This design comes from an exercise in tuning for small area, a short achievable clock period and few clock cycles on the open sky130 flow, not from production work.
At most, simulation tests tie the RTL to the original design; equivalence was not proved.
Some runs may be left out. An edit can pass the tests and still lose a function that they never use.
No functional check of the RTL was part of runs 1 and 25 to 30.

==> run_1/m3.png <==
The bar under the picture is 50 um long. Cells faint in the background.
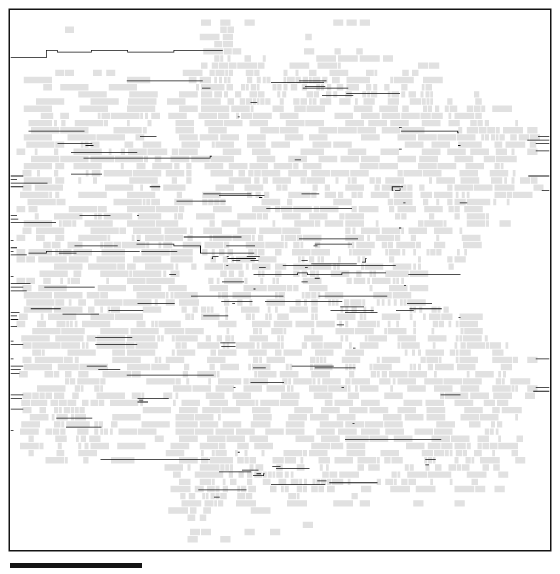
==> run_1/m2.png <==
Cells faint in the background.
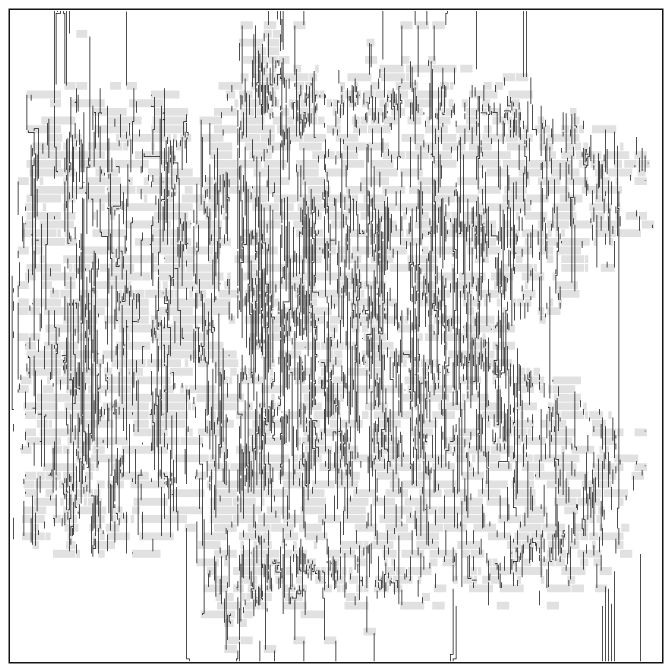
==> run_1/closeup.png <==
Region (39, 141) to (64, 166) um. Cells in grey, sequential cells in the stronger grey; small squares are vias.
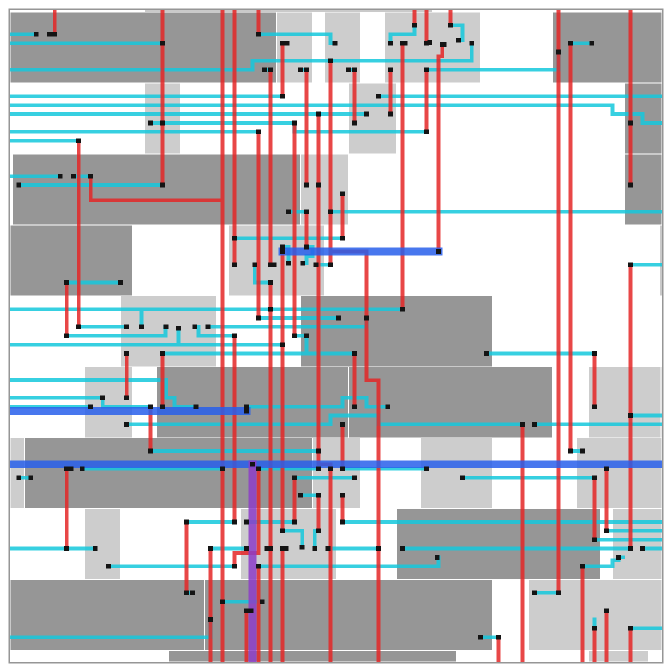
**flow/run.sh**
```bash
#!/bin/bash
# Standard ORFS layout, with repair_timing aiming for extra setup slack so the
# layout is sized for a shorter period than the 12 ns constraint.
set -euo pipefail
bash standard.sh SETUP_SLACK_MARGIN=8.7 finish > flow_standard.log 2>&1
```
**standard.sh**
```bash
#!/bin/bash
# synth_recipe.tcl (not shown) runs the flow's synth.tcl, then flattens the netlist and writes it again
# the make line also repeats each setting of config.mk as NAME=value (left out here)
make -C /OpenROAD-flow-scripts/flow DESIGN_CONFIG=/design/flow/config.mk WORK_HOME=/design/flow/orfs CLKGATE_MAP_FILE= SYNTH_SCRIPT=/design/flow/synth_recipe.tcl "${@:-finish}"
```
**config.mk**
```make
export PLATFORM = sky130hd
export DESIGN_NAME = CONVCOR
export DESIGN_NICKNAME = CONVCOR
export VERILOG_FILES = /design/flow/design.v
export SDC_FILE = /design/flow/constraint.sdc
export NUM_CORES = 4
export LEC_CHECK = 0
export CAP_MARGIN = 20
export CORE_MARGIN = 2
export CORE_UTILIZATION = 40
export SLEW_MARGIN = 20
export SYNTH_HIERARCHICAL = 1
```
**constraint.sdc**
```tcl
create_clock -name core_clock -period 12.0 [get_ports {clk}]
set_input_delay 2.4000 -clock core_clock [delete_from_list [all_inputs] [get_ports {clk}]]
set_output_delay 2.4000 -clock core_clock [all_outputs]
set_load 0.01 [all_outputs]
```
**design.v**
```verilog
module CONVCOR(
        clk,
        rst_n,
        in_valid,
        in_a,
        in_b,
        in_mode,
        out_valid,
        out
);
input              clk;
input              rst_n;
input              in_valid;
input      [15:0]  in_a;
input      [15:0]  in_b;
input              in_mode;
output reg         out_valid;
output reg [35:0]  out;
reg [15:0] a0, a1, a2, b0, b1, b2;
reg [3:0]  st;      
reg        mode;
wire        start    = (st == 4'd0) & in_valid;
wire        cur_mode = (st == 4'd0) ? in_mode : mode;
wire [15:0] in_bx    = {in_b[15:8], in_b[7:0] ^ {8{~cur_mode}}};
reg [3:0] st_n;
always @(*) begin
    if (!rst_n)
        st_n = 4'd0;
    else if (st == 4'd0)
        st_n = in_valid ? 4'd1 : 4'd0;
    else if ((mode && st == 4'd3) || st == 4'd9)
        st_n = 4'd0;
    else
        st_n = st + 4'd1;
end
always @(posedge clk) begin
    st <= st_n;
    if (start) mode <= in_mode;
    if (start) begin a0 <= in_a; b0 <= in_bx; end
    if (st == 4'd1) begin a1 <= in_a; b1 <= in_bx; end
    if (st == 4'd2) begin a2 <= in_a; b2 <= in_bx; end
end
reg [3:0] la, lb;     
reg       acc_n, ov_n;
always @(*) begin
    la = 4'b0001; lb = 4'b0001; acc_n = 1'b0; ov_n = 1'b0;
    if (st == 4'd0) begin
        ov_n = in_valid & ~in_mode;
    end else if (mode) begin
        case (st)
            4'd1: begin la = 4'b0001; lb = 4'b0001; acc_n = 1'b1; end
            4'd2: begin la = 4'b0001; lb = 4'b0001; acc_n = 1'b1; ov_n = 1'b1; end
            default: ;
        endcase
    end else begin
        case (st)
            4'd1: begin la = 4'b0001; lb = 4'b0010; end
            4'd2: begin la = 4'b0010; lb = 4'b0100; acc_n = 1'b1; ov_n = 1'b1; end
            4'd3: begin la = 4'b0010; lb = 4'b1000; end
            4'd4: begin la = 4'b0100; lb = 4'b0100; acc_n = 1'b1; end
            4'd5: begin la = 4'b1000; lb = 4'b0010; acc_n = 1'b1; ov_n = 1'b1; end
            4'd6: begin la = 4'b0100; lb = 4'b1000; end
            4'd7: begin la = 4'b1000; lb = 4'b0100; acc_n = 1'b1; ov_n = 1'b1; end
            4'd8: begin la = 4'b1000; lb = 4'b1000; ov_n = 1'b1; end
            default: ;
        endcase
    end
end
reg [15:0] xa, xb;
reg        acc, ov, m0;      
reg        acc2, ov2;        
always @(posedge clk) begin
    acc2 <= acc;
    ov2  <= ov & rst_n;
    xa  <= ({16{la[0]}} & in_a) | ({16{la[1]}} & a0) | ({16{la[2]}} & a1) | ({16{la[3]}} & a2);
    xb  <= ({16{lb[0]}} & in_bx) | ({16{lb[1]}} & b0) | ({16{lb[2]}} & b1) | ({16{lb[3]}} & b2);
    acc <= acc_n;
    ov  <= ov_n & rst_n;
    m0  <= ~cur_mode;
end
wire [7:0] ar = xa[15:8];
wire [7:0] ai = xa[7:0];
wire [7:0] br = xb[15:8];
wire [7:0] bx = xb[7:0];    
wire [7:0] by = ~bx;        
wire [7:0] cr = ai & {8{m0}};     
wire [7:0] ci = ar & {8{~m0}};    
wire [17:0] acc_r = out[35:18] & {18{acc2}};
wire [17:0] acc_i = out[17:0]  & {18{acc2}};
wire tra_1, tra_2;
CONVCOR_fa u_tra_1 (.a(~(ar[0] & br[6])), .b(~(ar[1] & br[5])), .c(~(ar[2] & br[4])), .s(tra_1), .co(tra_2));
wire tra_3, tra_4;
CONVCOR_fa u_tra_3 (.a((ar[0] & br[7])), .b(~(ar[1] & br[6])), .c(~(ar[2] & br[5])), .s(tra_3), .co(tra_4));
wire tra_5, tra_6;
CONVCOR_fa u_tra_5 (.a(~(ar[3] & br[4])), .b(~(ar[4] & br[3])), .c(~(ar[5] & br[2])), .s(tra_5), .co(tra_6));
wire tra_7, tra_8;
CONVCOR_fa u_tra_7 (.a(~(ar[6] & br[1])), .b((ar[7] & br[0])), .c((ai[0] & bx[7])), .s(tra_7), .co(tra_8));
wire tra_9, tra_10;
CONVCOR_fa u_tra_9 (.a((ar[1] & br[7])), .b(~(ar[2] & br[6])), .c(~(ar[3] & br[5])), .s(tra_9), .co(tra_10));
wire tra_11, tra_12;
CONVCOR_fa u_tra_11 (.a(~(ar[4] & br[4])), .b(~(ar[5] & br[3])), .c(~(ar[6] & br[2])), .s(tra_11), .co(tra_12));
wire tra_13 = ~((ar[7] & br[1]) ^ (ai[1] & bx[7]));
wire tra_14 = (ar[7] & br[1]) | (ai[1] & bx[7]);
wire tra_15, tra_16;
CONVCOR_fa u_tra_15 (.a((ar[2] & br[7])), .b(~(ar[3] & br[6])), .c(~(ar[4] & br[5])), .s(tra_15), .co(tra_16));
wire tra_17, tra_18;
CONVCOR_fa u_tra_17 (.a(~(ar[0] & br[4])), .b(~(ar[1] & br[3])), .c(~(ar[2] & br[2])), .s(tra_17), .co(tra_18));
wire tra_19, tra_20;
CONVCOR_fa u_tra_19 (.a(~(ar[0] & br[5])), .b(~(ar[1] & br[4])), .c(~(ar[2] & br[3])), .s(tra_19), .co(tra_20));
wire tra_21, tra_22;
CONVCOR_fa u_tra_21 (.a(~(ar[3] & br[2])), .b(~(ar[4] & br[1])), .c(~(ar[5] & br[0])), .s(tra_21), .co(tra_22));
wire tra_23 = ~(~(ai[0] & bx[5]) ^ ~(ai[1] & bx[4]));
wire tra_24 = ~(ai[0] & bx[5]) | ~(ai[1] & bx[4]);
wire tra_25, tra_26;
CONVCOR_fa u_tra_25 (.a(~(ar[3] & br[3])), .b(~(ar[4] & br[2])), .c(~(ar[5] & br[1])), .s(tra_25), .co(tra_26));
wire tra_27, tra_28;
CONVCOR_fa u_tra_27 (.a(~(ar[6] & br[0])), .b(~(ai[0] & bx[6])), .c(~(ai[1] & bx[5])), .s(tra_27), .co(tra_28));
wire tra_29, tra_30;
CONVCOR_fa u_tra_29 (.a(~(ai[2] & bx[4])), .b(~(ai[3] & bx[3])), .c(~(ai[4] & bx[2])), .s(tra_29), .co(tra_30));
wire tra_31 = ~(~(ai[5] & bx[1]) ^ ~(ai[6] & bx[0]));
wire tra_32 = ~(ai[5] & bx[1]) | ~(ai[6] & bx[0]);
wire tra_33, tra_34;
CONVCOR_fa u_tra_33 (.a(~(ai[1] & bx[6])), .b(~(ai[2] & bx[5])), .c(~(ai[3] & bx[4])), .s(tra_33), .co(tra_34));
wire tra_35, tra_36;
CONVCOR_fa u_tra_35 (.a(~(ai[4] & bx[3])), .b(~(ai[5] & bx[2])), .c(~(ai[6] & bx[1])), .s(tra_35), .co(tra_36));
wire tra_37, tra_38;
CONVCOR_ha u_tra_37 (.a((ai[7] & bx[0])), .b(cr[7]), .s(tra_37), .co(tra_38));
wire tra_39, tra_40;
CONVCOR_fa u_tra_39 (.a(tra_3), .b(tra_5), .c(tra_7), .s(tra_39), .co(tra_40));
wire tra_41, tra_42;
CONVCOR_fa u_tra_41 (.a(~(ai[2] & bx[6])), .b(~(ai[3] & bx[5])), .c(~(ai[4] & bx[4])), .s(tra_41), .co(tra_42));
wire tra_43, tra_44;
CONVCOR_fa u_tra_43 (.a(~(ai[5] & bx[3])), .b(~(ai[6] & bx[2])), .c((ai[7] & bx[1])), .s(tra_43), .co(tra_44));
wire tra_45, tra_46;
CONVCOR_ha u_tra_45 (.a(tra_9), .b(tra_11), .s(tra_45), .co(tra_46));
wire tra_47, tra_48;
CONVCOR_fa u_tra_47 (.a(tra_13), .b(tra_4), .c(tra_6), .s(tra_47), .co(tra_48));
wire tra_49, tra_50;
CONVCOR_fa u_tra_49 (.a(~(ar[5] & br[4])), .b(~(ar[6] & br[3])), .c((ar[7] & br[2])), .s(tra_49), .co(tra_50));
wire tra_51, tra_52;
CONVCOR_fa u_tra_51 (.a((ai[2] & bx[7])), .b(~(ai[3] & bx[6])), .c(~(ai[4] & bx[5])), .s(tra_51), .co(tra_52));
wire tra_53, tra_54;
CONVCOR_fa u_tra_53 (.a(~(ai[5] & bx[4])), .b(~(ai[6] & bx[3])), .c((ai[7] & bx[2])), .s(tra_53), .co(tra_54));
wire tra_55, tra_56;
CONVCOR_fa u_tra_55 (.a(tra_15), .b(tra_10), .c(tra_12), .s(tra_55), .co(tra_56));
wire tra_57, tra_58;
CONVCOR_fa u_tra_57 (.a((ar[3] & br[7])), .b(~(ar[4] & br[6])), .c(~(ar[5] & br[5])), .s(tra_57), .co(tra_58));
wire tra_59, tra_60;
CONVCOR_fa u_tra_59 (.a(~(ar[6] & br[4])), .b((ar[7] & br[3])), .c((ai[3] & bx[7])), .s(tra_59), .co(tra_60));
wire tra_61, tra_62;
CONVCOR_fa u_tra_61 (.a(~(ai[4] & bx[6])), .b(~(ai[5] & bx[5])), .c(~(ai[6] & bx[4])), .s(tra_61), .co(tra_62));
wire tra_63, tra_64;
CONVCOR_fa u_tra_63 (.a((ar[4] & br[7])), .b(~(ar[5] & br[6])), .c(~(ar[6] & br[5])), .s(tra_63), .co(tra_64));
wire tra_65 = ~(~(ar[0] & br[2]) ^ ~(ar[1] & br[1]));
wire tra_66 = ~(ar[0] & br[2]) | ~(ar[1] & br[1]);
wire tra_67, tra_68;
CONVCOR_fa u_tra_67 (.a(~(ar[0] & br[3])), .b(~(ar[1] & br[2])), .c(~(ar[2] & br[1])), .s(tra_67), .co(tra_68));
wire tra_69, tra_70;
CONVCOR_fa u_tra_69 (.a(~(ar[3] & br[0])), .b(~(ai[0] & bx[3])), .c(~(ai[1] & bx[2])), .s(tra_69), .co(tra_70));
wire tra_71, tra_72;
CONVCOR_fa u_tra_71 (.a(~(ar[3] & br[1])), .b(~(ar[4] & br[0])), .c(~(ai[0] & bx[4])), .s(tra_71), .co(tra_72));
wire tra_73, tra_74;
CONVCOR_fa u_tra_73 (.a(~(ai[1] & bx[3])), .b(~(ai[2] & bx[2])), .c(~(ai[3] & bx[1])), .s(tra_73), .co(tra_74));
wire tra_75 = ~(~(ai[4] & bx[0]) ^ ~cr[4]);
wire tra_76 = ~(ai[4] & bx[0]) | ~cr[4];
wire tra_77, tra_78;
CONVCOR_fa u_tra_77 (.a(~(ai[2] & bx[3])), .b(~(ai[3] & bx[2])), .c(~(ai[4] & bx[1])), .s(tra_77), .co(tra_78));
wire tra_79, tra_80;
CONVCOR_fa u_tra_79 (.a(~(ai[5] & bx[0])), .b(~cr[5]), .c(tra_19), .s(tra_79), .co(tra_80));
wire tra_81, tra_82;
CONVCOR_fa u_tra_81 (.a(tra_21), .b(tra_23), .c(tra_18), .s(tra_81), .co(tra_82));
wire tra_83, tra_84;
CONVCOR_fa u_tra_83 (.a(~cr[6]), .b(tra_1), .c(tra_25), .s(tra_83), .co(tra_84));
wire tra_85, tra_86;
CONVCOR_fa u_tra_85 (.a(tra_27), .b(tra_29), .c(tra_31), .s(tra_85), .co(tra_86));
wire tra_87, tra_88;
CONVCOR_fa u_tra_87 (.a(tra_20), .b(tra_22), .c(tra_24), .s(tra_87), .co(tra_88));
wire tra_89, tra_90;
CONVCOR_fa u_tra_89 (.a(tra_2), .b(tra_33), .c(tra_35), .s(tra_89), .co(tra_90));
wire tra_91, tra_92;
CONVCOR_fa u_tra_91 (.a(tra_37), .b(tra_26), .c(tra_28), .s(tra_91), .co(tra_92));
wire tra_93, tra_94;
CONVCOR_fa u_tra_93 (.a(tra_30), .b(tra_32), .c(tra_39), .s(tra_93), .co(tra_94));
wire tra_95, tra_96;
CONVCOR_fa u_tra_95 (.a(tra_8), .b(tra_41), .c(tra_43), .s(tra_95), .co(tra_96));
wire tra_97, tra_98;
CONVCOR_fa u_tra_97 (.a(tra_34), .b(tra_36), .c(tra_38), .s(tra_97), .co(tra_98));
wire tra_99, tra_100;
CONVCOR_fa u_tra_99 (.a(tra_45), .b(tra_47), .c(tra_40), .s(tra_99), .co(tra_100));
wire tra_101, tra_102;
CONVCOR_fa u_tra_101 (.a(tra_14), .b(tra_49), .c(tra_51), .s(tra_101), .co(tra_102));
wire tra_103, tra_104;
CONVCOR_fa u_tra_103 (.a(tra_53), .b(tra_42), .c(tra_44), .s(tra_103), .co(tra_104));
wire tra_105, tra_106;
CONVCOR_fa u_tra_105 (.a(tra_55), .b(tra_46), .c(tra_48), .s(tra_105), .co(tra_106));
wire tra_107, tra_108;
CONVCOR_fa u_tra_107 (.a((ai[7] & bx[3])), .b(tra_16), .c(tra_57), .s(tra_107), .co(tra_108));
wire tra_109, tra_110;
CONVCOR_fa u_tra_109 (.a(tra_59), .b(tra_61), .c(tra_50), .s(tra_109), .co(tra_110));
wire tra_111, tra_112;
CONVCOR_fa u_tra_111 (.a(tra_52), .b(tra_54), .c(tra_56), .s(tra_111), .co(tra_112));
wire tra_113, tra_114;
CONVCOR_fa u_tra_113 (.a((ar[7] & br[4])), .b((ai[4] & bx[7])), .c(~(ai[5] & bx[6])), .s(tra_113), .co(tra_114));
wire tra_115, tra_116;
CONVCOR_fa u_tra_115 (.a(~(ai[6] & bx[5])), .b((ai[7] & bx[4])), .c(tra_63), .s(tra_115), .co(tra_116));
wire tra_117, tra_118;
CONVCOR_fa u_tra_117 (.a(tra_58), .b(tra_60), .c(tra_62), .s(tra_117), .co(tra_118));
wire tra_119, tra_120;
CONVCOR_fa u_tra_119 (.a((ar[5] & br[7])), .b(~(ar[6] & br[6])), .c((ar[7] & br[5])), .s(tra_119), .co(tra_120));
wire tra_121, tra_122;
CONVCOR_fa u_tra_121 (.a((ai[5] & bx[7])), .b(~(ai[6] & bx[6])), .c((ai[7] & bx[5])), .s(tra_121), .co(tra_122));
wire tra_123 = ~(~(ar[0] & br[1]) ^ ~(ar[1] & br[0]));
wire tra_124 = ~(ar[0] & br[1]) | ~(ar[1] & br[0]);
wire tra_125, tra_126;
CONVCOR_fa u_tra_125 (.a(~(ar[2] & br[0])), .b(~(ai[0] & bx[2])), .c(~(ai[1] & bx[1])), .s(tra_125), .co(tra_126));
wire tra_127 = ~(~(ai[2] & bx[0]) ^ ~cr[2]);
wire tra_128 = ~(ai[2] & bx[0]) | ~cr[2];
wire tra_129, tra_130;
CONVCOR_fa u_tra_129 (.a(~(ai[2] & bx[1])), .b(~(ai[3] & bx[0])), .c(~cr[3]), .s(tra_129), .co(tra_130));
wire tra_131, tra_132;
CONVCOR_fa u_tra_131 (.a(tra_67), .b(tra_69), .c(tra_66), .s(tra_131), .co(tra_132));
wire tra_133, tra_134;
CONVCOR_fa u_tra_133 (.a(tra_17), .b(tra_71), .c(tra_73), .s(tra_133), .co(tra_134));
wire tra_135, tra_136;
CONVCOR_fa u_tra_135 (.a(tra_75), .b(tra_68), .c(tra_70), .s(tra_135), .co(tra_136));
wire tra_137, tra_138;
CONVCOR_fa u_tra_137 (.a(tra_77), .b(tra_72), .c(tra_74), .s(tra_137), .co(tra_138));
wire tra_139, tra_140;
CONVCOR_fa u_tra_139 (.a(tra_76), .b(tra_79), .c(tra_81), .s(tra_139), .co(tra_140));
wire tra_141, tra_142;
CONVCOR_fa u_tra_141 (.a(tra_78), .b(tra_83), .c(tra_85), .s(tra_141), .co(tra_142));
wire tra_143, tra_144;
CONVCOR_fa u_tra_143 (.a(tra_87), .b(tra_80), .c(tra_82), .s(tra_143), .co(tra_144));
wire tra_145, tra_146;
CONVCOR_fa u_tra_145 (.a(tra_89), .b(tra_91), .c(tra_84), .s(tra_145), .co(tra_146));
wire tra_147, tra_148;
CONVCOR_fa u_tra_147 (.a(tra_86), .b(tra_88), .c(tra_93), .s(tra_147), .co(tra_148));
wire tra_149, tra_150;
CONVCOR_fa u_tra_149 (.a(tra_95), .b(tra_97), .c(tra_90), .s(tra_149), .co(tra_150));
wire tra_151, tra_152;
CONVCOR_fa u_tra_151 (.a(tra_92), .b(tra_99), .c(tra_94), .s(tra_151), .co(tra_152));
wire tra_153, tra_154;
CONVCOR_fa u_tra_153 (.a(tra_101), .b(tra_103), .c(tra_96), .s(tra_153), .co(tra_154));
wire tra_155, tra_156;
CONVCOR_fa u_tra_155 (.a(tra_98), .b(tra_105), .c(tra_100), .s(tra_155), .co(tra_156));
wire tra_157, tra_158;
CONVCOR_fa u_tra_157 (.a(tra_107), .b(tra_109), .c(tra_102), .s(tra_157), .co(tra_158));
wire tra_159, tra_160;
CONVCOR_fa u_tra_159 (.a(tra_104), .b(tra_111), .c(tra_106), .s(tra_159), .co(tra_160));
wire tra_161, tra_162;
CONVCOR_fa u_tra_161 (.a(tra_113), .b(tra_115), .c(tra_117), .s(tra_161), .co(tra_162));
wire tra_163, tra_164;
CONVCOR_fa u_tra_163 (.a(tra_108), .b(tra_110), .c(tra_112), .s(tra_163), .co(tra_164));
wire tra_165, tra_166;
CONVCOR_fa u_tra_165 (.a(tra_64), .b(tra_119), .c(tra_121), .s(tra_165), .co(tra_166));
wire tra_167, tra_168;
CONVCOR_fa u_tra_167 (.a(tra_114), .b(tra_116), .c(tra_118), .s(tra_167), .co(tra_168));
wire tra_169, tra_170;
CONVCOR_fa u_tra_169 (.a((ar[6] & br[7])), .b((ar[7] & br[6])), .c((ai[6] & bx[7])), .s(tra_169), .co(tra_170));
wire tra_171, tra_172;
CONVCOR_fa u_tra_171 (.a((ai[7] & bx[6])), .b(tra_120), .c(tra_122), .s(tra_171), .co(tra_172));
wire tra_173 = ~(~(ai[0] & bx[1]) ^ ~(ai[1] & bx[0]));
wire tra_174 = ~(ai[0] & bx[1]) | ~(ai[1] & bx[0]);
wire tra_175, tra_176;
CONVCOR_fa u_tra_175 (.a(tra_65), .b(tra_125), .c(tra_127), .s(tra_175), .co(tra_176));
wire tra_177, tra_178;
CONVCOR_fa u_tra_177 (.a(tra_129), .b(tra_126), .c(tra_128), .s(tra_177), .co(tra_178));
wire tra_179, tra_180;
CONVCOR_fa u_tra_179 (.a(tra_130), .b(tra_133), .c(tra_135), .s(tra_179), .co(tra_180));
wire tra_181, tra_182;
CONVCOR_fa u_tra_181 (.a(tra_137), .b(tra_134), .c(tra_136), .s(tra_181), .co(tra_182));
wire tra_183, tra_184;
CONVCOR_fa u_tra_183 (.a(tra_138), .b(tra_141), .c(tra_143), .s(tra_183), .co(tra_184));
wire tra_185, tra_186;
CONVCOR_fa u_tra_185 (.a(tra_145), .b(tra_142), .c(tra_144), .s(tra_185), .co(tra_186));
wire tra_187, tra_188;
CONVCOR_fa u_tra_187 (.a(tra_149), .b(tra_146), .c(tra_151), .s(tra_187), .co(tra_188));
wire tra_189, tra_190;
CONVCOR_fa u_tra_189 (.a(tra_153), .b(tra_150), .c(tra_155), .s(tra_189), .co(tra_190));
wire tra_191, tra_192;
CONVCOR_fa u_tra_191 (.a(tra_157), .b(tra_154), .c(tra_159), .s(tra_191), .co(tra_192));
wire tra_193, tra_194;
CONVCOR_fa u_tra_193 (.a(tra_161), .b(tra_158), .c(tra_163), .s(tra_193), .co(tra_194));
wire tra_195, tra_196;
CONVCOR_fa u_tra_195 (.a(tra_165), .b(tra_167), .c(tra_162), .s(tra_195), .co(tra_196));
wire tra_197, tra_198;
CONVCOR_fa u_tra_197 (.a(tra_169), .b(tra_171), .c(tra_166), .s(tra_197), .co(tra_198));
wire tra_199, tra_200;
CONVCOR_fa u_tra_199 (.a(~(ar[7] & br[7])), .b(~(ai[7] & bx[7])), .c(tra_170), .s(tra_199), .co(tra_200));
reg tr_p0_0, tr_p0_1, tr_p0_2, tr_p1_0, tr_p1_1, tr_p1_2, tr_p2_0, tr_p2_1, tr_p2_2, tr_p3_0, tr_p3_1, tr_p3_2, tr_p4_0, tr_p4_1, tr_p4_2, tr_p5_0, tr_p5_1, tr_p5_2, tr_p6_0, tr_p6_1, tr_p6_2, tr_p7_0, tr_p7_1, tr_p7_2, tr_p8_0, tr_p8_1, tr_p8_2, tr_p9_0, tr_p9_1, tr_p9_2, tr_p10_0, tr_p10_1, tr_p10_2, tr_p11_0, tr_p11_1, tr_p11_2, tr_p12_0, tr_p12_1, tr_p12_2, tr_p13_0, tr_p13_1, tr_p13_2, tr_p14_0, tr_p14_1, tr_p14_2, tr_p15_0;
always @(posedge clk) begin
    tr_p0_0 <= ~(ar[0] & br[0]);
    tr_p0_1 <= ~(ai[0] & bx[0]);
    tr_p0_2 <= ~cr[0];
    tr_p1_0 <= ~cr[1];
    tr_p1_1 <= tra_123;
    tr_p1_2 <= tra_173;
    tr_p2_0 <= tra_124;
    tr_p2_1 <= tra_175;
    tr_p2_2 <= tra_174;
    tr_p3_0 <= tra_131;
    tr_p3_1 <= tra_177;
    tr_p3_2 <= tra_176;
    tr_p4_0 <= tra_132;
    tr_p4_1 <= tra_179;
    tr_p4_2 <= tra_178;
    tr_p5_0 <= tra_139;
    tr_p5_1 <= tra_181;
    tr_p5_2 <= tra_180;
    tr_p6_0 <= tra_140;
    tr_p6_1 <= tra_183;
    tr_p6_2 <= tra_182;
    tr_p7_0 <= tra_147;
    tr_p7_1 <= tra_185;
    tr_p7_2 <= tra_184;
    tr_p8_0 <= tra_148;
    tr_p8_1 <= tra_187;
    tr_p8_2 <= tra_186;
    tr_p9_0 <= tra_152;
    tr_p9_1 <= tra_189;
    tr_p9_2 <= tra_188;
    tr_p10_0 <= tra_156;
    tr_p10_1 <= tra_191;
    tr_p10_2 <= tra_190;
    tr_p11_0 <= tra_160;
    tr_p11_1 <= tra_193;
    tr_p11_2 <= tra_192;
    tr_p12_0 <= tra_164;
    tr_p12_1 <= tra_195;
    tr_p12_2 <= tra_194;
    tr_p13_0 <= tra_168;
    tr_p13_1 <= tra_197;
    tr_p13_2 <= tra_196;
    tr_p14_0 <= tra_172;
    tr_p14_1 <= tra_199;
    tr_p14_2 <= tra_198;
    tr_p15_0 <= tra_200;
end
wire trb_1 = ~(tr_p0_0 ^ tr_p0_1);
wire trb_2 = tr_p0_0 | tr_p0_1;
wire trb_3, trb_4;
CONVCOR_fa u_trb_3 (.a(tr_p1_0), .b(tr_p1_1), .c(tr_p1_2), .s(trb_3), .co(trb_4));
wire trb_5, trb_6;
CONVCOR_fa u_trb_5 (.a(tr_p2_0), .b(tr_p2_1), .c(tr_p2_2), .s(trb_5), .co(trb_6));
wire trb_7, trb_8;
CONVCOR_fa u_trb_7 (.a(tr_p3_0), .b(tr_p3_1), .c(tr_p3_2), .s(trb_7), .co(trb_8));
wire trb_9, trb_10;
CONVCOR_fa u_trb_9 (.a(tr_p4_0), .b(tr_p4_1), .c(tr_p4_2), .s(trb_9), .co(trb_10));
wire trb_11, trb_12;
CONVCOR_fa u_trb_11 (.a(tr_p5_0), .b(tr_p5_1), .c(tr_p5_2), .s(trb_11), .co(trb_12));
wire trb_13, trb_14;
CONVCOR_fa u_trb_13 (.a(tr_p6_0), .b(tr_p6_1), .c(tr_p6_2), .s(trb_13), .co(trb_14));
wire trb_15, trb_16;
CONVCOR_fa u_trb_15 (.a(tr_p7_0), .b(tr_p7_1), .c(tr_p7_2), .s(trb_15), .co(trb_16));
wire trb_17, trb_18;
CONVCOR_fa u_trb_17 (.a(tr_p8_0), .b(tr_p8_1), .c(tr_p8_2), .s(trb_17), .co(trb_18));
wire trb_19, trb_20;
CONVCOR_fa u_trb_19 (.a(tr_p9_0), .b(tr_p9_1), .c(tr_p9_2), .s(trb_19), .co(trb_20));
wire trb_21, trb_22;
CONVCOR_fa u_trb_21 (.a(tr_p10_0), .b(tr_p10_1), .c(tr_p10_2), .s(trb_21), .co(trb_22));
wire trb_23, trb_24;
CONVCOR_fa u_trb_23 (.a(tr_p11_0), .b(tr_p11_1), .c(tr_p11_2), .s(trb_23), .co(trb_24));
wire trb_25, trb_26;
CONVCOR_fa u_trb_25 (.a(tr_p12_0), .b(tr_p12_1), .c(tr_p12_2), .s(trb_25), .co(trb_26));
wire trb_27, trb_28;
CONVCOR_fa u_trb_27 (.a(tr_p13_0), .b(tr_p13_1), .c(tr_p13_2), .s(trb_27), .co(trb_28));
wire trb_29, trb_30;
CONVCOR_fa u_trb_29 (.a(tr_p14_0), .b(tr_p14_1), .c(tr_p14_2), .s(trb_29), .co(trb_30));
wire trb_31 = ~(tr_p0_2 ^ ~acc_r[0]);
wire trb_32 = tr_p0_2 | ~acc_r[0];
wire trb_33, trb_34;
CONVCOR_fa u_trb_33 (.a(~acc_r[1]), .b(trb_3), .c(trb_2), .s(trb_33), .co(trb_34));
wire trb_35, trb_36;
CONVCOR_fa u_trb_35 (.a(~acc_r[2]), .b(trb_5), .c(trb_4), .s(trb_35), .co(trb_36));
wire trb_37, trb_38;
CONVCOR_fa u_trb_37 (.a(~acc_r[3]), .b(trb_7), .c(trb_6), .s(trb_37), .co(trb_38));
wire trb_39, trb_40;
CONVCOR_fa u_trb_39 (.a(~acc_r[4]), .b(trb_9), .c(trb_8), .s(trb_39), .co(trb_40));
wire trb_41, trb_42;
CONVCOR_fa u_trb_41 (.a(~acc_r[5]), .b(trb_11), .c(trb_10), .s(trb_41), .co(trb_42));
wire trb_43, trb_44;
CONVCOR_fa u_trb_43 (.a(~acc_r[6]), .b(trb_13), .c(trb_12), .s(trb_43), .co(trb_44));
wire trb_45, trb_46;
CONVCOR_fa u_trb_45 (.a(~acc_r[7]), .b(trb_15), .c(trb_14), .s(trb_45), .co(trb_46));
wire trb_47, trb_48;
CONVCOR_fa u_trb_47 (.a(~acc_r[8]), .b(trb_17), .c(trb_16), .s(trb_47), .co(trb_48));
wire trb_49, trb_50;
CONVCOR_fa u_trb_49 (.a(~acc_r[9]), .b(trb_19), .c(trb_18), .s(trb_49), .co(trb_50));
wire trb_51, trb_52;
CONVCOR_fa u_trb_51 (.a(~acc_r[10]), .b(trb_21), .c(trb_20), .s(trb_51), .co(trb_52));
wire trb_53, trb_54;
CONVCOR_fa u_trb_53 (.a(~acc_r[11]), .b(trb_23), .c(trb_22), .s(trb_53), .co(trb_54));
wire trb_55, trb_56;
CONVCOR_fa u_trb_55 (.a(~acc_r[12]), .b(trb_25), .c(trb_24), .s(trb_55), .co(trb_56));
wire trb_57, trb_58;
CONVCOR_fa u_trb_57 (.a(~acc_r[13]), .b(trb_27), .c(trb_26), .s(trb_57), .co(trb_58));
wire trb_59, trb_60;
CONVCOR_fa u_trb_59 (.a(~acc_r[14]), .b(trb_29), .c(trb_28), .s(trb_59), .co(trb_60));
wire trb_61, trb_62;
CONVCOR_fa u_trb_61 (.a(tr_p15_0), .b(~acc_r[15]), .c(trb_30), .s(trb_61), .co(trb_62));
wire trb_63 = ~(~acc_r[16]);
wire trb_64 = ~acc_r[16];
wire trb_65 = ~(~acc_r[17]);
wire trb_66 = ~acc_r[17];
wire [17:0] nr_x = {trb_65, trb_63, trb_61, trb_59, trb_57, trb_55, trb_53, trb_51, trb_49, trb_47, trb_45, trb_43, trb_41, trb_39, trb_37, trb_35, trb_33, trb_1};
wire [17:0] nr_y = {trb_64, trb_62, trb_60, trb_58, trb_56, trb_54, trb_52, trb_50, trb_48, trb_46, trb_44, trb_42, trb_40, trb_38, trb_36, trb_34, trb_32, trb_31};
wire [17:0] nr = ~(nr_x + nr_y + 18'd1);    
wire tia_1, tia_2;
CONVCOR_fa u_tia_1 (.a(~(ai[0] & br[6])), .b(~(ai[1] & br[5])), .c(~(ai[2] & br[4])), .s(tia_1), .co(tia_2));
wire tia_3, tia_4;
CONVCOR_fa u_tia_3 (.a((ai[0] & br[7])), .b(~(ai[1] & br[6])), .c(~(ai[2] & br[5])), .s(tia_3), .co(tia_4));
wire tia_5, tia_6;
CONVCOR_fa u_tia_5 (.a(~(ai[3] & br[4])), .b(~(ai[4] & br[3])), .c(~(ai[5] & br[2])), .s(tia_5), .co(tia_6));
wire tia_7, tia_8;
CONVCOR_fa u_tia_7 (.a(~(ai[6] & br[1])), .b((ai[7] & br[0])), .c((ar[0] & by[7])), .s(tia_7), .co(tia_8));
wire tia_9, tia_10;
CONVCOR_fa u_tia_9 (.a((ai[1] & br[7])), .b(~(ai[2] & br[6])), .c(~(ai[3] & br[5])), .s(tia_9), .co(tia_10));
wire tia_11, tia_12;
CONVCOR_fa u_tia_11 (.a(~(ai[4] & br[4])), .b(~(ai[5] & br[3])), .c(~(ai[6] & br[2])), .s(tia_11), .co(tia_12));
wire tia_13 = ~((ai[7] & br[1]) ^ (ar[1] & by[7]));
wire tia_14 = (ai[7] & br[1]) | (ar[1] & by[7]);
wire tia_15, tia_16;
CONVCOR_fa u_tia_15 (.a((ai[2] & br[7])), .b(~(ai[3] & br[6])), .c(~(ai[4] & br[5])), .s(tia_15), .co(tia_16));
wire tia_17, tia_18;
CONVCOR_fa u_tia_17 (.a(~(ai[0] & br[4])), .b(~(ai[1] & br[3])), .c(~(ai[2] & br[2])), .s(tia_17), .co(tia_18));
wire tia_19, tia_20;
CONVCOR_fa u_tia_19 (.a(~(ai[0] & br[5])), .b(~(ai[1] & br[4])), .c(~(ai[2] & br[3])), .s(tia_19), .co(tia_20));
wire tia_21, tia_22;
CONVCOR_fa u_tia_21 (.a(~(ai[3] & br[2])), .b(~(ai[4] & br[1])), .c(~(ai[5] & br[0])), .s(tia_21), .co(tia_22));
wire tia_23 = ~(~(ar[0] & by[5]) ^ ~(ar[1] & by[4]));
wire tia_24 = ~(ar[0] & by[5]) | ~(ar[1] & by[4]);
wire tia_25, tia_26;
CONVCOR_fa u_tia_25 (.a(~(ai[3] & br[3])), .b(~(ai[4] & br[2])), .c(~(ai[5] & br[1])), .s(tia_25), .co(tia_26));
wire tia_27, tia_28;
CONVCOR_fa u_tia_27 (.a(~(ai[6] & br[0])), .b(~(ar[0] & by[6])), .c(~(ar[1] & by[5])), .s(tia_27), .co(tia_28));
wire tia_29, tia_30;
CONVCOR_fa u_tia_29 (.a(~(ar[2] & by[4])), .b(~(ar[3] & by[3])), .c(~(ar[4] & by[2])), .s(tia_29), .co(tia_30));
wire tia_31 = ~(~(ar[5] & by[1]) ^ ~(ar[6] & by[0]));
wire tia_32 = ~(ar[5] & by[1]) | ~(ar[6] & by[0]);
wire tia_33, tia_34;
CONVCOR_fa u_tia_33 (.a(~(ar[1] & by[6])), .b(~(ar[2] & by[5])), .c(~(ar[3] & by[4])), .s(tia_33), .co(tia_34));
wire tia_35, tia_36;
CONVCOR_fa u_tia_35 (.a(~(ar[4] & by[3])), .b(~(ar[5] & by[2])), .c(~(ar[6] & by[1])), .s(tia_35), .co(tia_36));
wire tia_37, tia_38;
CONVCOR_ha u_tia_37 (.a((ar[7] & by[0])), .b(ci[7]), .s(tia_37), .co(tia_38));
wire tia_39, tia_40;
CONVCOR_fa u_tia_39 (.a(tia_3), .b(tia_5), .c(tia_7), .s(tia_39), .co(tia_40));
wire tia_41, tia_42;
CONVCOR_fa u_tia_41 (.a(~(ar[2] & by[6])), .b(~(ar[3] & by[5])), .c(~(ar[4] & by[4])), .s(tia_41), .co(tia_42));
wire tia_43, tia_44;
CONVCOR_fa u_tia_43 (.a(~(ar[5] & by[3])), .b(~(ar[6] & by[2])), .c((ar[7] & by[1])), .s(tia_43), .co(tia_44));
wire tia_45, tia_46;
CONVCOR_ha u_tia_45 (.a(tia_9), .b(tia_11), .s(tia_45), .co(tia_46));
wire tia_47, tia_48;
CONVCOR_fa u_tia_47 (.a(tia_13), .b(tia_4), .c(tia_6), .s(tia_47), .co(tia_48));
wire tia_49, tia_50;
CONVCOR_fa u_tia_49 (.a(~(ai[5] & br[4])), .b(~(ai[6] & br[3])), .c((ai[7] & br[2])), .s(tia_49), .co(tia_50));
wire tia_51, tia_52;
CONVCOR_fa u_tia_51 (.a((ar[2] & by[7])), .b(~(ar[3] & by[6])), .c(~(ar[4] & by[5])), .s(tia_51), .co(tia_52));
wire tia_53, tia_54;
CONVCOR_fa u_tia_53 (.a(~(ar[5] & by[4])), .b(~(ar[6] & by[3])), .c((ar[7] & by[2])), .s(tia_53), .co(tia_54));
wire tia_55, tia_56;
CONVCOR_fa u_tia_55 (.a(tia_15), .b(tia_10), .c(tia_12), .s(tia_55), .co(tia_56));
wire tia_57, tia_58;
CONVCOR_fa u_tia_57 (.a((ai[3] & br[7])), .b(~(ai[4] & br[6])), .c(~(ai[5] & br[5])), .s(tia_57), .co(tia_58));
wire tia_59, tia_60;
CONVCOR_fa u_tia_59 (.a(~(ai[6] & br[4])), .b((ai[7] & br[3])), .c((ar[3] & by[7])), .s(tia_59), .co(tia_60));
wire tia_61, tia_62;
CONVCOR_fa u_tia_61 (.a(~(ar[4] & by[6])), .b(~(ar[5] & by[5])), .c(~(ar[6] & by[4])), .s(tia_61), .co(tia_62));
wire tia_63, tia_64;
CONVCOR_fa u_tia_63 (.a((ai[4] & br[7])), .b(~(ai[5] & br[6])), .c(~(ai[6] & br[5])), .s(tia_63), .co(tia_64));
wire tia_65 = ~(~(ai[0] & br[2]) ^ ~(ai[1] & br[1]));
wire tia_66 = ~(ai[0] & br[2]) | ~(ai[1] & br[1]);
wire tia_67, tia_68;
CONVCOR_fa u_tia_67 (.a(~(ai[0] & br[3])), .b(~(ai[1] & br[2])), .c(~(ai[2] & br[1])), .s(tia_67), .co(tia_68));
wire tia_69, tia_70;
CONVCOR_fa u_tia_69 (.a(~(ai[3] & br[0])), .b(~(ar[0] & by[3])), .c(~(ar[1] & by[2])), .s(tia_69), .co(tia_70));
wire tia_71, tia_72;
CONVCOR_fa u_tia_71 (.a(~(ai[3] & br[1])), .b(~(ai[4] & br[0])), .c(~(ar[0] & by[4])), .s(tia_71), .co(tia_72));
wire tia_73, tia_74;
CONVCOR_fa u_tia_73 (.a(~(ar[1] & by[3])), .b(~(ar[2] & by[2])), .c(~(ar[3] & by[1])), .s(tia_73), .co(tia_74));
wire tia_75 = ~(~(ar[4] & by[0]) ^ ~ci[4]);
wire tia_76 = ~(ar[4] & by[0]) | ~ci[4];
wire tia_77, tia_78;
CONVCOR_fa u_tia_77 (.a(~(ar[2] & by[3])), .b(~(ar[3] & by[2])), .c(~(ar[4] & by[1])), .s(tia_77), .co(tia_78));
wire tia_79, tia_80;
CONVCOR_fa u_tia_79 (.a(~(ar[5] & by[0])), .b(~ci[5]), .c(tia_19), .s(tia_79), .co(tia_80));
wire tia_81, tia_82;
CONVCOR_fa u_tia_81 (.a(tia_21), .b(tia_23), .c(tia_18), .s(tia_81), .co(tia_82));
wire tia_83, tia_84;
CONVCOR_fa u_tia_83 (.a(~ci[6]), .b(tia_1), .c(tia_25), .s(tia_83), .co(tia_84));
wire tia_85, tia_86;
CONVCOR_fa u_tia_85 (.a(tia_27), .b(tia_29), .c(tia_31), .s(tia_85), .co(tia_86));
wire tia_87, tia_88;
CONVCOR_fa u_tia_87 (.a(tia_20), .b(tia_22), .c(tia_24), .s(tia_87), .co(tia_88));
wire tia_89, tia_90;
CONVCOR_fa u_tia_89 (.a(tia_2), .b(tia_33), .c(tia_35), .s(tia_89), .co(tia_90));
wire tia_91, tia_92;
CONVCOR_fa u_tia_91 (.a(tia_37), .b(tia_26), .c(tia_28), .s(tia_91), .co(tia_92));
wire tia_93, tia_94;
CONVCOR_fa u_tia_93 (.a(tia_30), .b(tia_32), .c(tia_39), .s(tia_93), .co(tia_94));
wire tia_95, tia_96;
CONVCOR_fa u_tia_95 (.a(tia_8), .b(tia_41), .c(tia_43), .s(tia_95), .co(tia_96));
wire tia_97, tia_98;
CONVCOR_fa u_tia_97 (.a(tia_34), .b(tia_36), .c(tia_38), .s(tia_97), .co(tia_98));
wire tia_99, tia_100;
CONVCOR_fa u_tia_99 (.a(tia_45), .b(tia_47), .c(tia_40), .s(tia_99), .co(tia_100));
wire tia_101, tia_102;
CONVCOR_fa u_tia_101 (.a(tia_14), .b(tia_49), .c(tia_51), .s(tia_101), .co(tia_102));
wire tia_103, tia_104;
CONVCOR_fa u_tia_103 (.a(tia_53), .b(tia_42), .c(tia_44), .s(tia_103), .co(tia_104));
wire tia_105, tia_106;
CONVCOR_fa u_tia_105 (.a(tia_55), .b(tia_46), .c(tia_48), .s(tia_105), .co(tia_106));
wire tia_107, tia_108;
CONVCOR_fa u_tia_107 (.a((ar[7] & by[3])), .b(tia_16), .c(tia_57), .s(tia_107), .co(tia_108));
wire tia_109, tia_110;
CONVCOR_fa u_tia_109 (.a(tia_59), .b(tia_61), .c(tia_50), .s(tia_109), .co(tia_110));
wire tia_111, tia_112;
CONVCOR_fa u_tia_111 (.a(tia_52), .b(tia_54), .c(tia_56), .s(tia_111), .co(tia_112));
wire tia_113, tia_114;
CONVCOR_fa u_tia_113 (.a((ai[7] & br[4])), .b((ar[4] & by[7])), .c(~(ar[5] & by[6])), .s(tia_113), .co(tia_114));
wire tia_115, tia_116;
CONVCOR_fa u_tia_115 (.a(~(ar[6] & by[5])), .b((ar[7] & by[4])), .c(tia_63), .s(tia_115), .co(tia_116));
wire tia_117, tia_118;
CONVCOR_fa u_tia_117 (.a(tia_58), .b(tia_60), .c(tia_62), .s(tia_117), .co(tia_118));
wire tia_119, tia_120;
CONVCOR_fa u_tia_119 (.a((ai[5] & br[7])), .b(~(ai[6] & br[6])), .c((ai[7] & br[5])), .s(tia_119), .co(tia_120));
wire tia_121, tia_122;
CONVCOR_fa u_tia_121 (.a((ar[5] & by[7])), .b(~(ar[6] & by[6])), .c((ar[7] & by[5])), .s(tia_121), .co(tia_122));
wire tia_123 = ~(~(ai[0] & br[1]) ^ ~(ai[1] & br[0]));
wire tia_124 = ~(ai[0] & br[1]) | ~(ai[1] & br[0]);
wire tia_125, tia_126;
CONVCOR_fa u_tia_125 (.a(~(ai[2] & br[0])), .b(~(ar[0] & by[2])), .c(~(ar[1] & by[1])), .s(tia_125), .co(tia_126));
wire tia_127 = ~(~(ar[2] & by[0]) ^ ~ci[2]);
wire tia_128 = ~(ar[2] & by[0]) | ~ci[2];
wire tia_129, tia_130;
CONVCOR_fa u_tia_129 (.a(~(ar[2] & by[1])), .b(~(ar[3] & by[0])), .c(~ci[3]), .s(tia_129), .co(tia_130));
wire tia_131, tia_132;
CONVCOR_fa u_tia_131 (.a(tia_67), .b(tia_69), .c(tia_66), .s(tia_131), .co(tia_132));
wire tia_133, tia_134;
CONVCOR_fa u_tia_133 (.a(tia_17), .b(tia_71), .c(tia_73), .s(tia_133), .co(tia_134));
wire tia_135, tia_136;
CONVCOR_fa u_tia_135 (.a(tia_75), .b(tia_68), .c(tia_70), .s(tia_135), .co(tia_136));
wire tia_137, tia_138;
CONVCOR_fa u_tia_137 (.a(tia_77), .b(tia_72), .c(tia_74), .s(tia_137), .co(tia_138));
wire tia_139, tia_140;
CONVCOR_fa u_tia_139 (.a(tia_76), .b(tia_79), .c(tia_81), .s(tia_139), .co(tia_140));
wire tia_141, tia_142;
CONVCOR_fa u_tia_141 (.a(tia_78), .b(tia_83), .c(tia_85), .s(tia_141), .co(tia_142));
wire tia_143, tia_144;
CONVCOR_fa u_tia_143 (.a(tia_87), .b(tia_80), .c(tia_82), .s(tia_143), .co(tia_144));
wire tia_145, tia_146;
CONVCOR_fa u_tia_145 (.a(tia_89), .b(tia_91), .c(tia_84), .s(tia_145), .co(tia_146));
wire tia_147, tia_148;
CONVCOR_fa u_tia_147 (.a(tia_86), .b(tia_88), .c(tia_93), .s(tia_147), .co(tia_148));
wire tia_149, tia_150;
CONVCOR_fa u_tia_149 (.a(tia_95), .b(tia_97), .c(tia_90), .s(tia_149), .co(tia_150));
wire tia_151, tia_152;
CONVCOR_fa u_tia_151 (.a(tia_92), .b(tia_99), .c(tia_94), .s(tia_151), .co(tia_152));
wire tia_153, tia_154;
CONVCOR_fa u_tia_153 (.a(tia_101), .b(tia_103), .c(tia_96), .s(tia_153), .co(tia_154));
wire tia_155, tia_156;
CONVCOR_fa u_tia_155 (.a(tia_98), .b(tia_105), .c(tia_100), .s(tia_155), .co(tia_156));
wire tia_157, tia_158;
CONVCOR_fa u_tia_157 (.a(tia_107), .b(tia_109), .c(tia_102), .s(tia_157), .co(tia_158));
wire tia_159, tia_160;
CONVCOR_fa u_tia_159 (.a(tia_104), .b(tia_111), .c(tia_106), .s(tia_159), .co(tia_160));
wire tia_161, tia_162;
CONVCOR_fa u_tia_161 (.a(tia_113), .b(tia_115), .c(tia_117), .s(tia_161), .co(tia_162));
wire tia_163, tia_164;
CONVCOR_fa u_tia_163 (.a(tia_108), .b(tia_110), .c(tia_112), .s(tia_163), .co(tia_164));
wire tia_165, tia_166;
CONVCOR_fa u_tia_165 (.a(tia_64), .b(tia_119), .c(tia_121), .s(tia_165), .co(tia_166));
wire tia_167, tia_168;
CONVCOR_fa u_tia_167 (.a(tia_114), .b(tia_116), .c(tia_118), .s(tia_167), .co(tia_168));
wire tia_169, tia_170;
CONVCOR_fa u_tia_169 (.a((ai[6] & br[7])), .b((ai[7] & br[6])), .c((ar[6] & by[7])), .s(tia_169), .co(tia_170));
wire tia_171, tia_172;
CONVCOR_fa u_tia_171 (.a((ar[7] & by[6])), .b(tia_120), .c(tia_122), .s(tia_171), .co(tia_172));
wire tia_173 = ~(~(ar[0] & by[1]) ^ ~(ar[1] & by[0]));
wire tia_174 = ~(ar[0] & by[1]) | ~(ar[1] & by[0]);
wire tia_175, tia_176;
CONVCOR_fa u_tia_175 (.a(tia_65), .b(tia_125), .c(tia_127), .s(tia_175), .co(tia_176));
wire tia_177, tia_178;
CONVCOR_fa u_tia_177 (.a(tia_129), .b(tia_126), .c(tia_128), .s(tia_177), .co(tia_178));
wire tia_179, tia_180;
CONVCOR_fa u_tia_179 (.a(tia_130), .b(tia_133), .c(tia_135), .s(tia_179), .co(tia_180));
wire tia_181, tia_182;
CONVCOR_fa u_tia_181 (.a(tia_137), .b(tia_134), .c(tia_136), .s(tia_181), .co(tia_182));
wire tia_183, tia_184;
CONVCOR_fa u_tia_183 (.a(tia_138), .b(tia_141), .c(tia_143), .s(tia_183), .co(tia_184));
wire tia_185, tia_186;
CONVCOR_fa u_tia_185 (.a(tia_145), .b(tia_142), .c(tia_144), .s(tia_185), .co(tia_186));
wire tia_187, tia_188;
CONVCOR_fa u_tia_187 (.a(tia_149), .b(tia_146), .c(tia_151), .s(tia_187), .co(tia_188));
wire tia_189, tia_190;
CONVCOR_fa u_tia_189 (.a(tia_153), .b(tia_150), .c(tia_155), .s(tia_189), .co(tia_190));
wire tia_191, tia_192;
CONVCOR_fa u_tia_191 (.a(tia_157), .b(tia_154), .c(tia_159), .s(tia_191), .co(tia_192));
wire tia_193, tia_194;
CONVCOR_fa u_tia_193 (.a(tia_161), .b(tia_158), .c(tia_163), .s(tia_193), .co(tia_194));
wire tia_195, tia_196;
CONVCOR_fa u_tia_195 (.a(tia_165), .b(tia_167), .c(tia_162), .s(tia_195), .co(tia_196));
wire tia_197, tia_198;
CONVCOR_fa u_tia_197 (.a(tia_169), .b(tia_171), .c(tia_166), .s(tia_197), .co(tia_198));
wire tia_199, tia_200;
CONVCOR_fa u_tia_199 (.a(~(ai[7] & br[7])), .b(~(ar[7] & by[7])), .c(tia_170), .s(tia_199), .co(tia_200));
reg ti_p0_0, ti_p0_1, ti_p0_2, ti_p1_0, ti_p1_1, ti_p1_2, ti_p2_0, ti_p2_1, ti_p2_2, ti_p3_0, ti_p3_1, ti_p3_2, ti_p4_0, ti_p4_1, ti_p4_2, ti_p5_0, ti_p5_1, ti_p5_2, ti_p6_0, ti_p6_1, ti_p6_2, ti_p7_0, ti_p7_1, ti_p7_2, ti_p8_0, ti_p8_1, ti_p8_2, ti_p9_0, ti_p9_1, ti_p9_2, ti_p10_0, ti_p10_1, ti_p10_2, ti_p11_0, ti_p11_1, ti_p11_2, ti_p12_0, ti_p12_1, ti_p12_2, ti_p13_0, ti_p13_1, ti_p13_2, ti_p14_0, ti_p14_1, ti_p14_2, ti_p15_0;
always @(posedge clk) begin
    ti_p0_0 <= ~(ai[0] & br[0]);
    ti_p0_1 <= ~(ar[0] & by[0]);
    ti_p0_2 <= ~ci[0];
    ti_p1_0 <= ~ci[1];
    ti_p1_1 <= tia_123;
    ti_p1_2 <= tia_173;
    ti_p2_0 <= tia_124;
    ti_p2_1 <= tia_175;
    ti_p2_2 <= tia_174;
    ti_p3_0 <= tia_131;
    ti_p3_1 <= tia_177;
    ti_p3_2 <= tia_176;
    ti_p4_0 <= tia_132;
    ti_p4_1 <= tia_179;
    ti_p4_2 <= tia_178;
    ti_p5_0 <= tia_139;
    ti_p5_1 <= tia_181;
    ti_p5_2 <= tia_180;
    ti_p6_0 <= tia_140;
    ti_p6_1 <= tia_183;
    ti_p6_2 <= tia_182;
    ti_p7_0 <= tia_147;
    ti_p7_1 <= tia_185;
    ti_p7_2 <= tia_184;
    ti_p8_0 <= tia_148;
    ti_p8_1 <= tia_187;
    ti_p8_2 <= tia_186;
    ti_p9_0 <= tia_152;
    ti_p9_1 <= tia_189;
    ti_p9_2 <= tia_188;
    ti_p10_0 <= tia_156;
    ti_p10_1 <= tia_191;
    ti_p10_2 <= tia_190;
    ti_p11_0 <= tia_160;
    ti_p11_1 <= tia_193;
    ti_p11_2 <= tia_192;
    ti_p12_0 <= tia_164;
    ti_p12_1 <= tia_195;
    ti_p12_2 <= tia_194;
    ti_p13_0 <= tia_168;
    ti_p13_1 <= tia_197;
    ti_p13_2 <= tia_196;
    ti_p14_0 <= tia_172;
    ti_p14_1 <= tia_199;
    ti_p14_2 <= tia_198;
    ti_p15_0 <= tia_200;
end
wire tib_1 = ~(ti_p0_0 ^ ti_p0_1);
wire tib_2 = ti_p0_0 | ti_p0_1;
wire tib_3, tib_4;
CONVCOR_fa u_tib_3 (.a(ti_p1_0), .b(ti_p1_1), .c(ti_p1_2), .s(tib_3), .co(tib_4));
wire tib_5, tib_6;
CONVCOR_fa u_tib_5 (.a(ti_p2_0), .b(ti_p2_1), .c(ti_p2_2), .s(tib_5), .co(tib_6));
wire tib_7, tib_8;
CONVCOR_fa u_tib_7 (.a(ti_p3_0), .b(ti_p3_1), .c(ti_p3_2), .s(tib_7), .co(tib_8));
wire tib_9, tib_10;
CONVCOR_fa u_tib_9 (.a(ti_p4_0), .b(ti_p4_1), .c(ti_p4_2), .s(tib_9), .co(tib_10));
wire tib_11, tib_12;
CONVCOR_fa u_tib_11 (.a(ti_p5_0), .b(ti_p5_1), .c(ti_p5_2), .s(tib_11), .co(tib_12));
wire tib_13, tib_14;
CONVCOR_fa u_tib_13 (.a(ti_p6_0), .b(ti_p6_1), .c(ti_p6_2), .s(tib_13), .co(tib_14));
wire tib_15, tib_16;
CONVCOR_fa u_tib_15 (.a(ti_p7_0), .b(ti_p7_1), .c(ti_p7_2), .s(tib_15), .co(tib_16));
wire tib_17, tib_18;
CONVCOR_fa u_tib_17 (.a(ti_p8_0), .b(ti_p8_1), .c(ti_p8_2), .s(tib_17), .co(tib_18));
wire tib_19, tib_20;
CONVCOR_fa u_tib_19 (.a(ti_p9_0), .b(ti_p9_1), .c(ti_p9_2), .s(tib_19), .co(tib_20));
wire tib_21, tib_22;
CONVCOR_fa u_tib_21 (.a(ti_p10_0), .b(ti_p10_1), .c(ti_p10_2), .s(tib_21), .co(tib_22));
wire tib_23, tib_24;
CONVCOR_fa u_tib_23 (.a(ti_p11_0), .b(ti_p11_1), .c(ti_p11_2), .s(tib_23), .co(tib_24));
wire tib_25, tib_26;
CONVCOR_fa u_tib_25 (.a(ti_p12_0), .b(ti_p12_1), .c(ti_p12_2), .s(tib_25), .co(tib_26));
wire tib_27, tib_28;
CONVCOR_fa u_tib_27 (.a(ti_p13_0), .b(ti_p13_1), .c(ti_p13_2), .s(tib_27), .co(tib_28));
wire tib_29, tib_30;
CONVCOR_fa u_tib_29 (.a(ti_p14_0), .b(ti_p14_1), .c(ti_p14_2), .s(tib_29), .co(tib_30));
wire tib_31 = ~(ti_p0_2 ^ ~acc_i[0]);
wire tib_32 = ti_p0_2 | ~acc_i[0];
wire tib_33, tib_34;
CONVCOR_fa u_tib_33 (.a(~acc_i[1]), .b(tib_3), .c(tib_2), .s(tib_33), .co(tib_34));
wire tib_35, tib_36;
CONVCOR_fa u_tib_35 (.a(~acc_i[2]), .b(tib_5), .c(tib_4), .s(tib_35), .co(tib_36));
wire tib_37, tib_38;
CONVCOR_fa u_tib_37 (.a(~acc_i[3]), .b(tib_7), .c(tib_6), .s(tib_37), .co(tib_38));
wire tib_39, tib_40;
CONVCOR_fa u_tib_39 (.a(~acc_i[4]), .b(tib_9), .c(tib_8), .s(tib_39), .co(tib_40));
wire tib_41, tib_42;
CONVCOR_fa u_tib_41 (.a(~acc_i[5]), .b(tib_11), .c(tib_10), .s(tib_41), .co(tib_42));
wire tib_43, tib_44;
CONVCOR_fa u_tib_43 (.a(~acc_i[6]), .b(tib_13), .c(tib_12), .s(tib_43), .co(tib_44));
wire tib_45, tib_46;
CONVCOR_fa u_tib_45 (.a(~acc_i[7]), .b(tib_15), .c(tib_14), .s(tib_45), .co(tib_46));
wire tib_47, tib_48;
CONVCOR_fa u_tib_47 (.a(~acc_i[8]), .b(tib_17), .c(tib_16), .s(tib_47), .co(tib_48));
wire tib_49, tib_50;
CONVCOR_fa u_tib_49 (.a(~acc_i[9]), .b(tib_19), .c(tib_18), .s(tib_49), .co(tib_50));
wire tib_51, tib_52;
CONVCOR_fa u_tib_51 (.a(~acc_i[10]), .b(tib_21), .c(tib_20), .s(tib_51), .co(tib_52));
wire tib_53, tib_54;
CONVCOR_fa u_tib_53 (.a(~acc_i[11]), .b(tib_23), .c(tib_22), .s(tib_53), .co(tib_54));
wire tib_55, tib_56;
CONVCOR_fa u_tib_55 (.a(~acc_i[12]), .b(tib_25), .c(tib_24), .s(tib_55), .co(tib_56));
wire tib_57, tib_58;
CONVCOR_fa u_tib_57 (.a(~acc_i[13]), .b(tib_27), .c(tib_26), .s(tib_57), .co(tib_58));
wire tib_59, tib_60;
CONVCOR_fa u_tib_59 (.a(~acc_i[14]), .b(tib_29), .c(tib_28), .s(tib_59), .co(tib_60));
wire tib_61, tib_62;
CONVCOR_fa u_tib_61 (.a(ti_p15_0), .b(~acc_i[15]), .c(tib_30), .s(tib_61), .co(tib_62));
wire tib_63 = ~(~acc_i[16]);
wire tib_64 = ~acc_i[16];
wire tib_65 = ~(~acc_i[17]);
wire tib_66 = ~acc_i[17];
wire [17:0] ni_x = {tib_65, tib_63, tib_61, tib_59, tib_57, tib_55, tib_53, tib_51, tib_49, tib_47, tib_45, tib_43, tib_41, tib_39, tib_37, tib_35, tib_33, tib_1};
wire [17:0] ni_y = {tib_64, tib_62, tib_60, tib_58, tib_56, tib_54, tib_52, tib_50, tib_48, tib_46, tib_44, tib_42, tib_40, tib_38, tib_36, tib_34, tib_32, tib_31};
wire [17:0] ni = ~(ni_x + ni_y + 18'd1);    
always @(posedge clk) begin
    if (!rst_n)
        out_valid <= 1'b0;
    else
        out_valid <= ov2;
    out <= {nr, ni};
end
endmodule
module CONVCOR_fa(a, b, c, s, co);
input  a, b, c;
output s, co;
assign s  = a ^ b ^ c;
assign co = (a & b) | (a & c) | (b & c);
endmodule
module CONVCOR_ha(a, b, s, co);
input  a, b;
output s, co;
assign s  = a ^ b;
assign co = a & b;
endmodule
```
==> run_results.csv, run 1 <==
group,metric,value,unit
sta,maxSlewViolCount,0,
route,dr.pass1.iters,6,
global_route,grt_pass1_wl,57990,um
placed_design,hpwl,24630,um
status,outcome,"finished clean",
yosys,synth_xor_area_share,2.011,%
finish,drive_gt1_share,14.40,%
yosys,synth_top_family_by_area,"adder cells",
hold_path,worst_hold_path.num_cells,0,
global_route,grt-ovfl-total,0,
route,drc,0,
hold_path,whs_endpoint,"acc2",
sta,slew_headroom,32.09,%
yosys,ys_top_cells_by_area,"fa_1 (30%), dfxtp_1 (21%), edfxtp_1 (18%)",
yosys,synthAdderAreaFrac,34.71,%
route,drt_iter0_drc,601,
yosys,synth_compound_area_share,7.159,%
setup_path,required,9.60,ns
finish,fin_util,47.44,%
finish,final_common_cell,"fa_1",
finish,instances_no_fill,1997,
placed_design,dp_cells,1897,
route,wl_met2,17920,um
global_route,grt-busiest-layer,"met2",
route,topRoutingLayerUsed,"met4",
finish,multi_input_area,9351,um2
placed_design,dp_slack,7.850,ns
floorplanning,die_w,204.7,um
finish,multi_input_gates,957,
finish,regMostFlops,"out",
route,antenna_left,0,
sta,final.min_clock_period,3.419,ns
yosys,synth_edf_count,97,
clocking,cts_sinks,267,
setup_path,rr_startpoint,"xa[13]",
finish,multi_input_area_share,49.62,%
sta,grt_setup_unrepaired,"yes",
sta,period_share,28.49,%
clocking,htree_levels,1,
clocking,cts.clk_slew.worst_paths,0.06,ns
setup_path,r2r_setup_slack,8.78,ns
clocking,clockBufferDepth,3,
global_route,grt_max_degree,37,
yosys,yosysMostFrequentCell,"fa_1",
finish,fin_nets,1788,
placed_design,postPlaceCellArea,17330,um2
floorplanning,die_area,41900,um2
setup_path,r2r_cells,7,
floorplanning,fp.dieH,204.7,um
hold_path,hold_start,"acc",
sta,hold_slack,0.3254,ns
finish,seq-cell-share,34.10,%
yosys,syn_inst,1353,
-- m3.png (at the start) --
The wires run mostly horizontal. The longest straight run is 47.8 um. The layer carries 1630 um of wire.

-- m2.png (at the start) --
1595 nets have wire on it. The longest straight run is 94.2 um. The layer holds 50% of the routed length. The layer carries 17900 um of wire.

-- closeup.png (at the start) --
M4: marked purple. M1: marked cyan. M3: marked blue. M2: marked red.
26 logic cells have their middle in the window. Most frequent: edfxtp_1 (5), a222oi_1 (4). Sequential cells in the window: 10. Netlist names of flops here include a0 (4), xa (4).

==> run 1 -> run 2 <==
--- a/design.v
+++ b/design.v
@@ -18,6 +18,5 @@
 output reg [35:0]  out;
-reg [15:0] a0, a1, a2, b0, b1, b2;
+reg [15:0] xa, ra1, ra2, xb, rb1, rb2;
 reg [3:0]  st;      
 reg        mode;
-wire        start    = (st == 4'd0) & in_valid;
 wire        cur_mode = (st == 4'd0) ? in_mode : mode;
@@ -35,36 +34,36 @@
 end
+wire s0 = (st == 4'd0), s1 = (st == 4'd1), s2 = (st == 4'd2), s3 = (st == 4'd3);
+wire s4 = (st == 4'd4), s5 = (st == 4'd5), s6 = (st == 4'd6), s7 = (st == 4'd7);
+wire s8 = (st == 4'd8);
+wire xa_pins = s0 | (mode & (s1 | s2));
+wire xa_ra2  = ~mode & (s2 | s4 | s5 | s6 | s7);
+wire xb_pins = s0 | s1 | (mode & s2);
+wire xb_rb2  = ~mode & (s2 | s3 | s4 | s7 | s8);
+wire xb_rb1  = ~mode & s5;
 always @(posedge clk) begin
     st <= st_n;
-    if (start) mode <= in_mode;
-    if (start) begin a0 <= in_a; b0 <= in_bx; end
-    if (st == 4'd1) begin a1 <= in_a; b1 <= in_bx; end
-    if (st == 4'd2) begin a2 <= in_a; b2 <= in_bx; end
+    if (s0 & in_valid) mode <= in_mode;
+    if (xa_pins)     xa <= in_a;
+    else if (xa_ra2) xa <= ra2;
+    if (~s3) ra1 <= xa;
+    if (~s3) ra2 <= (s1 | s2) ? in_a : ra1;
+    if (xb_pins)     xb <= in_bx;
+    else if (xb_rb2) xb <= rb2;
+    else if (xb_rb1) xb <= rb1;
+    if (s2) rb1 <= in_bx;
+    if (~(s5 | s6)) rb2 <= xb;
 end
-reg [3:0] la, lb;     
-reg       acc_n, ov_n;
+reg acc_n, ov_n;
 always @(*) begin
-    la = 4'b0001; lb = 4'b0001; acc_n = 1'b0; ov_n = 1'b0;
-    if (st == 4'd0) begin
+    acc_n = 1'b0; ov_n = 1'b0;
+    if (s0)
         ov_n = in_valid & ~in_mode;
-    end else if (mode) begin
-        case (st)
-            4'd1: begin la = 4'b0001; lb = 4'b0001; acc_n = 1'b1; end
-            4'd2: begin la = 4'b0001; lb = 4'b0001; acc_n = 1'b1; ov_n = 1'b1; end
-            default: ;
-        endcase
+    else if (mode) begin
+        acc_n = s1 | s2;
+        ov_n  = s2;
     end else begin
-        case (st)
-            4'd1: begin la = 4'b0001; lb = 4'b0010; end
-            4'd2: begin la = 4'b0010; lb = 4'b0100; acc_n = 1'b1; ov_n = 1'b1; end
-            4'd3: begin la = 4'b0010; lb = 4'b1000; end
-            4'd4: begin la = 4'b0100; lb = 4'b0100; acc_n = 1'b1; end
-            4'd5: begin la = 4'b1000; lb = 4'b0010; acc_n = 1'b1; ov_n = 1'b1; end
-            4'd6: begin la = 4'b0100; lb = 4'b1000; end
-            4'd7: begin la = 4'b1000; lb = 4'b0100; acc_n = 1'b1; ov_n = 1'b1; end
-            4'd8: begin la = 4'b1000; lb = 4'b1000; ov_n = 1'b1; end
-            default: ;
-        endcase
+        acc_n = s2 | s4 | s5 | s7;
+        ov_n  = s2 | s5 | s7 | s8;
     end
 end
-reg [15:0] xa, xb;
 reg        acc, ov, m0;      
@@ -74,4 +73,2 @@
     ov2  <= ov & rst_n;
-    xa  <= ({16{la[0]}} & in_a) | ({16{la[1]}} & a0) | ({16{la[2]}} & a1) | ({16{la[3]}} & a2);
-    xb  <= ({16{lb[0]}} & in_bx) | ({16{lb[1]}} & b0) | ({16{lb[2]}} & b1) | ({16{lb[3]}} & b2);
     acc <= acc_n;
==> flow/run.sh (replaced) <==
#!/bin/bash
# Standard ORFS layout, with repair_timing aiming for extra setup slack so the
# layout is sized for a shorter period than the 12 ns constraint, plain
# buffers on the ports, and no dummy clock-tree loads.
set -euo pipefail
bash standard.sh SETUP_SLACK_MARGIN=8.7 \
  "BUFFER_PORTS_ARGS=-buffer_cell sky130_fd_sc_hd__buf_1" \
  "CTS_ARGS=-sink_clustering_enable -repair_clock_nets -dont_use_dummy_load" \
  finish > flow_standard.log 2>&1
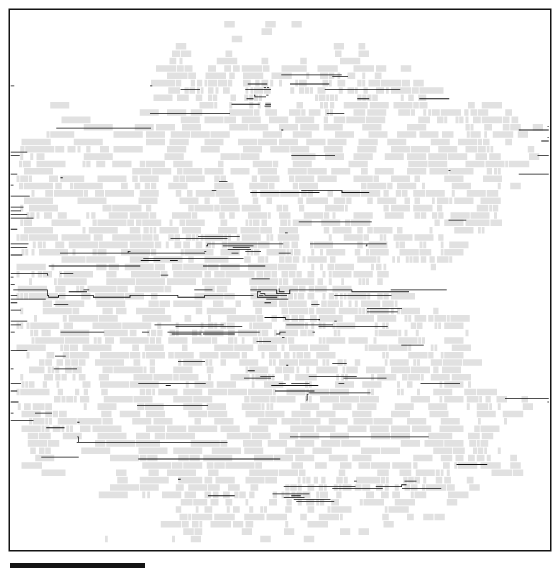
(run_2/m3.png)
The bar under the picture is 50 um long. Cells faint in the background.
120 nets have wire on it. The wires run mostly horizontal. The layer carries 1810 um of wire. The layer holds 5.1% of the routed length.

==> run 2 against run 1 <==
Die area fell by 4.8%. Critical path type unchanged. Critical endpoint unchanged. Largest cell class unchanged. Still clean on timing, DRC and antenna. Non-clock buffer count rose by 64. Highest routed layer unchanged.
==> run_results.csv, run 2 <==
group,metric,value,unit
status,outcome,"finished clean",
yosys,synth_top_family_by_area,"adder cells",
yosys,synth_edf_count,97,
yosys,synth_compound_area_share,5.044,%
yosys,synth_xor_area_share,2.342,%
placed_design,hpwl,23000,um
route,wl_met2,17540,um
floorplanning,die_area,39910,um2
floorplanning,fp.dieH,199.8,um
placed_design,dp_cells,1804,
sta,grt_setup_unrepaired,"yes",
finish,instances_no_fill,1939,
global_route,grt_pass1_wl,56440,um
clocking,cts_sinks,235,
finish,multi_input_area,9275,um2
setup_path,r2r_setup_slack,8.68,ns
setup_path,required,9.60,ns
finish,final_common_cell,"fa_1",
finish,multi_input_gates,918,
placed_design,dp_slack,8.226,ns
sta,maxSlewViolCount,0,
global_route,grt-ovfl-total,0,
placed_design,postPlaceCellArea,16100,um2
route,dr.pass1.iters,5,
route,drc,0,
finish,seq-cell-share,31.58,%
hold_path,worst_hold_path.num_cells,0,
finish,multi_input_area_share,51.17,%
global_route,grt_max_degree,37,
global_route,grt-busiest-layer,"met2",
clocking,htree_levels,1,
finish,fin_util,48.12,%
route,drt_iter0_drc,474,
sta,final.min_clock_period,3.387,ns
hold_path,whs_endpoint,"acc2",
clocking,cts.clk_slew.worst_paths,0.06,ns
finish,fin_nets,1768,
finish,regMostFlops,"out",
floorplanning,die_w,199.8,um
sta,period_share,28.23,%
yosys,synthAdderAreaFrac,36.40,%
sta,slew_headroom,26.77,%
yosys,syn_inst,1269,
sta,hold_slack,0.3276,ns
finish,drive_gt1_share,19.33,%
Testbench counts for the RTL of run 2, summed over its fixed seeds: cycles 64,050.
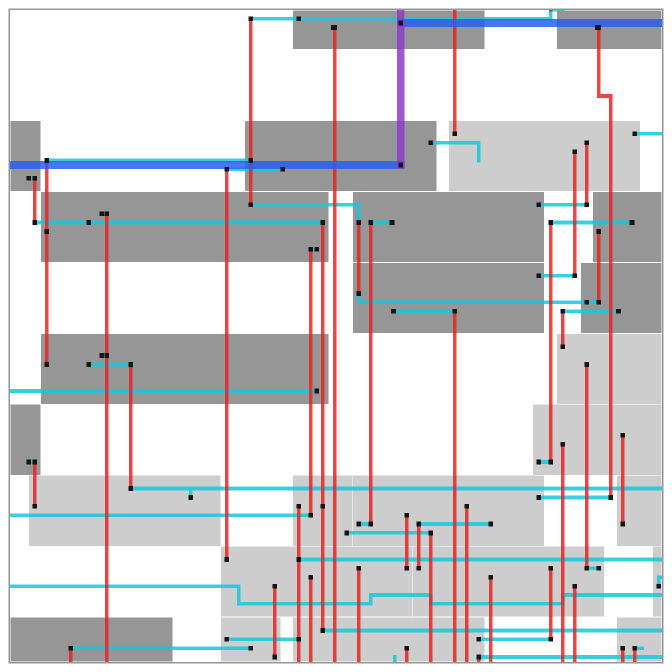
(run_2/closeup.png)
Region (37, 137) to (62, 162) um. Cells in grey, sequential cells in the stronger grey; small squares are vias.
M4: marked purple. M2: marked red. M1: marked cyan. M3: marked blue.
Most frequent: fa_1 (7), dfxtp_1 (5), edfxtp_1 (3). Sequential cells in the window: 8. Netlist names of flops here include rb2 (2). 19 logic cells have their middle in the window.

==> run 2 -> run 3 <==
--- a/config.mk
+++ b/config.mk
@@ -10,2 +10,4 @@
 export CORE_UTILIZATION = 40
+export CTS_CLUSTER_DIAMETER = 100
+export CTS_CLUSTER_SIZE = 50
 export SLEW_MARGIN = 20
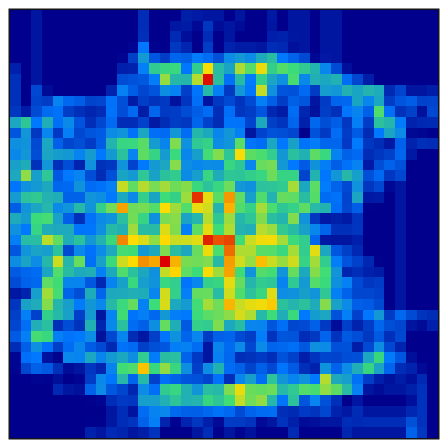
(run_3/route_heat.png)
40 x 40 tiles, from dark blue (low) to red (high), scaled to the fullest tile. Values are wire area over tile area, all layers added.
The mean over all tiles is 0.14. 20% of the tiles are nearly empty. 12% of the tiles are over half the peak. The fullest tile reaches 0.60.

==> run 3 against run 2 <==
Clock skew stayed put. Setup slack stayed put. Still clean on timing, DRC and antenna. Critical path depth stayed put. Register-to-register slack hardly changed. First-iteration DRC count stayed put. Via count stayed put. Count of clock-buffer cells in the layout stayed put. Die area stayed put.
==> run_results.csv, run 3 <==
group,metric,value,unit
finish,drive_gt1_share,19.33,%
route,dr.pass1.iters,5,
finish,multi_input_gates,918,
global_route,grt_max_degree,37,
route,wl_met1,15420,um
route,wl_met2,17540,um
finish,fin_util,48.12,%
global_route,grt_pass1_wl,56440,um
hold_path,holdCritPathClass,"reg2reg",
yosys,synthAdderAreaFrac,36.40,%
finish,final_area,18120,um2
finish,largestClassByArea,"multi-input gates",
hold_path,whs_endpoint,"acc2",
yosys,synth_edf_count,97,
hold_path,hold_start,"acc",
finish,seq-cell-share,31.58,%
route,drt_iter0_drc,474,
placed_design,dp_slack,8.226,ns
hold_path,worst_hold_path.num_cells,0,
sta,final.min_clock_period,3.387,ns
finish,multi_input_area,9275,um2
setup_path,required,9.60,ns
finish,antenna_cells,0,
global_route,grt-ovfl-total,0,
sta,hold_slack,0.3276,ns
yosys,synth_compound_area_share,5.044,%
floorplanning,die_w,199.8,um
setup_path,critical_path_depth,1,
floorplanning,taps,511,
sta,maxSlewViolCount,0,
finish,fin_nets,1768,
floorplanning,die_area,39910,um2
yosys,synthMuxAreaShare,3.526,%
flow_run,cap_viol_max_count,0,
sta,slew_headroom,26.77,%
route,topRoutingLayerUsed,"met4",
yosys,synth_xor_area_share,2.342,%
finish,regMostFlops,"out",
finish,final_common_cell,"fa_1",
placed_design,postPlaceCellArea,16100,um2
placed_design,dp_cells,1804,
yosys,synth-simple-area-share,12.75,%
route,drc,0,
status,outcome,"finished clean",
setup_path,r2r_setup_slack,8.68,ns
sta,period_share,28.23,%
clocking,cts.clk_slew.worst_paths,0.06,ns
clocking,htree_levels,1,
yosys,ys_ff_latch,235,
finish,final-nonclk-buf-share,8.615,%
yosys,syn_inst,1269,
finish,instances_no_fill,1939,
floorplanning,fp.dieH,199.8,um
sta,grt_setup_unrepaired,"yes",
clocking,cts_sinks,235,
yosys,yosys.area.top_type,"fa_1",
placed_design,hpwl,23000,um
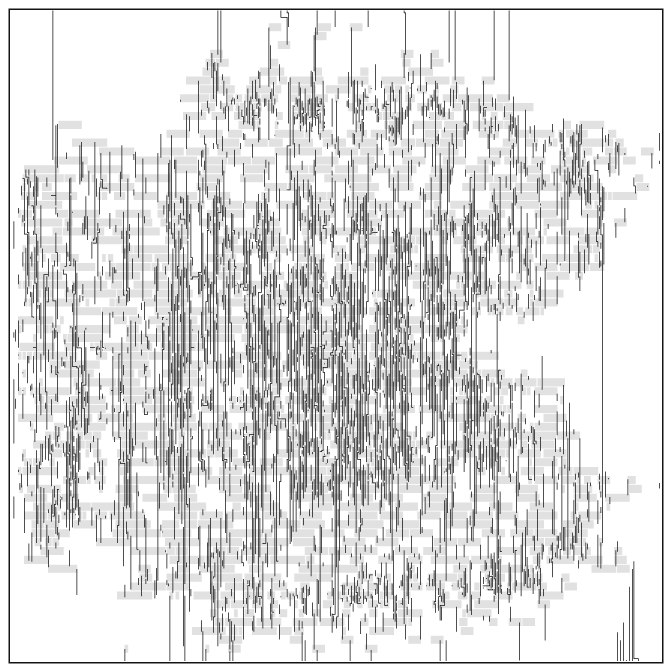
(run_3/m2.png)
Cells faint in the background.
The layer holds 49% of the routed length. The layer carries 17500 um of wire. The wires run mostly vertical. The longest straight run is 94.4 um.

==> run 3 -> run 4 <==
==> flow/run.sh (replaced) <==
#!/bin/bash
# Standard ORFS layout, with repair_timing aiming for extra setup slack so the
# layout is sized for a shorter period than the 12 ns constraint, plain
# buffers on the ports, larger clock sink clusters and no dummy clock loads.
set -euo pipefail
bash standard.sh SETUP_SLACK_MARGIN=8.7 \
  "BUFFER_PORTS_ARGS=-buffer_cell sky130_fd_sc_hd__buf_1" \
  "CTS_ARGS=-sink_clustering_enable -repair_clock_nets -dont_use_dummy_load -sink_clustering_size 30 -sink_clustering_max_diameter 150" \
  finish > flow_standard.log 2>&1
--- a/config.mk
+++ b/config.mk
@@ -10,4 +10,2 @@
 export CORE_UTILIZATION = 40
-export CTS_CLUSTER_DIAMETER = 100
-export CTS_CLUSTER_SIZE = 50
 export SLEW_MARGIN = 20
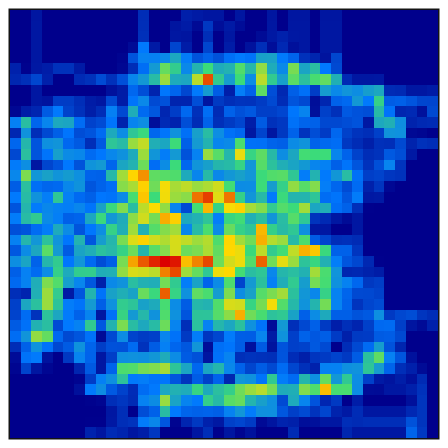
(run_4/route_heat.png)
40 x 40 tiles, from dark blue (low) to red (high), scaled to the fullest tile. Values are wire area over tile area, all layers added.
The fullest tile reaches 0.59. 12% of the tiles are over half the peak. 20% of the tiles are nearly empty. The mean over all tiles is 0.14.

==> run 4 against run 3 <==
Still clean on timing, DRC and antenna. Non-clock buffer count is 10 lower. Utilization fell by 1.4 points. First-iteration DRC count up 2.1%. Largest cell class unchanged. Synthesized cell count stayed put. Critical endpoint is now out[21]. Sequential share of layout area grew 0.98 points. Clock skew decreased by 0.037 ns. Flip-flop and latch count unchanged. Register-to-register slack improved by 0.03 ns.
==> run_results.csv, run 4 <==
group,metric,value,unit
status,outcome,"finished clean",
route,topRoutingLayerUsed,"met4",
hold_path,hold_start,"acc",
hold_path,holdCritPathClass,"reg2reg",
yosys,synth_compound_area_share,5.044,%
yosys,synth_edf_count,97,
finish,multi_input_gates,918,
clocking,cts_sinks,235,
finish,largestClassByArea,"multi-input gates",
sta,hold_slack,0.3377,ns
finish,fin_util,46.68,%
finish,fin_nets,1741,
route,drt_iter0_drc,484,
setup_path,critical_path_depth,1,
placed_design,dp_slack,8.226,ns
setup_path,required,9.60,ns
floorplanning,die_area,39910,um2
yosys,synth_xor_area_share,2.342,%
finish,final-nonclk-buf-share,8.104,%
global_route,grt_max_degree,37,
clocking,cts.clk_slew.worst_paths,0.12,ns
yosys,synthMuxAreaShare,3.526,%
finish,antenna_cells,0,
yosys,yosys.area.top_type,"fa_1",
finish,num-nonclk-buffers,177,
placed_design,dp_cells,1804,
placed_design,hpwl,23000,um
global_route,grt-ovfl-total,0,
floorplanning,num_rows,71,
flow_run,cap_viol_max_count,0,
finish,instances_no_fill,1912,
yosys,ys_ff_latch,235,
global_route,grt_pass1_wl,55610,um
sta,slew_headroom,27.48,%
setup_path,r2r_setup_slack,8.71,ns
finish,seq-cell-share,32.55,%
sta,grt_setup_unrepaired,"yes",
sta,max_freq,298.5,MHz
floorplanning,taps,511,
yosys,synthAdderAreaFrac,36.40,%
yosys,synth-simple-area-share,12.75,%
yosys,ys.warnings.count,7,
placed_design,postPlaceCellArea,16100,um2
finish,multi_input_area,9295,um2
clocking,root_buffer,"clkbuf_16",
route,wl_met2,16980,um
clocking,htree_levels,1,
setup_path,rr_startpoint,"ti_p1_2",
route,wl_met1,15160,um
sta,maxSlewViolCount,0,
yosys,syn_inst,1269,
finish,drive_gt1_share,17.92,%
sta,final.min_clock_period,3.351,ns
finish,final_common_cell,"fa_1",
placed_design,numPortBuffers,72,
floorplanning,fp.dieH,199.8,um
route,antenna_left,0,
hold_path,whs_endpoint,"acc2",
global_route,met2_usage,31.02,%
finish,regMostFlops,"out",
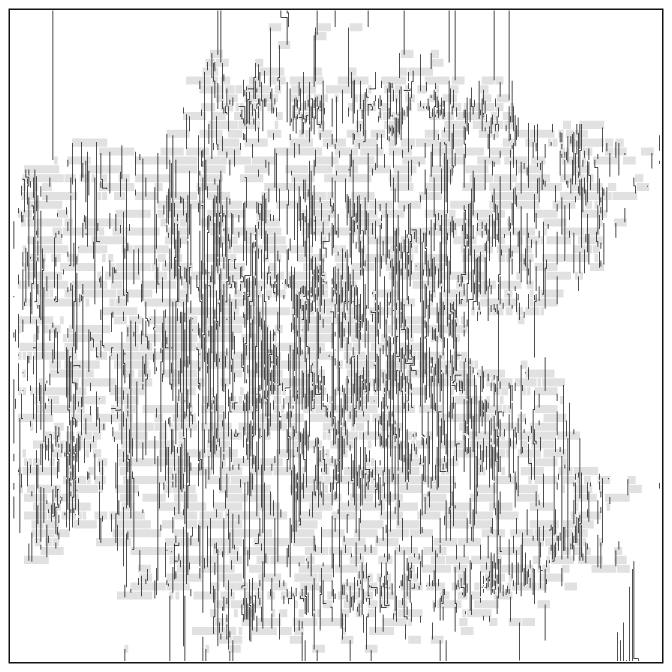
(run_4/m2.png)
Cells faint in the background.
The layer holds 49% of the routed length. The layer carries 17000 um of wire. The wires run mostly vertical. 1558 nets have wire on it. The longest straight run is 85.2 um.

==> run 4 -> run 5 <==
--- a/flow/run.sh
+++ b/flow/run.sh
@@ -7,3 +7,3 @@
   "BUFFER_PORTS_ARGS=-buffer_cell sky130_fd_sc_hd__buf_1" \
-  "CTS_ARGS=-sink_clustering_enable -repair_clock_nets -dont_use_dummy_load -sink_clustering_size 30 -sink_clustering_max_diameter 150" \
+  "CTS_ARGS=-sink_clustering_enable -repair_clock_nets -dont_use_dummy_load -sink_clustering_size 24 -sink_clustering_max_diameter 150" \
   finish > flow_standard.log 2>&1
--- a/config.mk
+++ b/config.mk
@@ -9,3 +9,3 @@
 export CORE_MARGIN = 2
-export CORE_UTILIZATION = 40
+export CORE_UTILIZATION = 60
 export SLEW_MARGIN = 20
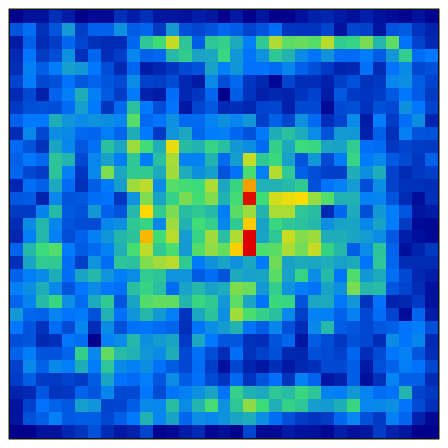
(run_5/route_heat.png)
33 x 33 tiles, from dark blue (low) to red (high), scaled to the fullest tile. Values are wire area over tile area, all layers added.
8.0% of the tiles are over half the peak. The mean over all tiles is 0.19. The densest ninth of the die: centre. The fullest tile reaches 0.74. 2.3% of the tiles are nearly empty.

==> run 5 against run 4 <==
Cell count decreased by 9.9%. Synthesized area unchanged. Highest routed layer unchanged. Clock skew increased by 0.013 ns. Non-clock buffer count decreased by 11. Critical endpoint is now out[12]. Cell area decreased by 1.4%.
==> run_results.csv, run 5 <==
group,metric,value,unit
status,outcome,"finished clean",
finish,nFillCells,1924,
global_route,grt_pass1_wl,52060,um
finish,num-nonclk-buffers,166,
finish,multi_input_area,9298,um2
route,wl_met2,16380,um
flow_run,cap_viol_max_count,0,
clocking,cts_sinks,235,
floorplanning,num_rows,58,
route,drt_iter0_drc,516,
finish,final-nonclk-buf-share,7.795,%
placed_design,dp_cells,1625,
yosys,synth_common_cells,"fa_1 (240), nand2_1 (204), dfxtp_1 (138), edfxtp_1 (97), and2_1 (67)",
setup_path,critical-path-max-stage-delay,0.34,ns
yosys,synth_top_family_by_area,"adder cells",
clocking,tritoncts,"done",
floorplanning,die_w,163.8,um
setup_path,rr_startpoint,"xb[15]",
yosys,ys_ff_latch,235,
yosys,syn_inst,1269,
floorplanning,taps,330,
sta,hold_slack,0.3089,ns
setup_path,cp_max_fo,2,
placed_design,numPortBuffers,72,
finish,antenna_cells,0,
finish,fin_util,69.04,%
finish,multi_input_gates,918,
placed_design,dp_slack,8.381,ns
yosys,ys.warnings.count,7,
finish,synthToLayoutAreaGrowth,13.08,%
hold_path,whs_endpoint,"acc2",
finish,largest_register_ffs,36,
global_route,met2_usage,43.39,%
clocking,root_buffer,"clkbuf_16",
clocking,cts.clk_slew.worst_paths,0.09,ns
route,topRoutingLayerUsed,"met4",
setup_path,startpoint,"out[12]",
yosys,synth_compound_area_share,5.044,%
finish,final_common_cell,"fa_1",
yosys,synth_xor_area_share,2.342,%
yosys,synth_cell_types,51,
sta,max_freq,298.6,MHz
setup_path,worst_setup_path_end_kind,"output pin",
sta,final.min_clock_period,3.349,ns
sta,maxSlewViolCount,0,
placed_design,hpwl,22440,um
yosys,synth_edf_count,97,
setup_path,r2r_setup_slack,8.67,ns
sta,grt_setup_unrepaired,"yes",
yosys,yosys.area.top_type,"fa_1",
yosys,synth-simple-area-share,12.75,%
finish,seq-cell-share,33.01,%
yosys,synthAdderAreaFrac,36.40,%
clocking,post_cts_resized,112,
finish,seq_cell_count,235,
placed_design,postPlaceCellArea,15880,um2
setup_path,required,9.60,ns
sta,worst_slack,8.651,ns
global_route,antenna_found_initial,1,
setup_path,critical_path_depth,1,
floorplanning,die_area,26840,um2
hold_path,holdCritPathClass,"reg2reg",
route,wl_met1,14010,um
clocking,htree_levels,1,
global_route,grt_max_degree,37,
finish,largestClassByArea,"multi-input gates",
finish,drive_gt1_share,17.53,%
finish,regMostFlops,"out",
yosys,synthMuxAreaShare,3.526,%
finish,fin_nets,1732,
sta,fin_worst_skew,0.03876,ns
clocking,post_cts_buffers,60,
global_route,grt-ovfl-total,0,
finish,instances_no_fill,1722,
floorplanning,start_util,61.05,%
route,antenna_left,0,
sta,slew_headroom,33.93,%
floorplanning,fp.dieH,163.8,um
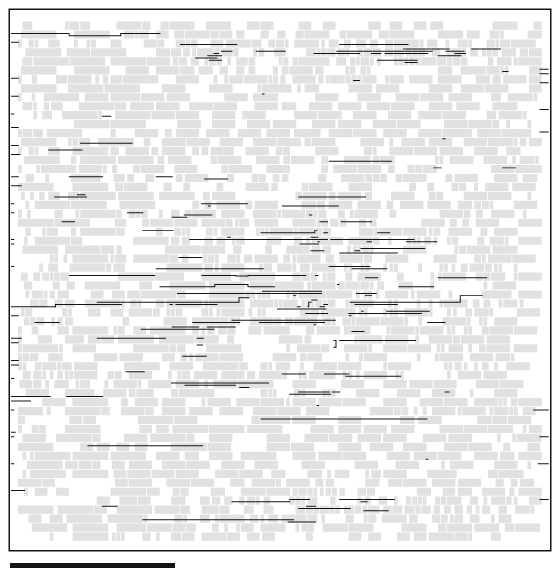
(run_5/m3.png)
The bar under the picture is 50 um long. Cells faint in the background.
128 nets have wire on it. The longest straight run is 50.4 um. The wires run mostly horizontal. The layer holds 5.0% of the routed length.

==> run 5 -> run 6 <==
--- a/config.mk
+++ b/config.mk
@@ -9,3 +9,3 @@
 export CORE_MARGIN = 2
-export CORE_UTILIZATION = 60
+export CORE_UTILIZATION = 40
 export SLEW_MARGIN = 20
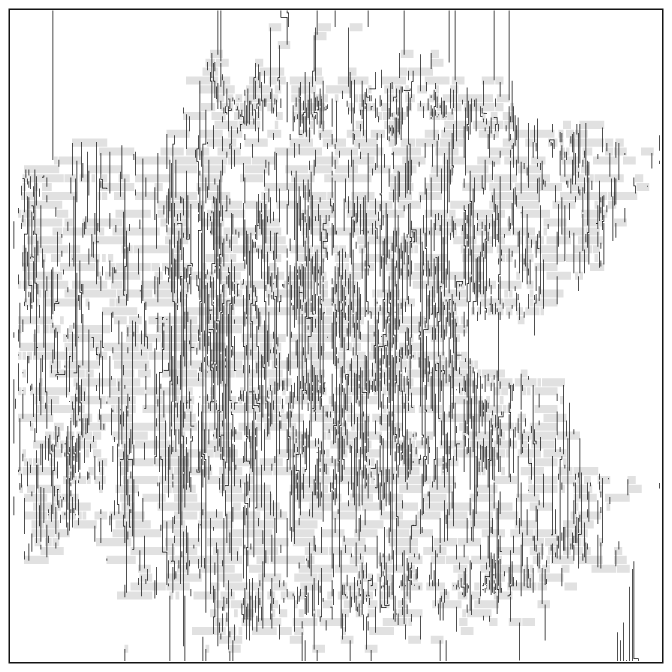
(run_6/m2.png)
Cells faint in the background.
The layer holds 50% of the routed length. The longest straight run is 95.1 um. The wires run mostly vertical. 1567 nets have wire on it. The layer carries 17200 um of wire.

==> run 6 against run 5 <==
Synthesized area unchanged. Maximum frequency is 0.15% lower. First-iteration DRC count shrank 4.5%. Setup slack got worse by 0.0049 ns. Global-route usage is 7.3 points lower. Cell area is 2.0% higher. Still clean. Wire length grew 5.2%. Count of clock-buffer cells in the layout is the same.
==> run_results.csv, run 6 <==
group,metric,value,unit
yosys,synthAdderAreaFrac,36.40,%
yosys,yosysMostFrequentCell,"fa_1",
setup_path,r2r_setup_slack,8.73,ns
hold_path,whs_endpoint,"acc2",
setup_path,critical-path-max-stage-delay,0.34,ns
placed_design,numPortBuffers,72,
setup_path,required,9.60,ns
yosys,synth_common_cells,"fa_1 (240), nand2_1 (204), dfxtp_1 (138), edfxtp_1 (97), and2_1 (67)",
finish,antenna_cells,0,
route,drt_iter0_drc,493,
finish,synthToLayoutAreaGrowth,15.30,%
finish,seq-cell-share,32.39,%
sta,hold_slack,0.3492,ns
flow_run,cap_viol_max_count,0,
setup_path,worst_setup_path_end_kind,"output pin",
hold_path,holdCritPathClass,"reg2reg",
global_route,grt-ovfl-total,0,
global_route,met2_usage,31.20,%
finish,largestClassByArea,"multi-input gates",
global_route,grt_usage,18.12,%
global_route,grt_max_degree,37,
clocking,cts.clk_slew.worst_paths,0.09,ns
sta,max_freq,298.1,MHz
setup_path,r2r_cells,10,
finish,nFillCells,3481,
placed_design,dp_cells,1804,
route,topRoutingLayerUsed,"met4",
route,wl_met2,17180,um
clocking,htree_levels,1,
finish,final-nonclk-buf-share,8.240,%
clocking,cts_sinks,235,
placed_design,dp_slack,8.226,ns
floorplanning,fp.dieH,199.8,um
finish,multi_input_gates,918,
route,routedWlPerCell,18.01,um
sta,worst_slack,8.646,ns
floorplanning,taps,511,
finish,fin_nets,1745,
route,wl_met1,15290,um
sta,final.min_clock_period,3.354,ns
finish,num-nonclk-buffers,179,
yosys,ys.warnings.count,7,
clocking,post_cts_resized,112,
route,totalWireLength,34510,um
floorplanning,die_area,39910,um2
yosys,syn_inst,1269,
yosys,ys_ff_latch,235,
yosys,synth_xor_area_share,2.342,%
floorplanning,start_util,40.70,%
status,outcome,"finished clean",
finish,fin_util,46.92,%
yosys,synth_top_family_by_area,"adder cells",
sta,slew_headroom,27.14,%
sta,period_share,27.95,%
yosys,synth_edf_count,97,
clocking,post_cts_buffers,86,
floorplanning,num_rows,71,
route,dr.pass1.iters,5,
finish,largest_register_ffs,36,
setup_path,cp-endpoint,"out[35]",
clocking,tritoncts,"done",
global_route,grt_pass1_wl,55720,um
global_route,antenna_found_initial,0,
placed_design,postPlaceCellArea,16100,um2
sta,grt_setup_unrepaired,"yes",
route,antenna_left,0,
floorplanning,die_w,199.8,um
setup_path,rr_startpoint,"ti_p1_2",
yosys,yosys.area.top_type,"fa_1",
yosys,synthMuxAreaShare,3.526,%
placed_design,hpwl,23000,um
setup_path,cp_max_fo,2,
yosys,synth_cell_types,51,
clocking,root_buffer,"clkbuf_16",
finish,regMostFlops,"out",
yosys,synth_compound_area_share,5.044,%
finish,final_common_cell,"fa_1",
finish,multi_input_area,9304,um2
sta,fin_worst_skew,0.04169,ns
yosys,synth-simple-area-share,12.75,%
sta,maxSlewViolCount,0,
finish,drive_gt1_share,18.29,%
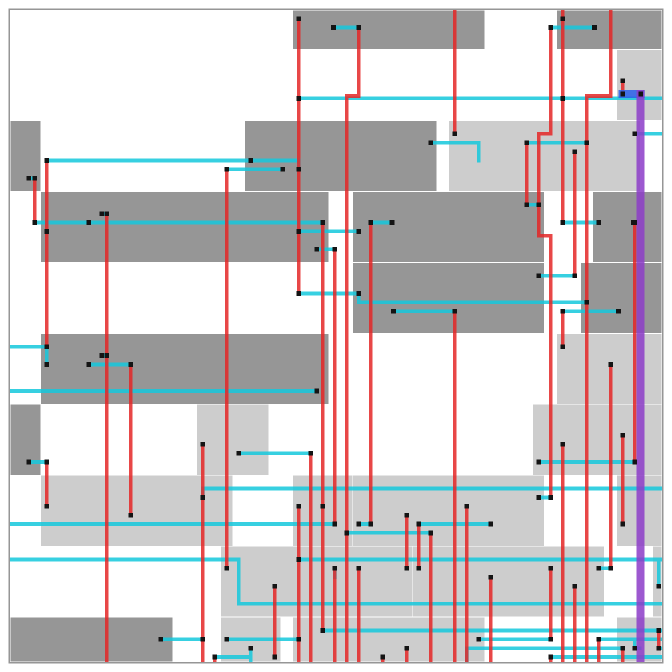
(run_6/closeup.png)
Region (37, 137) to (62, 162) um. Cells in grey, sequential cells in the stronger grey; small squares are vias.
M3: marked blue. M2: marked red. M1: marked cyan. M4: marked purple.
Netlist names of flops here include rb2 (2). 20 logic cells have their middle in the window. Sequential cells in the window: 8. Most frequent: fa_1 (7), dfxtp_1 (5), edfxtp_1 (3).

==> run 6 -> run 7 <==
--- a/flow/run.sh
+++ b/flow/run.sh
@@ -5,3 +5,3 @@
 set -euo pipefail
-bash standard.sh SETUP_SLACK_MARGIN=8.7 \
+bash standard.sh SETUP_SLACK_MARGIN=8.4 \
   "BUFFER_PORTS_ARGS=-buffer_cell sky130_fd_sc_hd__buf_1" \
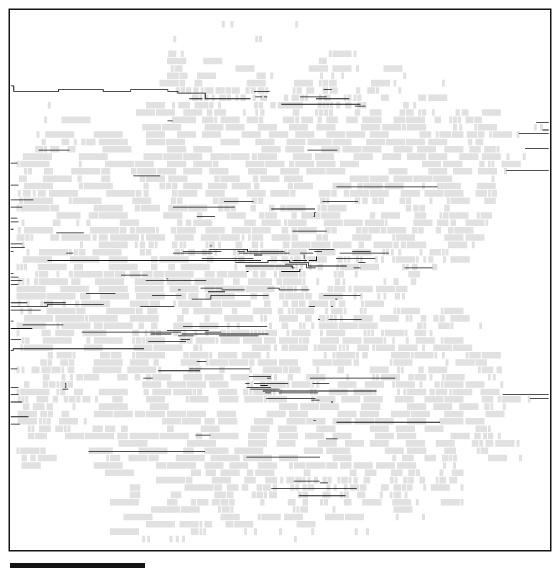
(run_7/m3.png)
The bar under the picture is 50 um long. Cells faint in the background.
109 nets have wire on it. The layer carries 1640 um of wire. The wires run mostly horizontal.

==> run 7 against run 6 <==
Setup slack worse by 0.21 ns. Critical path depth up 5. Utilization down 2.3 points. Cell count down 2.8%. Cell area down 4.8%. Critical endpoint is now tr_p8_1. Sequential share of layout area up 1.3 points. Largest cell class unchanged. Via count down 3.4%. Wire length down 4.2%. Global-route usage down 0.87 points.
==> run_results.csv, run 7 <==
group,metric,value,unit
status,outcome,"finished clean",
route,wl_met1,14320,um
sta,final.min_clock_period,3.562,ns
yosys,synth_top_family_by_area,"adder cells",
clocking,cts_sinks,235,
placed_design,numPortBuffers,72,
route,antenna_left,0,
finish,fin_util,44.67,%
setup_path,cp-endpoint,"tr_p8_1",
sta,period_share,29.68,%
sta,slew_headroom,31.88,%
finish,final_common_cell,"fa_1",
route,totalWireLength,33070,um
finish,synthToLayoutAreaGrowth,9.754,%
setup_path,worst_setup_path_end_kind,"register",
setup_path,r2r_setup_slack,8.44,ns
route,routedWlPerCell,17.76,um
clocking,cts.clk_slew.worst_paths,0.10,ns
finish,fin_nets,1690,
setup_path,cp_slowest_cell,"edfxtp_1",
finish,largest_register_ffs,36,
yosys,syn_area,15330,um2
yosys,synth_cell_types,51,
sta,maxSlewViolCount,0,
floorplanning,coreArea,37670,um2
clocking,post_cts_buffers,27,
finish,multi_input_gates,918,
yosys,synth_common_cells,"fa_1 (240), nand2_1 (204), dfxtp_1 (138), edfxtp_1 (97), and2_1 (67)",
setup_path,rr_startpoint,"xb[8]",
finish,multi_input_area,9243,um2
finish,num-nonclk-buffers,124,
finish,final-nonclk-buf-share,4.246,%
yosys,yosysMostFrequentCell,"fa_1",
finish,seq-cell-share,33.73,%
yosys,seq_area_frac_synth,37.02,%
route,topRoutingLayerUsed,"met5",
global_route,antenna_found_initial,2,
setup_path,cp_max_fo,17,
finish,nFillCells,3535,
placed_design,dp_slack,8.239,ns
placed_design,postPlaceCellArea,16100,um2
global_route,grt_max_degree,37,
setup_path,timing.rr.end,"tr_p8_1",
floorplanning,fp.dieH,199.8,um
clocking,root_buffer,"clkbuf_16",
clocking,tritoncts,"done",
yosys,synth_edf_count,97,
hold_path,whs_endpoint,"acc2",
finish,antenna_cells,1,
sta,fin_worst_skew,0.04397,ns
hold_path,holdCritPathClass,"reg2reg",
finish,instances_no_fill,1862,
floorplanning,taps,511,
floorplanning,io_pins,73,
floorplanning,die_area,39910,um2
global_route,grt_usage,17.25,%
finish,regMostFlops,"out",
route,drt_iter0_drc,491,
route,wl_met2,16510,um
floorplanning,die_w,199.8,um
placed_design,dp_cells,1803,
setup_path,critical_path_depth,6,
yosys,synthMuxAreaShare,3.526,%
clocking,post_cts_resized,0,
yosys,synth-simple-area-share,12.75,%
yosys,synthArstFlopShare,0,%
setup_path,required,12.35,ns
placed_design,hpwl,23320,um
setup_path,r2r_cells,6,
yosys,syn_inst,1269,
sta,worst_slack,8.438,ns
yosys,synth_xor_area_share,2.342,%
yosys,synth_compound_area_share,5.044,%
finish,drive_gt1_share,8.074,%
setup_path,startpoint,"xb[8]",
floorplanning,num_rows,71,
floorplanning,start_util,40.70,%
route,dr.pass1.iters,5,
finish,largestClassByArea,"multi-input gates",
sta,max_freq,280.7,MHz
global_route,grt-ovfl-total,0,
global_route,met2_usage,30.09,%
global_route,grt_pass1_wl,53190,um
yosys,synthAdderAreaFrac,36.40,%
sta,grt_setup_unrepaired,"yes",
finish,multi_input_area_share,54.93,%
sta,hold_slack,0.3175,ns
setup_path,crit_chain,"and2_1 -> fa_1 -> fa_1 -> fa_1 -> fa_1 -> fa_1",
yosys,yosys.area.top_type,"fa_1",
setup_path,critical-path-max-stage-delay,0.83,ns
yosys,ys.warnings.count,7,
flow_run,cap_viol_max_count,0,
clocking,htree_levels,1,
yosys,ys_ff_latch,235,
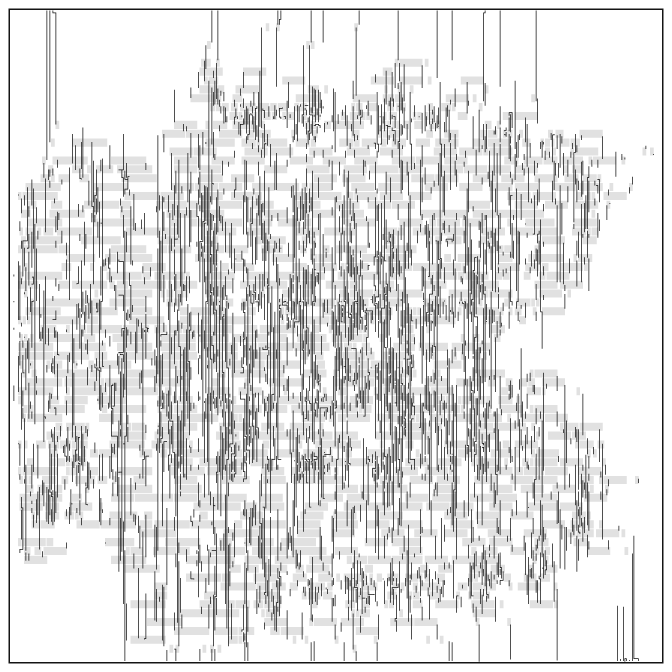
(run_7/m2.png)
Cells faint in the background.
The wires run mostly vertical. The layer carries 16500 um of wire. The longest straight run is 127 um. The layer holds 50% of the routed length. 1505 nets have wire on it.

==> run 7 -> run 8 <==
--- a/flow/run.sh
+++ b/flow/run.sh
@@ -5,3 +5,3 @@
 set -euo pipefail
-bash standard.sh SETUP_SLACK_MARGIN=8.4 \
+bash standard.sh SETUP_SLACK_MARGIN=8.8 \
   "BUFFER_PORTS_ARGS=-buffer_cell sky130_fd_sc_hd__buf_1" \
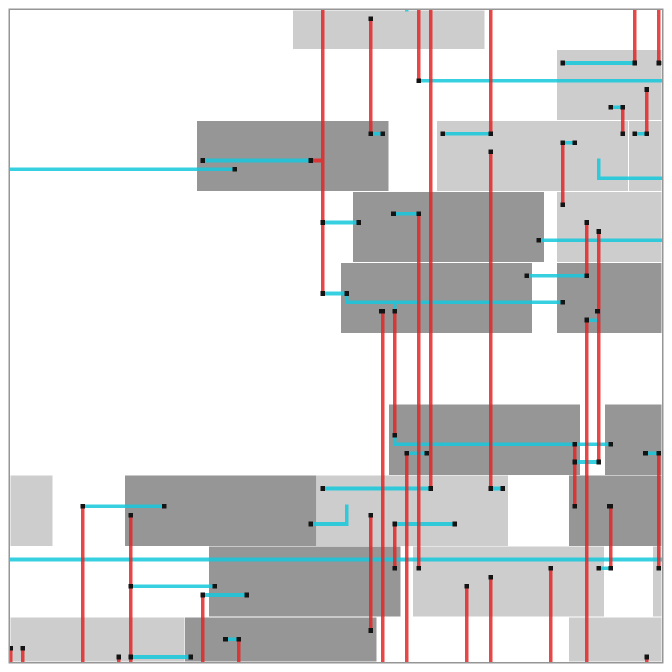
(run_8/closeup.png)
Region (37, 137) to (62, 162) um. Cells in grey, sequential cells in the stronger grey; small squares are vias.
M2: marked red. M1: marked cyan.
Sequential cells in the window: 8. Most frequent: dfxtp_1 (8), fa_1 (5). 15 logic cells have their middle in the window.

==> run 8 against run 7 <==
Wire length rose by 7.0%. Global-route usage rose by 1.1 points. Setup slack improved by 0.21 ns. Highest routed layer is now met4. Synthesized area did not move. Flip-flop and latch count did not move. Utilization rose by 2.9 points.
==> run_results.csv, run 8 <==
group,metric,value,unit
yosys,synth_edf_count,97,
route,dr.pass1.iters,5,
clocking,root_buffer,"clkbuf_16",
floorplanning,die_w,199.8,um
clocking,htree_levels,1,
yosys,yosysMostFrequentCell,"fa_1",
floorplanning,die_area,39910,um2
setup_path,required,9.60,ns
yosys,synthAdderAreaFrac,36.40,%
finish,multi_input_area_share,52.35,%
placed_design,dp_slack,7.969,ns
finish,fin_nets,1760,
route,wl_met2,16860,um
yosys,syn_area,15330,um2
setup_path,rr_startpoint,"xb[15]",
sta,maxSlewViolCount,0,
route,drt_iter0_drc,533,
clocking,cts_sinks,235,
global_route,grt_usage,18.35,%
yosys,synth-simple-area-share,12.75,%
placed_design,postPlaceCellArea,16110,um2
finish,num-nonclk-buffers,194,
finish,largest_register_ffs,36,
global_route,antenna_found_initial,1,
clocking,tritoncts,"done",
global_route,grt-ovfl-total,0,
floorplanning,io_pins,73,
setup_path,timing.rr.end,"ti_p9_1",
yosys,synthMuxAreaShare,3.526,%
placed_design,dp_cells,1805,
finish,final_common_cell,"fa_1",
placed_design,numPortBuffers,72,
global_route,grt_pass1_wl,56000,um
finish,seq-cell-share,31.98,%
clocking,post_cts_resized,135,
yosys,ys_ff_latch,235,
hold_path,whs_endpoint,"acc2",
setup_path,startpoint,"out[24]",
finish,antenna_cells,0,
finish,nFillCells,3472,
placed_design,hpwl,23830,um
hold_path,holdCritPathClass,"reg2reg",
yosys,synth_xor_area_share,2.342,%
route,antenna_left,0,
floorplanning,num_rows,71,
setup_path,crit_chain,"buf_6",
sta,final.min_clock_period,3.356,ns
sta,grt_setup_unrepaired,"yes",
yosys,synth_cell_types,51,
yosys,synth_compound_area_share,5.044,%
setup_path,critical-path-max-stage-delay,0.34,ns
status,outcome,"finished clean",
finish,largestClassByArea,"multi-input gates",
route,wl_met1,15810,um
setup_path,critical_path_depth,1,
clocking,cts.clk_slew.worst_paths,0.10,ns
floorplanning,coreArea,37670,um2
finish,fin_util,47.56,%
yosys,synth_common_cells,"fa_1 (240), nand2_1 (204), dfxtp_1 (138), edfxtp_1 (97), and2_1 (67)",
sta,slew_headroom,35.52,%
finish,synthToLayoutAreaGrowth,16.86,%
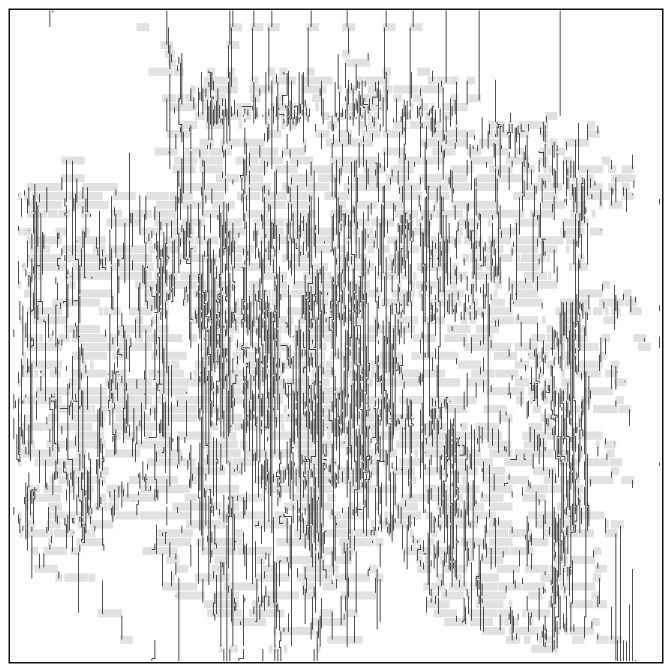
(run_8/m2.png)
Cells faint in the background.
The layer holds 48% of the routed length. The longest straight run is 77.5 um. 1541 nets have wire on it.

==> run 8 -> run 9 <==
--- a/flow/run.sh
+++ b/flow/run.sh
@@ -5,3 +5,3 @@
 set -euo pipefail
-bash standard.sh SETUP_SLACK_MARGIN=8.8 \
+bash standard.sh SETUP_SLACK_MARGIN=8.7 \
   "BUFFER_PORTS_ARGS=-buffer_cell sky130_fd_sc_hd__buf_1" \
--- a/config.mk
+++ b/config.mk
@@ -7,2 +7,3 @@
 export LEC_CHECK = 0
+export ABC_AREA = 1
 export CAP_MARGIN = 20
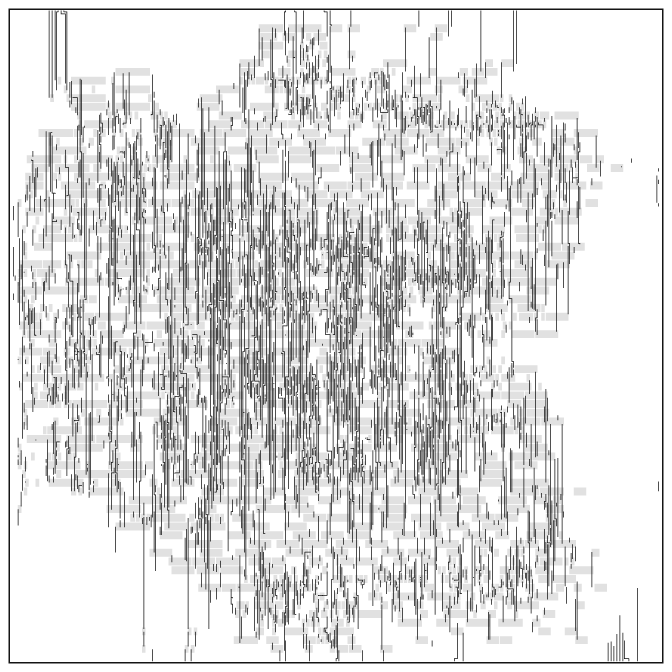
(run_9/m2.png)
Cells faint in the background.
The layer carries 18300 um of wire. The longest straight run is 74.3 um.

==> run 9 against run 8 <==
Flip-flop and latch count unchanged. Cell count increased by 17%. Non-clock buffer count down 16. Maximum frequency is essentially flat. Register-to-register slack lost 0.02 ns. Wire length increased by 6.7%. Sequential share of layout area is 0.11 points lower. Cell area is 0.18% higher. Count of clock-buffer cells in the layout is the same. Hold slack better by 0.018 ns. Highest routed layer unchanged.
==> run_results.csv, run 9 <==
group,metric,value,unit
status,outcome,"finished clean",
global_route,gr-usage-met3,3.323,%
floorplanning,die_area,41150,um2
floorplanning,coreArea,38830,um2
finish,num-nonclk-buffers,178,
finish,final_area,17950,um2
yosys,synth_xor_area_share,1.764,%
clocking,post_cts_resized,112,
sta,slew_headroom,35.56,%
finish,antenna_cells,0,
yosys,synth_top_family_by_area,"adder cells",
setup_path,timing.rr.end,"tr_p9_1",
yosys,synthAdderAreaFrac,35.28,%
floorplanning,num_rows,72,
sta,finalSetupViolCount,0,
sta,grt_setup_unrepaired,"yes",
sta,max_freq,298.0,MHz
route,antenna_left,0,
placed_design,dp_cells,2139,
flow_run,cap_viol_max_count,0,
sta,tightestPinTransition,0.9640,ns
global_route,grt_pass1_vias,11500,
setup_path,rr_startpoint,"xb[15]",
finish,largest_register_ffs,36,
sta,final.min_clock_period,3.356,ns
finish,drive_gt1_share,12.58,%
yosys,ys_ff_latch,235,
finish,fin_nets,2073,
finish,fin_util,46.22,%
clocking,htree_levels,1,
setup_path,critical-path-max-stage-delay,0.36,ns
yosys,yosysMostFrequentCell,"nand2_1",
route,topRoutingLayerUsed,"met4",
placed_design,hpwl,26780,um
finish,seq-cell-share,31.87,%
floorplanning,die_w,202.9,um
yosys,seq_area_frac_synth,35.88,%
setup_path,required,9.60,ns
global_route,grt-ovfl-total,0,
yosys,synth-simple-area-share,17.07,%
sta,fin_worst_skew,0.04408,ns
yosys,syn_area,15820,um2
finish,seq_cell_count,235,
finish,multi_input_area,9032,um2
setup_path,crit_chain,"buf_6",
setup_path,worst_setup_path_end_kind,"output pin",
clocking,clockBufferDepth,3,
route,dr.pass1.iters,5,
clocking,cts.clk_slew.worst_paths,0.10,ns
route,viasPerCell,4.852,
sta,fin_setup_tns,0,ns
yosys,synth_cell_types,33,
yosys,synthArstFlopShare,0,%
global_route,grt_pass1_wl,60770,um
finish,final_cell_mix,"nand2_1 (517), fa_1 (238), inv_1 (216), dfxtp_1 (102), buf_4 (100)",
yosys,synth_edf_count,97,
yosys,ys_top_cells_by_area,"fa_1 (30%), edfxtp_1 (18%), dfxtp_1 (17%)",
floorplanning,io_pins,73,
finish,multi_input_area_share,50.33,%
yosys,synth_compound_area_share,2.903,%
placed_design,postPlaceCellArea,16500,um2
sta,period_share,27.96,%
global_route,grt_max_degree,37,
global_route,grt-busiest-layer,"met2",
clocking,cts_sinks,235,
clocking,tritoncts,"done",
setup_path,r2r_setup_slack,8.68,ns
sta,hold_viol,0,
placed_design,dp_slack,8.394,ns
placed_design,gp_congestion,0.8494,
global_route,grt_usage,18.93,%
global_route,antenna_found_initial,0,
setup_path,crit_buf_inv,1,
finish,synthToLayoutAreaGrowth,13.47,%
sta,maxSlewViolCount,0,
finish,largestClassByArea,"multi-input gates",
setup_path,critical_path_depth,1,
yosys,yosys.area.top_type,"fa_1",
finish,n_clock_buffer,13,
route,drt_iter0_drc,705,
route,totalWireLength,37760,um
route,wl_met2,18330,um
setup_path,cp-endpoint,"out[34]",
hold_path,holdCritPathClass,"reg2reg",
placed_design,numPortBuffers,72,
finish,clk_share,1.813,%
setup_path,start_kind,"register",
floorplanning,fp.dieH,202.9,um
finish,nFillCells,3639,
clocking,post_cts_buffers,88,
finish,final_common_cell,"nand2_1",
sta,worst_slack,8.644,ns
route,wl_met1,16140,um
setup_path,startpoint,"out[34]",
yosys,synthMuxAreaShare,0,%
yosys,synth_common_cells,"nand2_1 (519), fa_1 (240), inv_1 (217), dfxtp_1 (138), edfxtp_1 (97)",
clocking,root_buffer,"clkbuf_16",
hold_path,whs_endpoint,"acc2",
hold_path,worst_hold_path.num_cells,0,
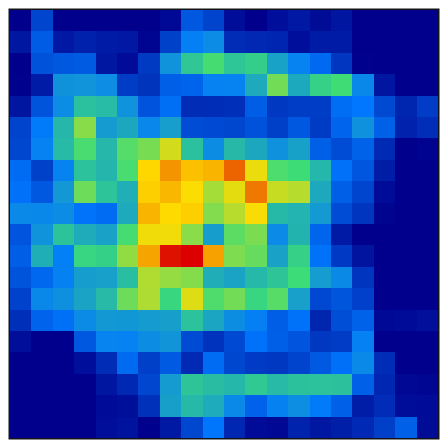
(run_9/route_heat.png)
20 x 20 tiles, from dark blue (low) to red (high), scaled to the fullest tile. Values are wire area over tile area, all layers added.
19% of the tiles are nearly empty. The mean over all tiles is 0.15. 14% of the tiles are over half the peak.

==> run 9 -> run 10 <==
--- a/config.mk
+++ b/config.mk
@@ -7,3 +7,3 @@
 export LEC_CHECK = 0
-export ABC_AREA = 1
+export ABC_CLOCK_PERIOD_IN_PS = 3300
 export CAP_MARGIN = 20
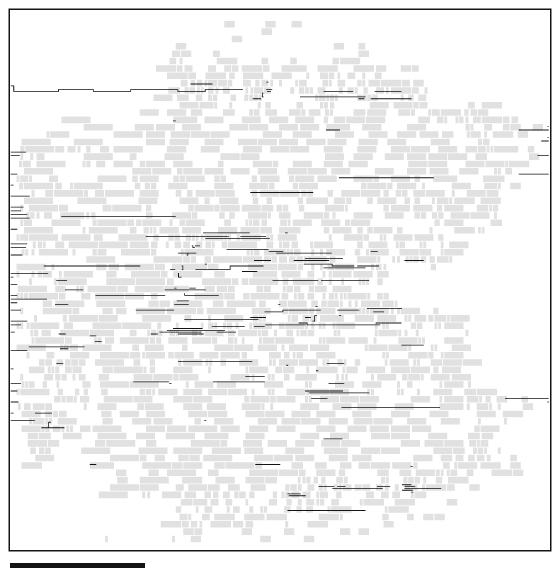
(run_10/m3.png)
The bar under the picture is 50 um long. Cells faint in the background.
The layer holds 4.1% of the routed length. 119 nets have wire on it.

==> run 10 against run 9 <==
Sequential share of layout area is 0.51 points higher. Hold slack improved by 0.00085 ns. Die area down 3.0%. Cell area fell by 1.5%. Flip-flop and latch count unchanged. Non-clock buffer count up 1. Synthesized area decreased by 3.1%. Register-to-register slack gained 0.05 ns. Global-route usage decreased by 0.82 points.
==> run_results.csv, run 10 <==
group,metric,value,unit
sta,period_share,27.95,%
setup_path,cp-endpoint,"out[35]",
route,viasPerCell,5.072,
setup_path,startpoint,"out[35]",
finish,final_area,17670,um2
finish,final_common_cell,"fa_1",
yosys,synth_top_family_by_area,"adder cells",
clocking,htree_levels,1,
route,drt_iter0_drc,493,
finish,seq_cell_count,235,
sta,worst_slack,8.646,ns
global_route,grt_pass1_vias,10510,
yosys,synthMuxAreaShare,3.526,%
sta,fin_worst_skew,0.04169,ns
route,wl_met1,15290,um
finish,antenna_cells,0,
setup_path,required,9.60,ns
yosys,seq_area_frac_synth,37.02,%
global_route,grt_max_degree,37,
placed_design,postPlaceCellArea,16100,um2
floorplanning,fp.dieH,199.8,um
status,outcome,"finished clean",
setup_path,crit_chain,"buf_6",
finish,multi_input_area_share,52.64,%
placed_design,gp_congestion,0.8300,
finish,largestClassByArea,"multi-input gates",
yosys,synthArstFlopShare,0,%
global_route,grt_usage,18.12,%
sta,slew_headroom,27.14,%
placed_design,dp_slack,8.226,ns
clocking,root_buffer,"clkbuf_16",
floorplanning,die_area,39910,um2
clocking,post_cts_resized,112,
floorplanning,io_pins,73,
finish,multi_input_area,9304,um2
clocking,post_cts_buffers,86,
yosys,synth_cell_types,51,
yosys,synth_edf_count,97,
global_route,grt-busiest-layer,"met2",
clocking,cts.clk_slew.worst_paths,0.09,ns
finish,fin_util,46.92,%
global_route,grt-ovfl-total,0,
finish,largest_register_ffs,36,
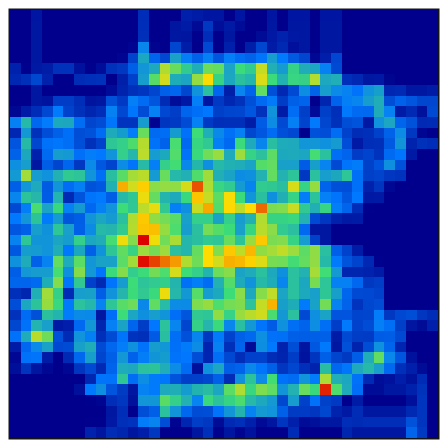
(run_10/route_heat.png)
40 x 40 tiles, from dark blue (low) to red (high), scaled to the fullest tile. Values are wire area over tile area, all layers added.
The mean over all tiles is 0.13. 11% of the tiles are over half the peak. The fullest tile reaches 0.59. The densest ninth of the die: centre.

==> run 10 -> run 11 <==
--- a/flow/run.sh
+++ b/flow/run.sh
@@ -5,3 +5,3 @@
 set -euo pipefail
-bash standard.sh SETUP_SLACK_MARGIN=8.7 \
+bash standard.sh SETUP_SLACK_MARGIN=8.6 \
   "BUFFER_PORTS_ARGS=-buffer_cell sky130_fd_sc_hd__buf_1" \
--- a/config.mk
+++ b/config.mk
@@ -7,3 +7,2 @@
 export LEC_CHECK = 0
-export ABC_CLOCK_PERIOD_IN_PS = 3300
 export CAP_MARGIN = 20
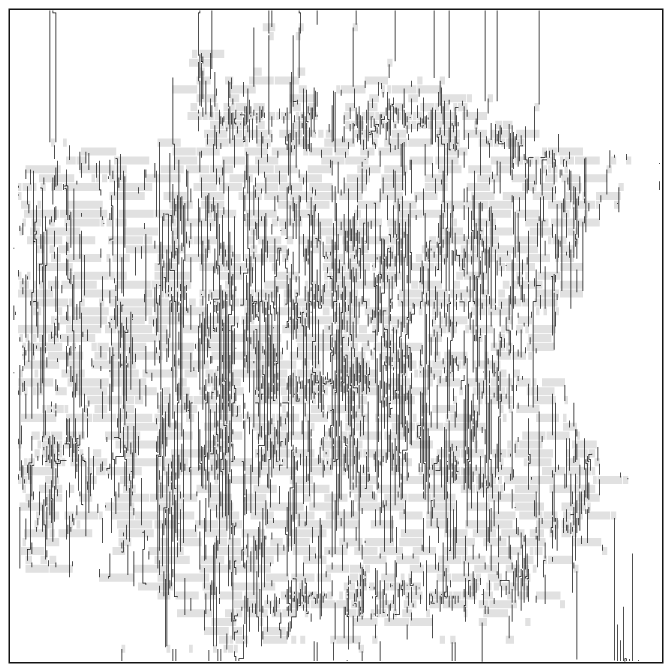
(run_11/m2.png)
Cells faint in the background.
1504 nets have wire on it. The longest straight run is 62.9 um. The layer carries 16400 um of wire. The wires run mostly vertical. The layer holds 49% of the routed length.

==> run 11 against run 10 <==
First-iteration DRC count is 4.1% higher. Hold slack got worse by 0.018 ns. Die area unchanged. Register-to-register slack lost 0.06 ns. Via count decreased by 2.5%. Flip-flop and latch count is the same. Maximum frequency is 0.26% lower. Critical path type unchanged. Largest cell class unchanged.
==> run_results.csv, run 11 <==
group,metric,value,unit
placed_design,postPlaceCellArea,16090,um2
global_route,grt_max_degree,37,
setup_path,timing.rr.end,"ti_p9_1",
global_route,grt-ovfl-total,0,
sta,worst_slack,8.637,ns
sta,grt_setup_unrepaired,"yes",
floorplanning,start_util,40.70,%
yosys,synth_compound_area_share,5.044,%
setup_path,crit_buf_inv,1,
setup_path,rr_startpoint,"xb[12]",
finish,synthToLayoutAreaGrowth,10.83,%
setup_path,required,9.60,ns
route,wl_met1,14430,um
clocking,htree_levels,1,
yosys,synth_xor_area_share,2.342,%
route,viasPerCell,5.059,
sta,final.min_clock_period,3.363,ns
route,drt_iter0_drc,513,
yosys,synth_cell_types,51,
clocking,root_buffer,"clkbuf_16",
clocking,post_cts_resized,41,
floorplanning,coreArea,37670,um2
floorplanning,die_w,199.8,um
placed_design,gp_congestion,0.7936,
setup_path,arrival,0.96,ns
yosys,synthMuxAreaShare,3.526,%
clocking,clockBufferDepth,3,
finish,n_clock_buffer,13,
finish,largest_register_ffs,36,
finish,multi_input_area_share,54.40,%
setup_path,startpoint,"out[13]",
sta,slew_headroom,32.59,%
finish,final_area,16990,um2
global_route,grt_pass1_wl,54570,um
yosys,seq_area_frac_synth,37.02,%
route,routedWlPerCell,17.86,um
setup_path,cp-endpoint,"out[13]",
global_route,grt-busiest-layer,"met2",
finish,instances_no_fill,1872,
yosys,synth_ff_type,"dfxtp_1",
setup_path,worst_setup_path_end_kind,"output pin",
route,wl_met2,16420,um
clocking,post_cts_buffers,52,
yosys,ys_ff_latch,235,
finish,largestClassByArea,"multi-input gates",
route,totalWireLength,33440,um
floorplanning,fp.dieH,199.8,um
sta,fin_setup_tns,0,ns
placed_design,numPortBuffers,72,
floorplanning,num_rows,71,
finish,inv_count,60,
setup_path,critical-path-max-stage-delay,0.34,ns
yosys,ys_top_cells_by_area,"fa_1 (31%), edfxtp_1 (19%), dfxtp_1 (18%)",
yosys,post_synth.cell_area_avg,12.08,um2
clocking,clock_latency,0.50,ns
floorplanning,die_area,39910,um2
yosys,synth_top_family_by_area,"adder cells",
setup_path,cp_slowest_cell,"dfxtp_2",
global_route,grt_usage,17.65,%
setup_path,crit_family,"flip-flops",
sta,period_share,28.03,%
yosys,synthAdderAreaFrac,36.40,%
finish,fin_util,45.11,%
finish,regMostFlops,"out",
setup_path,crit_chain,"buf_2",
sta,fin_worst_skew,0.03631,ns
sta,tightestPinTransition,1.011,ns
placed_design,dp_slack,8.356,ns
clocking,hold_buffers,0,
global_route,grt_pass1_vias,10310,
finish,antenna_cells,1,
hold_path,holdCritPathClass,"reg2reg",
sta,finalSetupViolCount,0,
global_route,met2_usage,30.16,%
status,outcome,"finished clean",
flow_run,cap_viol_max_count,0,
hold_path,whs_endpoint,"acc2",
clocking,cts.clk_slew.worst_paths,0.09,ns
yosys,synthArstFlopShare,0,%
hold_path,worst_hold_path.num_cells,0,
finish,final_common_cell,"fa_1",
finish,seq_cell_count,235,
setup_path,cp_max_fo,2,
global_route,antenna_found_initial,1,
finish,fin_nets,1700,
finish,num-nonclk-buffers,134,
finish,multi_input_area,9243,um2
finish,multi_input_gates,918,
setup_path,start_kind,"register",
floorplanning,taps,511,
floorplanning,io_pins,73,
yosys,synth_edf_count,97,
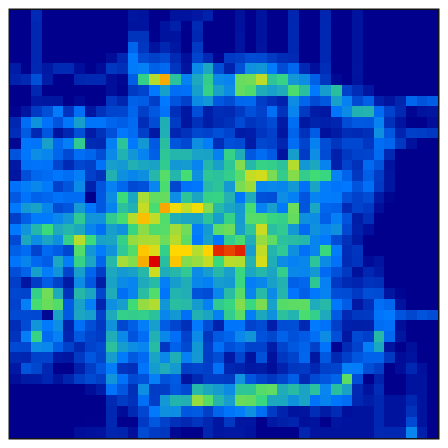
(run_11/route_heat.png)
40 x 40 tiles, from dark blue (low) to red (high), scaled to the fullest tile. Values are wire area over tile area, all layers added.
The fullest tile reaches 0.70. The mean over all tiles is 0.13. The densest ninth of the die: centre. 21% of the tiles are nearly empty. The emptiest ninth of the die: upper right.

==> run 11 -> run 12 <==
--- a/flow/run.sh
+++ b/flow/run.sh
@@ -5,3 +5,3 @@
 set -euo pipefail
-bash standard.sh SETUP_SLACK_MARGIN=8.6 \
+bash standard.sh SETUP_SLACK_MARGIN=8.65 \
   "BUFFER_PORTS_ARGS=-buffer_cell sky130_fd_sc_hd__buf_1" \
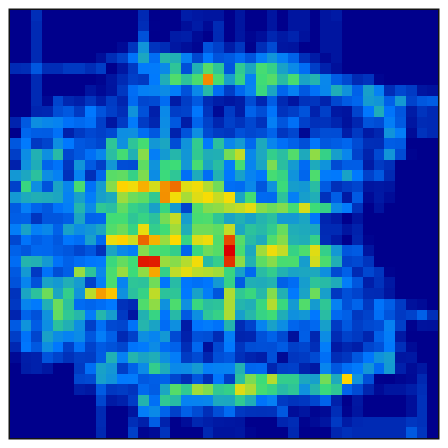
(run_12/route_heat.png)
40 x 40 tiles, from dark blue (low) to red (high), scaled to the fullest tile. Values are wire area over tile area, all layers added.
The fullest tile reaches 0.64. 10% of the tiles are over half the peak. The mean over all tiles is 0.14.

==> run 12 against run 11 <==
Still clean on timing, DRC and antenna. Maximum frequency decreased by 0.59%. Critical path depth unchanged. Clock skew increased by 0.0086 ns. Utilization increased by 1.6 points. First-iteration DRC count increased by 17%. Critical endpoint is now out[16]. Largest cell class unchanged.
==> run_results.csv, run 12 <==
group,metric,value,unit
clocking,clockBufferDepth,3,
clocking,root_buffer,"clkbuf_16",
sta,tightestPinTransition,0.9714,ns
finish,seq_cell_count,235,
placed_design,gp_congestion,0.8440,
sta,fin_setup_tns,0,ns
global_route,grt_pass1_wl,54830,um
sta,final.min_clock_period,3.383,ns
setup_path,timing.rr.end,"ti_p9_1",
sta,grt_setup_unrepaired,"yes",
setup_path,arrival,0.98,ns
hold_path,worst_hold_path.num_cells,0,
floorplanning,die_w,199.8,um
yosys,synth_compound_area_share,5.044,%
global_route,antenna_found_initial,1,
finish,fin_nets,1743,
clocking,clock_latency,0.51,ns
yosys,ys_ff_latch,235,
sta,finalSetupViolCount,0,
flow_run,cap_viol_max_count,0,
setup_path,required,9.60,ns
floorplanning,die_area,39910,um2
yosys,seq_area_frac_synth,37.02,%
status,outcome,"finished clean",
setup_path,criticalPathCategory,"reg2out",
yosys,synth_cell_types,51,
floorplanning,coreArea,37670,um2
clocking,cts.clk_slew.worst_paths,0.10,ns
yosys,syn_area,15330,um2
setup_path,worst_setup_path_end_kind,"output pin",
sta,period_share,28.19,%
setup_path,crit_chain,"buf_6",
yosys,synthMuxAreaShare,3.526,%
clocking,post_cts_resized,106,
yosys,ys.warnings.count,7,
finish,synthToLayoutAreaGrowth,14.76,%
setup_path,cp_slowest_cell,"dfxtp_4",
setup_path,rr_startpoint,"xb[15]",
sta,slew_headroom,35.23,%
setup_path,crit_family,"flip-flops",
finish,num-nonclk-buffers,177,
clocking,htree_levels,1,
floorplanning,io_pins,73,
placed_design,dp_slack,8.252,ns
floorplanning,num_rows,71,
finish,multi_input_area,9263,um2
global_route,grt-ovfl-total,0,
hold_path,hold_start,"acc",
setup_path,crit_buf_inv,1,
hold_path,whs_endpoint,"acc2",
setup_path,cp_max_fo,2,
setup_path,critical-path-max-stage-delay,0.36,ns
global_route,grt-busiest-layer,"met2",
route,totalWireLength,34010,um
finish,fin_util,46.70,%
yosys,post_synth.cell_area_avg,12.08,um2
finish,inv_count,60,
finish,multi_input_area_share,52.65,%
finish,final_area,17590,um2
yosys,synthAdderAreaFrac,36.40,%
route,routedWlPerCell,17.77,um
yosys,ys_top_cells_by_area,"fa_1 (31%), edfxtp_1 (19%), dfxtp_1 (18%)",
setup_path,startpoint,"out[16]",
global_route,grt_usage,17.81,%
hold_path,holdCritPathClass,"reg2reg",
placed_design,numPortBuffers,72,
finish,antenna_cells,0,
finish,largest_register_ffs,36,
placed_design,postPlaceCellArea,16110,um2
yosys,synth_top_family_by_area,"adder cells",
global_route,grt_max_degree,37,
global_route,grt_pass1_vias,10320,
finish,regMostFlops,"out",
finish,n_clock_buffer,13,
yosys,synth_ff_type,"dfxtp_1",
route,viasPerCell,5.024,
finish,final_common_cell,"fa_1",
route,drt_iter0_drc,601,
yosys,synthArstFlopShare,0,%
global_route,met2_usage,30.26,%
finish,instances_no_fill,1914,
sta,fin_worst_skew,0.04495,ns
clocking,post_cts_buffers,76,
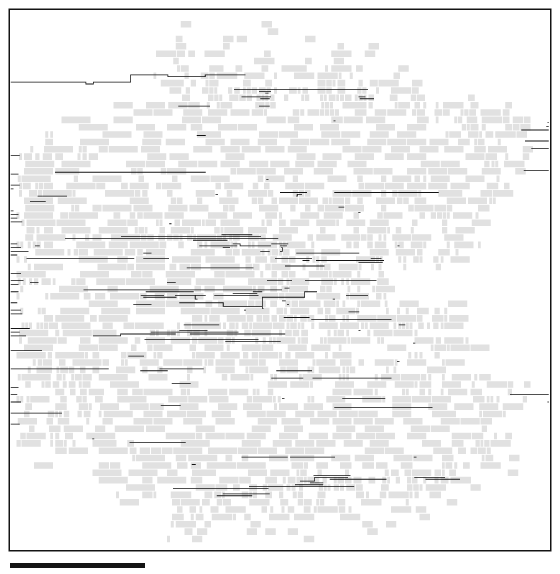
(run_12/m3.png)
The bar under the picture is 50 um long. Cells faint in the background.
The layer carries 1770 um of wire. The wires run mostly horizontal. The longest straight run is 78.7 um. 114 nets have wire on it. The layer holds 5.2% of the routed length.

==> run 12 -> run 13 <==
--- a/flow/run.sh
+++ b/flow/run.sh
@@ -5,3 +5,3 @@
 set -euo pipefail
-bash standard.sh SETUP_SLACK_MARGIN=8.65 \
+bash standard.sh SETUP_SLACK_MARGIN=8.55 \
   "BUFFER_PORTS_ARGS=-buffer_cell sky130_fd_sc_hd__buf_1" \
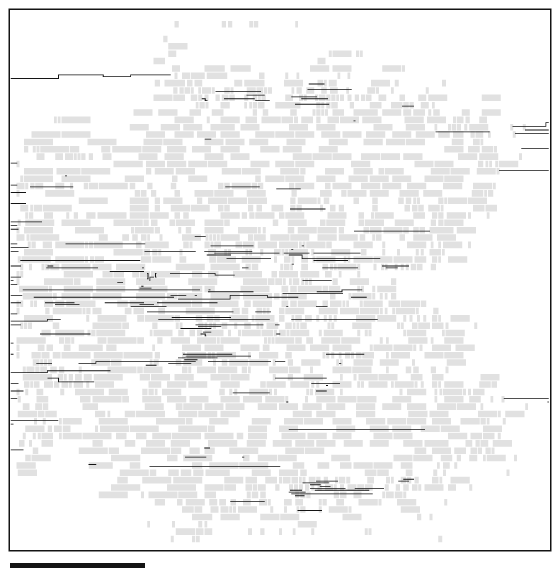
(run_13/m3.png)
The bar under the picture is 50 um long. Cells faint in the background.
The layer carries 1840 um of wire. The wires run mostly horizontal. The layer holds 5.5% of the routed length.

==> run 13 against run 12 <==
Die area stayed put. Utilization is 1.9 points lower. Count of clock-buffer cells in the layout stayed put. First-iteration DRC count is 0.33% higher. Cell count is 2.5% lower. Sequential share of layout area is 1.1 points higher. Via count is 1.4% lower. Synthesized area stayed put. Wire length is 1.7% lower. Global-route usage is 0.19 points lower. Synthesized cell count stayed put. Maximum frequency is 0.70% lower. Critical endpoint is now out[24].
==> run_results.csv, run 13 <==
group,metric,value,unit
yosys,ys.warnings.count,7,
global_route,grt-ovfl-total,0,
placed_design,postPlaceCellArea,16100,um2
yosys,synth_cell_types,51,
yosys,synthAdderAreaFrac,36.40,%
flow_run,cap_viol_max_count,0,
global_route,grt_usage,17.63,%
placed_design,dp_slack,8.261,ns
global_route,grt_max_degree,37,
sta,grt_setup_unrepaired,"no",
setup_path,start_kind,"register",
yosys,ys_top_cells_by_area,"fa_1 (31%), edfxtp_1 (19%), dfxtp_1 (18%)",
setup_path,r2r_cells,6,
floorplanning,num_rows,71,
finish,largest_register_ffs,36,
setup_path,worst_setup_path_end_kind,"output pin",
finish,n_clock_buffer,13,
global_route,grt-busiest-layer,"met2",
yosys,ys_ff_latch,235,
floorplanning,die_area,39910,um2
route,drt_iter0_drc,603,
route,viasPerCell,5.079,
global_route,grt_pass1_wl,54120,um
finish,multi_input_area,9244,um2
finish,fin_nets,1696,
setup_path,criticalPathCategory,"reg2out",
setup_path,cp_slowest_cell,"dfxtp_1",
yosys,synthArstFlopShare,0,%
floorplanning,fp.dieH,199.8,um
clocking,post_cts_resized,9,
setup_path,critical-path-max-stage-delay,0.35,ns
yosys,synth_ff_type,"dfxtp_1",
floorplanning,io_pins,73,
global_route,antenna_found_initial,0,
route,routedWlPerCell,17.90,um
finish,fin_util,44.81,%
finish,num-nonclk-buffers,130,
setup_path,timing.rr.end,"ti_p9_1",
clocking,clockBufferDepth,3,
status,outcome,"finished clean",
route,wl_met3,1842,um
setup_path,cp_max_fo,2,
clocking,clock_latency,0.51,ns
finish,seq_cell_count,235,
clocking,htree_levels,1,
setup_path,startpoint,"out[24]",
setup_path,crit_chain,"buf_1",
sta,period_share,28.39,%
setup_path,crit_buf_inv,1,
setup_path,arrival,1.01,ns
finish,multi_input_area_share,54.77,%
hold_path,holdCritPathClass,"reg2reg",
hold_path,whs_endpoint,"acc2",
global_route,grt_pass1_vias,10160,
finish,final_common_cell,"fa_1",
finish,antenna_cells,0,
finish,final_area,16880,um2
route,totalWireLength,33430,um
global_route,met1_usage,24.01,%
sta,finalSetupViolCount,0,
yosys,seq_area_frac_synth,37.02,%
floorplanning,die_w,199.8,um
yosys,synth_top_family_by_area,"adder cells",
hold_path,hold_start,"acc",
clocking,post_cts_buffers,48,
sta,slew_headroom,35.13,%
finish,synthToLayoutAreaGrowth,10.10,%
global_route,met2_usage,30.58,%
placed_design,numPortBuffers,72,
route,wl_met1,14240,um
sta,final.min_clock_period,3.407,ns
yosys,synth_compound_area_share,5.044,%
route,drc,0,
setup_path,rr_startpoint,"xb[15]",
hold_path,worst_hold_path.num_cells,0,
sta,tightestPinTransition,0.9730,ns
route,antenna_left,0,
yosys,synthMuxAreaShare,3.526,%
finish,instances_no_fill,1867,
finish,regMostFlops,"out",
clocking,root_buffer,"clkbuf_16",
sta,fin_worst_skew,0.04406,ns
yosys,syn_area,15330,um2
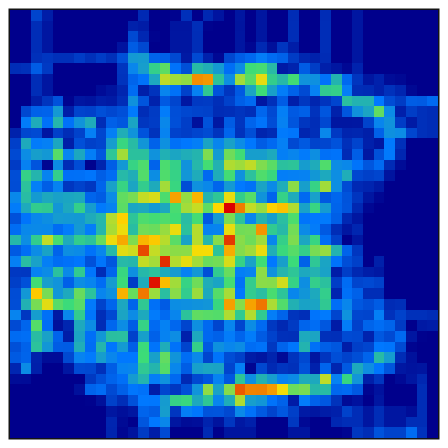
(run_13/route_heat.png)
40 x 40 tiles, from dark blue (low) to red (high), scaled to the fullest tile. Values are wire area over tile area, all layers added.
The densest ninth of the die: centre. The mean over all tiles is 0.13. 11% of the tiles are over half the peak.

==> run 13 -> run 14 <==
==> flow/run.sh (replaced) <==
#!/bin/bash
# Standard ORFS layout, with repair_timing aiming for extra setup slack so the
# layout is sized for a shorter period than the 12 ns constraint, plain
# buffers on the ports, larger clock sink clusters and no dummy clock loads.
set -euo pipefail
bash standard.sh SETUP_SLACK_MARGIN=8.7 \
  "BUFFER_PORTS_ARGS=-buffer_cell sky130_fd_sc_hd__buf_1" \
  "CTS_ARGS=-sink_clustering_enable -repair_clock_nets -dont_use_dummy_load -sink_clustering_size 24 -sink_clustering_max_diameter 150 -distance_between_buffers 500 -branching_point_buffers_distance 500" \
  finish > flow_standard.log 2>&1
==> run 14 against run 13 <==
Wire length grew 3.2%. Global-route usage grew 0.49 points. Critical endpoint is now out[35]. Synthesized cell count is the same. Still clean.
==> run_results.csv, run 14 <==
group,metric,value,unit
global_route,grt-busiest-layer,"met2",
finish,synthToLayoutAreaGrowth,15.30,%
route,routedWlPerCell,18.01,um
floorplanning,num_rows,71,
route,wl_met3,1404,um
finish,antenna_cells,0,
route,drc,0,
route,drt_iter0_drc,493,
yosys,synthMuxAreaShare,3.526,%
global_route,grt_usage,18.12,%
floorplanning,die_w,199.8,um
setup_path,timing.rr.end,"out[14]",
route,antenna_left,0,
yosys,ys.warnings.count,7,
floorplanning,io_pins,73,
setup_path,critical-path-max-stage-delay,0.34,ns
setup_path,arrival,0.95,ns
clocking,post_cts_buffers,86,
placed_design,postPlaceCellArea,16100,um2
yosys,synth_cell_types,51,
floorplanning,die_area,39910,um2
setup_path,start_kind,"register",
setup_path,worst_setup_path_end_kind,"output pin",
route,viasPerCell,5.072,
placed_design,numPortBuffers,72,
setup_path,cp_slowest_cell,"dfxtp_2",
hold_path,whs_endpoint,"acc2",
hold_path,holdCritPathClass,"reg2reg",
finish,fin_nets,1745,
finish,seq_cell_count,235,
sta,final.min_clock_period,3.354,ns
clocking,root_buffer,"clkbuf_16",
clocking,clockBufferDepth,3,
hold_path,worst_hold_path.num_cells,0,
finish,num-nonclk-buffers,179,
floorplanning,fp.dieH,199.8,um
yosys,synthArstFlopShare,0,%
sta,period_share,27.95,%
yosys,synth_compound_area_share,5.044,%
setup_path,rr_startpoint,"ti_p1_2",
setup_path,cp_max_fo,2,
finish,regMostFlops,"out",
global_route,met1_usage,24.84,%
clocking,clock_latency,0.50,ns
yosys,synth_ff_type,"dfxtp_1",
setup_path,startpoint,"out[35]",
placed_design,dp_slack,8.226,ns
setup_path,r2r_cells,10,
sta,grt_setup_unrepaired,"yes",
finish,final_area,17670,um2
clocking,htree_levels,1,
global_route,grt_pass1_vias,10510,
sta,finalSetupViolCount,0,
status,outcome,"finished clean",
finish,multi_input_area_share,52.64,%
global_route,grt_max_degree,37,
finish,largest_register_ffs,36,
finish,final_common_cell,"fa_1",
clocking,post_cts_resized,112,
setup_path,criticalPathCategory,"reg2out",
global_route,met2_usage,31.20,%
==> run 14 -> run 15 <==
--- a/flow/run.sh
+++ b/flow/run.sh
@@ -7,3 +7,3 @@
   "BUFFER_PORTS_ARGS=-buffer_cell sky130_fd_sc_hd__buf_1" \
-  "CTS_ARGS=-sink_clustering_enable -repair_clock_nets -dont_use_dummy_load -sink_clustering_size 24 -sink_clustering_max_diameter 150 -distance_between_buffers 500 -branching_point_buffers_distance 500" \
+  "CTS_ARGS=-sink_clustering_enable -dont_use_dummy_load -sink_clustering_size 24 -sink_clustering_max_diameter 150 -distance_between_buffers 500 -branching_point_buffers_distance 500" \
   finish > flow_standard.log 2>&1
==> run 15 against run 14 <==
Still clean. Wire length unchanged. Cell area stayed put. Setup slack did not move. Sequential share of layout area unchanged. Register-to-register slack is essentially flat. Count of clock-buffer cells in the layout unchanged. Critical endpoint unchanged. Highest routed layer unchanged.
==> run_results.csv, run 15 <==
group,metric,value,unit
status,outcome,"finished clean",
setup_path,critical_path_depth,1,
yosys,syn_area,15330,um2
hold_path,whs_endpoint,"acc2",
setup_path,cp_slowest_cell,"dfxtp_2",
finish,fin_nets,1745,
setup_path,start_kind,"register",
hold_path,holdCritPathClass,"reg2reg",
finish,clk_share,1.841,%
global_route,gr-usage-met3,2.134,%
setup_path,cp-endpoint,"out[35]",
setup_path,critical-path-max-stage-delay,0.34,ns
clocking,numCtsBuffers,13,
clocking,htree_levels,1,
yosys,synth_cell_types,51,
sta,final.min_clock_period,3.354,ns
setup_path,r2r_cells,10,
yosys,synthMuxAreaShare,3.526,%
sta,period_share,27.95,%
floorplanning,num_rows,71,
yosys,synth.top_cell.area_share,31.34,%
setup_path,cp_max_fo,2,
yosys,synth_ff_type,"dfxtp_1",
sta,finalSetupViolCount,0,
floorplanning,io_pins,73,
finish,synthToLayoutAreaGrowth,15.30,%
global_route,grt_max_degree,37,
sta,maxSlewViolCount,0,
route,drt_iter0_drc,493,
finish,antenna_cells,0,
finish,seq_cell_count,235,
route,routedWlPerCell,18.01,um
clocking,root_buffer,"clkbuf_16",
global_route,met1_usage,24.84,%
placed_design,hpwl,23000,um
yosys,synth_compound_area_share,5.044,%
route,antenna_left,0,
finish,multi_input_gates,918,
finish,drive_gt1_share,18.29,%
route,wl_met3,1404,um
finish,final_common_cell,"fa_1",
route,dr.pass1.iters,5,
global_route,grt_usage,18.12,%
finish,largest_register_ffs,36,
setup_path,criticalPathCategory,"reg2out",
yosys,synthArstFlopShare,0,%
setup_path,crit_chain,"buf_6",
placed_design,numPortBuffers,72,
placed_design,gp_congestion,0.8300,
placed_design,postPlaceCellArea,16100,um2
global_route,grt_pass1_vias,10510,
sta,fin_setup_tns,0,ns
hold_path,worst_hold_path.num_cells,0,
clocking,clock_latency,0.50,ns
clocking,hold_buffers,0,
yosys,ys_ff_latch,235,
placed_design,dp_slack,8.226,ns
finish,inv_count,60,
finish,multi_input_area_share,52.64,%
sta,hold_slack,0.3492,ns
sta,grt_setup_unrepaired,"yes",
floorplanning,coreArea,37670,um2
global_route,met2_usage,31.20,%
global_route,grt-busiest-layer,"met2",
yosys,synth_top_family_by_area,"adder cells",
setup_path,worst_setup_path_end_kind,"output pin",
yosys,synthAdderAreaFrac,36.40,%
yosys,ys_top_cells_by_area,"fa_1 (31%), edfxtp_1 (19%), dfxtp_1 (18%)",
floorplanning,start_util,40.70,%
yosys,synth_xor_area_share,2.342,%
yosys,yosys.area.top_type,"fa_1",
setup_path,arrival,0.95,ns
route,viasPerCell,5.072,
floorplanning,die_w,199.8,um
yosys,ys.warnings.count,7,
setup_path,r2r_setup_slack,8.73,ns
route,vias,9717,
clocking,post_cts_resized,112,
clocking,clockBufferDepth,3,
setup_path,rr_startpoint,"ti_p1_2",
yosys,seq_area_frac_synth,37.02,%
finish,final-nonclk-buf-share,8.240,%
floorplanning,fp.dieH,199.8,um
hold_path,hold_start,"acc",
sta,worst_slack,8.646,ns
route,drc,0,
floorplanning,die_area,39910,um2
finish,regMostFlops,"out",
global_route,antenna_found_initial,0,
clocking,post_cts_buffers,86,
finish,num-nonclk-buffers,179,
finish,final_area,17670,um2
setup_path,timing.rr.end,"out[14]",
sta,fin_worst_skew,0.04169,ns
setup_path,required,9.60,ns
global_route,grt-ovfl-total,0,
setup_path,startpoint,"out[35]",
==> run 15 -> run 16 <==
--- a/flow/run.sh
+++ b/flow/run.sh
@@ -7,3 +7,3 @@
   "BUFFER_PORTS_ARGS=-buffer_cell sky130_fd_sc_hd__buf_1" \
-  "CTS_ARGS=-sink_clustering_enable -dont_use_dummy_load -sink_clustering_size 24 -sink_clustering_max_diameter 150 -distance_between_buffers 500 -branching_point_buffers_distance 500" \
+  "CTS_ARGS=-sink_clustering_enable -repair_clock_nets -dont_use_dummy_load -sink_clustering_size 24 -sink_clustering_max_diameter 150 -sink_clustering_levels 1" \
   finish > flow_standard.log 2>&1
==> run 16 against run 15 <==
Non-clock buffer count is the same. Via count did not move. Still clean on timing, DRC and antenna. Critical path type unchanged. Largest cell class unchanged.
==> run_results.csv, run 16 <==
group,metric,value,unit
setup_path,start_kind,"register",
yosys,synth_top_family_by_area,"adder cells",
yosys,ys.warnings.count,7,
global_route,grt_usage,18.12,%
setup_path,required,9.60,ns
yosys,synth_ff_type,"dfxtp_1",
finish,final_area,17670,um2
clocking,post_cts_resized,112,
setup_path,cp_slowest_cell,"dfxtp_2",
floorplanning,coreArea,37670,um2
yosys,synthAdderAreaFrac,36.40,%
route,drt_iter0_drc,493,
floorplanning,die_area,39910,um2
route,routedWlPerCell,18.01,um
hold_path,whs_endpoint,"acc2",
hold_path,holdCritPathClass,"reg2reg",
sta,hold_slack,0.3492,ns
hold_path,hold_start,"acc",
route,antenna_left,0,
finish,drive_gt1_share,18.29,%
floorplanning,fp.dieH,199.8,um
finish,clk_share,1.841,%
floorplanning,num_rows,71,
sta,grt_setup_unrepaired,"yes",
clocking,htree_levels,1,
finish,regMostFlops,"out",
global_route,antenna_found_initial,0,
sta,period_share,27.95,%
finish,fin_nets,1745,
yosys,synthMuxAreaShare,3.526,%
hold_path,worst_hold_path.num_cells,0,
clocking,post_cts_buffers,86,
setup_path,worst_setup_path_end_kind,"output pin",
global_route,grt-ovfl-total,0,
yosys,synthArstFlopShare,0,%
status,outcome,"finished clean",
floorplanning,die_w,199.8,um
yosys,ys_ff_latch,235,
floorplanning,io_pins,73,
setup_path,r2r_cells,10,
global_route,grt-busiest-layer,"met2",
setup_path,criticalPathCategory,"reg2out",
sta,fin_setup_tns,0,ns
yosys,synth_compound_area_share,5.044,%
yosys,synth_cell_types,51,
sta,final.min_clock_period,3.354,ns
finish,final_common_cell,"fa_1",
floorplanning,start_util,40.70,%
placed_design,postPlaceCellArea,16100,um2
==> run 16 -> run 17 <==
--- a/flow/run.sh
+++ b/flow/run.sh
@@ -7,3 +7,3 @@
   "BUFFER_PORTS_ARGS=-buffer_cell sky130_fd_sc_hd__buf_1" \
-  "CTS_ARGS=-sink_clustering_enable -repair_clock_nets -dont_use_dummy_load -sink_clustering_size 24 -sink_clustering_max_diameter 150 -sink_clustering_levels 1" \
+  "CTS_ARGS=-sink_clustering_enable -repair_clock_nets -dont_use_dummy_load -sink_clustering_size 24 -sink_clustering_max_diameter 150 -num_static_layers 1" \
   finish > flow_standard.log 2>&1
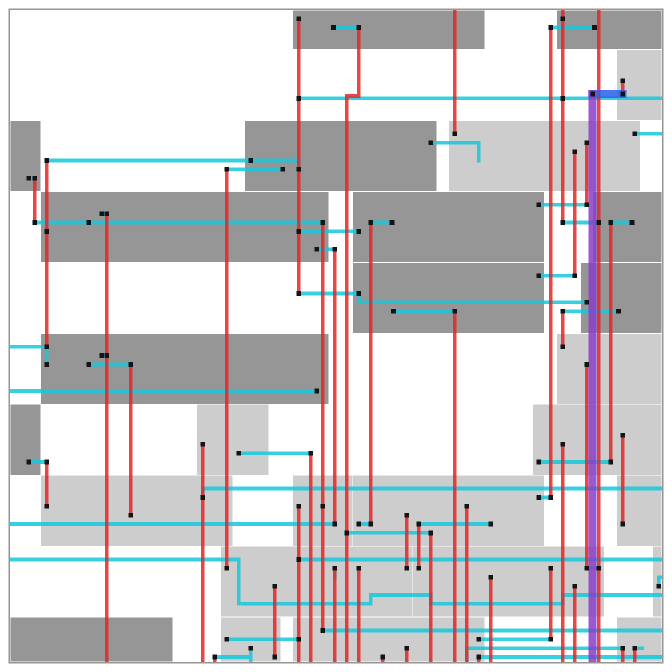
(run_17/closeup.png)
Region (37, 137) to (62, 162) um. Cells in grey, sequential cells in the stronger grey; small squares are vias.
M1: marked cyan. M4: marked purple. M3: marked blue. M2: marked red.
Sequential cells in the window: 8. Most frequent: fa_1 (7), dfxtp_1 (5), edfxtp_1 (3). Netlist names of flops here include rb2 (2). 20 logic cells have their middle in the window.

==> run 17 against run 16 <==
Still clean on timing, DRC and antenna. Cell count unchanged. Maximum frequency up 0.13%. Critical path depth is the same. Count of clock-buffer cells in the layout unchanged. Synthesized cell count unchanged. Hold slack better by 0.00071 ns. Clock skew shrank 0.0032 ns. Flip-flop and latch count is the same. Critical path type unchanged. Largest cell class unchanged.
==> run_results.csv, run 17 <==
group,metric,value,unit
clocking,post_cts_resized,112,
floorplanning,io_pins,73,
floorplanning,die_area,39910,um2
route,vias,9681,
yosys,synthAdderAreaFrac,36.40,%
route,wl_met3,1575,um
finish,regMostFlops,"out",
floorplanning,num_rows,71,
global_route,grt_max_degree,37,
placed_design,postPlaceCellArea,16100,um2
global_route,antenna_found_initial,0,
hold_path,holdCritPathClass,"reg2reg",
route,antenna_left,0,
setup_path,cp-endpoint,"out[12]",
setup_path,required,9.60,ns
yosys,post_synth.cell_area_avg,12.08,um2
hold_path,worst_hold_path.num_cells,0,
setup_path,crit_family,"flip-flops",
clocking,cts_sinks,235,
setup_path,criticalPathCategory,"reg2out",
sta,hold_slack,0.3499,ns
finish,drive_gt1_share,18.29,%
finish,final_area,17670,um2
route,routedWlPerCell,17.98,um
setup_path,start_kind,"register",
yosys,synth_compound_area_share,5.044,%
sta,grt_setup_unrepaired,"yes",
sta,final.min_clock_period,3.350,ns
flow_run,cap_viol_max_count,0,
clocking,htree_levels,1,
yosys,ys.warnings.count,7,
hold_path,hold_start,"acc",
route,viasPerCell,5.053,
sta,fin_setup_tns,0,ns
clocking,post_cts_buffers,86,
yosys,ys_top_cells_by_area,"fa_1 (31%), edfxtp_1 (19%), dfxtp_1 (18%)",
route,drt_iter0_drc,489,
global_route,grt-ovfl-total,0,
clocking,clockBufferDepth,3,
yosys,synth_top_family_by_area,"adder cells",
status,outcome,"finished clean",
sta,period_share,27.92,%
finish,seq_cell_count,235,
sta,fin_worst_skew,0.03844,ns
yosys,synthArstFlopShare,0,%
floorplanning,die_w,199.8,um
setup_path,cp_slowest_cell,"dfxtp_2",
setup_path,worst_setup_path_end_kind,"output pin",
yosys,synth_cell_types,51,
global_route,grt_usage,18.12,%
floorplanning,coreArea,37670,um2
finish,fin_nets,1745,
yosys,ys_ff_latch,235,
finish,clk_share,1.841,%
setup_path,critical_path_depth,1,
route,drc,0,
setup_path,r2r_cells,10,
global_route,grt-busiest-layer,"met2",
floorplanning,fp.dieH,199.8,um
setup_path,timing.rr.end,"out[14]",
yosys,synthMuxAreaShare,3.526,%
finish,multi_input_area,9304,um2
route,wl_met2,17030,um
placed_design,gp_congestion,0.8300,
sta,max_freq,298.5,MHz
floorplanning,start_util,40.70,%
finish,multi_input_area_share,52.64,%
yosys,synth.top_cell.area_share,31.34,%
hold_path,whs_endpoint,"acc2",
setup_path,crit_buf_inv,1,
finish,final_common_cell,"fa_1",
clocking,cts.clk_slew.worst_paths,0.09,ns
yosys,synth_ff_type,"dfxtp_1",
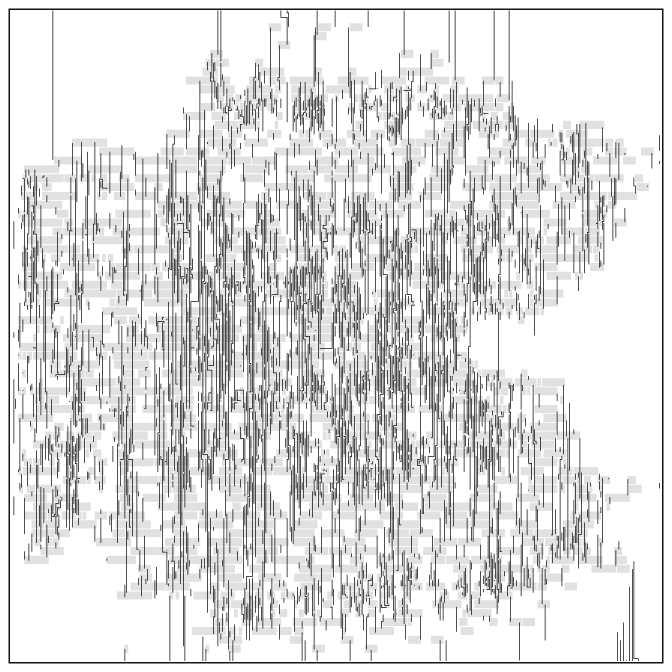
(run_17/m2.png)
Cells faint in the background.
1566 nets have wire on it. The layer carries 17000 um of wire. The longest straight run is 73.1 um. The wires run mostly vertical. The layer holds 49% of the routed length.

==> run 17 -> run 18 <==
--- a/design.v
+++ b/design.v
@@ -37,7 +37,7 @@
 wire s8 = (st == 4'd8);
+wire early   = s0 | s1 | s2;           
 wire xa_pins = s0 | (mode & (s1 | s2));
-wire xa_ra2  = ~mode & (s2 | s4 | s5 | s6 | s7);
 wire xb_pins = s0 | s1 | (mode & s2);
-wire xb_rb2  = ~mode & (s2 | s3 | s4 | s7 | s8);
-wire xb_rb1  = ~mode & s5;
+wire xb_rb2  = ~mode & (s2 | s4 | s5);
+wire xb_rb1  = ~mode & s7;
 always @(posedge clk) begin
@@ -45,6 +45,5 @@
     if (s0 & in_valid) mode <= in_mode;
-    if (xa_pins)     xa <= in_a;
-    else if (xa_ra2) xa <= ra2;
-    if (~s3) ra1 <= xa;
-    if (~s3) ra2 <= (s1 | s2) ? in_a : ra1;
+    xa  <= xa_pins ? in_a : ra1;
+    ra1 <= early ? in_a : ra2;
+    ra2 <= (s5 | s6) ? ra1 : xa;
     if (xb_pins)     xb <= in_bx;
@@ -52,4 +51,4 @@
     else if (xb_rb1) xb <= rb1;
-    if (s2) rb1 <= in_bx;
-    if (~(s5 | s6)) rb2 <= xb;
+    rb1 <= early ? in_bx : rb2;
+    rb2 <= rb1;
 end
==> flow/run.sh (replaced) <==
#!/bin/bash
# Standard ORFS layout, with repair_timing aiming for extra setup slack so the
# layout is sized for a shorter period than the 12 ns constraint, plain
# buffers on the ports, larger clock sink clusters and no dummy clock loads.
set -euo pipefail
bash standard.sh SETUP_SLACK_MARGIN=8.65 \
  "BUFFER_PORTS_ARGS=-buffer_cell sky130_fd_sc_hd__buf_1" \
  "CTS_ARGS=-sink_clustering_enable -repair_clock_nets -dont_use_dummy_load -sink_clustering_size 24 -sink_clustering_max_diameter 150" \
  finish > flow_standard.log 2>&1
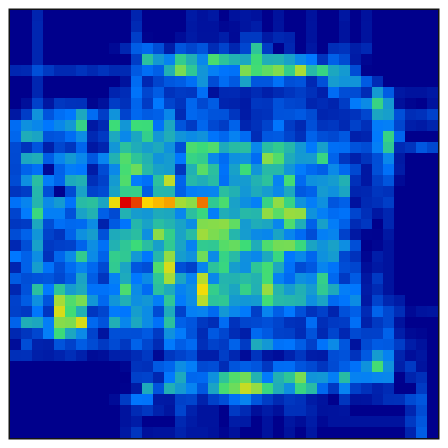
(run_18/route_heat.png)
39 x 39 tiles, from dark blue (low) to red (high), scaled to the fullest tile. Values are wire area over tile area, all layers added.
The mean over all tiles is 0.13. The fullest tile reaches 0.70. 5.1% of the tiles are over half the peak. 21% of the tiles are nearly empty.

==> run 18 against run 17 <==
Flip-flop and latch count unchanged. Cell area fell by 4.7%. Non-clock buffer count decreased by 44. Critical path type unchanged. Critical endpoint is now out[17].
==> run_results.csv, run 18 <==
group,metric,value,unit
status,outcome,"finished clean",
clocking,htree_levels,1,
route,routedWlPerCell,17.18,um
finish,fin_nets,1732,
sta,period_share,27.94,%
finish,clk_share,1.931,%
clocking,cts_sinks,235,
floorplanning,die_area,38890,um2
setup_path,required,9.60,ns
finish,final_common_cell,"fa_1",
yosys,synthArstFlopShare,0,%
global_route,met2_usage,29.60,%
yosys,synth_compound_area_share,5.371,%
finish,multi_input_area_share,57.76,%
sta,slew_headroom,43.22,%
finish,num-nonclk-buffers,135,
route,topRoutingLayerUsed,"met5",
yosys,ys.warnings.count,7,
hold_path,worst_hold_path.num_cells,0,
route,wl_met3,1366,um
yosys,synthMuxAreaShare,5.991,%
route,drc,0,
setup_path,r2r_cells,10,
finish,instances_no_fill,1862,
yosys,synth-simple-area-share,13.35,%
yosys,synth_top_family_by_area,"adder cells",
floorplanning,fp.dieH,197.2,um
route,antenna_left,0,
route,wl_met2,15940,um
finish,drive_gt1_share,18.39,%
setup_path,cp-endpoint,"out[17]",
setup_path,crit_family,"flip-flops",
hold_path,hold_start,"acc",
floorplanning,io_pins,73,
floorplanning,start_util,40.69,%
global_route,grt_pass1_wl,51790,um
flow_run,cap_viol_max_count,0,
setup_path,timing.rr.end,"out[16]",
global_route,antenna_found_initial,2,
sta,fin_setup_tns,0,ns
floorplanning,coreArea,36700,um2
finish,seq_cell_count,235,
finish,fin_util,45.90,%
placed_design,postPlaceCellArea,15620,um2
clocking,post_cts_resized,107,
global_route,grt-ovfl-total,0,
clocking,cts.clk_slew.worst_paths,0.09,ns
sta,grt_setup_unrepaired,"yes",
global_route,grt_usage,16.92,%
sta,hold_slack,0.3323,ns
clocking,hold_buffers,0,
finish,seqCellArea,4965,um2
setup_path,worst_setup_path_end_kind,"output pin",
setup_path,crit_buf_inv,1,
setup_path,start_kind,"register",
floorplanning,die_w,197.2,um
sta,finalSetupViolCount,0,
clocking,clockBufferDepth,3,
setup_path,cp_slowest_cell,"dfxtp_2",
route,drt_iter0_drc,423,
yosys,synth_ff_type,"dfxtp_1",
setup_path,criticalPathCategory,"reg2out",
route,dr.pass1.iters,5,
route,vias,9473,
finish,n_clock_buffer,13,
yosys,synth_common_cells,"fa_1 (240), dfxtp_1 (218), nand2_1 (206), and2_1 (65), mux2_2 (64)",
sta,max_freq,298.2,MHz
yosys,synth_xor_area_share,2.229,%
sta,maxSlewViolCount,0,
hold_path,holdCritPathClass,"reg2reg",
sta,worst_slack,8.647,ns
yosys,seq_area_frac_synth,32.64,%
placed_design,gp_congestion,0.8474,
yosys,synth_edf_count,17,
finish,multi_input_area,9728,um2
route,viasPerCell,5.088,
yosys,post_synth.cell_area_avg,11.43,um2
yosys,synth.top_cell.area_share,32.17,%
yosys,ys_top_cells_by_area,"fa_1 (32%), dfxtp_1 (29%), ha_1 (5.2%)",
yosys,ys_ff_latch,235,
floorplanning,num_rows,70,
global_route,grt_max_degree,37,
yosys,synth_cell_types,55,
global_route,gr-usage-met3,2.254,%
finish,final_area,16840,um2
clocking,post_cts_buffers,42,
hold_path,whs_endpoint,"acc2",
yosys,synthAdderAreaFrac,37.37,%
global_route,grt-busiest-layer,"met2",
setup_path,critical_path_depth,1,
sta,fin_worst_skew,0.04324,ns
finish,regMostFlops,"out",
sta,final.min_clock_period,3.353,ns
finish,largest_register_ffs,36,
Testbench counts for the RTL of run 18, summed over its fixed seeds: cycles 64,050.
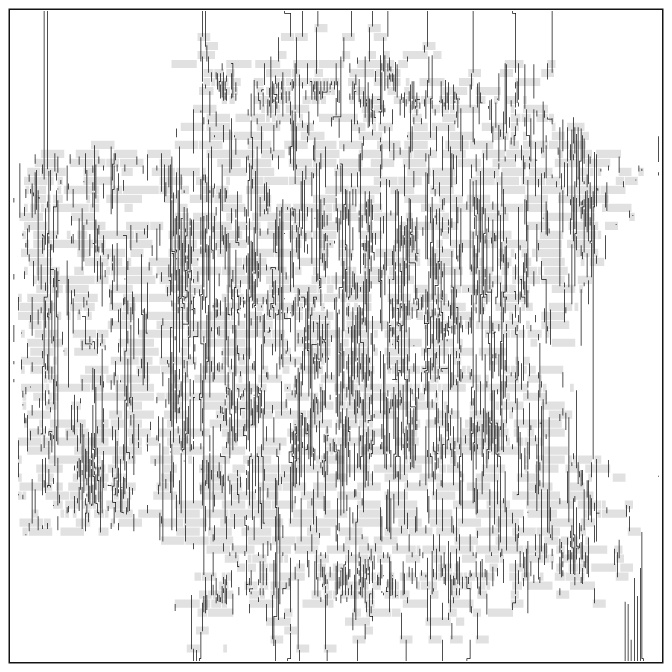
(run_18/m2.png)
Cells faint in the background.
The layer holds 50% of the routed length. The wires run mostly vertical.

==> run 18 -> run 19 <==
--- a/flow/run.sh
+++ b/flow/run.sh
@@ -5,3 +5,3 @@
 set -euo pipefail
-bash standard.sh SETUP_SLACK_MARGIN=8.65 \
+bash standard.sh SETUP_SLACK_MARGIN=8.55 \
   "BUFFER_PORTS_ARGS=-buffer_cell sky130_fd_sc_hd__buf_1" \
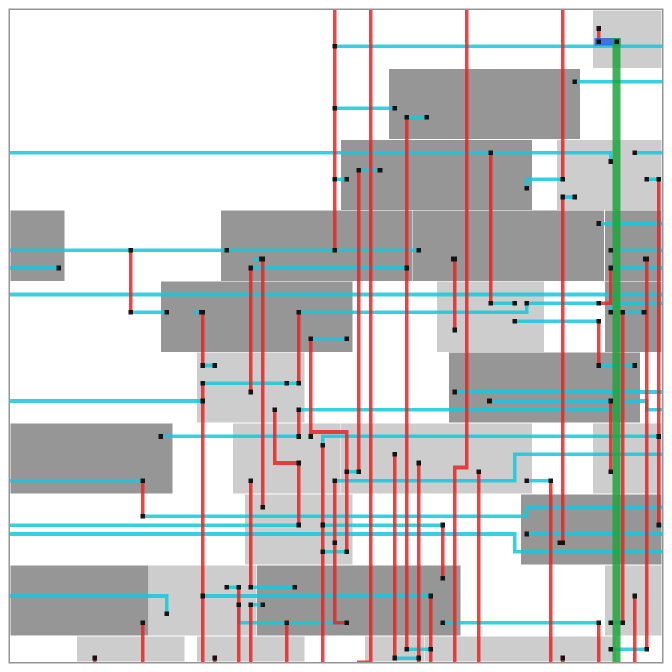
(run_19/closeup.png)
Region (37, 135) to (62, 160) um. Cells in grey, sequential cells in the stronger grey; small squares are vias.
M4: marked green. M3: marked blue. M1: marked cyan. M2: marked red.
Netlist names of flops here include ra2 (3), ra1 (2), xa (2). Most frequent: mux2_2 (7), dfxtp_1 (7), dfxtp_2 (2). 18 logic cells have their middle in the window. Sequential cells in the window: 10.

==> run 19 against run 18 <==
Count of clock-buffer cells in the layout did not move. Cell count fell by 1.8%. Utilization fell by 1.7 points. Via count fell by 1.7%. Non-clock buffer count fell by 32. First-iteration DRC count rose by 9.9%. Hold slack got worse by 0.00089 ns. Sequential share of layout area rose by 0.75 points. Wire length fell by 2.3%. Synthesized cell count did not move. Critical path depth did not move. Critical path type unchanged.
==> run_results.csv, run 19 <==
group,metric,value,unit
yosys,ys_top_cells_by_area,"fa_1 (32%), dfxtp_1 (29%), ha_1 (5.2%)",
finish,final_area,16230,um2
yosys,synth_cell_types,55,
route,wl_met3,1612,um
clocking,htree_levels,1,
sta,slew_headroom,43.73,%
global_route,grt_usage,16.65,%
route,vias,9309,
setup_path,r2r_cells,6,
finish,fin_nets,1700,
clocking,post_cts_buffers,17,
finish,seqCellArea,4906,um2
setup_path,crit_family,"flip-flops",
route,routedWlPerCell,17.09,um
floorplanning,start_util,40.69,%
global_route,grt_pass1_wl,51160,um
yosys,synthAdderAreaFrac,37.37,%
sta,finalSetupViolCount,0,
setup_path,required,9.60,ns
global_route,met2_usage,29.24,%
route,drc,0,
global_route,grt-ovfl-total,0,
sta,worst_slack,8.589,ns
route,wl_met2,15520,um
finish,multi_input_area_share,59.42,%
clocking,cts.clk_slew.worst_paths,0.09,ns
setup_path,critical_path_depth,1,
setup_path,crit_buf_inv,1,
hold_path,holdCritPathClass,"reg2reg",
setup_path,criticalPathCategory,"reg2out",
yosys,synth_xor_area_share,2.229,%
finish,regMostFlops,"out",
setup_path,cp-endpoint,"out[19]",
placed_design,postPlaceCellArea,15610,um2
floorplanning,die_w,197.2,um
flow_run,cap_viol_max_count,0,
finish,instances_no_fill,1829,
finish,n_clock_buffer,13,
route,topRoutingLayerUsed,"met5",
yosys,synth_edf_count,17,
floorplanning,coreArea,36700,um2
route,drt_iter0_drc,465,
route,viasPerCell,5.090,
sta,maxSlewViolCount,0,
finish,num-nonclk-buffers,103,
setup_path,timing.rr.end,"tr_p9_1",
yosys,synthMuxAreaShare,5.991,%
global_route,gr-usage-met3,2.424,%
yosys,synth_common_cells,"fa_1 (240), dfxtp_1 (218), nand2_1 (206), and2_1 (65), mux2_2 (64)",
finish,drive_gt1_share,11.69,%
finish,largest_register_ffs,36,
finish,clk_share,2.004,%
sta,grt_setup_unrepaired,"yes",
clocking,hold_buffers,0,
sta,fin_worst_skew,0.03078,ns
status,outcome,"finished clean",
finish,fin_util,44.23,%
hold_path,hold_start,"acc",
yosys,ys.warnings.count,7,
global_route,grt_max_degree,37,
sta,max_freq,293.2,MHz
clocking,clockBufferDepth,3,
placed_design,gp_congestion,0.8271,
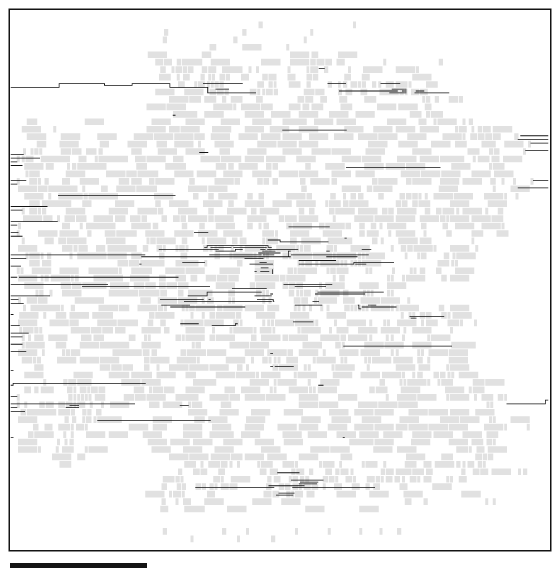
(run_19/m3.png)
The bar under the picture is 50 um long. Cells faint in the background.
100 nets have wire on it. The layer holds 5.2% of the routed length.

==> run 19 -> run 20 <==
--- a/flow/run.sh
+++ b/flow/run.sh
@@ -5,3 +5,3 @@
 set -euo pipefail
-bash standard.sh SETUP_SLACK_MARGIN=8.55 \
+bash standard.sh SETUP_SLACK_MARGIN=8.6 \
   "BUFFER_PORTS_ARGS=-buffer_cell sky130_fd_sc_hd__buf_1" \
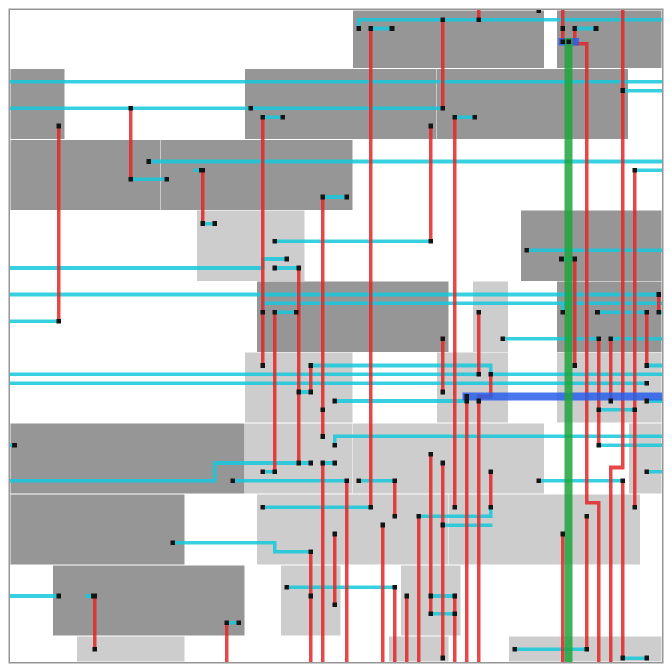
(run_20/closeup.png)
Region (37, 135) to (62, 160) um. Cells in grey, sequential cells in the stronger grey; small squares are vias.
M1: marked cyan. M4: marked green. M2: marked red. M3: marked blue.
Most frequent: dfxtp_1 (9), mux2_2 (4). 23 logic cells have their middle in the window. Sequential cells in the window: 12. Netlist names of flops here include ra1 (3), xb (3), ra2 (2).

==> run 20 against run 19 <==
Still clean on timing, DRC and antenna. Hold slack worse by 0.00054 ns. First-iteration DRC count decreased by 8.0%. Via count up 0.24%. Synthesized cell count is the same. Cell area rose by 0.54%. Non-clock buffer count increased by 3. Clock skew grew 0.0035 ns. Synthesized area is the same. Sequential share of layout area shrank 0.063 points. Critical path type is now reg2reg.
==> run_results.csv, run 20 <==
group,metric,value,unit
route,wl_met3,1615,um
clocking,clock_latency,0.49,ns
hold_path,hold_start,"acc",
hold_path,whs_endpoint,"acc2",
clocking,cts.clk_slew.worst_paths,0.09,ns
setup_path,criticalPathCategory,"reg2reg",
setup_path,timing.rr.end,"out[17]",
clocking,post_cts_buffers,18,
global_route,antenna_found_initial,3,
finish,num-nonclk-buffers,106,
finish,multi_input_area_share,59.31,%
sta,final.min_clock_period,3.373,ns
route,wl_met1,13800,um
clocking,root_buffer,"clkbuf_16",
placed_design,gp_congestion,0.8448,
finish,antenna_cells,1,
flow_run,cap_viol_max_count,0,
status,outcome,"finished clean",
finish,largest_register_ffs,36,
floorplanning,coreArea,36700,um2
hold_path,holdCritPathClass,"reg2reg",
route,topRoutingLayerUsed,"met5",
route,routedWlPerCell,17.29,um
clocking,htree_levels,1,
finish,largestClassByArea,"multi-input gates",
finish,regMostFlops,"out",
finish,final_area,16320,um2
global_route,grt-ovfl-total,0,
finish,fin_nets,1703,
sta,tightestPinTransition,0.8161,ns
setup_path,rr_startpoint,"ti_p3_0",
finish,multi_input_area,9679,um2
floorplanning,io_pins,73,
global_route,met2_usage,29.85,%
global_route,gr-usage-met3,2.595,%
floorplanning,num_rows,70,
setup_path,required,12.43,ns
sta,hold_slack,0.3308,ns
yosys,synth_cell_types,55,
global_route,grt_max_degree,37,
clocking,post_cts_resized,58,
clocking,tritoncts,"done",
global_route,grt_pass1_wl,51860,um
sta,slew_headroom,45.46,%
sta,grt_setup_unrepaired,"yes",
route,viasPerCell,5.093,
yosys,synth_edf_count,17,
route,drc,0,
setup_path,r2r_cells,9,
yosys,synth_xor_area_share,2.229,%
hold_path,worst_hold_path.num_cells,0,
clocking,hold_buffers,0,
finish,instances_no_fill,1832,
sta,finalSetupViolCount,0,
sta,maxSlewViolCount,0,
sta,max_freq,296.5,MHz
finish,fin_util,44.47,%
route,drt_iter0_drc,428,
yosys,ys_top_cells_by_area,"fa_1 (32%), dfxtp_1 (29%), ha_1 (5.2%)",
yosys,synth_common_cells,"fa_1 (240), dfxtp_1 (218), nand2_1 (206), and2_1 (65), mux2_2 (64)",
yosys,synth-simple-area-share,13.35,%
setup_path,cp-endpoint,"out[17]",
yosys,post_synth.cell_area_avg,11.43,um2
yosys,ys.warnings.count,7,
global_route,grt_pass1_vias,10020,
sta,fin_worst_skew,0.03425,ns
finish,clk_share,1.993,%
global_route,grt_usage,16.91,%
setup_path,crit_buf_inv,0,
setup_path,critical_path_depth,9,
finish,n_clock_buffer,13,
floorplanning,start_util,40.69,%
clocking,clockBufferDepth,3,
finish,drive_gt1_share,14.75,%
yosys,synthAdderAreaFrac,37.37,%
sta,worst_slack,8.627,ns
yosys,synthMuxAreaShare,5.991,%
floorplanning,die_area,38890,um2
finish,seq_cell_count,235,
route,vias,9331,
finish,seqCellArea,4922,um2
placed_design,postPlaceCellArea,15620,um2
route,antenna_left,0,
setup_path,crit_chain,"fa_1 -> fa_1 -> ha_2 -> a21o_1 -> a21oi_2 -> a31oi_1 -> a311o_2 -> or4_1 -> nand3_1",
setup_path,crit_family,"adder cells",
floorplanning,die_w,197.2,um
clocking,cts_sinks,235,
route,wl_met2,15730,um
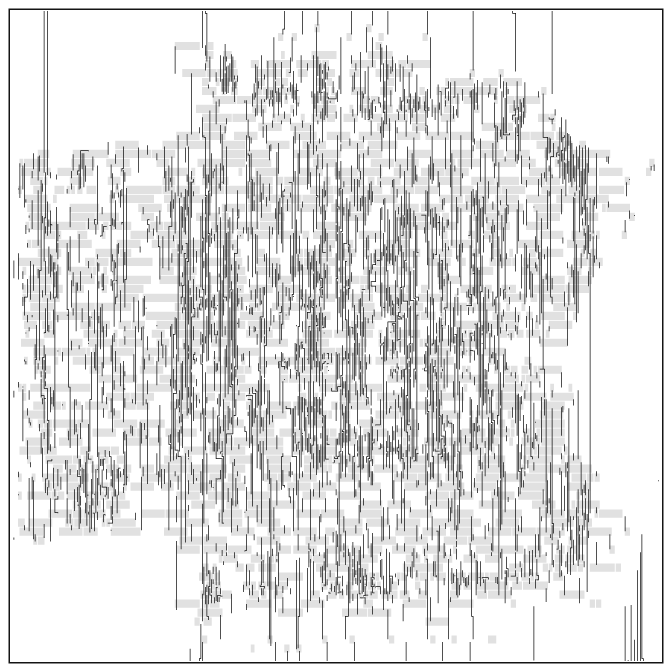
(run_20/m2.png)
Cells faint in the background.
The layer carries 15700 um of wire. 1533 nets have wire on it. The longest straight run is 78.5 um. The layer holds 50% of the routed length.

==> run 20 -> run 21 <==
==> flow/run.sh (replaced) <==
#!/bin/bash
set -euo pipefail
knobs=(
  SETUP_SLACK_MARGIN=8.6
  "BUFFER_PORTS_ARGS=-buffer_cell sky130_fd_sc_hd__buf_1"
  "CTS_ARGS=-sink_clustering_enable -repair_clock_nets -dont_use_dummy_load -sink_clustering_size 24 -sink_clustering_max_diameter 150"
)
for stage in synth floorplan place cts route finish; do
  bash standard.sh "${knobs[@]}" "$stage" > "log_${stage}.log" 2>&1
done
--- a/config.mk
+++ b/config.mk
@@ -9,3 +9,3 @@
 export CORE_MARGIN = 2
-export CORE_UTILIZATION = 40
+export CORE_UTILIZATION = 65
 export SLEW_MARGIN = 20
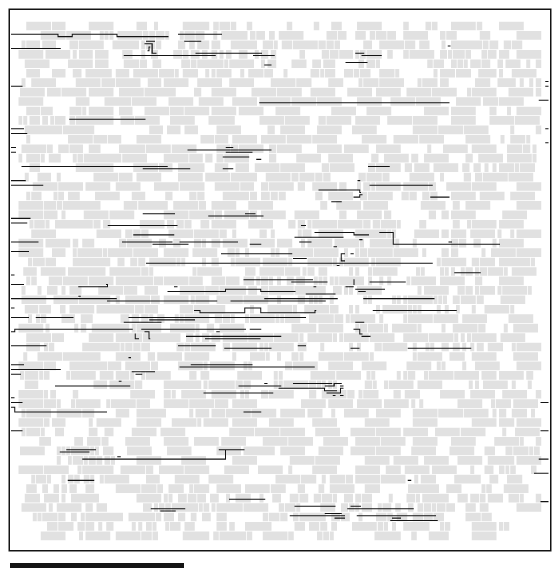
(run_21/m3.png)
The bar under the picture is 50 um long. Cells faint in the background.
The longest straight run is 82.3 um. The layer carries 1730 um of wire. The wires run mostly horizontal.

==> run 21 against run 20 <==
Via count rose by 0.62%. Count of clock-buffer cells in the layout is the same. Setup slack worse by 0.0034 ns. Synthesized cell count stayed put.
==> run_results.csv, run 21 <==
group,metric,value,unit
finish,seq_cell_count,235,
finish,instances_no_fill,1645,
finish,antenna_cells,0,
clocking,cts.clk_slew.worst_paths,0.10,ns
finish,n_clock_buffer,13,
flow_run,cap_viol_max_count,0,
setup_path,crit_family,"flip-flops",
route,wl_met3,1732,um
sta,hold_slack,0.3310,ns
placed_design,gp_congestion,0.8296,
route,wl_met2,15250,um
clocking,post_cts_resized,35,
route,viasPerCell,5.708,
sta,final.min_clock_period,3.377,ns
finish,largest_register_ffs,36,
sta,worst_slack,8.623,ns
setup_path,crit_buf_inv,1,
global_route,gr-usage-met3,3.583,%
setup_path,timing.rr.end,"tr_p9_1",
route,drt_iter0_drc,647,
setup_path,cp-endpoint,"out[34]",
setup_path,criticalPathCategory,"reg2out",
hold_path,holdCritPathClass,"reg2reg",
route,vias,9389,
yosys,synth_xor_area_share,2.229,%
yosys,synth_edf_count,17,
status,outcome,"finished clean",
yosys,synth_common_cells,"fa_1 (240), dfxtp_1 (218), nand2_1 (206), and2_1 (65), mux2_2 (64)",
yosys,post_synth.cell_area_avg,11.43,um2
setup_path,crit_chain,"buf_2",
clocking,tritoncts,"done",
finish,fin_util,71.04,%
clocking,post_cts_buffers,16,
global_route,grt_pass1_vias,9899,
global_route,met2_usage,45.41,%
global_route,grt-ovfl-total,0,
sta,max_freq,296.2,MHz
finish,drive_gt1_share,14.41,%
setup_path,critical_path_depth,1,
route,drc,0,
global_route,grt_usage,25.99,%
yosys,synthMuxAreaShare,5.991,%
finish,seqCellArea,4918,um2
setup_path,required,9.60,ns
finish,multi_input_area,9666,um2
finish,num-nonclk-buffers,103,
floorplanning,die_area,24200,um2
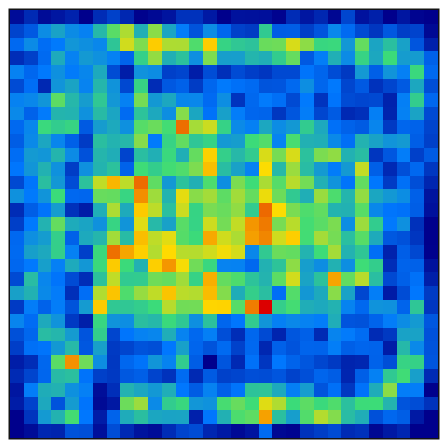
(run_21/route_heat.png)
31 x 31 tiles, from dark blue (low) to red (high), scaled to the fullest tile. Values are wire area over tile area, all layers added.
The densest ninth of the die: centre. The mean over all tiles is 0.20. 20% of the tiles are over half the peak. The fullest tile reaches 0.60.

==> run 21 -> run 22 <==
--- a/config.mk
+++ b/config.mk
@@ -9,3 +9,3 @@
 export CORE_MARGIN = 2
-export CORE_UTILIZATION = 65
+export CORE_UTILIZATION = 75
 export SLEW_MARGIN = 20
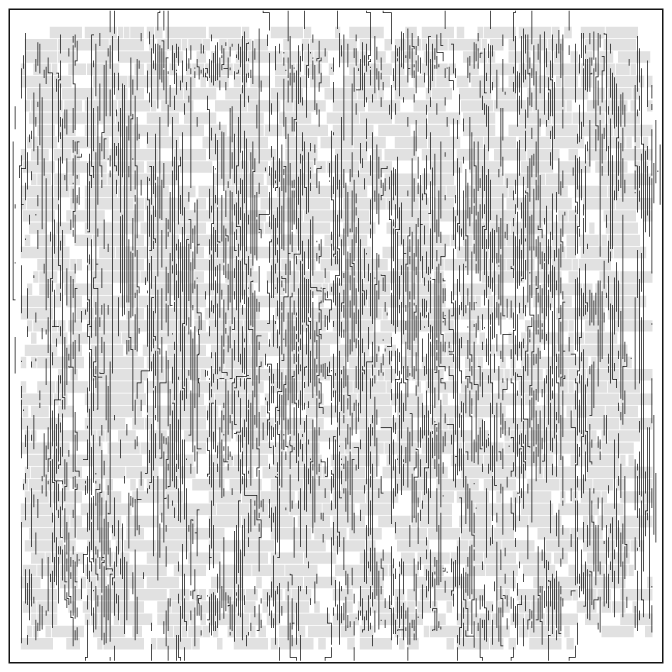
(run_22/m2.png)
Cells faint in the background.
The wires run mostly vertical. The layer holds 51% of the routed length. The longest straight run is 95.0 um. The layer carries 15900 um of wire. 1545 nets have wire on it.

==> run 22 against run 21 <==
Synthesized area did not move.
==> run_results.csv, run 22 <==
group,metric,value,unit
floorplanning,fp.dieH,145.1,um
global_route,grt_usage,30.49,%
route,drt_iter0_drc,580,
finish,seq-cell-share,30.69,%
yosys,synth_cell_types,55,
yosys,synth_edf_count,17,
route,viasPerCell,5.922,
setup_path,crit_chain,"buf_2",
flow_run,cap_viol_max_count,0,
clocking,post_cts_resized,25,
finish,n_clock_buffer,13,
global_route,gr-usage-met3,5.314,%
clocking,post_cts_buffers,23,
sta,hold_slack,0.3288,ns
sta,max_freq,296.6,MHz
finish,final_area,16020,um2
placed_design,gp_congestion,0.8641,
yosys,ys_ff_latch,235,
yosys,synthMuxAreaShare,5.991,%
finish,regMostFlops,"out",
sta,worst_slack,8.628,ns
sta,hold_viol,0,
yosys,synthAdderAreaFrac,37.37,%
finish,nFillCells,1176,
route,drc,0,
sta,final.min_clock_period,3.372,ns
clocking,tritoncts,"done",
placed_design,postPlaceCellArea,15360,um2
yosys,synth_top_family_by_area,"adder cells",
global_route,grt_pass1_vias,10380,
route,routedWlPerCell,19.05,um
setup_path,r2r_setup_slack,8.63,ns
hold_path,whs_endpoint,"acc2",
yosys,syn_inst,1306,
finish,final-nonclk-buf-share,3.530,%
setup_path,critical_path_depth,1,
setup_path,timing.rr.end,"ti_p9_1",
hold_path,hold_start,"acc",
yosys,post_synth.cell_area_avg,11.43,um2
finish,drive_gt1_share,13.51,%
finish,multi_input_area_share,60.41,%
finish,fin_nets,1702,
global_route,grt-ovfl-total,0,
finish,num-nonclk-buffers,105,
route,wl_met2,15930,um
route,antenna_left,0,
floorplanning,taps,265,
finish,final_cell_mix,"fa_1 (236), nand2_1 (206), dfxtp_1 (194), and2_1 (64), mux2_2 (64)",
setup_path,crit_family,"flip-flops",
clocking,clock_latency,0.50,ns
clocking,htree_levels,1,
finish,multi_input_area,9678,um2
floorplanning,num_rows,51,
global_route,grt-busiest-layer,"met2",
setup_path,required,9.60,ns
finish,seq_cell_count,235,
clocking,cts_sinks,235,
setup_path,crit_buf_inv,1,
yosys,yosys.area.top_type,"fa_1",
yosys,synth_xor_area_share,2.229,%
sta,grt_setup_unrepaired,"yes",
route,dr.pass1.iters,5,
global_route,met2_usage,53.14,%
finish,fin_util,82.05,%
finish,largest_register_ffs,36,
setup_path,r2r_cells,6,
finish,final_common_cell,"fa_1",
finish,seqCellArea,4917,um2
setup_path,cp_slowest_cell,"dfxtp_2",
clocking,cts.clk_slew.worst_paths,0.09,ns
setup_path,cp-endpoint,"out[33]",
finish,antenna_cells,0,
finish,largestClassByArea,"multi-input gates",
global_route,grt_max_degree,37,
status,outcome,"finished clean",
finish,clk_share,2.031,%
hold_path,holdCritPathClass,"reg2reg",
finish,instances_no_fill,1627,
route,wl_met3,1955,um
route,vias,9635,
placed_design,hpwl,21880,um
yosys,synth_common_cells,"fa_1 (240), dfxtp_1 (218), nand2_1 (206), and2_1 (65), mux2_2 (64)",
yosys,synth_ff_type,"dfxtp_1",
sta,tightestPinTransition,0.8100,ns
setup_path,arrival,0.97,ns
sta,fin_worst_skew,0.04851,ns
floorplanning,die_area,21060,um2
sta,period_share,28.10,%
clocking,clockBufferDepth,3,
global_route,grt_pass1_wl,51070,um
clocking,numCtsBuffers,13,
setup_path,startpoint,"out[33]",
setup_path,criticalPathCategory,"reg2out",
sta,fin_setup_tns,0,ns
global_route,met1_usage,39.27,%
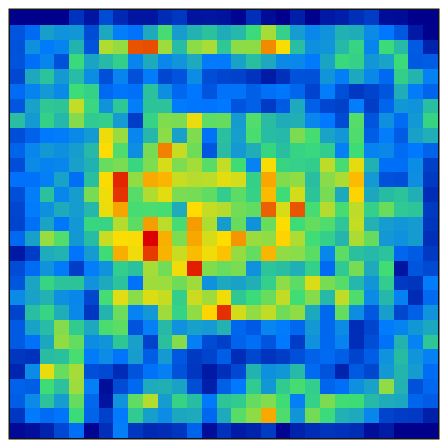
(run_22/route_heat.png)
29 x 29 tiles, from dark blue (low) to red (high), scaled to the fullest tile. Values are wire area over tile area, all layers added.
The fullest tile reaches 0.65. 26% of the tiles are over half the peak. The mean over all tiles is 0.24. 1.8% of the tiles are nearly empty. The densest ninth of the die: centre.

==> run 22 -> run 23 <==
--- a/config.mk
+++ b/config.mk
@@ -9,3 +9,3 @@
 export CORE_MARGIN = 2
-export CORE_UTILIZATION = 75
+export CORE_UTILIZATION = 40
 export SLEW_MARGIN = 20
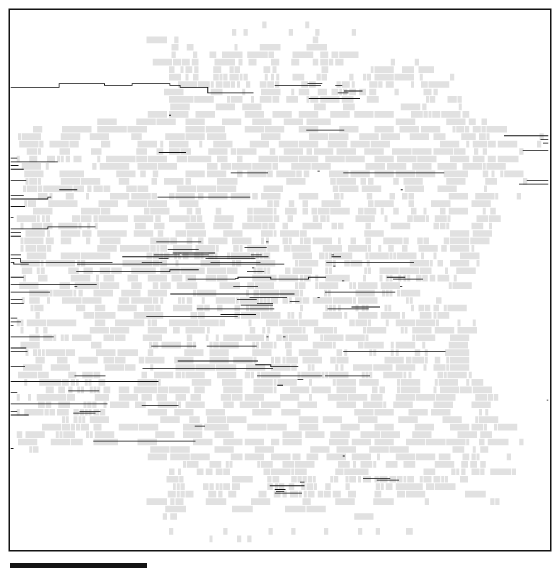
(run_23/m3.png)
The bar under the picture is 50 um long. Cells faint in the background.
The layer holds 5.1% of the routed length. The wires run mostly horizontal.

==> run 23 against run 22 <==
Still clean on timing, DRC and antenna. Cell area rose by 1.9%. Synthesized cell count did not move. Critical path depth rose by 8. Critical endpoint is now out[17].
==> run_results.csv, run 23 <==
group,metric,value,unit
setup_path,critical_path_depth,9,
clocking,clock_latency,0.49,ns
yosys,ys_ff_latch,235,
clocking,cts_sinks,235,
yosys,synth_common_cells,"fa_1 (240), dfxtp_1 (218), nand2_1 (206), and2_1 (65), mux2_2 (64)",
sta,period_share,28.11,%
setup_path,arrival,3.80,ns
clocking,htree_levels,1,
setup_path,cp_slowest_cell,"fa_1",
floorplanning,die_area,38890,um2
global_route,met1_usage,22.33,%
floorplanning,num_rows,70,
hold_path,hold_start,"acc",
global_route,grt_usage,16.91,%
setup_path,timing.rr.end,"out[17]",
route,dr.pass1.iters,5,
placed_design,postPlaceCellArea,15620,um2
sta,grt_setup_unrepaired,"yes",
floorplanning,taps,468,
sta,hold_viol,0,
finish,clk_share,1.993,%
yosys,yosys.area.top_type,"fa_1",
setup_path,r2r_setup_slack,8.63,ns
setup_path,crit_buf_inv,0,
finish,seqCellArea,4922,um2
sta,fin_worst_skew,0.03425,ns
yosys,synth_cell_types,55,
finish,instances_no_fill,1832,
status,outcome,"finished clean",
finish,regMostFlops,"out",
global_route,gr-usage-met3,2.595,%
sta,worst_slack,8.627,ns
global_route,grt_pass1_wl,51860,um
finish,nFillCells,3425,
clocking,post_cts_buffers,18,
setup_path,cp-endpoint,"out[17]",
finish,num-nonclk-buffers,106,
placed_design,gp_congestion,0.8448,
route,drt_iter0_drc,428,
setup_path,criticalPathCategory,"reg2reg",
route,drc,0,
clocking,clockBufferDepth,3,
setup_path,crit_family,"adder cells",
yosys,syn_inst,1306,
yosys,synth_edf_count,17,
global_route,met2_usage,29.85,%
hold_path,holdCritPathClass,"reg2reg",
setup_path,r2r_cells,9,
finish,final_cell_mix,"fa_1 (240), nand2_1 (206), dfxtp_1 (184), and2_1 (65), mux2_2 (64)",
sta,hold_slack,0.3308,ns
clocking,cts.clk_slew.worst_paths,0.09,ns
placed_design,hpwl,23470,um
finish,seq_cell_count,235,
global_route,grt_pass1_vias,10020,
finish,multi_input_area,9679,um2
route,wl_met3,1615,um
floorplanning,fp.dieH,197.2,um
sta,final.min_clock_period,3.373,ns
hold_path,whs_endpoint,"acc2",
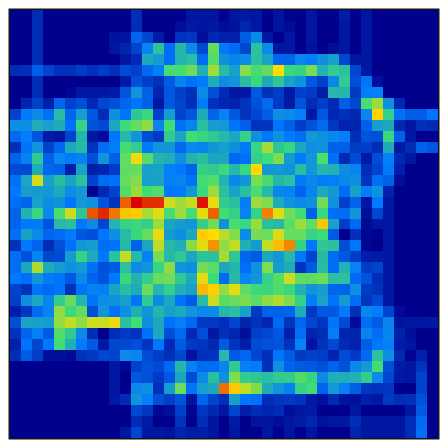
(run_23/route_heat.png)
39 x 39 tiles, from dark blue (low) to red (high), scaled to the fullest tile. Values are wire area over tile area, all layers added.
The densest ninth of the die: centre. 10% of the tiles are over half the peak. The mean over all tiles is 0.13. 20% of the tiles are nearly empty.

==> run 23 -> run 24 <==
--- a/config.mk
+++ b/config.mk
@@ -9,3 +9,3 @@
 export CORE_MARGIN = 2
-export CORE_UTILIZATION = 40
+export CORE_UTILIZATION = 55
 export SLEW_MARGIN = 20
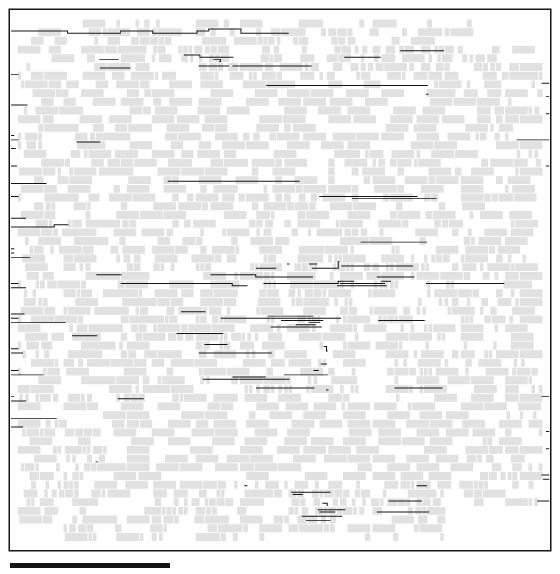
(run_24/m3.png)
The bar under the picture is 50 um long. Cells faint in the background.
The longest straight run is 50.1 um. 80 nets have wire on it. The layer carries 1060 um of wire.

==> run 24 against run 23 <==
Still clean on timing, DRC and antenna. Wire length decreased by 3.0%. Utilization increased by 16 points. Maximum frequency up 0.16%. Highest routed layer is now met4.
==> run_results.csv, run 24 <==
group,metric,value,unit
status,outcome,"finished clean",
yosys,synth_common_cells,"fa_1 (240), dfxtp_1 (218), nand2_1 (206), and2_1 (65), mux2_2 (64)",
hold_path,whs_endpoint,"acc2",
finish,multi_input_area,9704,um2
yosys,syn_inst,1306,
route,dr.pass1.iters,5,
route,viasPerCell,5.386,
sta,grt_setup_unrepaired,"yes",
sta,hold_viol,0,
finish,final_cell_mix,"fa_1 (233), nand2_1 (206), dfxtp_1 (194), mux2_2 (64), and2_1 (63)",
sta,fin_worst_skew,0.03723,ns
finish,fin_util,60.24,%
global_route,met2_usage,39.31,%
yosys,yosysMostFrequentCell,"fa_1",
global_route,grt_pass1_wl,49700,um
global_route,grt_usage,22.27,%
setup_path,crit_buf_inv,1,
clocking,post_cts_buffers,18,
sta,final.min_clock_period,3.368,ns
finish,drive_gt1_share,14.39,%
global_route,grt_pass1_vias,9663,
floorplanning,num_rows,60,
clocking,clockBufferDepth,3,
setup_path,start_kind,"register",
clocking,clock_latency,0.49,ns
setup_path,cp-endpoint,"out[23]",
clocking,cts_sinks,235,
finish,num-nonclk-buffers,105,
setup_path,cp_slowest_cell,"dfxtp_1",
hold_path,holdCritPathClass,"reg2reg",
yosys,ys_top_cells_by_area,"fa_1 (32%), dfxtp_1 (29%), ha_1 (5.2%)",
clocking,root_buffer,"clkbuf_16",
setup_path,r2r_cells,7,
global_route,met1_usage,30.72,%
setup_path,cp_max_fo,2,
global_route,gr-usage-met3,2.104,%
setup_path,r2r_setup_slack,8.66,ns
route,drt_iter0_drc,458,
yosys,synth_edf_count,17,
route,wl_met2,15500,um
finish,seq_cell_count,235,
clocking,htree_levels,1,
route,wl_met3,1062,um
setup_path,crit_family,"flip-flops",
yosys,yosys.area.top_type,"fa_1",
sta,maxSlewViolCount,0,
finish,instances_no_fill,1703,
finish,final_common_cell,"fa_1",
sta,tightestPinTransition,0.8444,ns
yosys,syn_area,14930,um2
route,topRoutingLayerUsed,"met4",
finish,clk_share,2.015,%
floorplanning,taps,341,
sta,hold_slack,0.3287,ns
placed_design,hpwl,22470,um
sta,worst_slack,8.632,ns
setup_path,timing.rr.end,"tr_p8_1",
setup_path,rr_startpoint,"xb[15]",
setup_path,arrival,0.97,ns
setup_path,critical_path_depth,1,
yosys,synth.top_cell.area_share,32.17,%
finish,regMostFlops,"out",
floorplanning,fp.dieH,168.8,um
hold_path,hold_start,"acc",
finish,seq-cell-share,30.39,%
sta,period_share,28.06,%
placed_design,postPlaceCellArea,15470,um2
route,drc,0,
floorplanning,die_area,28490,um2
placed_design,gp_congestion,0.8050,
placed_design,dp_slack,8.352,ns
setup_path,criticalPathCategory,"reg2out",
finish,seqCellArea,4907,um2
floorplanning,die_w,168.8,um
clocking,cts.clk_slew.worst_paths,0.10,ns
placed_design,numPortBuffers,72,
yosys,synth_cell_types,55,
yosys,ys_ff_latch,235,
finish,nFillCells,2285,
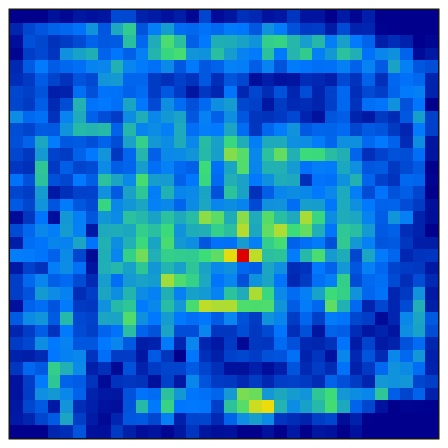
(run_24/route_heat.png)
34 x 34 tiles, from dark blue (low) to red (high), scaled to the fullest tile. Values are wire area over tile area, all layers added.
The fullest tile reaches 0.74. 3.8% of the tiles are over half the peak. 4.7% of the tiles are nearly empty. The densest ninth of the die: centre.

==> run 24 -> run 25 <==
--- a/design.v
+++ b/design.v
@@ -67,3 +67,3 @@
 end
-reg        acc, ov, m0;      
+reg        acc, ov;          
 reg        acc2, ov2;        
@@ -74,3 +74,2 @@
     ov  <= ov_n & rst_n;
-    m0  <= ~cur_mode;
 end
@@ -81,4 +80,4 @@
 wire [7:0] by = ~bx;        
-wire [7:0] cr = ai & {8{m0}};     
-wire [7:0] ci = ar & {8{~m0}};    
+wire [7:0] cr = ai & {8{~mode}};  
+wire [7:0] ci = ar & {8{mode}};   
 wire [17:0] acc_r = out[35:18] & {18{acc2}};
@@ -97,4 +96,4 @@
 CONVCOR_fa u_tra_11 (.a(~(ar[4] & br[4])), .b(~(ar[5] & br[3])), .c(~(ar[6] & br[2])), .s(tra_11), .co(tra_12));
-wire tra_13 = ~((ar[7] & br[1]) ^ (ai[1] & bx[7]));
-wire tra_14 = (ar[7] & br[1]) | (ai[1] & bx[7]);
+wire tra_13, tra_14;
+CONVCOR_fa u_tra_13 (.a((ar[7] & br[1])), .b((ai[1] & bx[7])), .c(1'b1), .s(tra_13), .co(tra_14));
 wire tra_15, tra_16;
@@ -107,4 +106,4 @@
 CONVCOR_fa u_tra_21 (.a(~(ar[3] & br[2])), .b(~(ar[4] & br[1])), .c(~(ar[5] & br[0])), .s(tra_21), .co(tra_22));
-wire tra_23 = ~(~(ai[0] & bx[5]) ^ ~(ai[1] & bx[4]));
-wire tra_24 = ~(ai[0] & bx[5]) | ~(ai[1] & bx[4]);
+wire tra_23, tra_24;
+CONVCOR_fa u_tra_23 (.a(~(ai[0] & bx[5])), .b(~(ai[1] & bx[4])), .c(1'b1), .s(tra_23), .co(tra_24));
 wire tra_25, tra_26;
@@ -115,4 +114,4 @@
 CONVCOR_fa u_tra_29 (.a(~(ai[2] & bx[4])), .b(~(ai[3] & bx[3])), .c(~(ai[4] & bx[2])), .s(tra_29), .co(tra_30));
-wire tra_31 = ~(~(ai[5] & bx[1]) ^ ~(ai[6] & bx[0]));
-wire tra_32 = ~(ai[5] & bx[1]) | ~(ai[6] & bx[0]);
+wire tra_31, tra_32;
+CONVCOR_fa u_tra_31 (.a(~(ai[5] & bx[1])), .b(~(ai[6] & bx[0])), .c(1'b1), .s(tra_31), .co(tra_32));
 wire tra_33, tra_34;
@@ -149,4 +148,4 @@
 CONVCOR_fa u_tra_63 (.a((ar[4] & br[7])), .b(~(ar[5] & br[6])), .c(~(ar[6] & br[5])), .s(tra_63), .co(tra_64));
-wire tra_65 = ~(~(ar[0] & br[2]) ^ ~(ar[1] & br[1]));
-wire tra_66 = ~(ar[0] & br[2]) | ~(ar[1] & br[1]);
+wire tra_65, tra_66;
+CONVCOR_fa u_tra_65 (.a(~(ar[0] & br[2])), .b(~(ar[1] & br[1])), .c(1'b1), .s(tra_65), .co(tra_66));
 wire tra_67, tra_68;
@@ -159,4 +158,4 @@
 CONVCOR_fa u_tra_73 (.a(~(ai[1] & bx[3])), .b(~(ai[2] & bx[2])), .c(~(ai[3] & bx[1])), .s(tra_73), .co(tra_74));
-wire tra_75 = ~(~(ai[4] & bx[0]) ^ ~cr[4]);
-wire tra_76 = ~(ai[4] & bx[0]) | ~cr[4];
+wire tra_75, tra_76;
+CONVCOR_fa u_tra_75 (.a(~(ai[4] & bx[0])), .b(~cr[4]), .c(1'b1), .s(tra_75), .co(tra_76));
 wire tra_77, tra_78;
@@ -207,8 +206,8 @@
 CONVCOR_fa u_tra_121 (.a((ai[5] & bx[7])), .b(~(ai[6] & bx[6])), .c((ai[7] & bx[5])), .s(tra_121), .co(tra_122));
-wire tra_123 = ~(~(ar[0] & br[1]) ^ ~(ar[1] & br[0]));
-wire tra_124 = ~(ar[0] & br[1]) | ~(ar[1] & br[0]);
+wire tra_123, tra_124;
+CONVCOR_fa u_tra_123 (.a(~(ar[0] & br[1])), .b(~(ar[1] & br[0])), .c(1'b1), .s(tra_123), .co(tra_124));
 wire tra_125, tra_126;
 CONVCOR_fa u_tra_125 (.a(~(ar[2] & br[0])), .b(~(ai[0] & bx[2])), .c(~(ai[1] & bx[1])), .s(tra_125), .co(tra_126));
-wire tra_127 = ~(~(ai[2] & bx[0]) ^ ~cr[2]);
-wire tra_128 = ~(ai[2] & bx[0]) | ~cr[2];
+wire tra_127, tra_128;
+CONVCOR_fa u_tra_127 (.a(~(ai[2] & bx[0])), .b(~cr[2]), .c(1'b1), .s(tra_127), .co(tra_128));
 wire tra_129, tra_130;
@@ -257,4 +256,4 @@
 CONVCOR_fa u_tra_171 (.a((ai[7] & bx[6])), .b(tra_120), .c(tra_122), .s(tra_171), .co(tra_172));
-wire tra_173 = ~(~(ai[0] & bx[1]) ^ ~(ai[1] & bx[0]));
-wire tra_174 = ~(ai[0] & bx[1]) | ~(ai[1] & bx[0]);
+wire tra_173, tra_174;
+CONVCOR_fa u_tra_173 (.a(~(ai[0] & bx[1])), .b(~(ai[1] & bx[0])), .c(1'b1), .s(tra_173), .co(tra_174));
 wire tra_175, tra_176;
@@ -334,4 +333,4 @@
 end
-wire trb_1 = ~(tr_p0_0 ^ tr_p0_1);
-wire trb_2 = tr_p0_0 | tr_p0_1;
+wire trb_1, trb_2;
+CONVCOR_fa u_trb_1 (.a(tr_p0_0), .b(tr_p0_1), .c(1'b1), .s(trb_1), .co(trb_2));
 wire trb_3, trb_4;
@@ -364,4 +363,4 @@
 CONVCOR_fa u_trb_29 (.a(tr_p14_0), .b(tr_p14_1), .c(tr_p14_2), .s(trb_29), .co(trb_30));
-wire trb_31 = ~(tr_p0_2 ^ ~acc_r[0]);
-wire trb_32 = tr_p0_2 | ~acc_r[0];
+wire trb_31, trb_32;
+CONVCOR_fa u_trb_31 (.a(tr_p0_2), .b(~acc_r[0]), .c(1'b1), .s(trb_31), .co(trb_32));
 wire trb_33, trb_34;
@@ -415,4 +414,4 @@
 CONVCOR_fa u_tia_11 (.a(~(ai[4] & br[4])), .b(~(ai[5] & br[3])), .c(~(ai[6] & br[2])), .s(tia_11), .co(tia_12));
-wire tia_13 = ~((ai[7] & br[1]) ^ (ar[1] & by[7]));
-wire tia_14 = (ai[7] & br[1]) | (ar[1] & by[7]);
+wire tia_13, tia_14;
+CONVCOR_fa u_tia_13 (.a((ai[7] & br[1])), .b((ar[1] & by[7])), .c(1'b1), .s(tia_13), .co(tia_14));
 wire tia_15, tia_16;
@@ -425,4 +424,4 @@
 CONVCOR_fa u_tia_21 (.a(~(ai[3] & br[2])), .b(~(ai[4] & br[1])), .c(~(ai[5] & br[0])), .s(tia_21), .co(tia_22));
-wire tia_23 = ~(~(ar[0] & by[5]) ^ ~(ar[1] & by[4]));
-wire tia_24 = ~(ar[0] & by[5]) | ~(ar[1] & by[4]);
+wire tia_23, tia_24;
+CONVCOR_fa u_tia_23 (.a(~(ar[0] & by[5])), .b(~(ar[1] & by[4])), .c(1'b1), .s(tia_23), .co(tia_24));
 wire tia_25, tia_26;
@@ -433,4 +432,4 @@
 CONVCOR_fa u_tia_29 (.a(~(ar[2] & by[4])), .b(~(ar[3] & by[3])), .c(~(ar[4] & by[2])), .s(tia_29), .co(tia_30));
-wire tia_31 = ~(~(ar[5] & by[1]) ^ ~(ar[6] & by[0]));
-wire tia_32 = ~(ar[5] & by[1]) | ~(ar[6] & by[0]);
+wire tia_31, tia_32;
+CONVCOR_fa u_tia_31 (.a(~(ar[5] & by[1])), .b(~(ar[6] & by[0])), .c(1'b1), .s(tia_31), .co(tia_32));
 wire tia_33, tia_34;
@@ -467,4 +466,4 @@
 CONVCOR_fa u_tia_63 (.a((ai[4] & br[7])), .b(~(ai[5] & br[6])), .c(~(ai[6] & br[5])), .s(tia_63), .co(tia_64));
-wire tia_65 = ~(~(ai[0] & br[2]) ^ ~(ai[1] & br[1]));
-wire tia_66 = ~(ai[0] & br[2]) | ~(ai[1] & br[1]);
+wire tia_65, tia_66;
+CONVCOR_fa u_tia_65 (.a(~(ai[0] & br[2])), .b(~(ai[1] & br[1])), .c(1'b1), .s(tia_65), .co(tia_66));
 wire tia_67, tia_68;
@@ -477,4 +476,4 @@
 CONVCOR_fa u_tia_73 (.a(~(ar[1] & by[3])), .b(~(ar[2] & by[2])), .c(~(ar[3] & by[1])), .s(tia_73), .co(tia_74));
-wire tia_75 = ~(~(ar[4] & by[0]) ^ ~ci[4]);
-wire tia_76 = ~(ar[4] & by[0]) | ~ci[4];
+wire tia_75, tia_76;
+CONVCOR_fa u_tia_75 (.a(~(ar[4] & by[0])), .b(~ci[4]), .c(1'b1), .s(tia_75), .co(tia_76));
 wire tia_77, tia_78;
@@ -525,8 +524,8 @@
 CONVCOR_fa u_tia_121 (.a((ar[5] & by[7])), .b(~(ar[6] & by[6])), .c((ar[7] & by[5])), .s(tia_121), .co(tia_122));
-wire tia_123 = ~(~(ai[0] & br[1]) ^ ~(ai[1] & br[0]));
-wire tia_124 = ~(ai[0] & br[1]) | ~(ai[1] & br[0]);
+wire tia_123, tia_124;
+CONVCOR_fa u_tia_123 (.a(~(ai[0] & br[1])), .b(~(ai[1] & br[0])), .c(1'b1), .s(tia_123), .co(tia_124));
 wire tia_125, tia_126;
 CONVCOR_fa u_tia_125 (.a(~(ai[2] & br[0])), .b(~(ar[0] & by[2])), .c(~(ar[1] & by[1])), .s(tia_125), .co(tia_126));
-wire tia_127 = ~(~(ar[2] & by[0]) ^ ~ci[2]);
-wire tia_128 = ~(ar[2] & by[0]) | ~ci[2];
+wire tia_127, tia_128;
+CONVCOR_fa u_tia_127 (.a(~(ar[2] & by[0])), .b(~ci[2]), .c(1'b1), .s(tia_127), .co(tia_128));
 wire tia_129, tia_130;
@@ -575,4 +574,4 @@
 CONVCOR_fa u_tia_171 (.a((ar[7] & by[6])), .b(tia_120), .c(tia_122), .s(tia_171), .co(tia_172));
-wire tia_173 = ~(~(ar[0] & by[1]) ^ ~(ar[1] & by[0]));
-wire tia_174 = ~(ar[0] & by[1]) | ~(ar[1] & by[0]);
+wire tia_173, tia_174;
+CONVCOR_fa u_tia_173 (.a(~(ar[0] & by[1])), .b(~(ar[1] & by[0])), .c(1'b1), .s(tia_173), .co(tia_174));
 wire tia_175, tia_176;
@@ -652,4 +651,4 @@
 end
-wire tib_1 = ~(ti_p0_0 ^ ti_p0_1);
-wire tib_2 = ti_p0_0 | ti_p0_1;
+wire tib_1, tib_2;
+CONVCOR_fa u_tib_1 (.a(ti_p0_0), .b(ti_p0_1), .c(1'b1), .s(tib_1), .co(tib_2));
 wire tib_3, tib_4;
@@ -682,4 +681,4 @@
 CONVCOR_fa u_tib_29 (.a(ti_p14_0), .b(ti_p14_1), .c(ti_p14_2), .s(tib_29), .co(tib_30));
-wire tib_31 = ~(ti_p0_2 ^ ~acc_i[0]);
-wire tib_32 = ti_p0_2 | ~acc_i[0];
+wire tib_31, tib_32;
+CONVCOR_fa u_tib_31 (.a(ti_p0_2), .b(~acc_i[0]), .c(1'b1), .s(tib_31), .co(tib_32));
 wire tib_33, tib_34;
--- a/config.mk
+++ b/config.mk
@@ -9,3 +9,3 @@
 export CORE_MARGIN = 2
-export CORE_UTILIZATION = 55
+export CORE_UTILIZATION = 65
 export SLEW_MARGIN = 20
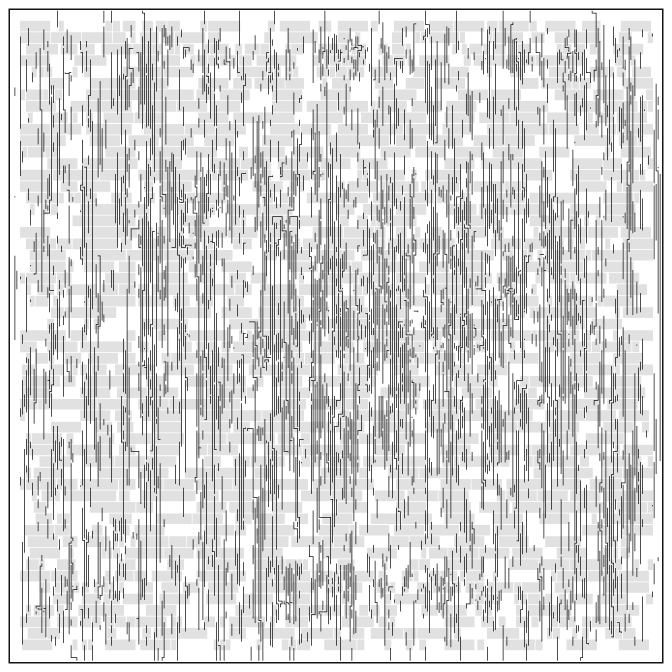
(run_25/m2.png)
Cells faint in the background.
The longest straight run is 68.0 um. The wires run mostly vertical. The layer holds 52% of the routed length. 1499 nets have wire on it. The layer carries 15700 um of wire.

==> run 25 against run 24 <==
Still clean on timing, DRC and antenna. First-iteration DRC count grew 26%. Critical path depth did not move. Largest cell class unchanged. Highest routed layer unchanged.
==> run_results.csv, run 25 <==
group,metric,value,unit
finish,fin_nets,1674,
route,topRoutingLayerUsed,"met4",
yosys,ys_top_cells_by_area,"fa_1 (35%), dfxtp_1 (29%), nand2_1 (5.8%)",
setup_path,cp_max_fo,2,
sta,hold_slack,0.3459,ns
global_route,gr-usage-met3,2.830,%
setup_path,critical_path_depth,1,
yosys,synth_cell_types,55,
clocking,clockBufferDepth,3,
yosys,syn_area,14780,um2
setup_path,crit_family,"flip-flops",
setup_path,timing.rr.end,"ti_p8_1",
clocking,post_cts_buffers,22,
placed_design,dp_slack,8.250,ns
setup_path,rr_startpoint,"xb[14]",
route,wl_met3,1161,um
yosys,synth.top_cell.area_share,35.22,%
placed_design,hpwl,21320,um
setup_path,r2r_cells,7,
finish,seq_cell_count,234,
clocking,root_buffer,"clkbuf_16",
global_route,grt_pass1_wl,48680,um
clocking,cts.clk_slew.worst_paths,0.09,ns
finish,fin_util,71.54,%
floorplanning,fp.dieH,154.8,um
setup_path,r2r_setup_slack,8.67,ns
floorplanning,num_rows,55,
global_route,met2_usage,46.83,%
route,drt_iter0_drc,579,
yosys,yosysMostFrequentCell,"fa_1",
hold_path,holdCritPathClass,"reg2reg",
yosys,synth_common_cells,"fa_1 (260), nand2_1 (230), dfxtp_1 (217), nand2b_1 (65), mux2_2 (64)",
sta,fin_setup_tns,0,ns
sta,maxSlewViolCount,0,
setup_path,cp-endpoint,"out[33]",
clocking,htree_levels,1,
setup_path,start_kind,"register",
finish,drive_gt1_share,14.17,%
yosys,ys_ff_latch,234,
finish,instances_no_fill,1619,
sta,hold_viol,0,
finish,seq-cell-share,30.50,%
route,viasPerCell,5.675,
floorplanning,taps,285,
floorplanning,die_w,154.8,um
finish,final_common_cell,"fa_1",
status,outcome,"finished clean",
route,drc,0,
global_route,grt_usage,26.01,%
sta,grt_setup_unrepaired,"yes",
clocking,cts_sinks,234,
hold_path,whs_endpoint,"acc2",
placed_design,numPortBuffers,72,
setup_path,cp_slowest_cell,"dfxtp_1",
placed_design,gp_congestion,0.8531,
finish,num-nonclk-buffers,112,
hold_path,hold_start,"acc",
sta,tightestPinTransition,0.9860,ns
sta,period_share,28.14,%
global_route,grt_pass1_vias,9747,
finish,regMostFlops,"out",
yosys,yosys.area.top_type,"fa_1",
floorplanning,die_area,23960,um2
setup_path,arrival,0.98,ns
route,dr.pass1.iters,13,
finish,seqCellArea,4910,um2
setup_path,crit_buf_inv,1,
yosys,syn_inst,1252,
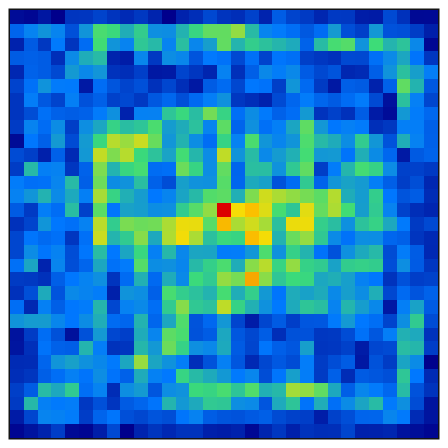
(run_25/route_heat.png)
31 x 31 tiles, from dark blue (low) to red (high), scaled to the fullest tile. Values are wire area over tile area, all layers added.
The fullest tile reaches 0.70. 1.4% of the tiles are nearly empty. The mean over all tiles is 0.20. 11% of the tiles are over half the peak.

==> run 25 -> run 26 <==
--- a/config.mk
+++ b/config.mk
@@ -9,3 +9,3 @@
 export CORE_MARGIN = 2
-export CORE_UTILIZATION = 65
+export CORE_UTILIZATION = 55
 export SLEW_MARGIN = 20
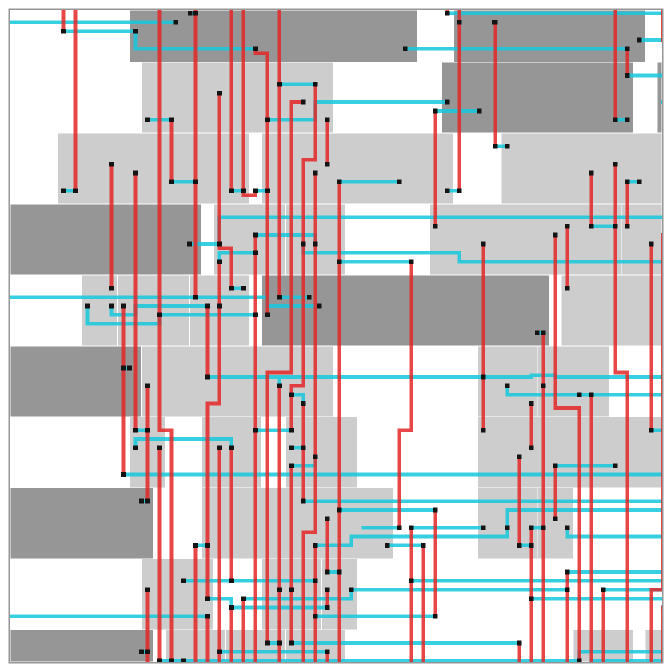
(run_26/closeup.png)
Region (29, 113) to (54, 138) um. Cells in grey, sequential cells in the stronger grey; small squares are vias.
M1: marked cyan. M2: marked red.
Sequential cells in the window: 5. 29 logic cells have their middle in the window. Netlist names of flops here include xb (3). Most frequent: fa_1 (8), and2_1 (6), buf_4 (5).

==> run 26 against run 25 <==
Still clean. Non-clock buffer count increased by 6. Hold slack worse by 0.0094 ns. Synthesized cell count stayed put. Flip-flop and latch count did not move. Cell count rose by 3.8%.
==> run_results.csv, run 26 <==
group,metric,value,unit
clocking,clockBufferDepth,3,
finish,seqCellArea,4912,um2
setup_path,crit_family,"flip-flops",
sta,period_share,28.04,%
route,viasPerCell,5.388,
finish,regMostFlops,"out",
finish,fin_nets,1680,
hold_path,whs_endpoint,"acc2",
setup_path,timing.rr.end,"ti_p9_1",
route,topRoutingLayerUsed,"met4",
sta,hold_viol,0,
route,drt_iter0_drc,431,
clocking,cts.clk_slew.worst_paths,0.10,ns
global_route,met2_usage,41.56,%
yosys,syn_inst,1252,
hold_path,hold_start,"acc",
setup_path,critical_path_depth,1,
setup_path,r2r_setup_slack,8.68,ns
sta,grt_setup_unrepaired,"yes",
finish,instances_no_fill,1681,
finish,fin_util,60.95,%
finish,num-nonclk-buffers,118,
status,outcome,"finished clean",
hold_path,holdCritPathClass,"reg2reg",
setup_path,rr_startpoint,"xb[15]",
setup_path,cp_max_fo,2,
route,dr.pass1.iters,5,
global_route,grt_pass1_wl,50670,um
finish,seq_cell_count,234,
floorplanning,die_w,167.9,um
finish,drive_gt1_share,15.75,%
clocking,post_cts_buffers,21,
finish,final_common_cell,"fa_1",
setup_path,cp_slowest_cell,"dfxtp_1",
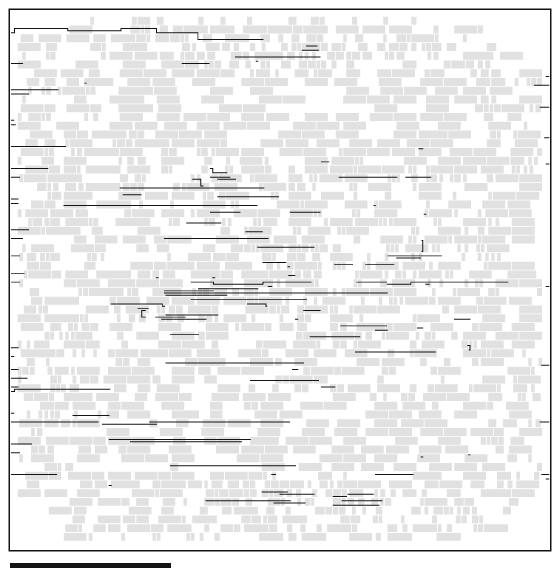
(run_26/m3.png)
The bar under the picture is 50 um long. Cells faint in the background.
95 nets have wire on it. The wires run mostly horizontal.

==> run 27: too many edits to list; what changed since run 26 <==
design.v: 740 -> 868 lines; modules unchanged: 2
  CONVCOR: edited, 728 -> 856 lines
==> flow/run.sh (replaced) <==
#!/bin/bash
# Standard ORFS layout, with repair_timing aiming for extra setup slack so the
# layout is sized for a shorter period than the 12 ns constraint, plain
# buffers on the ports, larger clock sink clusters and no dummy clock loads.
set -euo pipefail
bash standard.sh SETUP_SLACK_MARGIN=8.7 \
  "BUFFER_PORTS_ARGS=-buffer_cell sky130_fd_sc_hd__buf_1" \
  "CTS_ARGS=-sink_clustering_enable -repair_clock_nets -dont_use_dummy_load -sink_clustering_size 24 -sink_clustering_max_diameter 150" \
  finish > flow_standard.log 2>&1
--- a/config.mk
+++ b/config.mk
@@ -8,5 +8,5 @@
 export CAP_MARGIN = 20
 export CORE_MARGIN = 2
-export CORE_UTILIZATION = 55
+export CORE_UTILIZATION = 40
 export SLEW_MARGIN = 20
 export SYNTH_HIERARCHICAL = 1
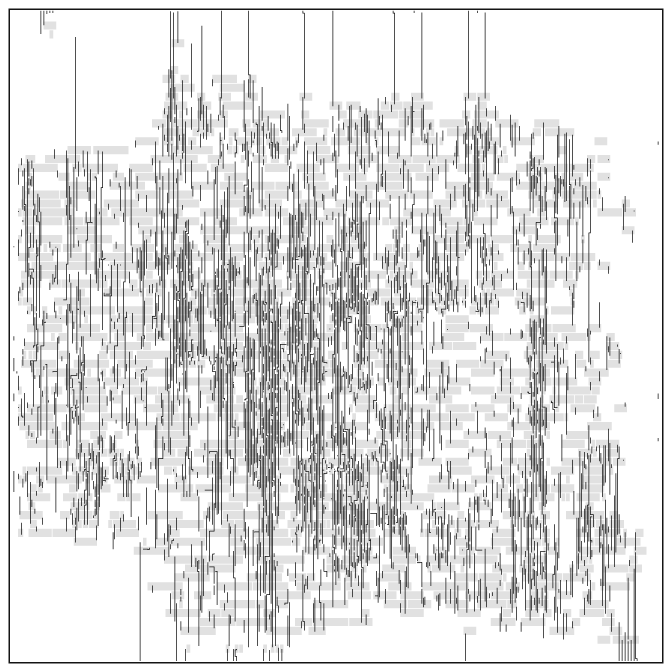
(run_27/m2.png)
Cells faint in the background.
The layer holds 47% of the routed length. 1535 nets have wire on it. The wires run mostly vertical. The layer carries 16400 um of wire. The longest straight run is 79.9 um.

==> run 27 against run 26 <==
Still clean on timing, DRC and antenna. Via count rose by 2.8%. Die area rose by 41%. Clock skew fell by 0.0039 ns. Non-clock buffer count rose by 87. Maximum frequency fell by 0.13%. Critical path depth did not move. Cell area rose by 10%. Utilization fell by 13 points. Largest cell class unchanged. Highest routed layer unchanged.
==> run_results.csv, run 27 <==
group,metric,value,unit
status,outcome,"finished clean",
finish,seqCellArea,5728,um2
sta,hold_slack,0.3963,ns
finish,nFillCells,3367,
yosys,ys_top_cells_by_area,"fa_1 (33%), edfxtp_1 (19%), dfxtp_1 (18%)",
hold_path,hold_start,"acc",
finish,final_cell_mix,"fa_1 (246), nand2_1 (201), buf_4 (118), dfxtp_1 (100), edfxtp_1 (97)",
placed_design,numPortBuffers,72,
finish,seq_cell_count,235,
setup_path,r2r_setup_slack,8.63,ns
finish,final_area,17870,um2
route,topRoutingLayerUsed,"met4",
global_route,grt_max_degree,34,
floorplanning,fp.dieH,199.2,um
global_route,grt_pass1_vias,10300,
sta,period_share,28.07,%
floorplanning,num_rows,71,
placed_design,hpwl,22980,um
setup_path,critical_path_depth,1,
flow_run,cap_viol_max_count,0,
floorplanning,die_w,199.2,um
setup_path,worst_setup_path_end_kind,"output pin",
route,antenna_left,0,
finish,inv_count,76,
clocking,cts.clk_slew.worst_paths,0.09,ns
setup_path,rr_startpoint,"xb[13]",
setup_path,cp_slowest_cell,"dfxtp_4",
finish,synthToLayoutAreaGrowth,17.27,%
finish,largest_register_ffs,36,
setup_path,timing.rr.end,"tr_p9_1",
finish,num-nonclk-buffers,205,
yosys,yosysMostFrequentCell,"fa_1",
finish,regMostFlops,"out",
clocking,post_cts_buffers,98,
clocking,cts_sinks,235,
route,wl_met2,16390,um
placed_design,dp_slack,8.182,ns
yosys,synth_cell_types,48,
finish,multi_input_area,9193,um2
placed_design,dp_cells,1749,
placed_design,gp_congestion,0.7780,
finish,largestClassByArea,"multi-input gates",
clocking,post_cts_resized,122,
route,viasPerCell,4.930,
route,vias,9313,
sta,final.min_clock_period,3.369,ns
setup_path,start_kind,"register",
setup_path,required,9.60,ns
yosys,syn_inst,1213,
setup_path,crit_family,"flip-flops",
sta,hold_viol,0,
sta,tightestPinTransition,0.9292,ns
floorplanning,die_area,39680,um2
finish,multi_input_gates,848,
clocking,clockBufferDepth,3,
setup_path,cp_max_fo,2,
finish,instances_no_fill,1889,
sta,grt_setup_unrepaired,"yes",
global_route,grt_pass1_wl,55250,um
finish,seq-cell-share,32.05,%
route,dr.pass1.iters,5,
global_route,met2_usage,30.33,%
floorplanning,start_util,40.56,%
finish,drive_gt1_share,21.64,%
global_route,met1_usage,24.18,%
yosys,synth_compound_area_share,3.185,%
yosys,post_synth.cell_area_avg,12.57,um2
clocking,clock_latency,0.49,ns
setup_path,critical-path-max-stage-delay,0.37,ns
hold_path,holdCritPathClass,"reg2reg",
route,wl_met1,14900,um
yosys,synth-simple-area-share,12.01,%
floorplanning,coreArea,37580,um2
setup_path,arrival,0.97,ns
finish,final_common_cell,"fa_1",
finish,fin_nets,1731,
yosys,synth.top_cell.area_share,33.36,%
setup_path,r2r_cells,7,
global_route,gr-usage-met3,3.004,%
yosys,synthMuxAreaShare,3.727,%
hold_path,whs_endpoint,"acc2",
clocking,tritoncts,"done",
finish,n_clock_buffer,13,
yosys,synth_edf_count,97,
sta,maxSlewViolCount,0,
sta,fin_worst_skew,0.02553,ns
setup_path,crit_buf_inv,1,
yosys,ys_ff_latch,235,
finish,fin_util,47.57,%
finish,multi_input_area_share,51.43,%
finish,antenna_cells,1,
route,drt_iter0_drc,512,
yosys,yosys.area.top_type,"fa_1",
setup_path,startpoint,"out[17]",
setup_path,crit_chain,"buf_6",
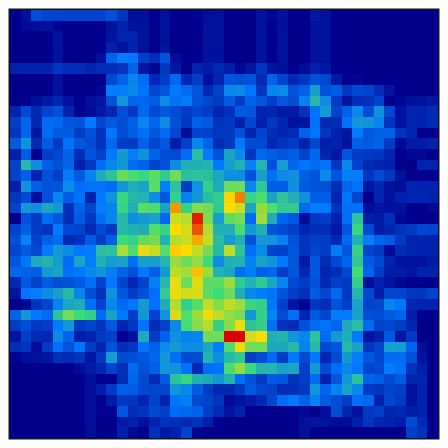
(run_27/route_heat.png)
40 x 40 tiles, from dark blue (low) to red (high), scaled to the fullest tile. Values are wire area over tile area, all layers added.
The fullest tile reaches 0.80. 6.1% of the tiles are over half the peak. The emptiest ninth of the die: upper right. The mean over all tiles is 0.14. 20% of the tiles are nearly empty. The densest ninth of the die: centre.

==> run 27 -> run 28 <==
--- a/flow/run.sh
+++ b/flow/run.sh
@@ -5,3 +5,3 @@
 set -euo pipefail
-bash standard.sh SETUP_SLACK_MARGIN=8.7 \
+bash standard.sh SETUP_SLACK_MARGIN=9.0 \
   "BUFFER_PORTS_ARGS=-buffer_cell sky130_fd_sc_hd__buf_1" \
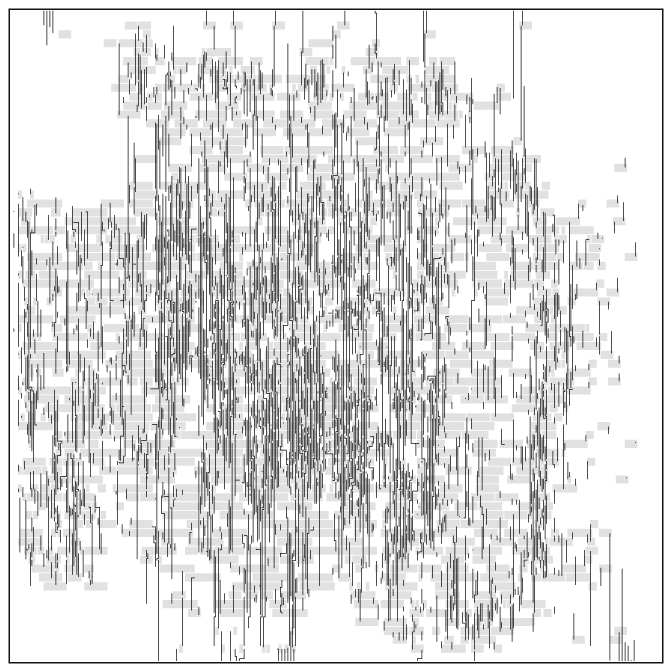
(run_28/m2.png)
Cells faint in the background.
The layer carries 17200 um of wire. The wires run mostly vertical. The longest straight run is 70.0 um.

==> run 28 against run 27 <==
Via count increased by 0.96%. Hold slack worse by 0.021 ns. Still clean on timing, DRC and antenna. Flip-flop and latch count did not move. Critical path depth unchanged. Cell count up 2.0%. Setup slack improved by 0.025 ns.
==> run_results.csv, run 28 <==
group,metric,value,unit
yosys,synthMuxAreaShare,3.727,%
route,antenna_left,0,
setup_path,required,9.60,ns
yosys,synth_compound_area_share,3.185,%
finish,instances_no_fill,1926,
clocking,post_cts_buffers,137,
setup_path,critical_path_depth,1,
finish,seq-cell-share,30.98,%
finish,synthToLayoutAreaGrowth,21.48,%
flow_run,cap_viol_max_count,0,
yosys,syn_inst,1213,
placed_design,dp_slack,8.296,ns
finish,fin_util,49.28,%
route,wl_met2,17220,um
clocking,post_cts_resized,193,
finish,largestClassByArea,"multi-input gates",
yosys,synth_edf_count,97,
setup_path,cp_max_fo,2,
global_route,met1_usage,23.89,%
sta,final.min_clock_period,3.344,ns
finish,final_cell_mix,"fa_1 (210), nand2_1 (193), buf_4 (131), edfxtp_1 (97), dfxtp_1 (91)",
finish,seqCellArea,5737,um2
floorplanning,fp.dieH,199.2,um
finish,num-nonclk-buffers,243,
sta,maxSlewViolCount,0,
setup_path,cp_slowest_cell,"dfxtp_2",
hold_path,whs_endpoint,"acc2",
floorplanning,start_util,40.56,%
finish,antenna_cells,0,
status,outcome,"finished clean",
setup_path,crit_chain,"buf_6",
clocking,cts_sinks,235,
floorplanning,num_rows,71,
yosys,yosys.area.top_type,"fa_1",
setup_path,critical-path-max-stage-delay,0.36,ns
global_route,grt_max_degree,34,
global_route,grt_pass1_vias,10480,
yosys,ys_top_cells_by_area,"fa_1 (33%), edfxtp_1 (19%), dfxtp_1 (18%)",
sta,hold_slack,0.3756,ns
finish,regMostFlops,"out",
finish,nFillCells,3256,
setup_path,rr_startpoint,"xa[2]",
finish,largest_register_ffs,36,
finish,multi_input_gates,848,
global_route,met2_usage,31.81,%
placed_design,numPortBuffers,72,
global_route,gr-usage-met3,3.882,%
finish,final_common_cell,"fa_1",
yosys,synth_cell_types,48,
clocking,root_buffer,"clkbuf_16",
setup_path,crit_buf_inv,1,
placed_design,gp_congestion,0.8517,
yosys,yosysMostFrequentCell,"fa_1",
setup_path,worst_setup_path_end_kind,"output pin",
sta,period_share,27.86,%
clocking,cts.clk_slew.worst_paths,0.10,ns
finish,n_clock_buffer,13,
setup_path,r2r_cells,6,
route,vias,9402,
clocking,tritoncts,"done",
setup_path,startpoint,"out[19]",
finish,drive_gt1_share,28.69,%
route,dr.pass1.iters,7,
route,drt_iter0_drc,638,
placed_design,hpwl,22990,um
clocking,clockBufferDepth,3,
yosys,synth.top_cell.area_share,33.36,%
sta,hold_viol,0,
route,viasPerCell,4.882,
yosys,synth-simple-area-share,12.01,%
finish,seq_cell_count,235,
route,totalWireLength,35510,um
sta,grt_setup_unrepaired,"yes",
placed_design,dp_cells,1748,
clocking,clock_latency,0.48,ns
finish,multi_input_area,9453,um2
sta,fin_worst_skew,0.01903,ns
yosys,post_synth.cell_area_avg,12.57,um2
floorplanning,die_w,199.2,um
finish,fin_nets,1769,
finish,final_area,18520,um2
setup_path,timing.rr.end,"ti_p9_1",
floorplanning,die_area,39680,um2
yosys,ys_ff_latch,235,
setup_path,r2r_setup_slack,8.72,ns
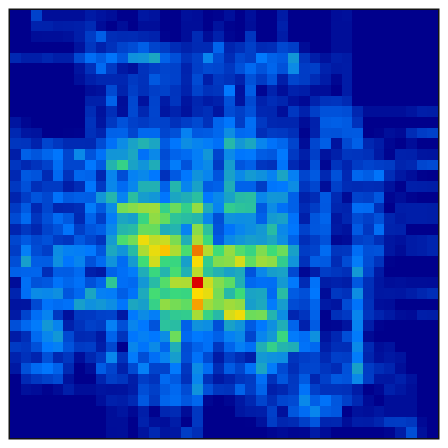
(run_28/route_heat.png)
40 x 40 tiles, from dark blue (low) to red (high), scaled to the fullest tile. Values are wire area over tile area, all layers added.
The fullest tile reaches 0.96. The emptiest ninth of the die: upper right. The densest ninth of the die: centre. 4.2% of the tiles are over half the peak. 20% of the tiles are nearly empty.

## Run 29: large edit since run 28, in outline
design.v: 868 -> 756 lines; modules unchanged: 2
  CONVCOR: edited, 856 -> 744 lines
==> flow/run.sh (replaced) <==
#!/bin/bash
# Standard ORFS layout, with repair_timing aiming for extra setup slack so the
# layout is sized for a shorter period than the 12 ns constraint, plain
# buffers on the ports, and no dummy clock-tree loads.
set -euo pipefail
bash standard.sh SETUP_SLACK_MARGIN=8.7 \
  "BUFFER_PORTS_ARGS=-buffer_cell sky130_fd_sc_hd__buf_1" \
  "CTS_ARGS=-sink_clustering_enable -repair_clock_nets -dont_use_dummy_load" \
  finish > flow_standard.log 2>&1
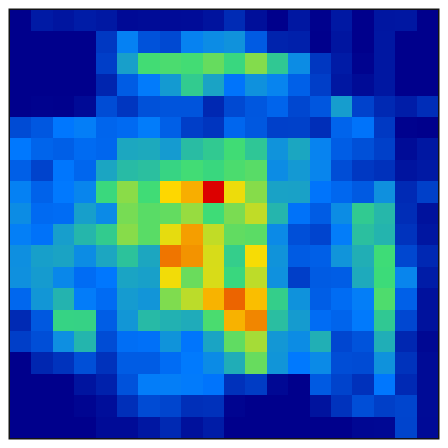
(run_29/route_heat.png)
20 x 20 tiles, from dark blue (low) to red (high), scaled to the fullest tile. Values are wire area over tile area, all layers added.
The mean over all tiles is 0.15. The emptiest ninth of the die: upper right. 14% of the tiles are nearly empty. The fullest tile reaches 0.62.

==> run 29 against run 28 <==
Utilization shrank 0.11 points. Hold slack got worse by 0.042 ns. Maximum frequency down 1.8%. First-iteration DRC count increased by 1.4%. Critical endpoint is now out[16]. Flip-flop and latch count shrank 18. Still clean. Via count increased by 14%. Critical path depth unchanged. Synthesized area grew 4.1%. Global-route usage grew 0.60 points.
==> run_results.csv, run 29 <==
group,metric,value,unit
clocking,post_cts_resized,134,
setup_path,r2r_cells,8,
finish,antenna_cells,0,
clocking,post_cts_buffers,127,
status,outcome,"finished clean",
finish,largest_register_ffs,36,
route,wl_met2,18290,um
setup_path,crit_chain,"buf_6",
clocking,tritoncts,"done",
setup_path,required,9.60,ns
floorplanning,num_rows,72,
finish,multi_input_area,9987,um2
finish,n_clock_buffer,27,
setup_path,startpoint,"out[16]",
setup_path,cp_max_fo,2,
yosys,yosys.area.top_type,"fa_1",
route,antenna_left,0,
route,viasPerCell,5.109,
finish,regMostFlops,"out",
yosys,post_synth.cell_area_avg,11.41,um2
global_route,grt_max_degree,26,
sta,final.min_clock_period,3.406,ns
setup_path,critical-path-max-stage-delay,0.34,ns
setup_path,timing.rr.end,"ti_p8_2",
finish,final_area,19130,um2
yosys,synthMuxAreaShare,4.276,%
finish,fin_util,49.16,%
floorplanning,die_w,203.1,um
clocking,clockBufferDepth,3,
yosys,synth_edf_count,97,
finish,final_common_cell,"fa_1",
finish,multi_input_gates,975,
setup_path,r2r_setup_slack,8.61,ns
global_route,gr-usage-met3,3.098,%
route,totalWireLength,38580,um
sta,grt_setup_unrepaired,"yes",
yosys,synth_compound_area_share,5.719,%
clocking,clock_latency,0.56,ns
route,vias,10710,
floorplanning,die_area,41260,um2
placed_design,hpwl,24880,um
finish,seqCellArea,5365,um2
placed_design,gp_congestion,0.8324,
global_route,met1_usage,26.48,%
yosys,yosysMostFrequentCell,"fa_1",
clocking,cts.clk_slew.worst_paths,0.06,ns
hold_path,whs_endpoint,"acc2",
setup_path,cp_slowest_cell,"dfxtp_2",
finish,final_cell_mix,"fa_1 (224), nand2_1 (205), inv_1 (138), buf_4 (126), edfxtp_1 (97)",
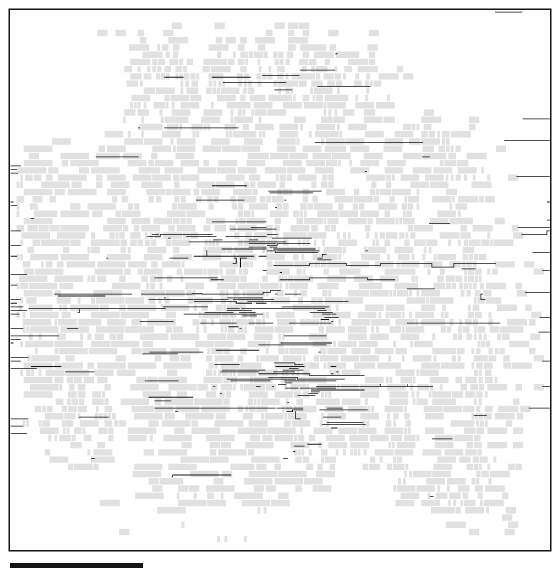
(run_29/m3.png)
The bar under the picture is 50 um long. Cells faint in the background.
The layer carries 2170 um of wire. The wires run mostly horizontal.

--- run 30: outline of the changes from run 29 ---
design.v: 756 -> 745 lines; modules unchanged: 2
  CONVCOR: edited, 744 -> 733 lines
==> flow/run.sh (replaced) <==
#!/bin/bash
# Standard ORFS layout, with repair_timing aiming for extra setup slack so the
# layout is sized for a shorter period than the 12 ns constraint.
set -euo pipefail
bash standard.sh SETUP_SLACK_MARGIN=8.7 finish > flow_standard.log 2>&1
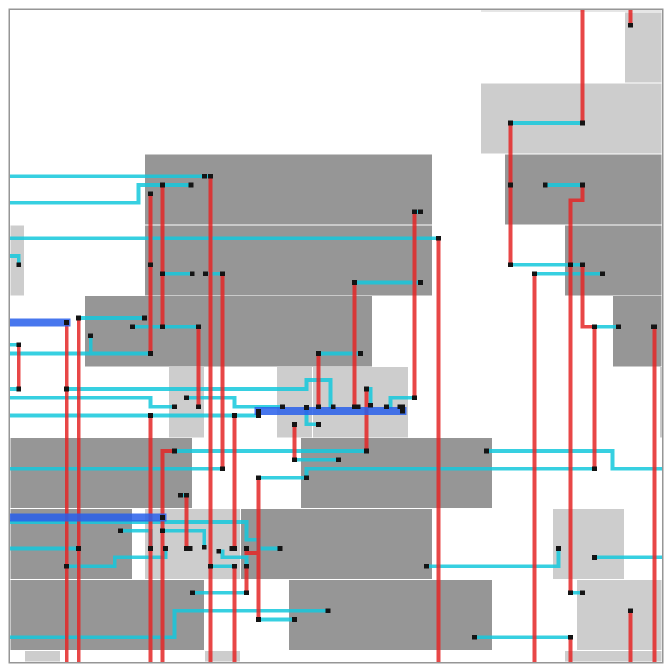
(run_30/closeup.png)
Region (39, 141) to (64, 166) um. Cells in grey, sequential cells in the stronger grey; small squares are vias.
M1: marked cyan. M2: marked red. M3: marked blue.
Sequential cells in the window: 10. 16 logic cells have their middle in the window. Most frequent: edfxtp_1 (5), dfxtp_1 (4). Netlist names of flops here include xa (3), a0 (2), a1 (2).

==> run 30 against run 29 <==
Wire length fell by 11%. Cell area shrank 1.6%. Still clean on timing, DRC and antenna. Hold slack worse by 0.0062 ns. Highest routed layer unchanged. Sequential share of layout area grew 6.1 points.
==> run_results.csv, run 30 <==
group,metric,value,unit
yosys,post_synth.cell_area_avg,12.49,um2
placed_design,gp_congestion,0.8038,
clocking,post_cts_resized,256,
yosys,yosys.area.top_type,"fa_1",
setup_path,startpoint,"out[15]",
yosys,synth_compound_area_share,6.086,%
finish,largest_register_ffs,36,
route,totalWireLength,34410,um
setup_path,crit_chain,"buf_6",
finish,largestClassByArea,"multi-input gates",
sta,hold_viol,0,
hold_path,worst_hold_path.num_cells,0,
global_route,grt_max_degree,37,
finish,final_area,18820,um2
finish,seqCellArea,6434,um2
finish,antenna_cells,0,
setup_path,r2r_setup_slack,8.78,ns
finish,regMostFlops,"out",
finish,multi_input_gates,943,
placed_design,hpwl,23560,um
floorplanning,die_w,205.1,um
finish,final_cell_mix,"fa_1 (239), and2_1 (194), nand2_1 (129), dfxtp_1 (108), edfxtp_1 (97)",
hold_path,whs_endpoint,"acc2",
global_route,gr-usage-met3,2.545,%
yosys,synth_edf_count,97,
status,outcome,"finished clean",
clocking,cts.clk_slew.worst_paths,0.06,ns
finish,multi_input_area,9563,um2
yosys,synthMuxAreaShare,0.1392,%
clocking,tritoncts,"done",
route,wl_met2,17150,um
finish,final_common_cell,"fa_1",
route,vias,9738,
floorplanning,num_rows,73,
setup_path,timing.rr.end,"tr_p9_1",
yosys,synth_top_family_by_area,"adder cells",
sta,final.min_clock_period,3.444,ns
setup_path,r2r_cells,6,
setup_path,required,9.60,ns
setup_path,cp_max_fo,2,
route,antenna_left,0,
setup_path,cp_slowest_cell,"dfxtp_2",
clocking,clock_latency,0.60,ns
clocking,clockBufferDepth,3,
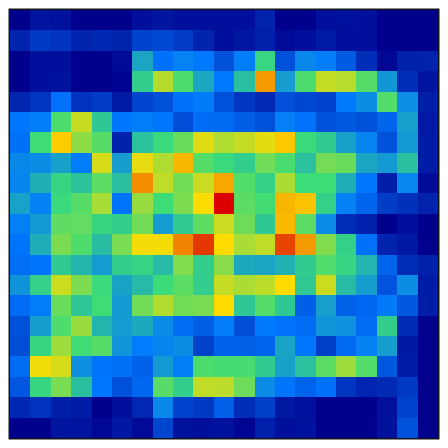
(run_30/route_heat.png)
21 x 21 tiles, from dark blue (low) to red (high), scaled to the fullest tile. Values are wire area over tile area, all layers added.
9.1% of the tiles are nearly empty. 24% of the tiles are over half the peak. The densest ninth of the die: centre. The fullest tile reaches 0.42. The mean over all tiles is 0.13.


## Gallery

Layout detail.
shot_01.png
Region (37, 137) to (62, 162) um. Cells in grey, sequential cells in the stronger grey; small squares are vias.
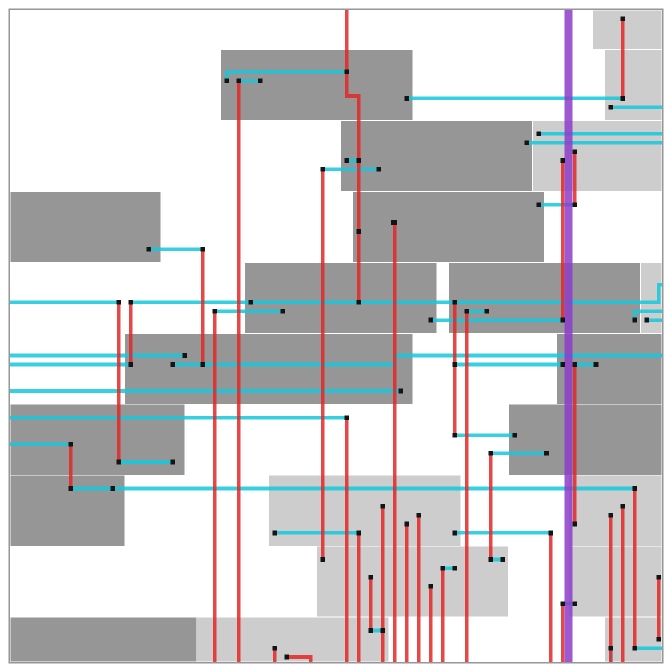
shot_02.png
Region (24, 96) to (49, 121) um. Cells in grey, sequential cells in the stronger grey; small squares are vias.
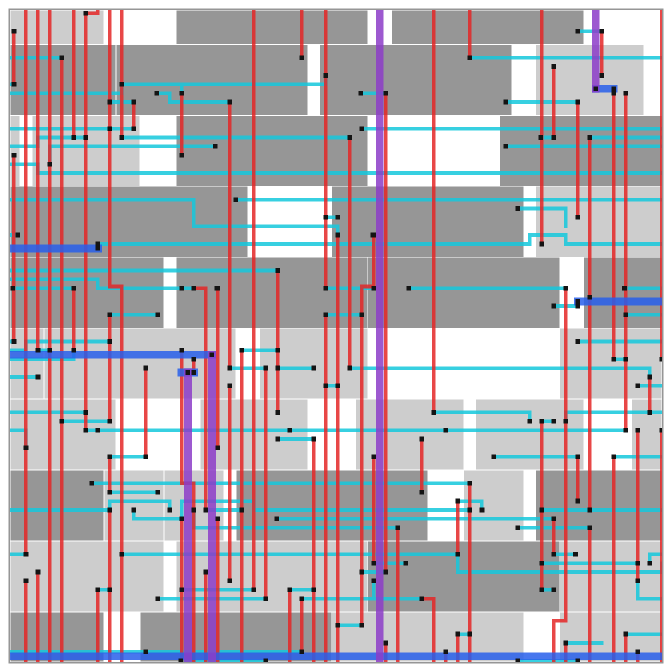
shot_03.png
Region (38, 140) to (63, 165) um. Cells in grey, sequential cells in the stronger grey; small squares are vias.
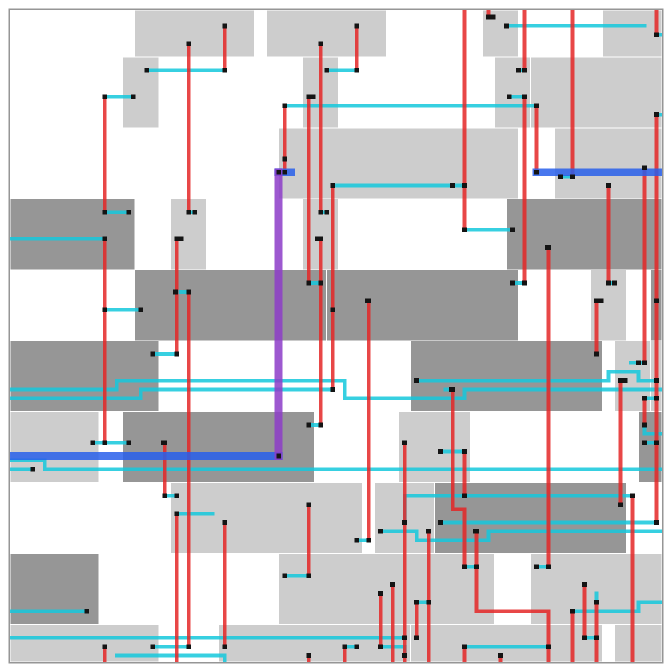
shot_04.png
Region (37, 135) to (62, 160) um. Cells in grey, sequential cells in the stronger grey; small squares are vias.
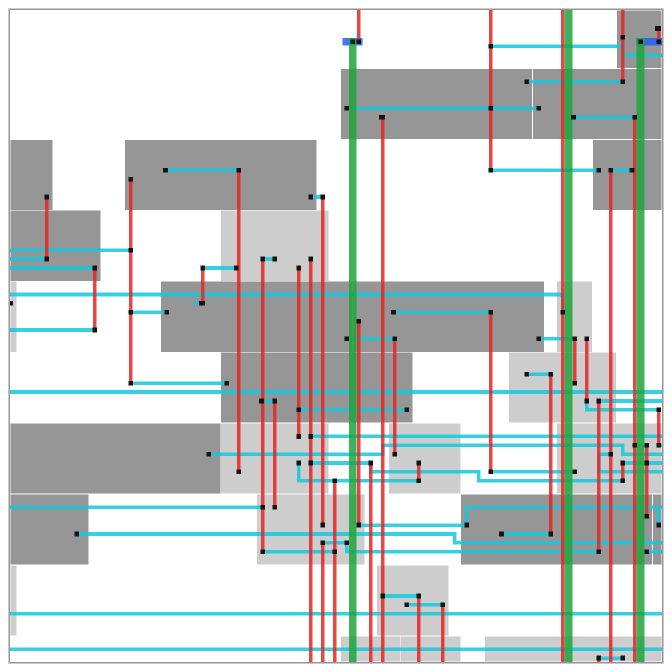
shot_05.png
Region (37, 137) to (62, 162) um. Cells in grey, sequential cells in the stronger grey; small squares are vias.
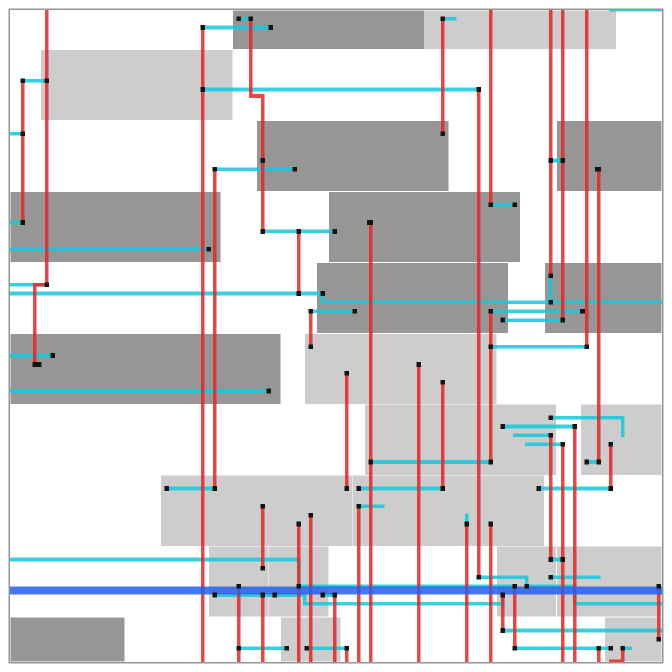
shot_06.png
Region (37, 137) to (62, 162) um. Cells in grey, sequential cells in the stronger grey; small squares are vias.
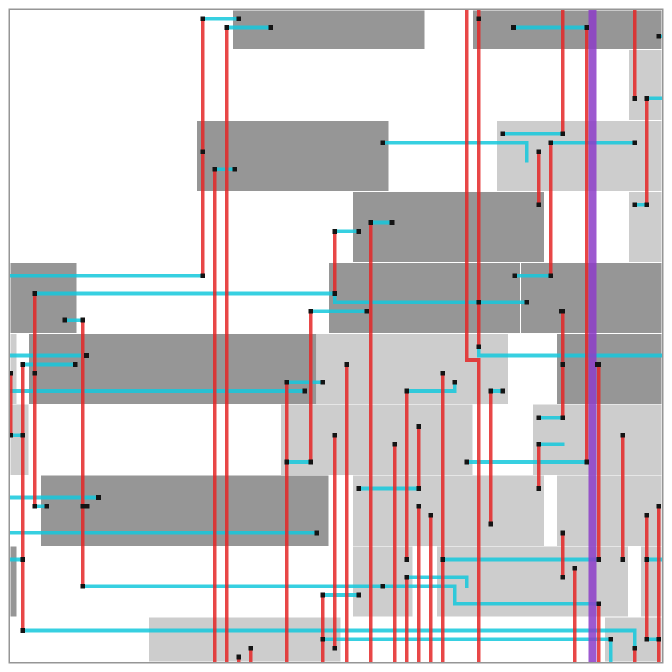
shot_02.png is run 22.
shot_01.png is run 11.
shot_05.png is run 12.
shot_04.png is run 18.
shot_03.png is run 29.
shot_06.png is run 13.

Key to shot_03.png:
M2: marked red. M3: marked blue. M1: marked cyan. M4: marked purple.
Sequential cells in the window: 8. 30 logic cells have their middle in the window. Most frequent: inv_1 (8), dfxtp_1 (8), fa_1 (5).

re-timing with driven ports:
No port has a modelled driver above. Below, the same layouts with a new extraction and two added sets of constraints.
Step 1: set_driving_cell puts a clkbuf_16 on clk and a buf_2 on each other input, an assumption about the parent block.
Step 2, shift: input delay + t, output delay - t, t = (earliest + latest rising clock arrival at the registers) / 2. This alone moves slack from input paths to output paths.
a / b / c = ideal ports / drivers / drivers and shift; a / b = the first two.
run | t (ns) | slack for setup (ns) | worst setup path after step 2 | worst register clock-pin slew, ns | worst data-port slew with drivers (ns)
run 1 | 0.619 | 8.581 / 8.529 / 8.174 | input to register | 0.06 / 0.06 | 0.05
run 2 | 0.571 | 8.613 / 8.563 / 8.476 | input to register | 0.06 / 0.06 | 0.08
run 3 | 0.571 | 8.613 / 8.563 / 8.476 | input to register | 0.06 / 0.06 | 0.08
run 4 | 0.529 | 8.649 / 8.600 / 8.482 | input to register | 0.12 / 0.12 | 0.10
run 5 | 0.526 | 8.651 / 8.600 / 8.539 | input to register | 0.10 / 0.10 | 0.05
run 6 | 0.532 | 8.646 / 8.595 / 8.488 | input to register | 0.10 / 0.10 | 0.09
run 7 | 0.529 | 8.438 / 8.438 / 8.312 | input to register | 0.10 / 0.10 | 0.07
run 8 | 0.543 | 8.644 / 8.590 / 8.503 | input to register | 0.11 / 0.11 | 0.05
run 9 | 0.528 | 8.644 / 8.596 / 8.609 | input to register | 0.10 / 0.10 | 0.05
run 10 | 0.532 | 8.646 / 8.595 / 8.488 | input to register | 0.10 / 0.10 | 0.09
run 11 | 0.532 | 8.637 / 8.587 / 8.612 | input to register | 0.10 / 0.10 | 0.08
run 12 | 0.538 | 8.617 / 8.566 / 8.489 | input to register | 0.10 / 0.10 | 0.07
run 13 | 0.534 | 8.593 / 8.543 / 8.305 | input to register | 0.10 / 0.10 | 0.06
run 14 | 0.532 | 8.646 / 8.595 / 8.488 | input to register | 0.10 / 0.10 | 0.09
run 15 | 0.532 | 8.646 / 8.595 / 8.488 | input to register | 0.10 / 0.10 | 0.09
run 16 | 0.532 | 8.646 / 8.595 / 8.488 | input to register | 0.10 / 0.10 | 0.09
run 17 | 0.532 | 8.650 / 8.598 / 8.486 | input to register | 0.11 / 0.11 | 0.09
run 18 | 0.524 | 8.647 / 8.599 / 8.470 | input to register | 0.09 / 0.09 | 0.09
run 19 | 0.528 | 8.589 / 8.540 / 8.209 | input to register | 0.10 / 0.10 | 0.10
run 20 | 0.522 | 8.627 / 8.581 / 8.459 | input to register | 0.10 / 0.10 | 0.10
run 21 | 0.528 | 8.623 / 8.572 / 8.460 | input to register | 0.10 / 0.10 | 0.05
run 22 | 0.522 | 8.628 / 8.579 / 8.486 | input to register | 0.09 / 0.09 | 0.05
run 23 | 0.522 | 8.627 / 8.581 / 8.459 | input to register | 0.10 / 0.10 | 0.10
run 24 | 0.524 | 8.632 / 8.581 / 8.443 | input to register | 0.10 / 0.10 | 0.05
run 25 | 0.520 | 8.623 / 8.573 / 8.281 | input to register | 0.10 / 0.10 | 0.04
run 26 | 0.538 | 8.636 / 8.585 / 8.333 | input to register | 0.10 / 0.10 | 0.07
run 27 | 0.527 | 8.631 / 8.582 / 8.459 | input to register | 0.10 / 0.10 | 0.06
run 28 | 0.525 | 8.656 / 8.607 / 8.636 | input to register | 0.10 / 0.10 | 0.06
run 29 | 0.580 | 8.594 / 8.540 / 8.327 | input to register | 0.06 / 0.06 | 0.05
run 30 | 0.625 | 8.556 / 8.506 / 8.182 | input to register | 0.07 / 0.07 | 0.04
After both steps every run listed still meets setup and hold. For run 1, which loses most, drivers alone change the setup slack by -0.052 ns; drivers and shift together by -0.407 ns.
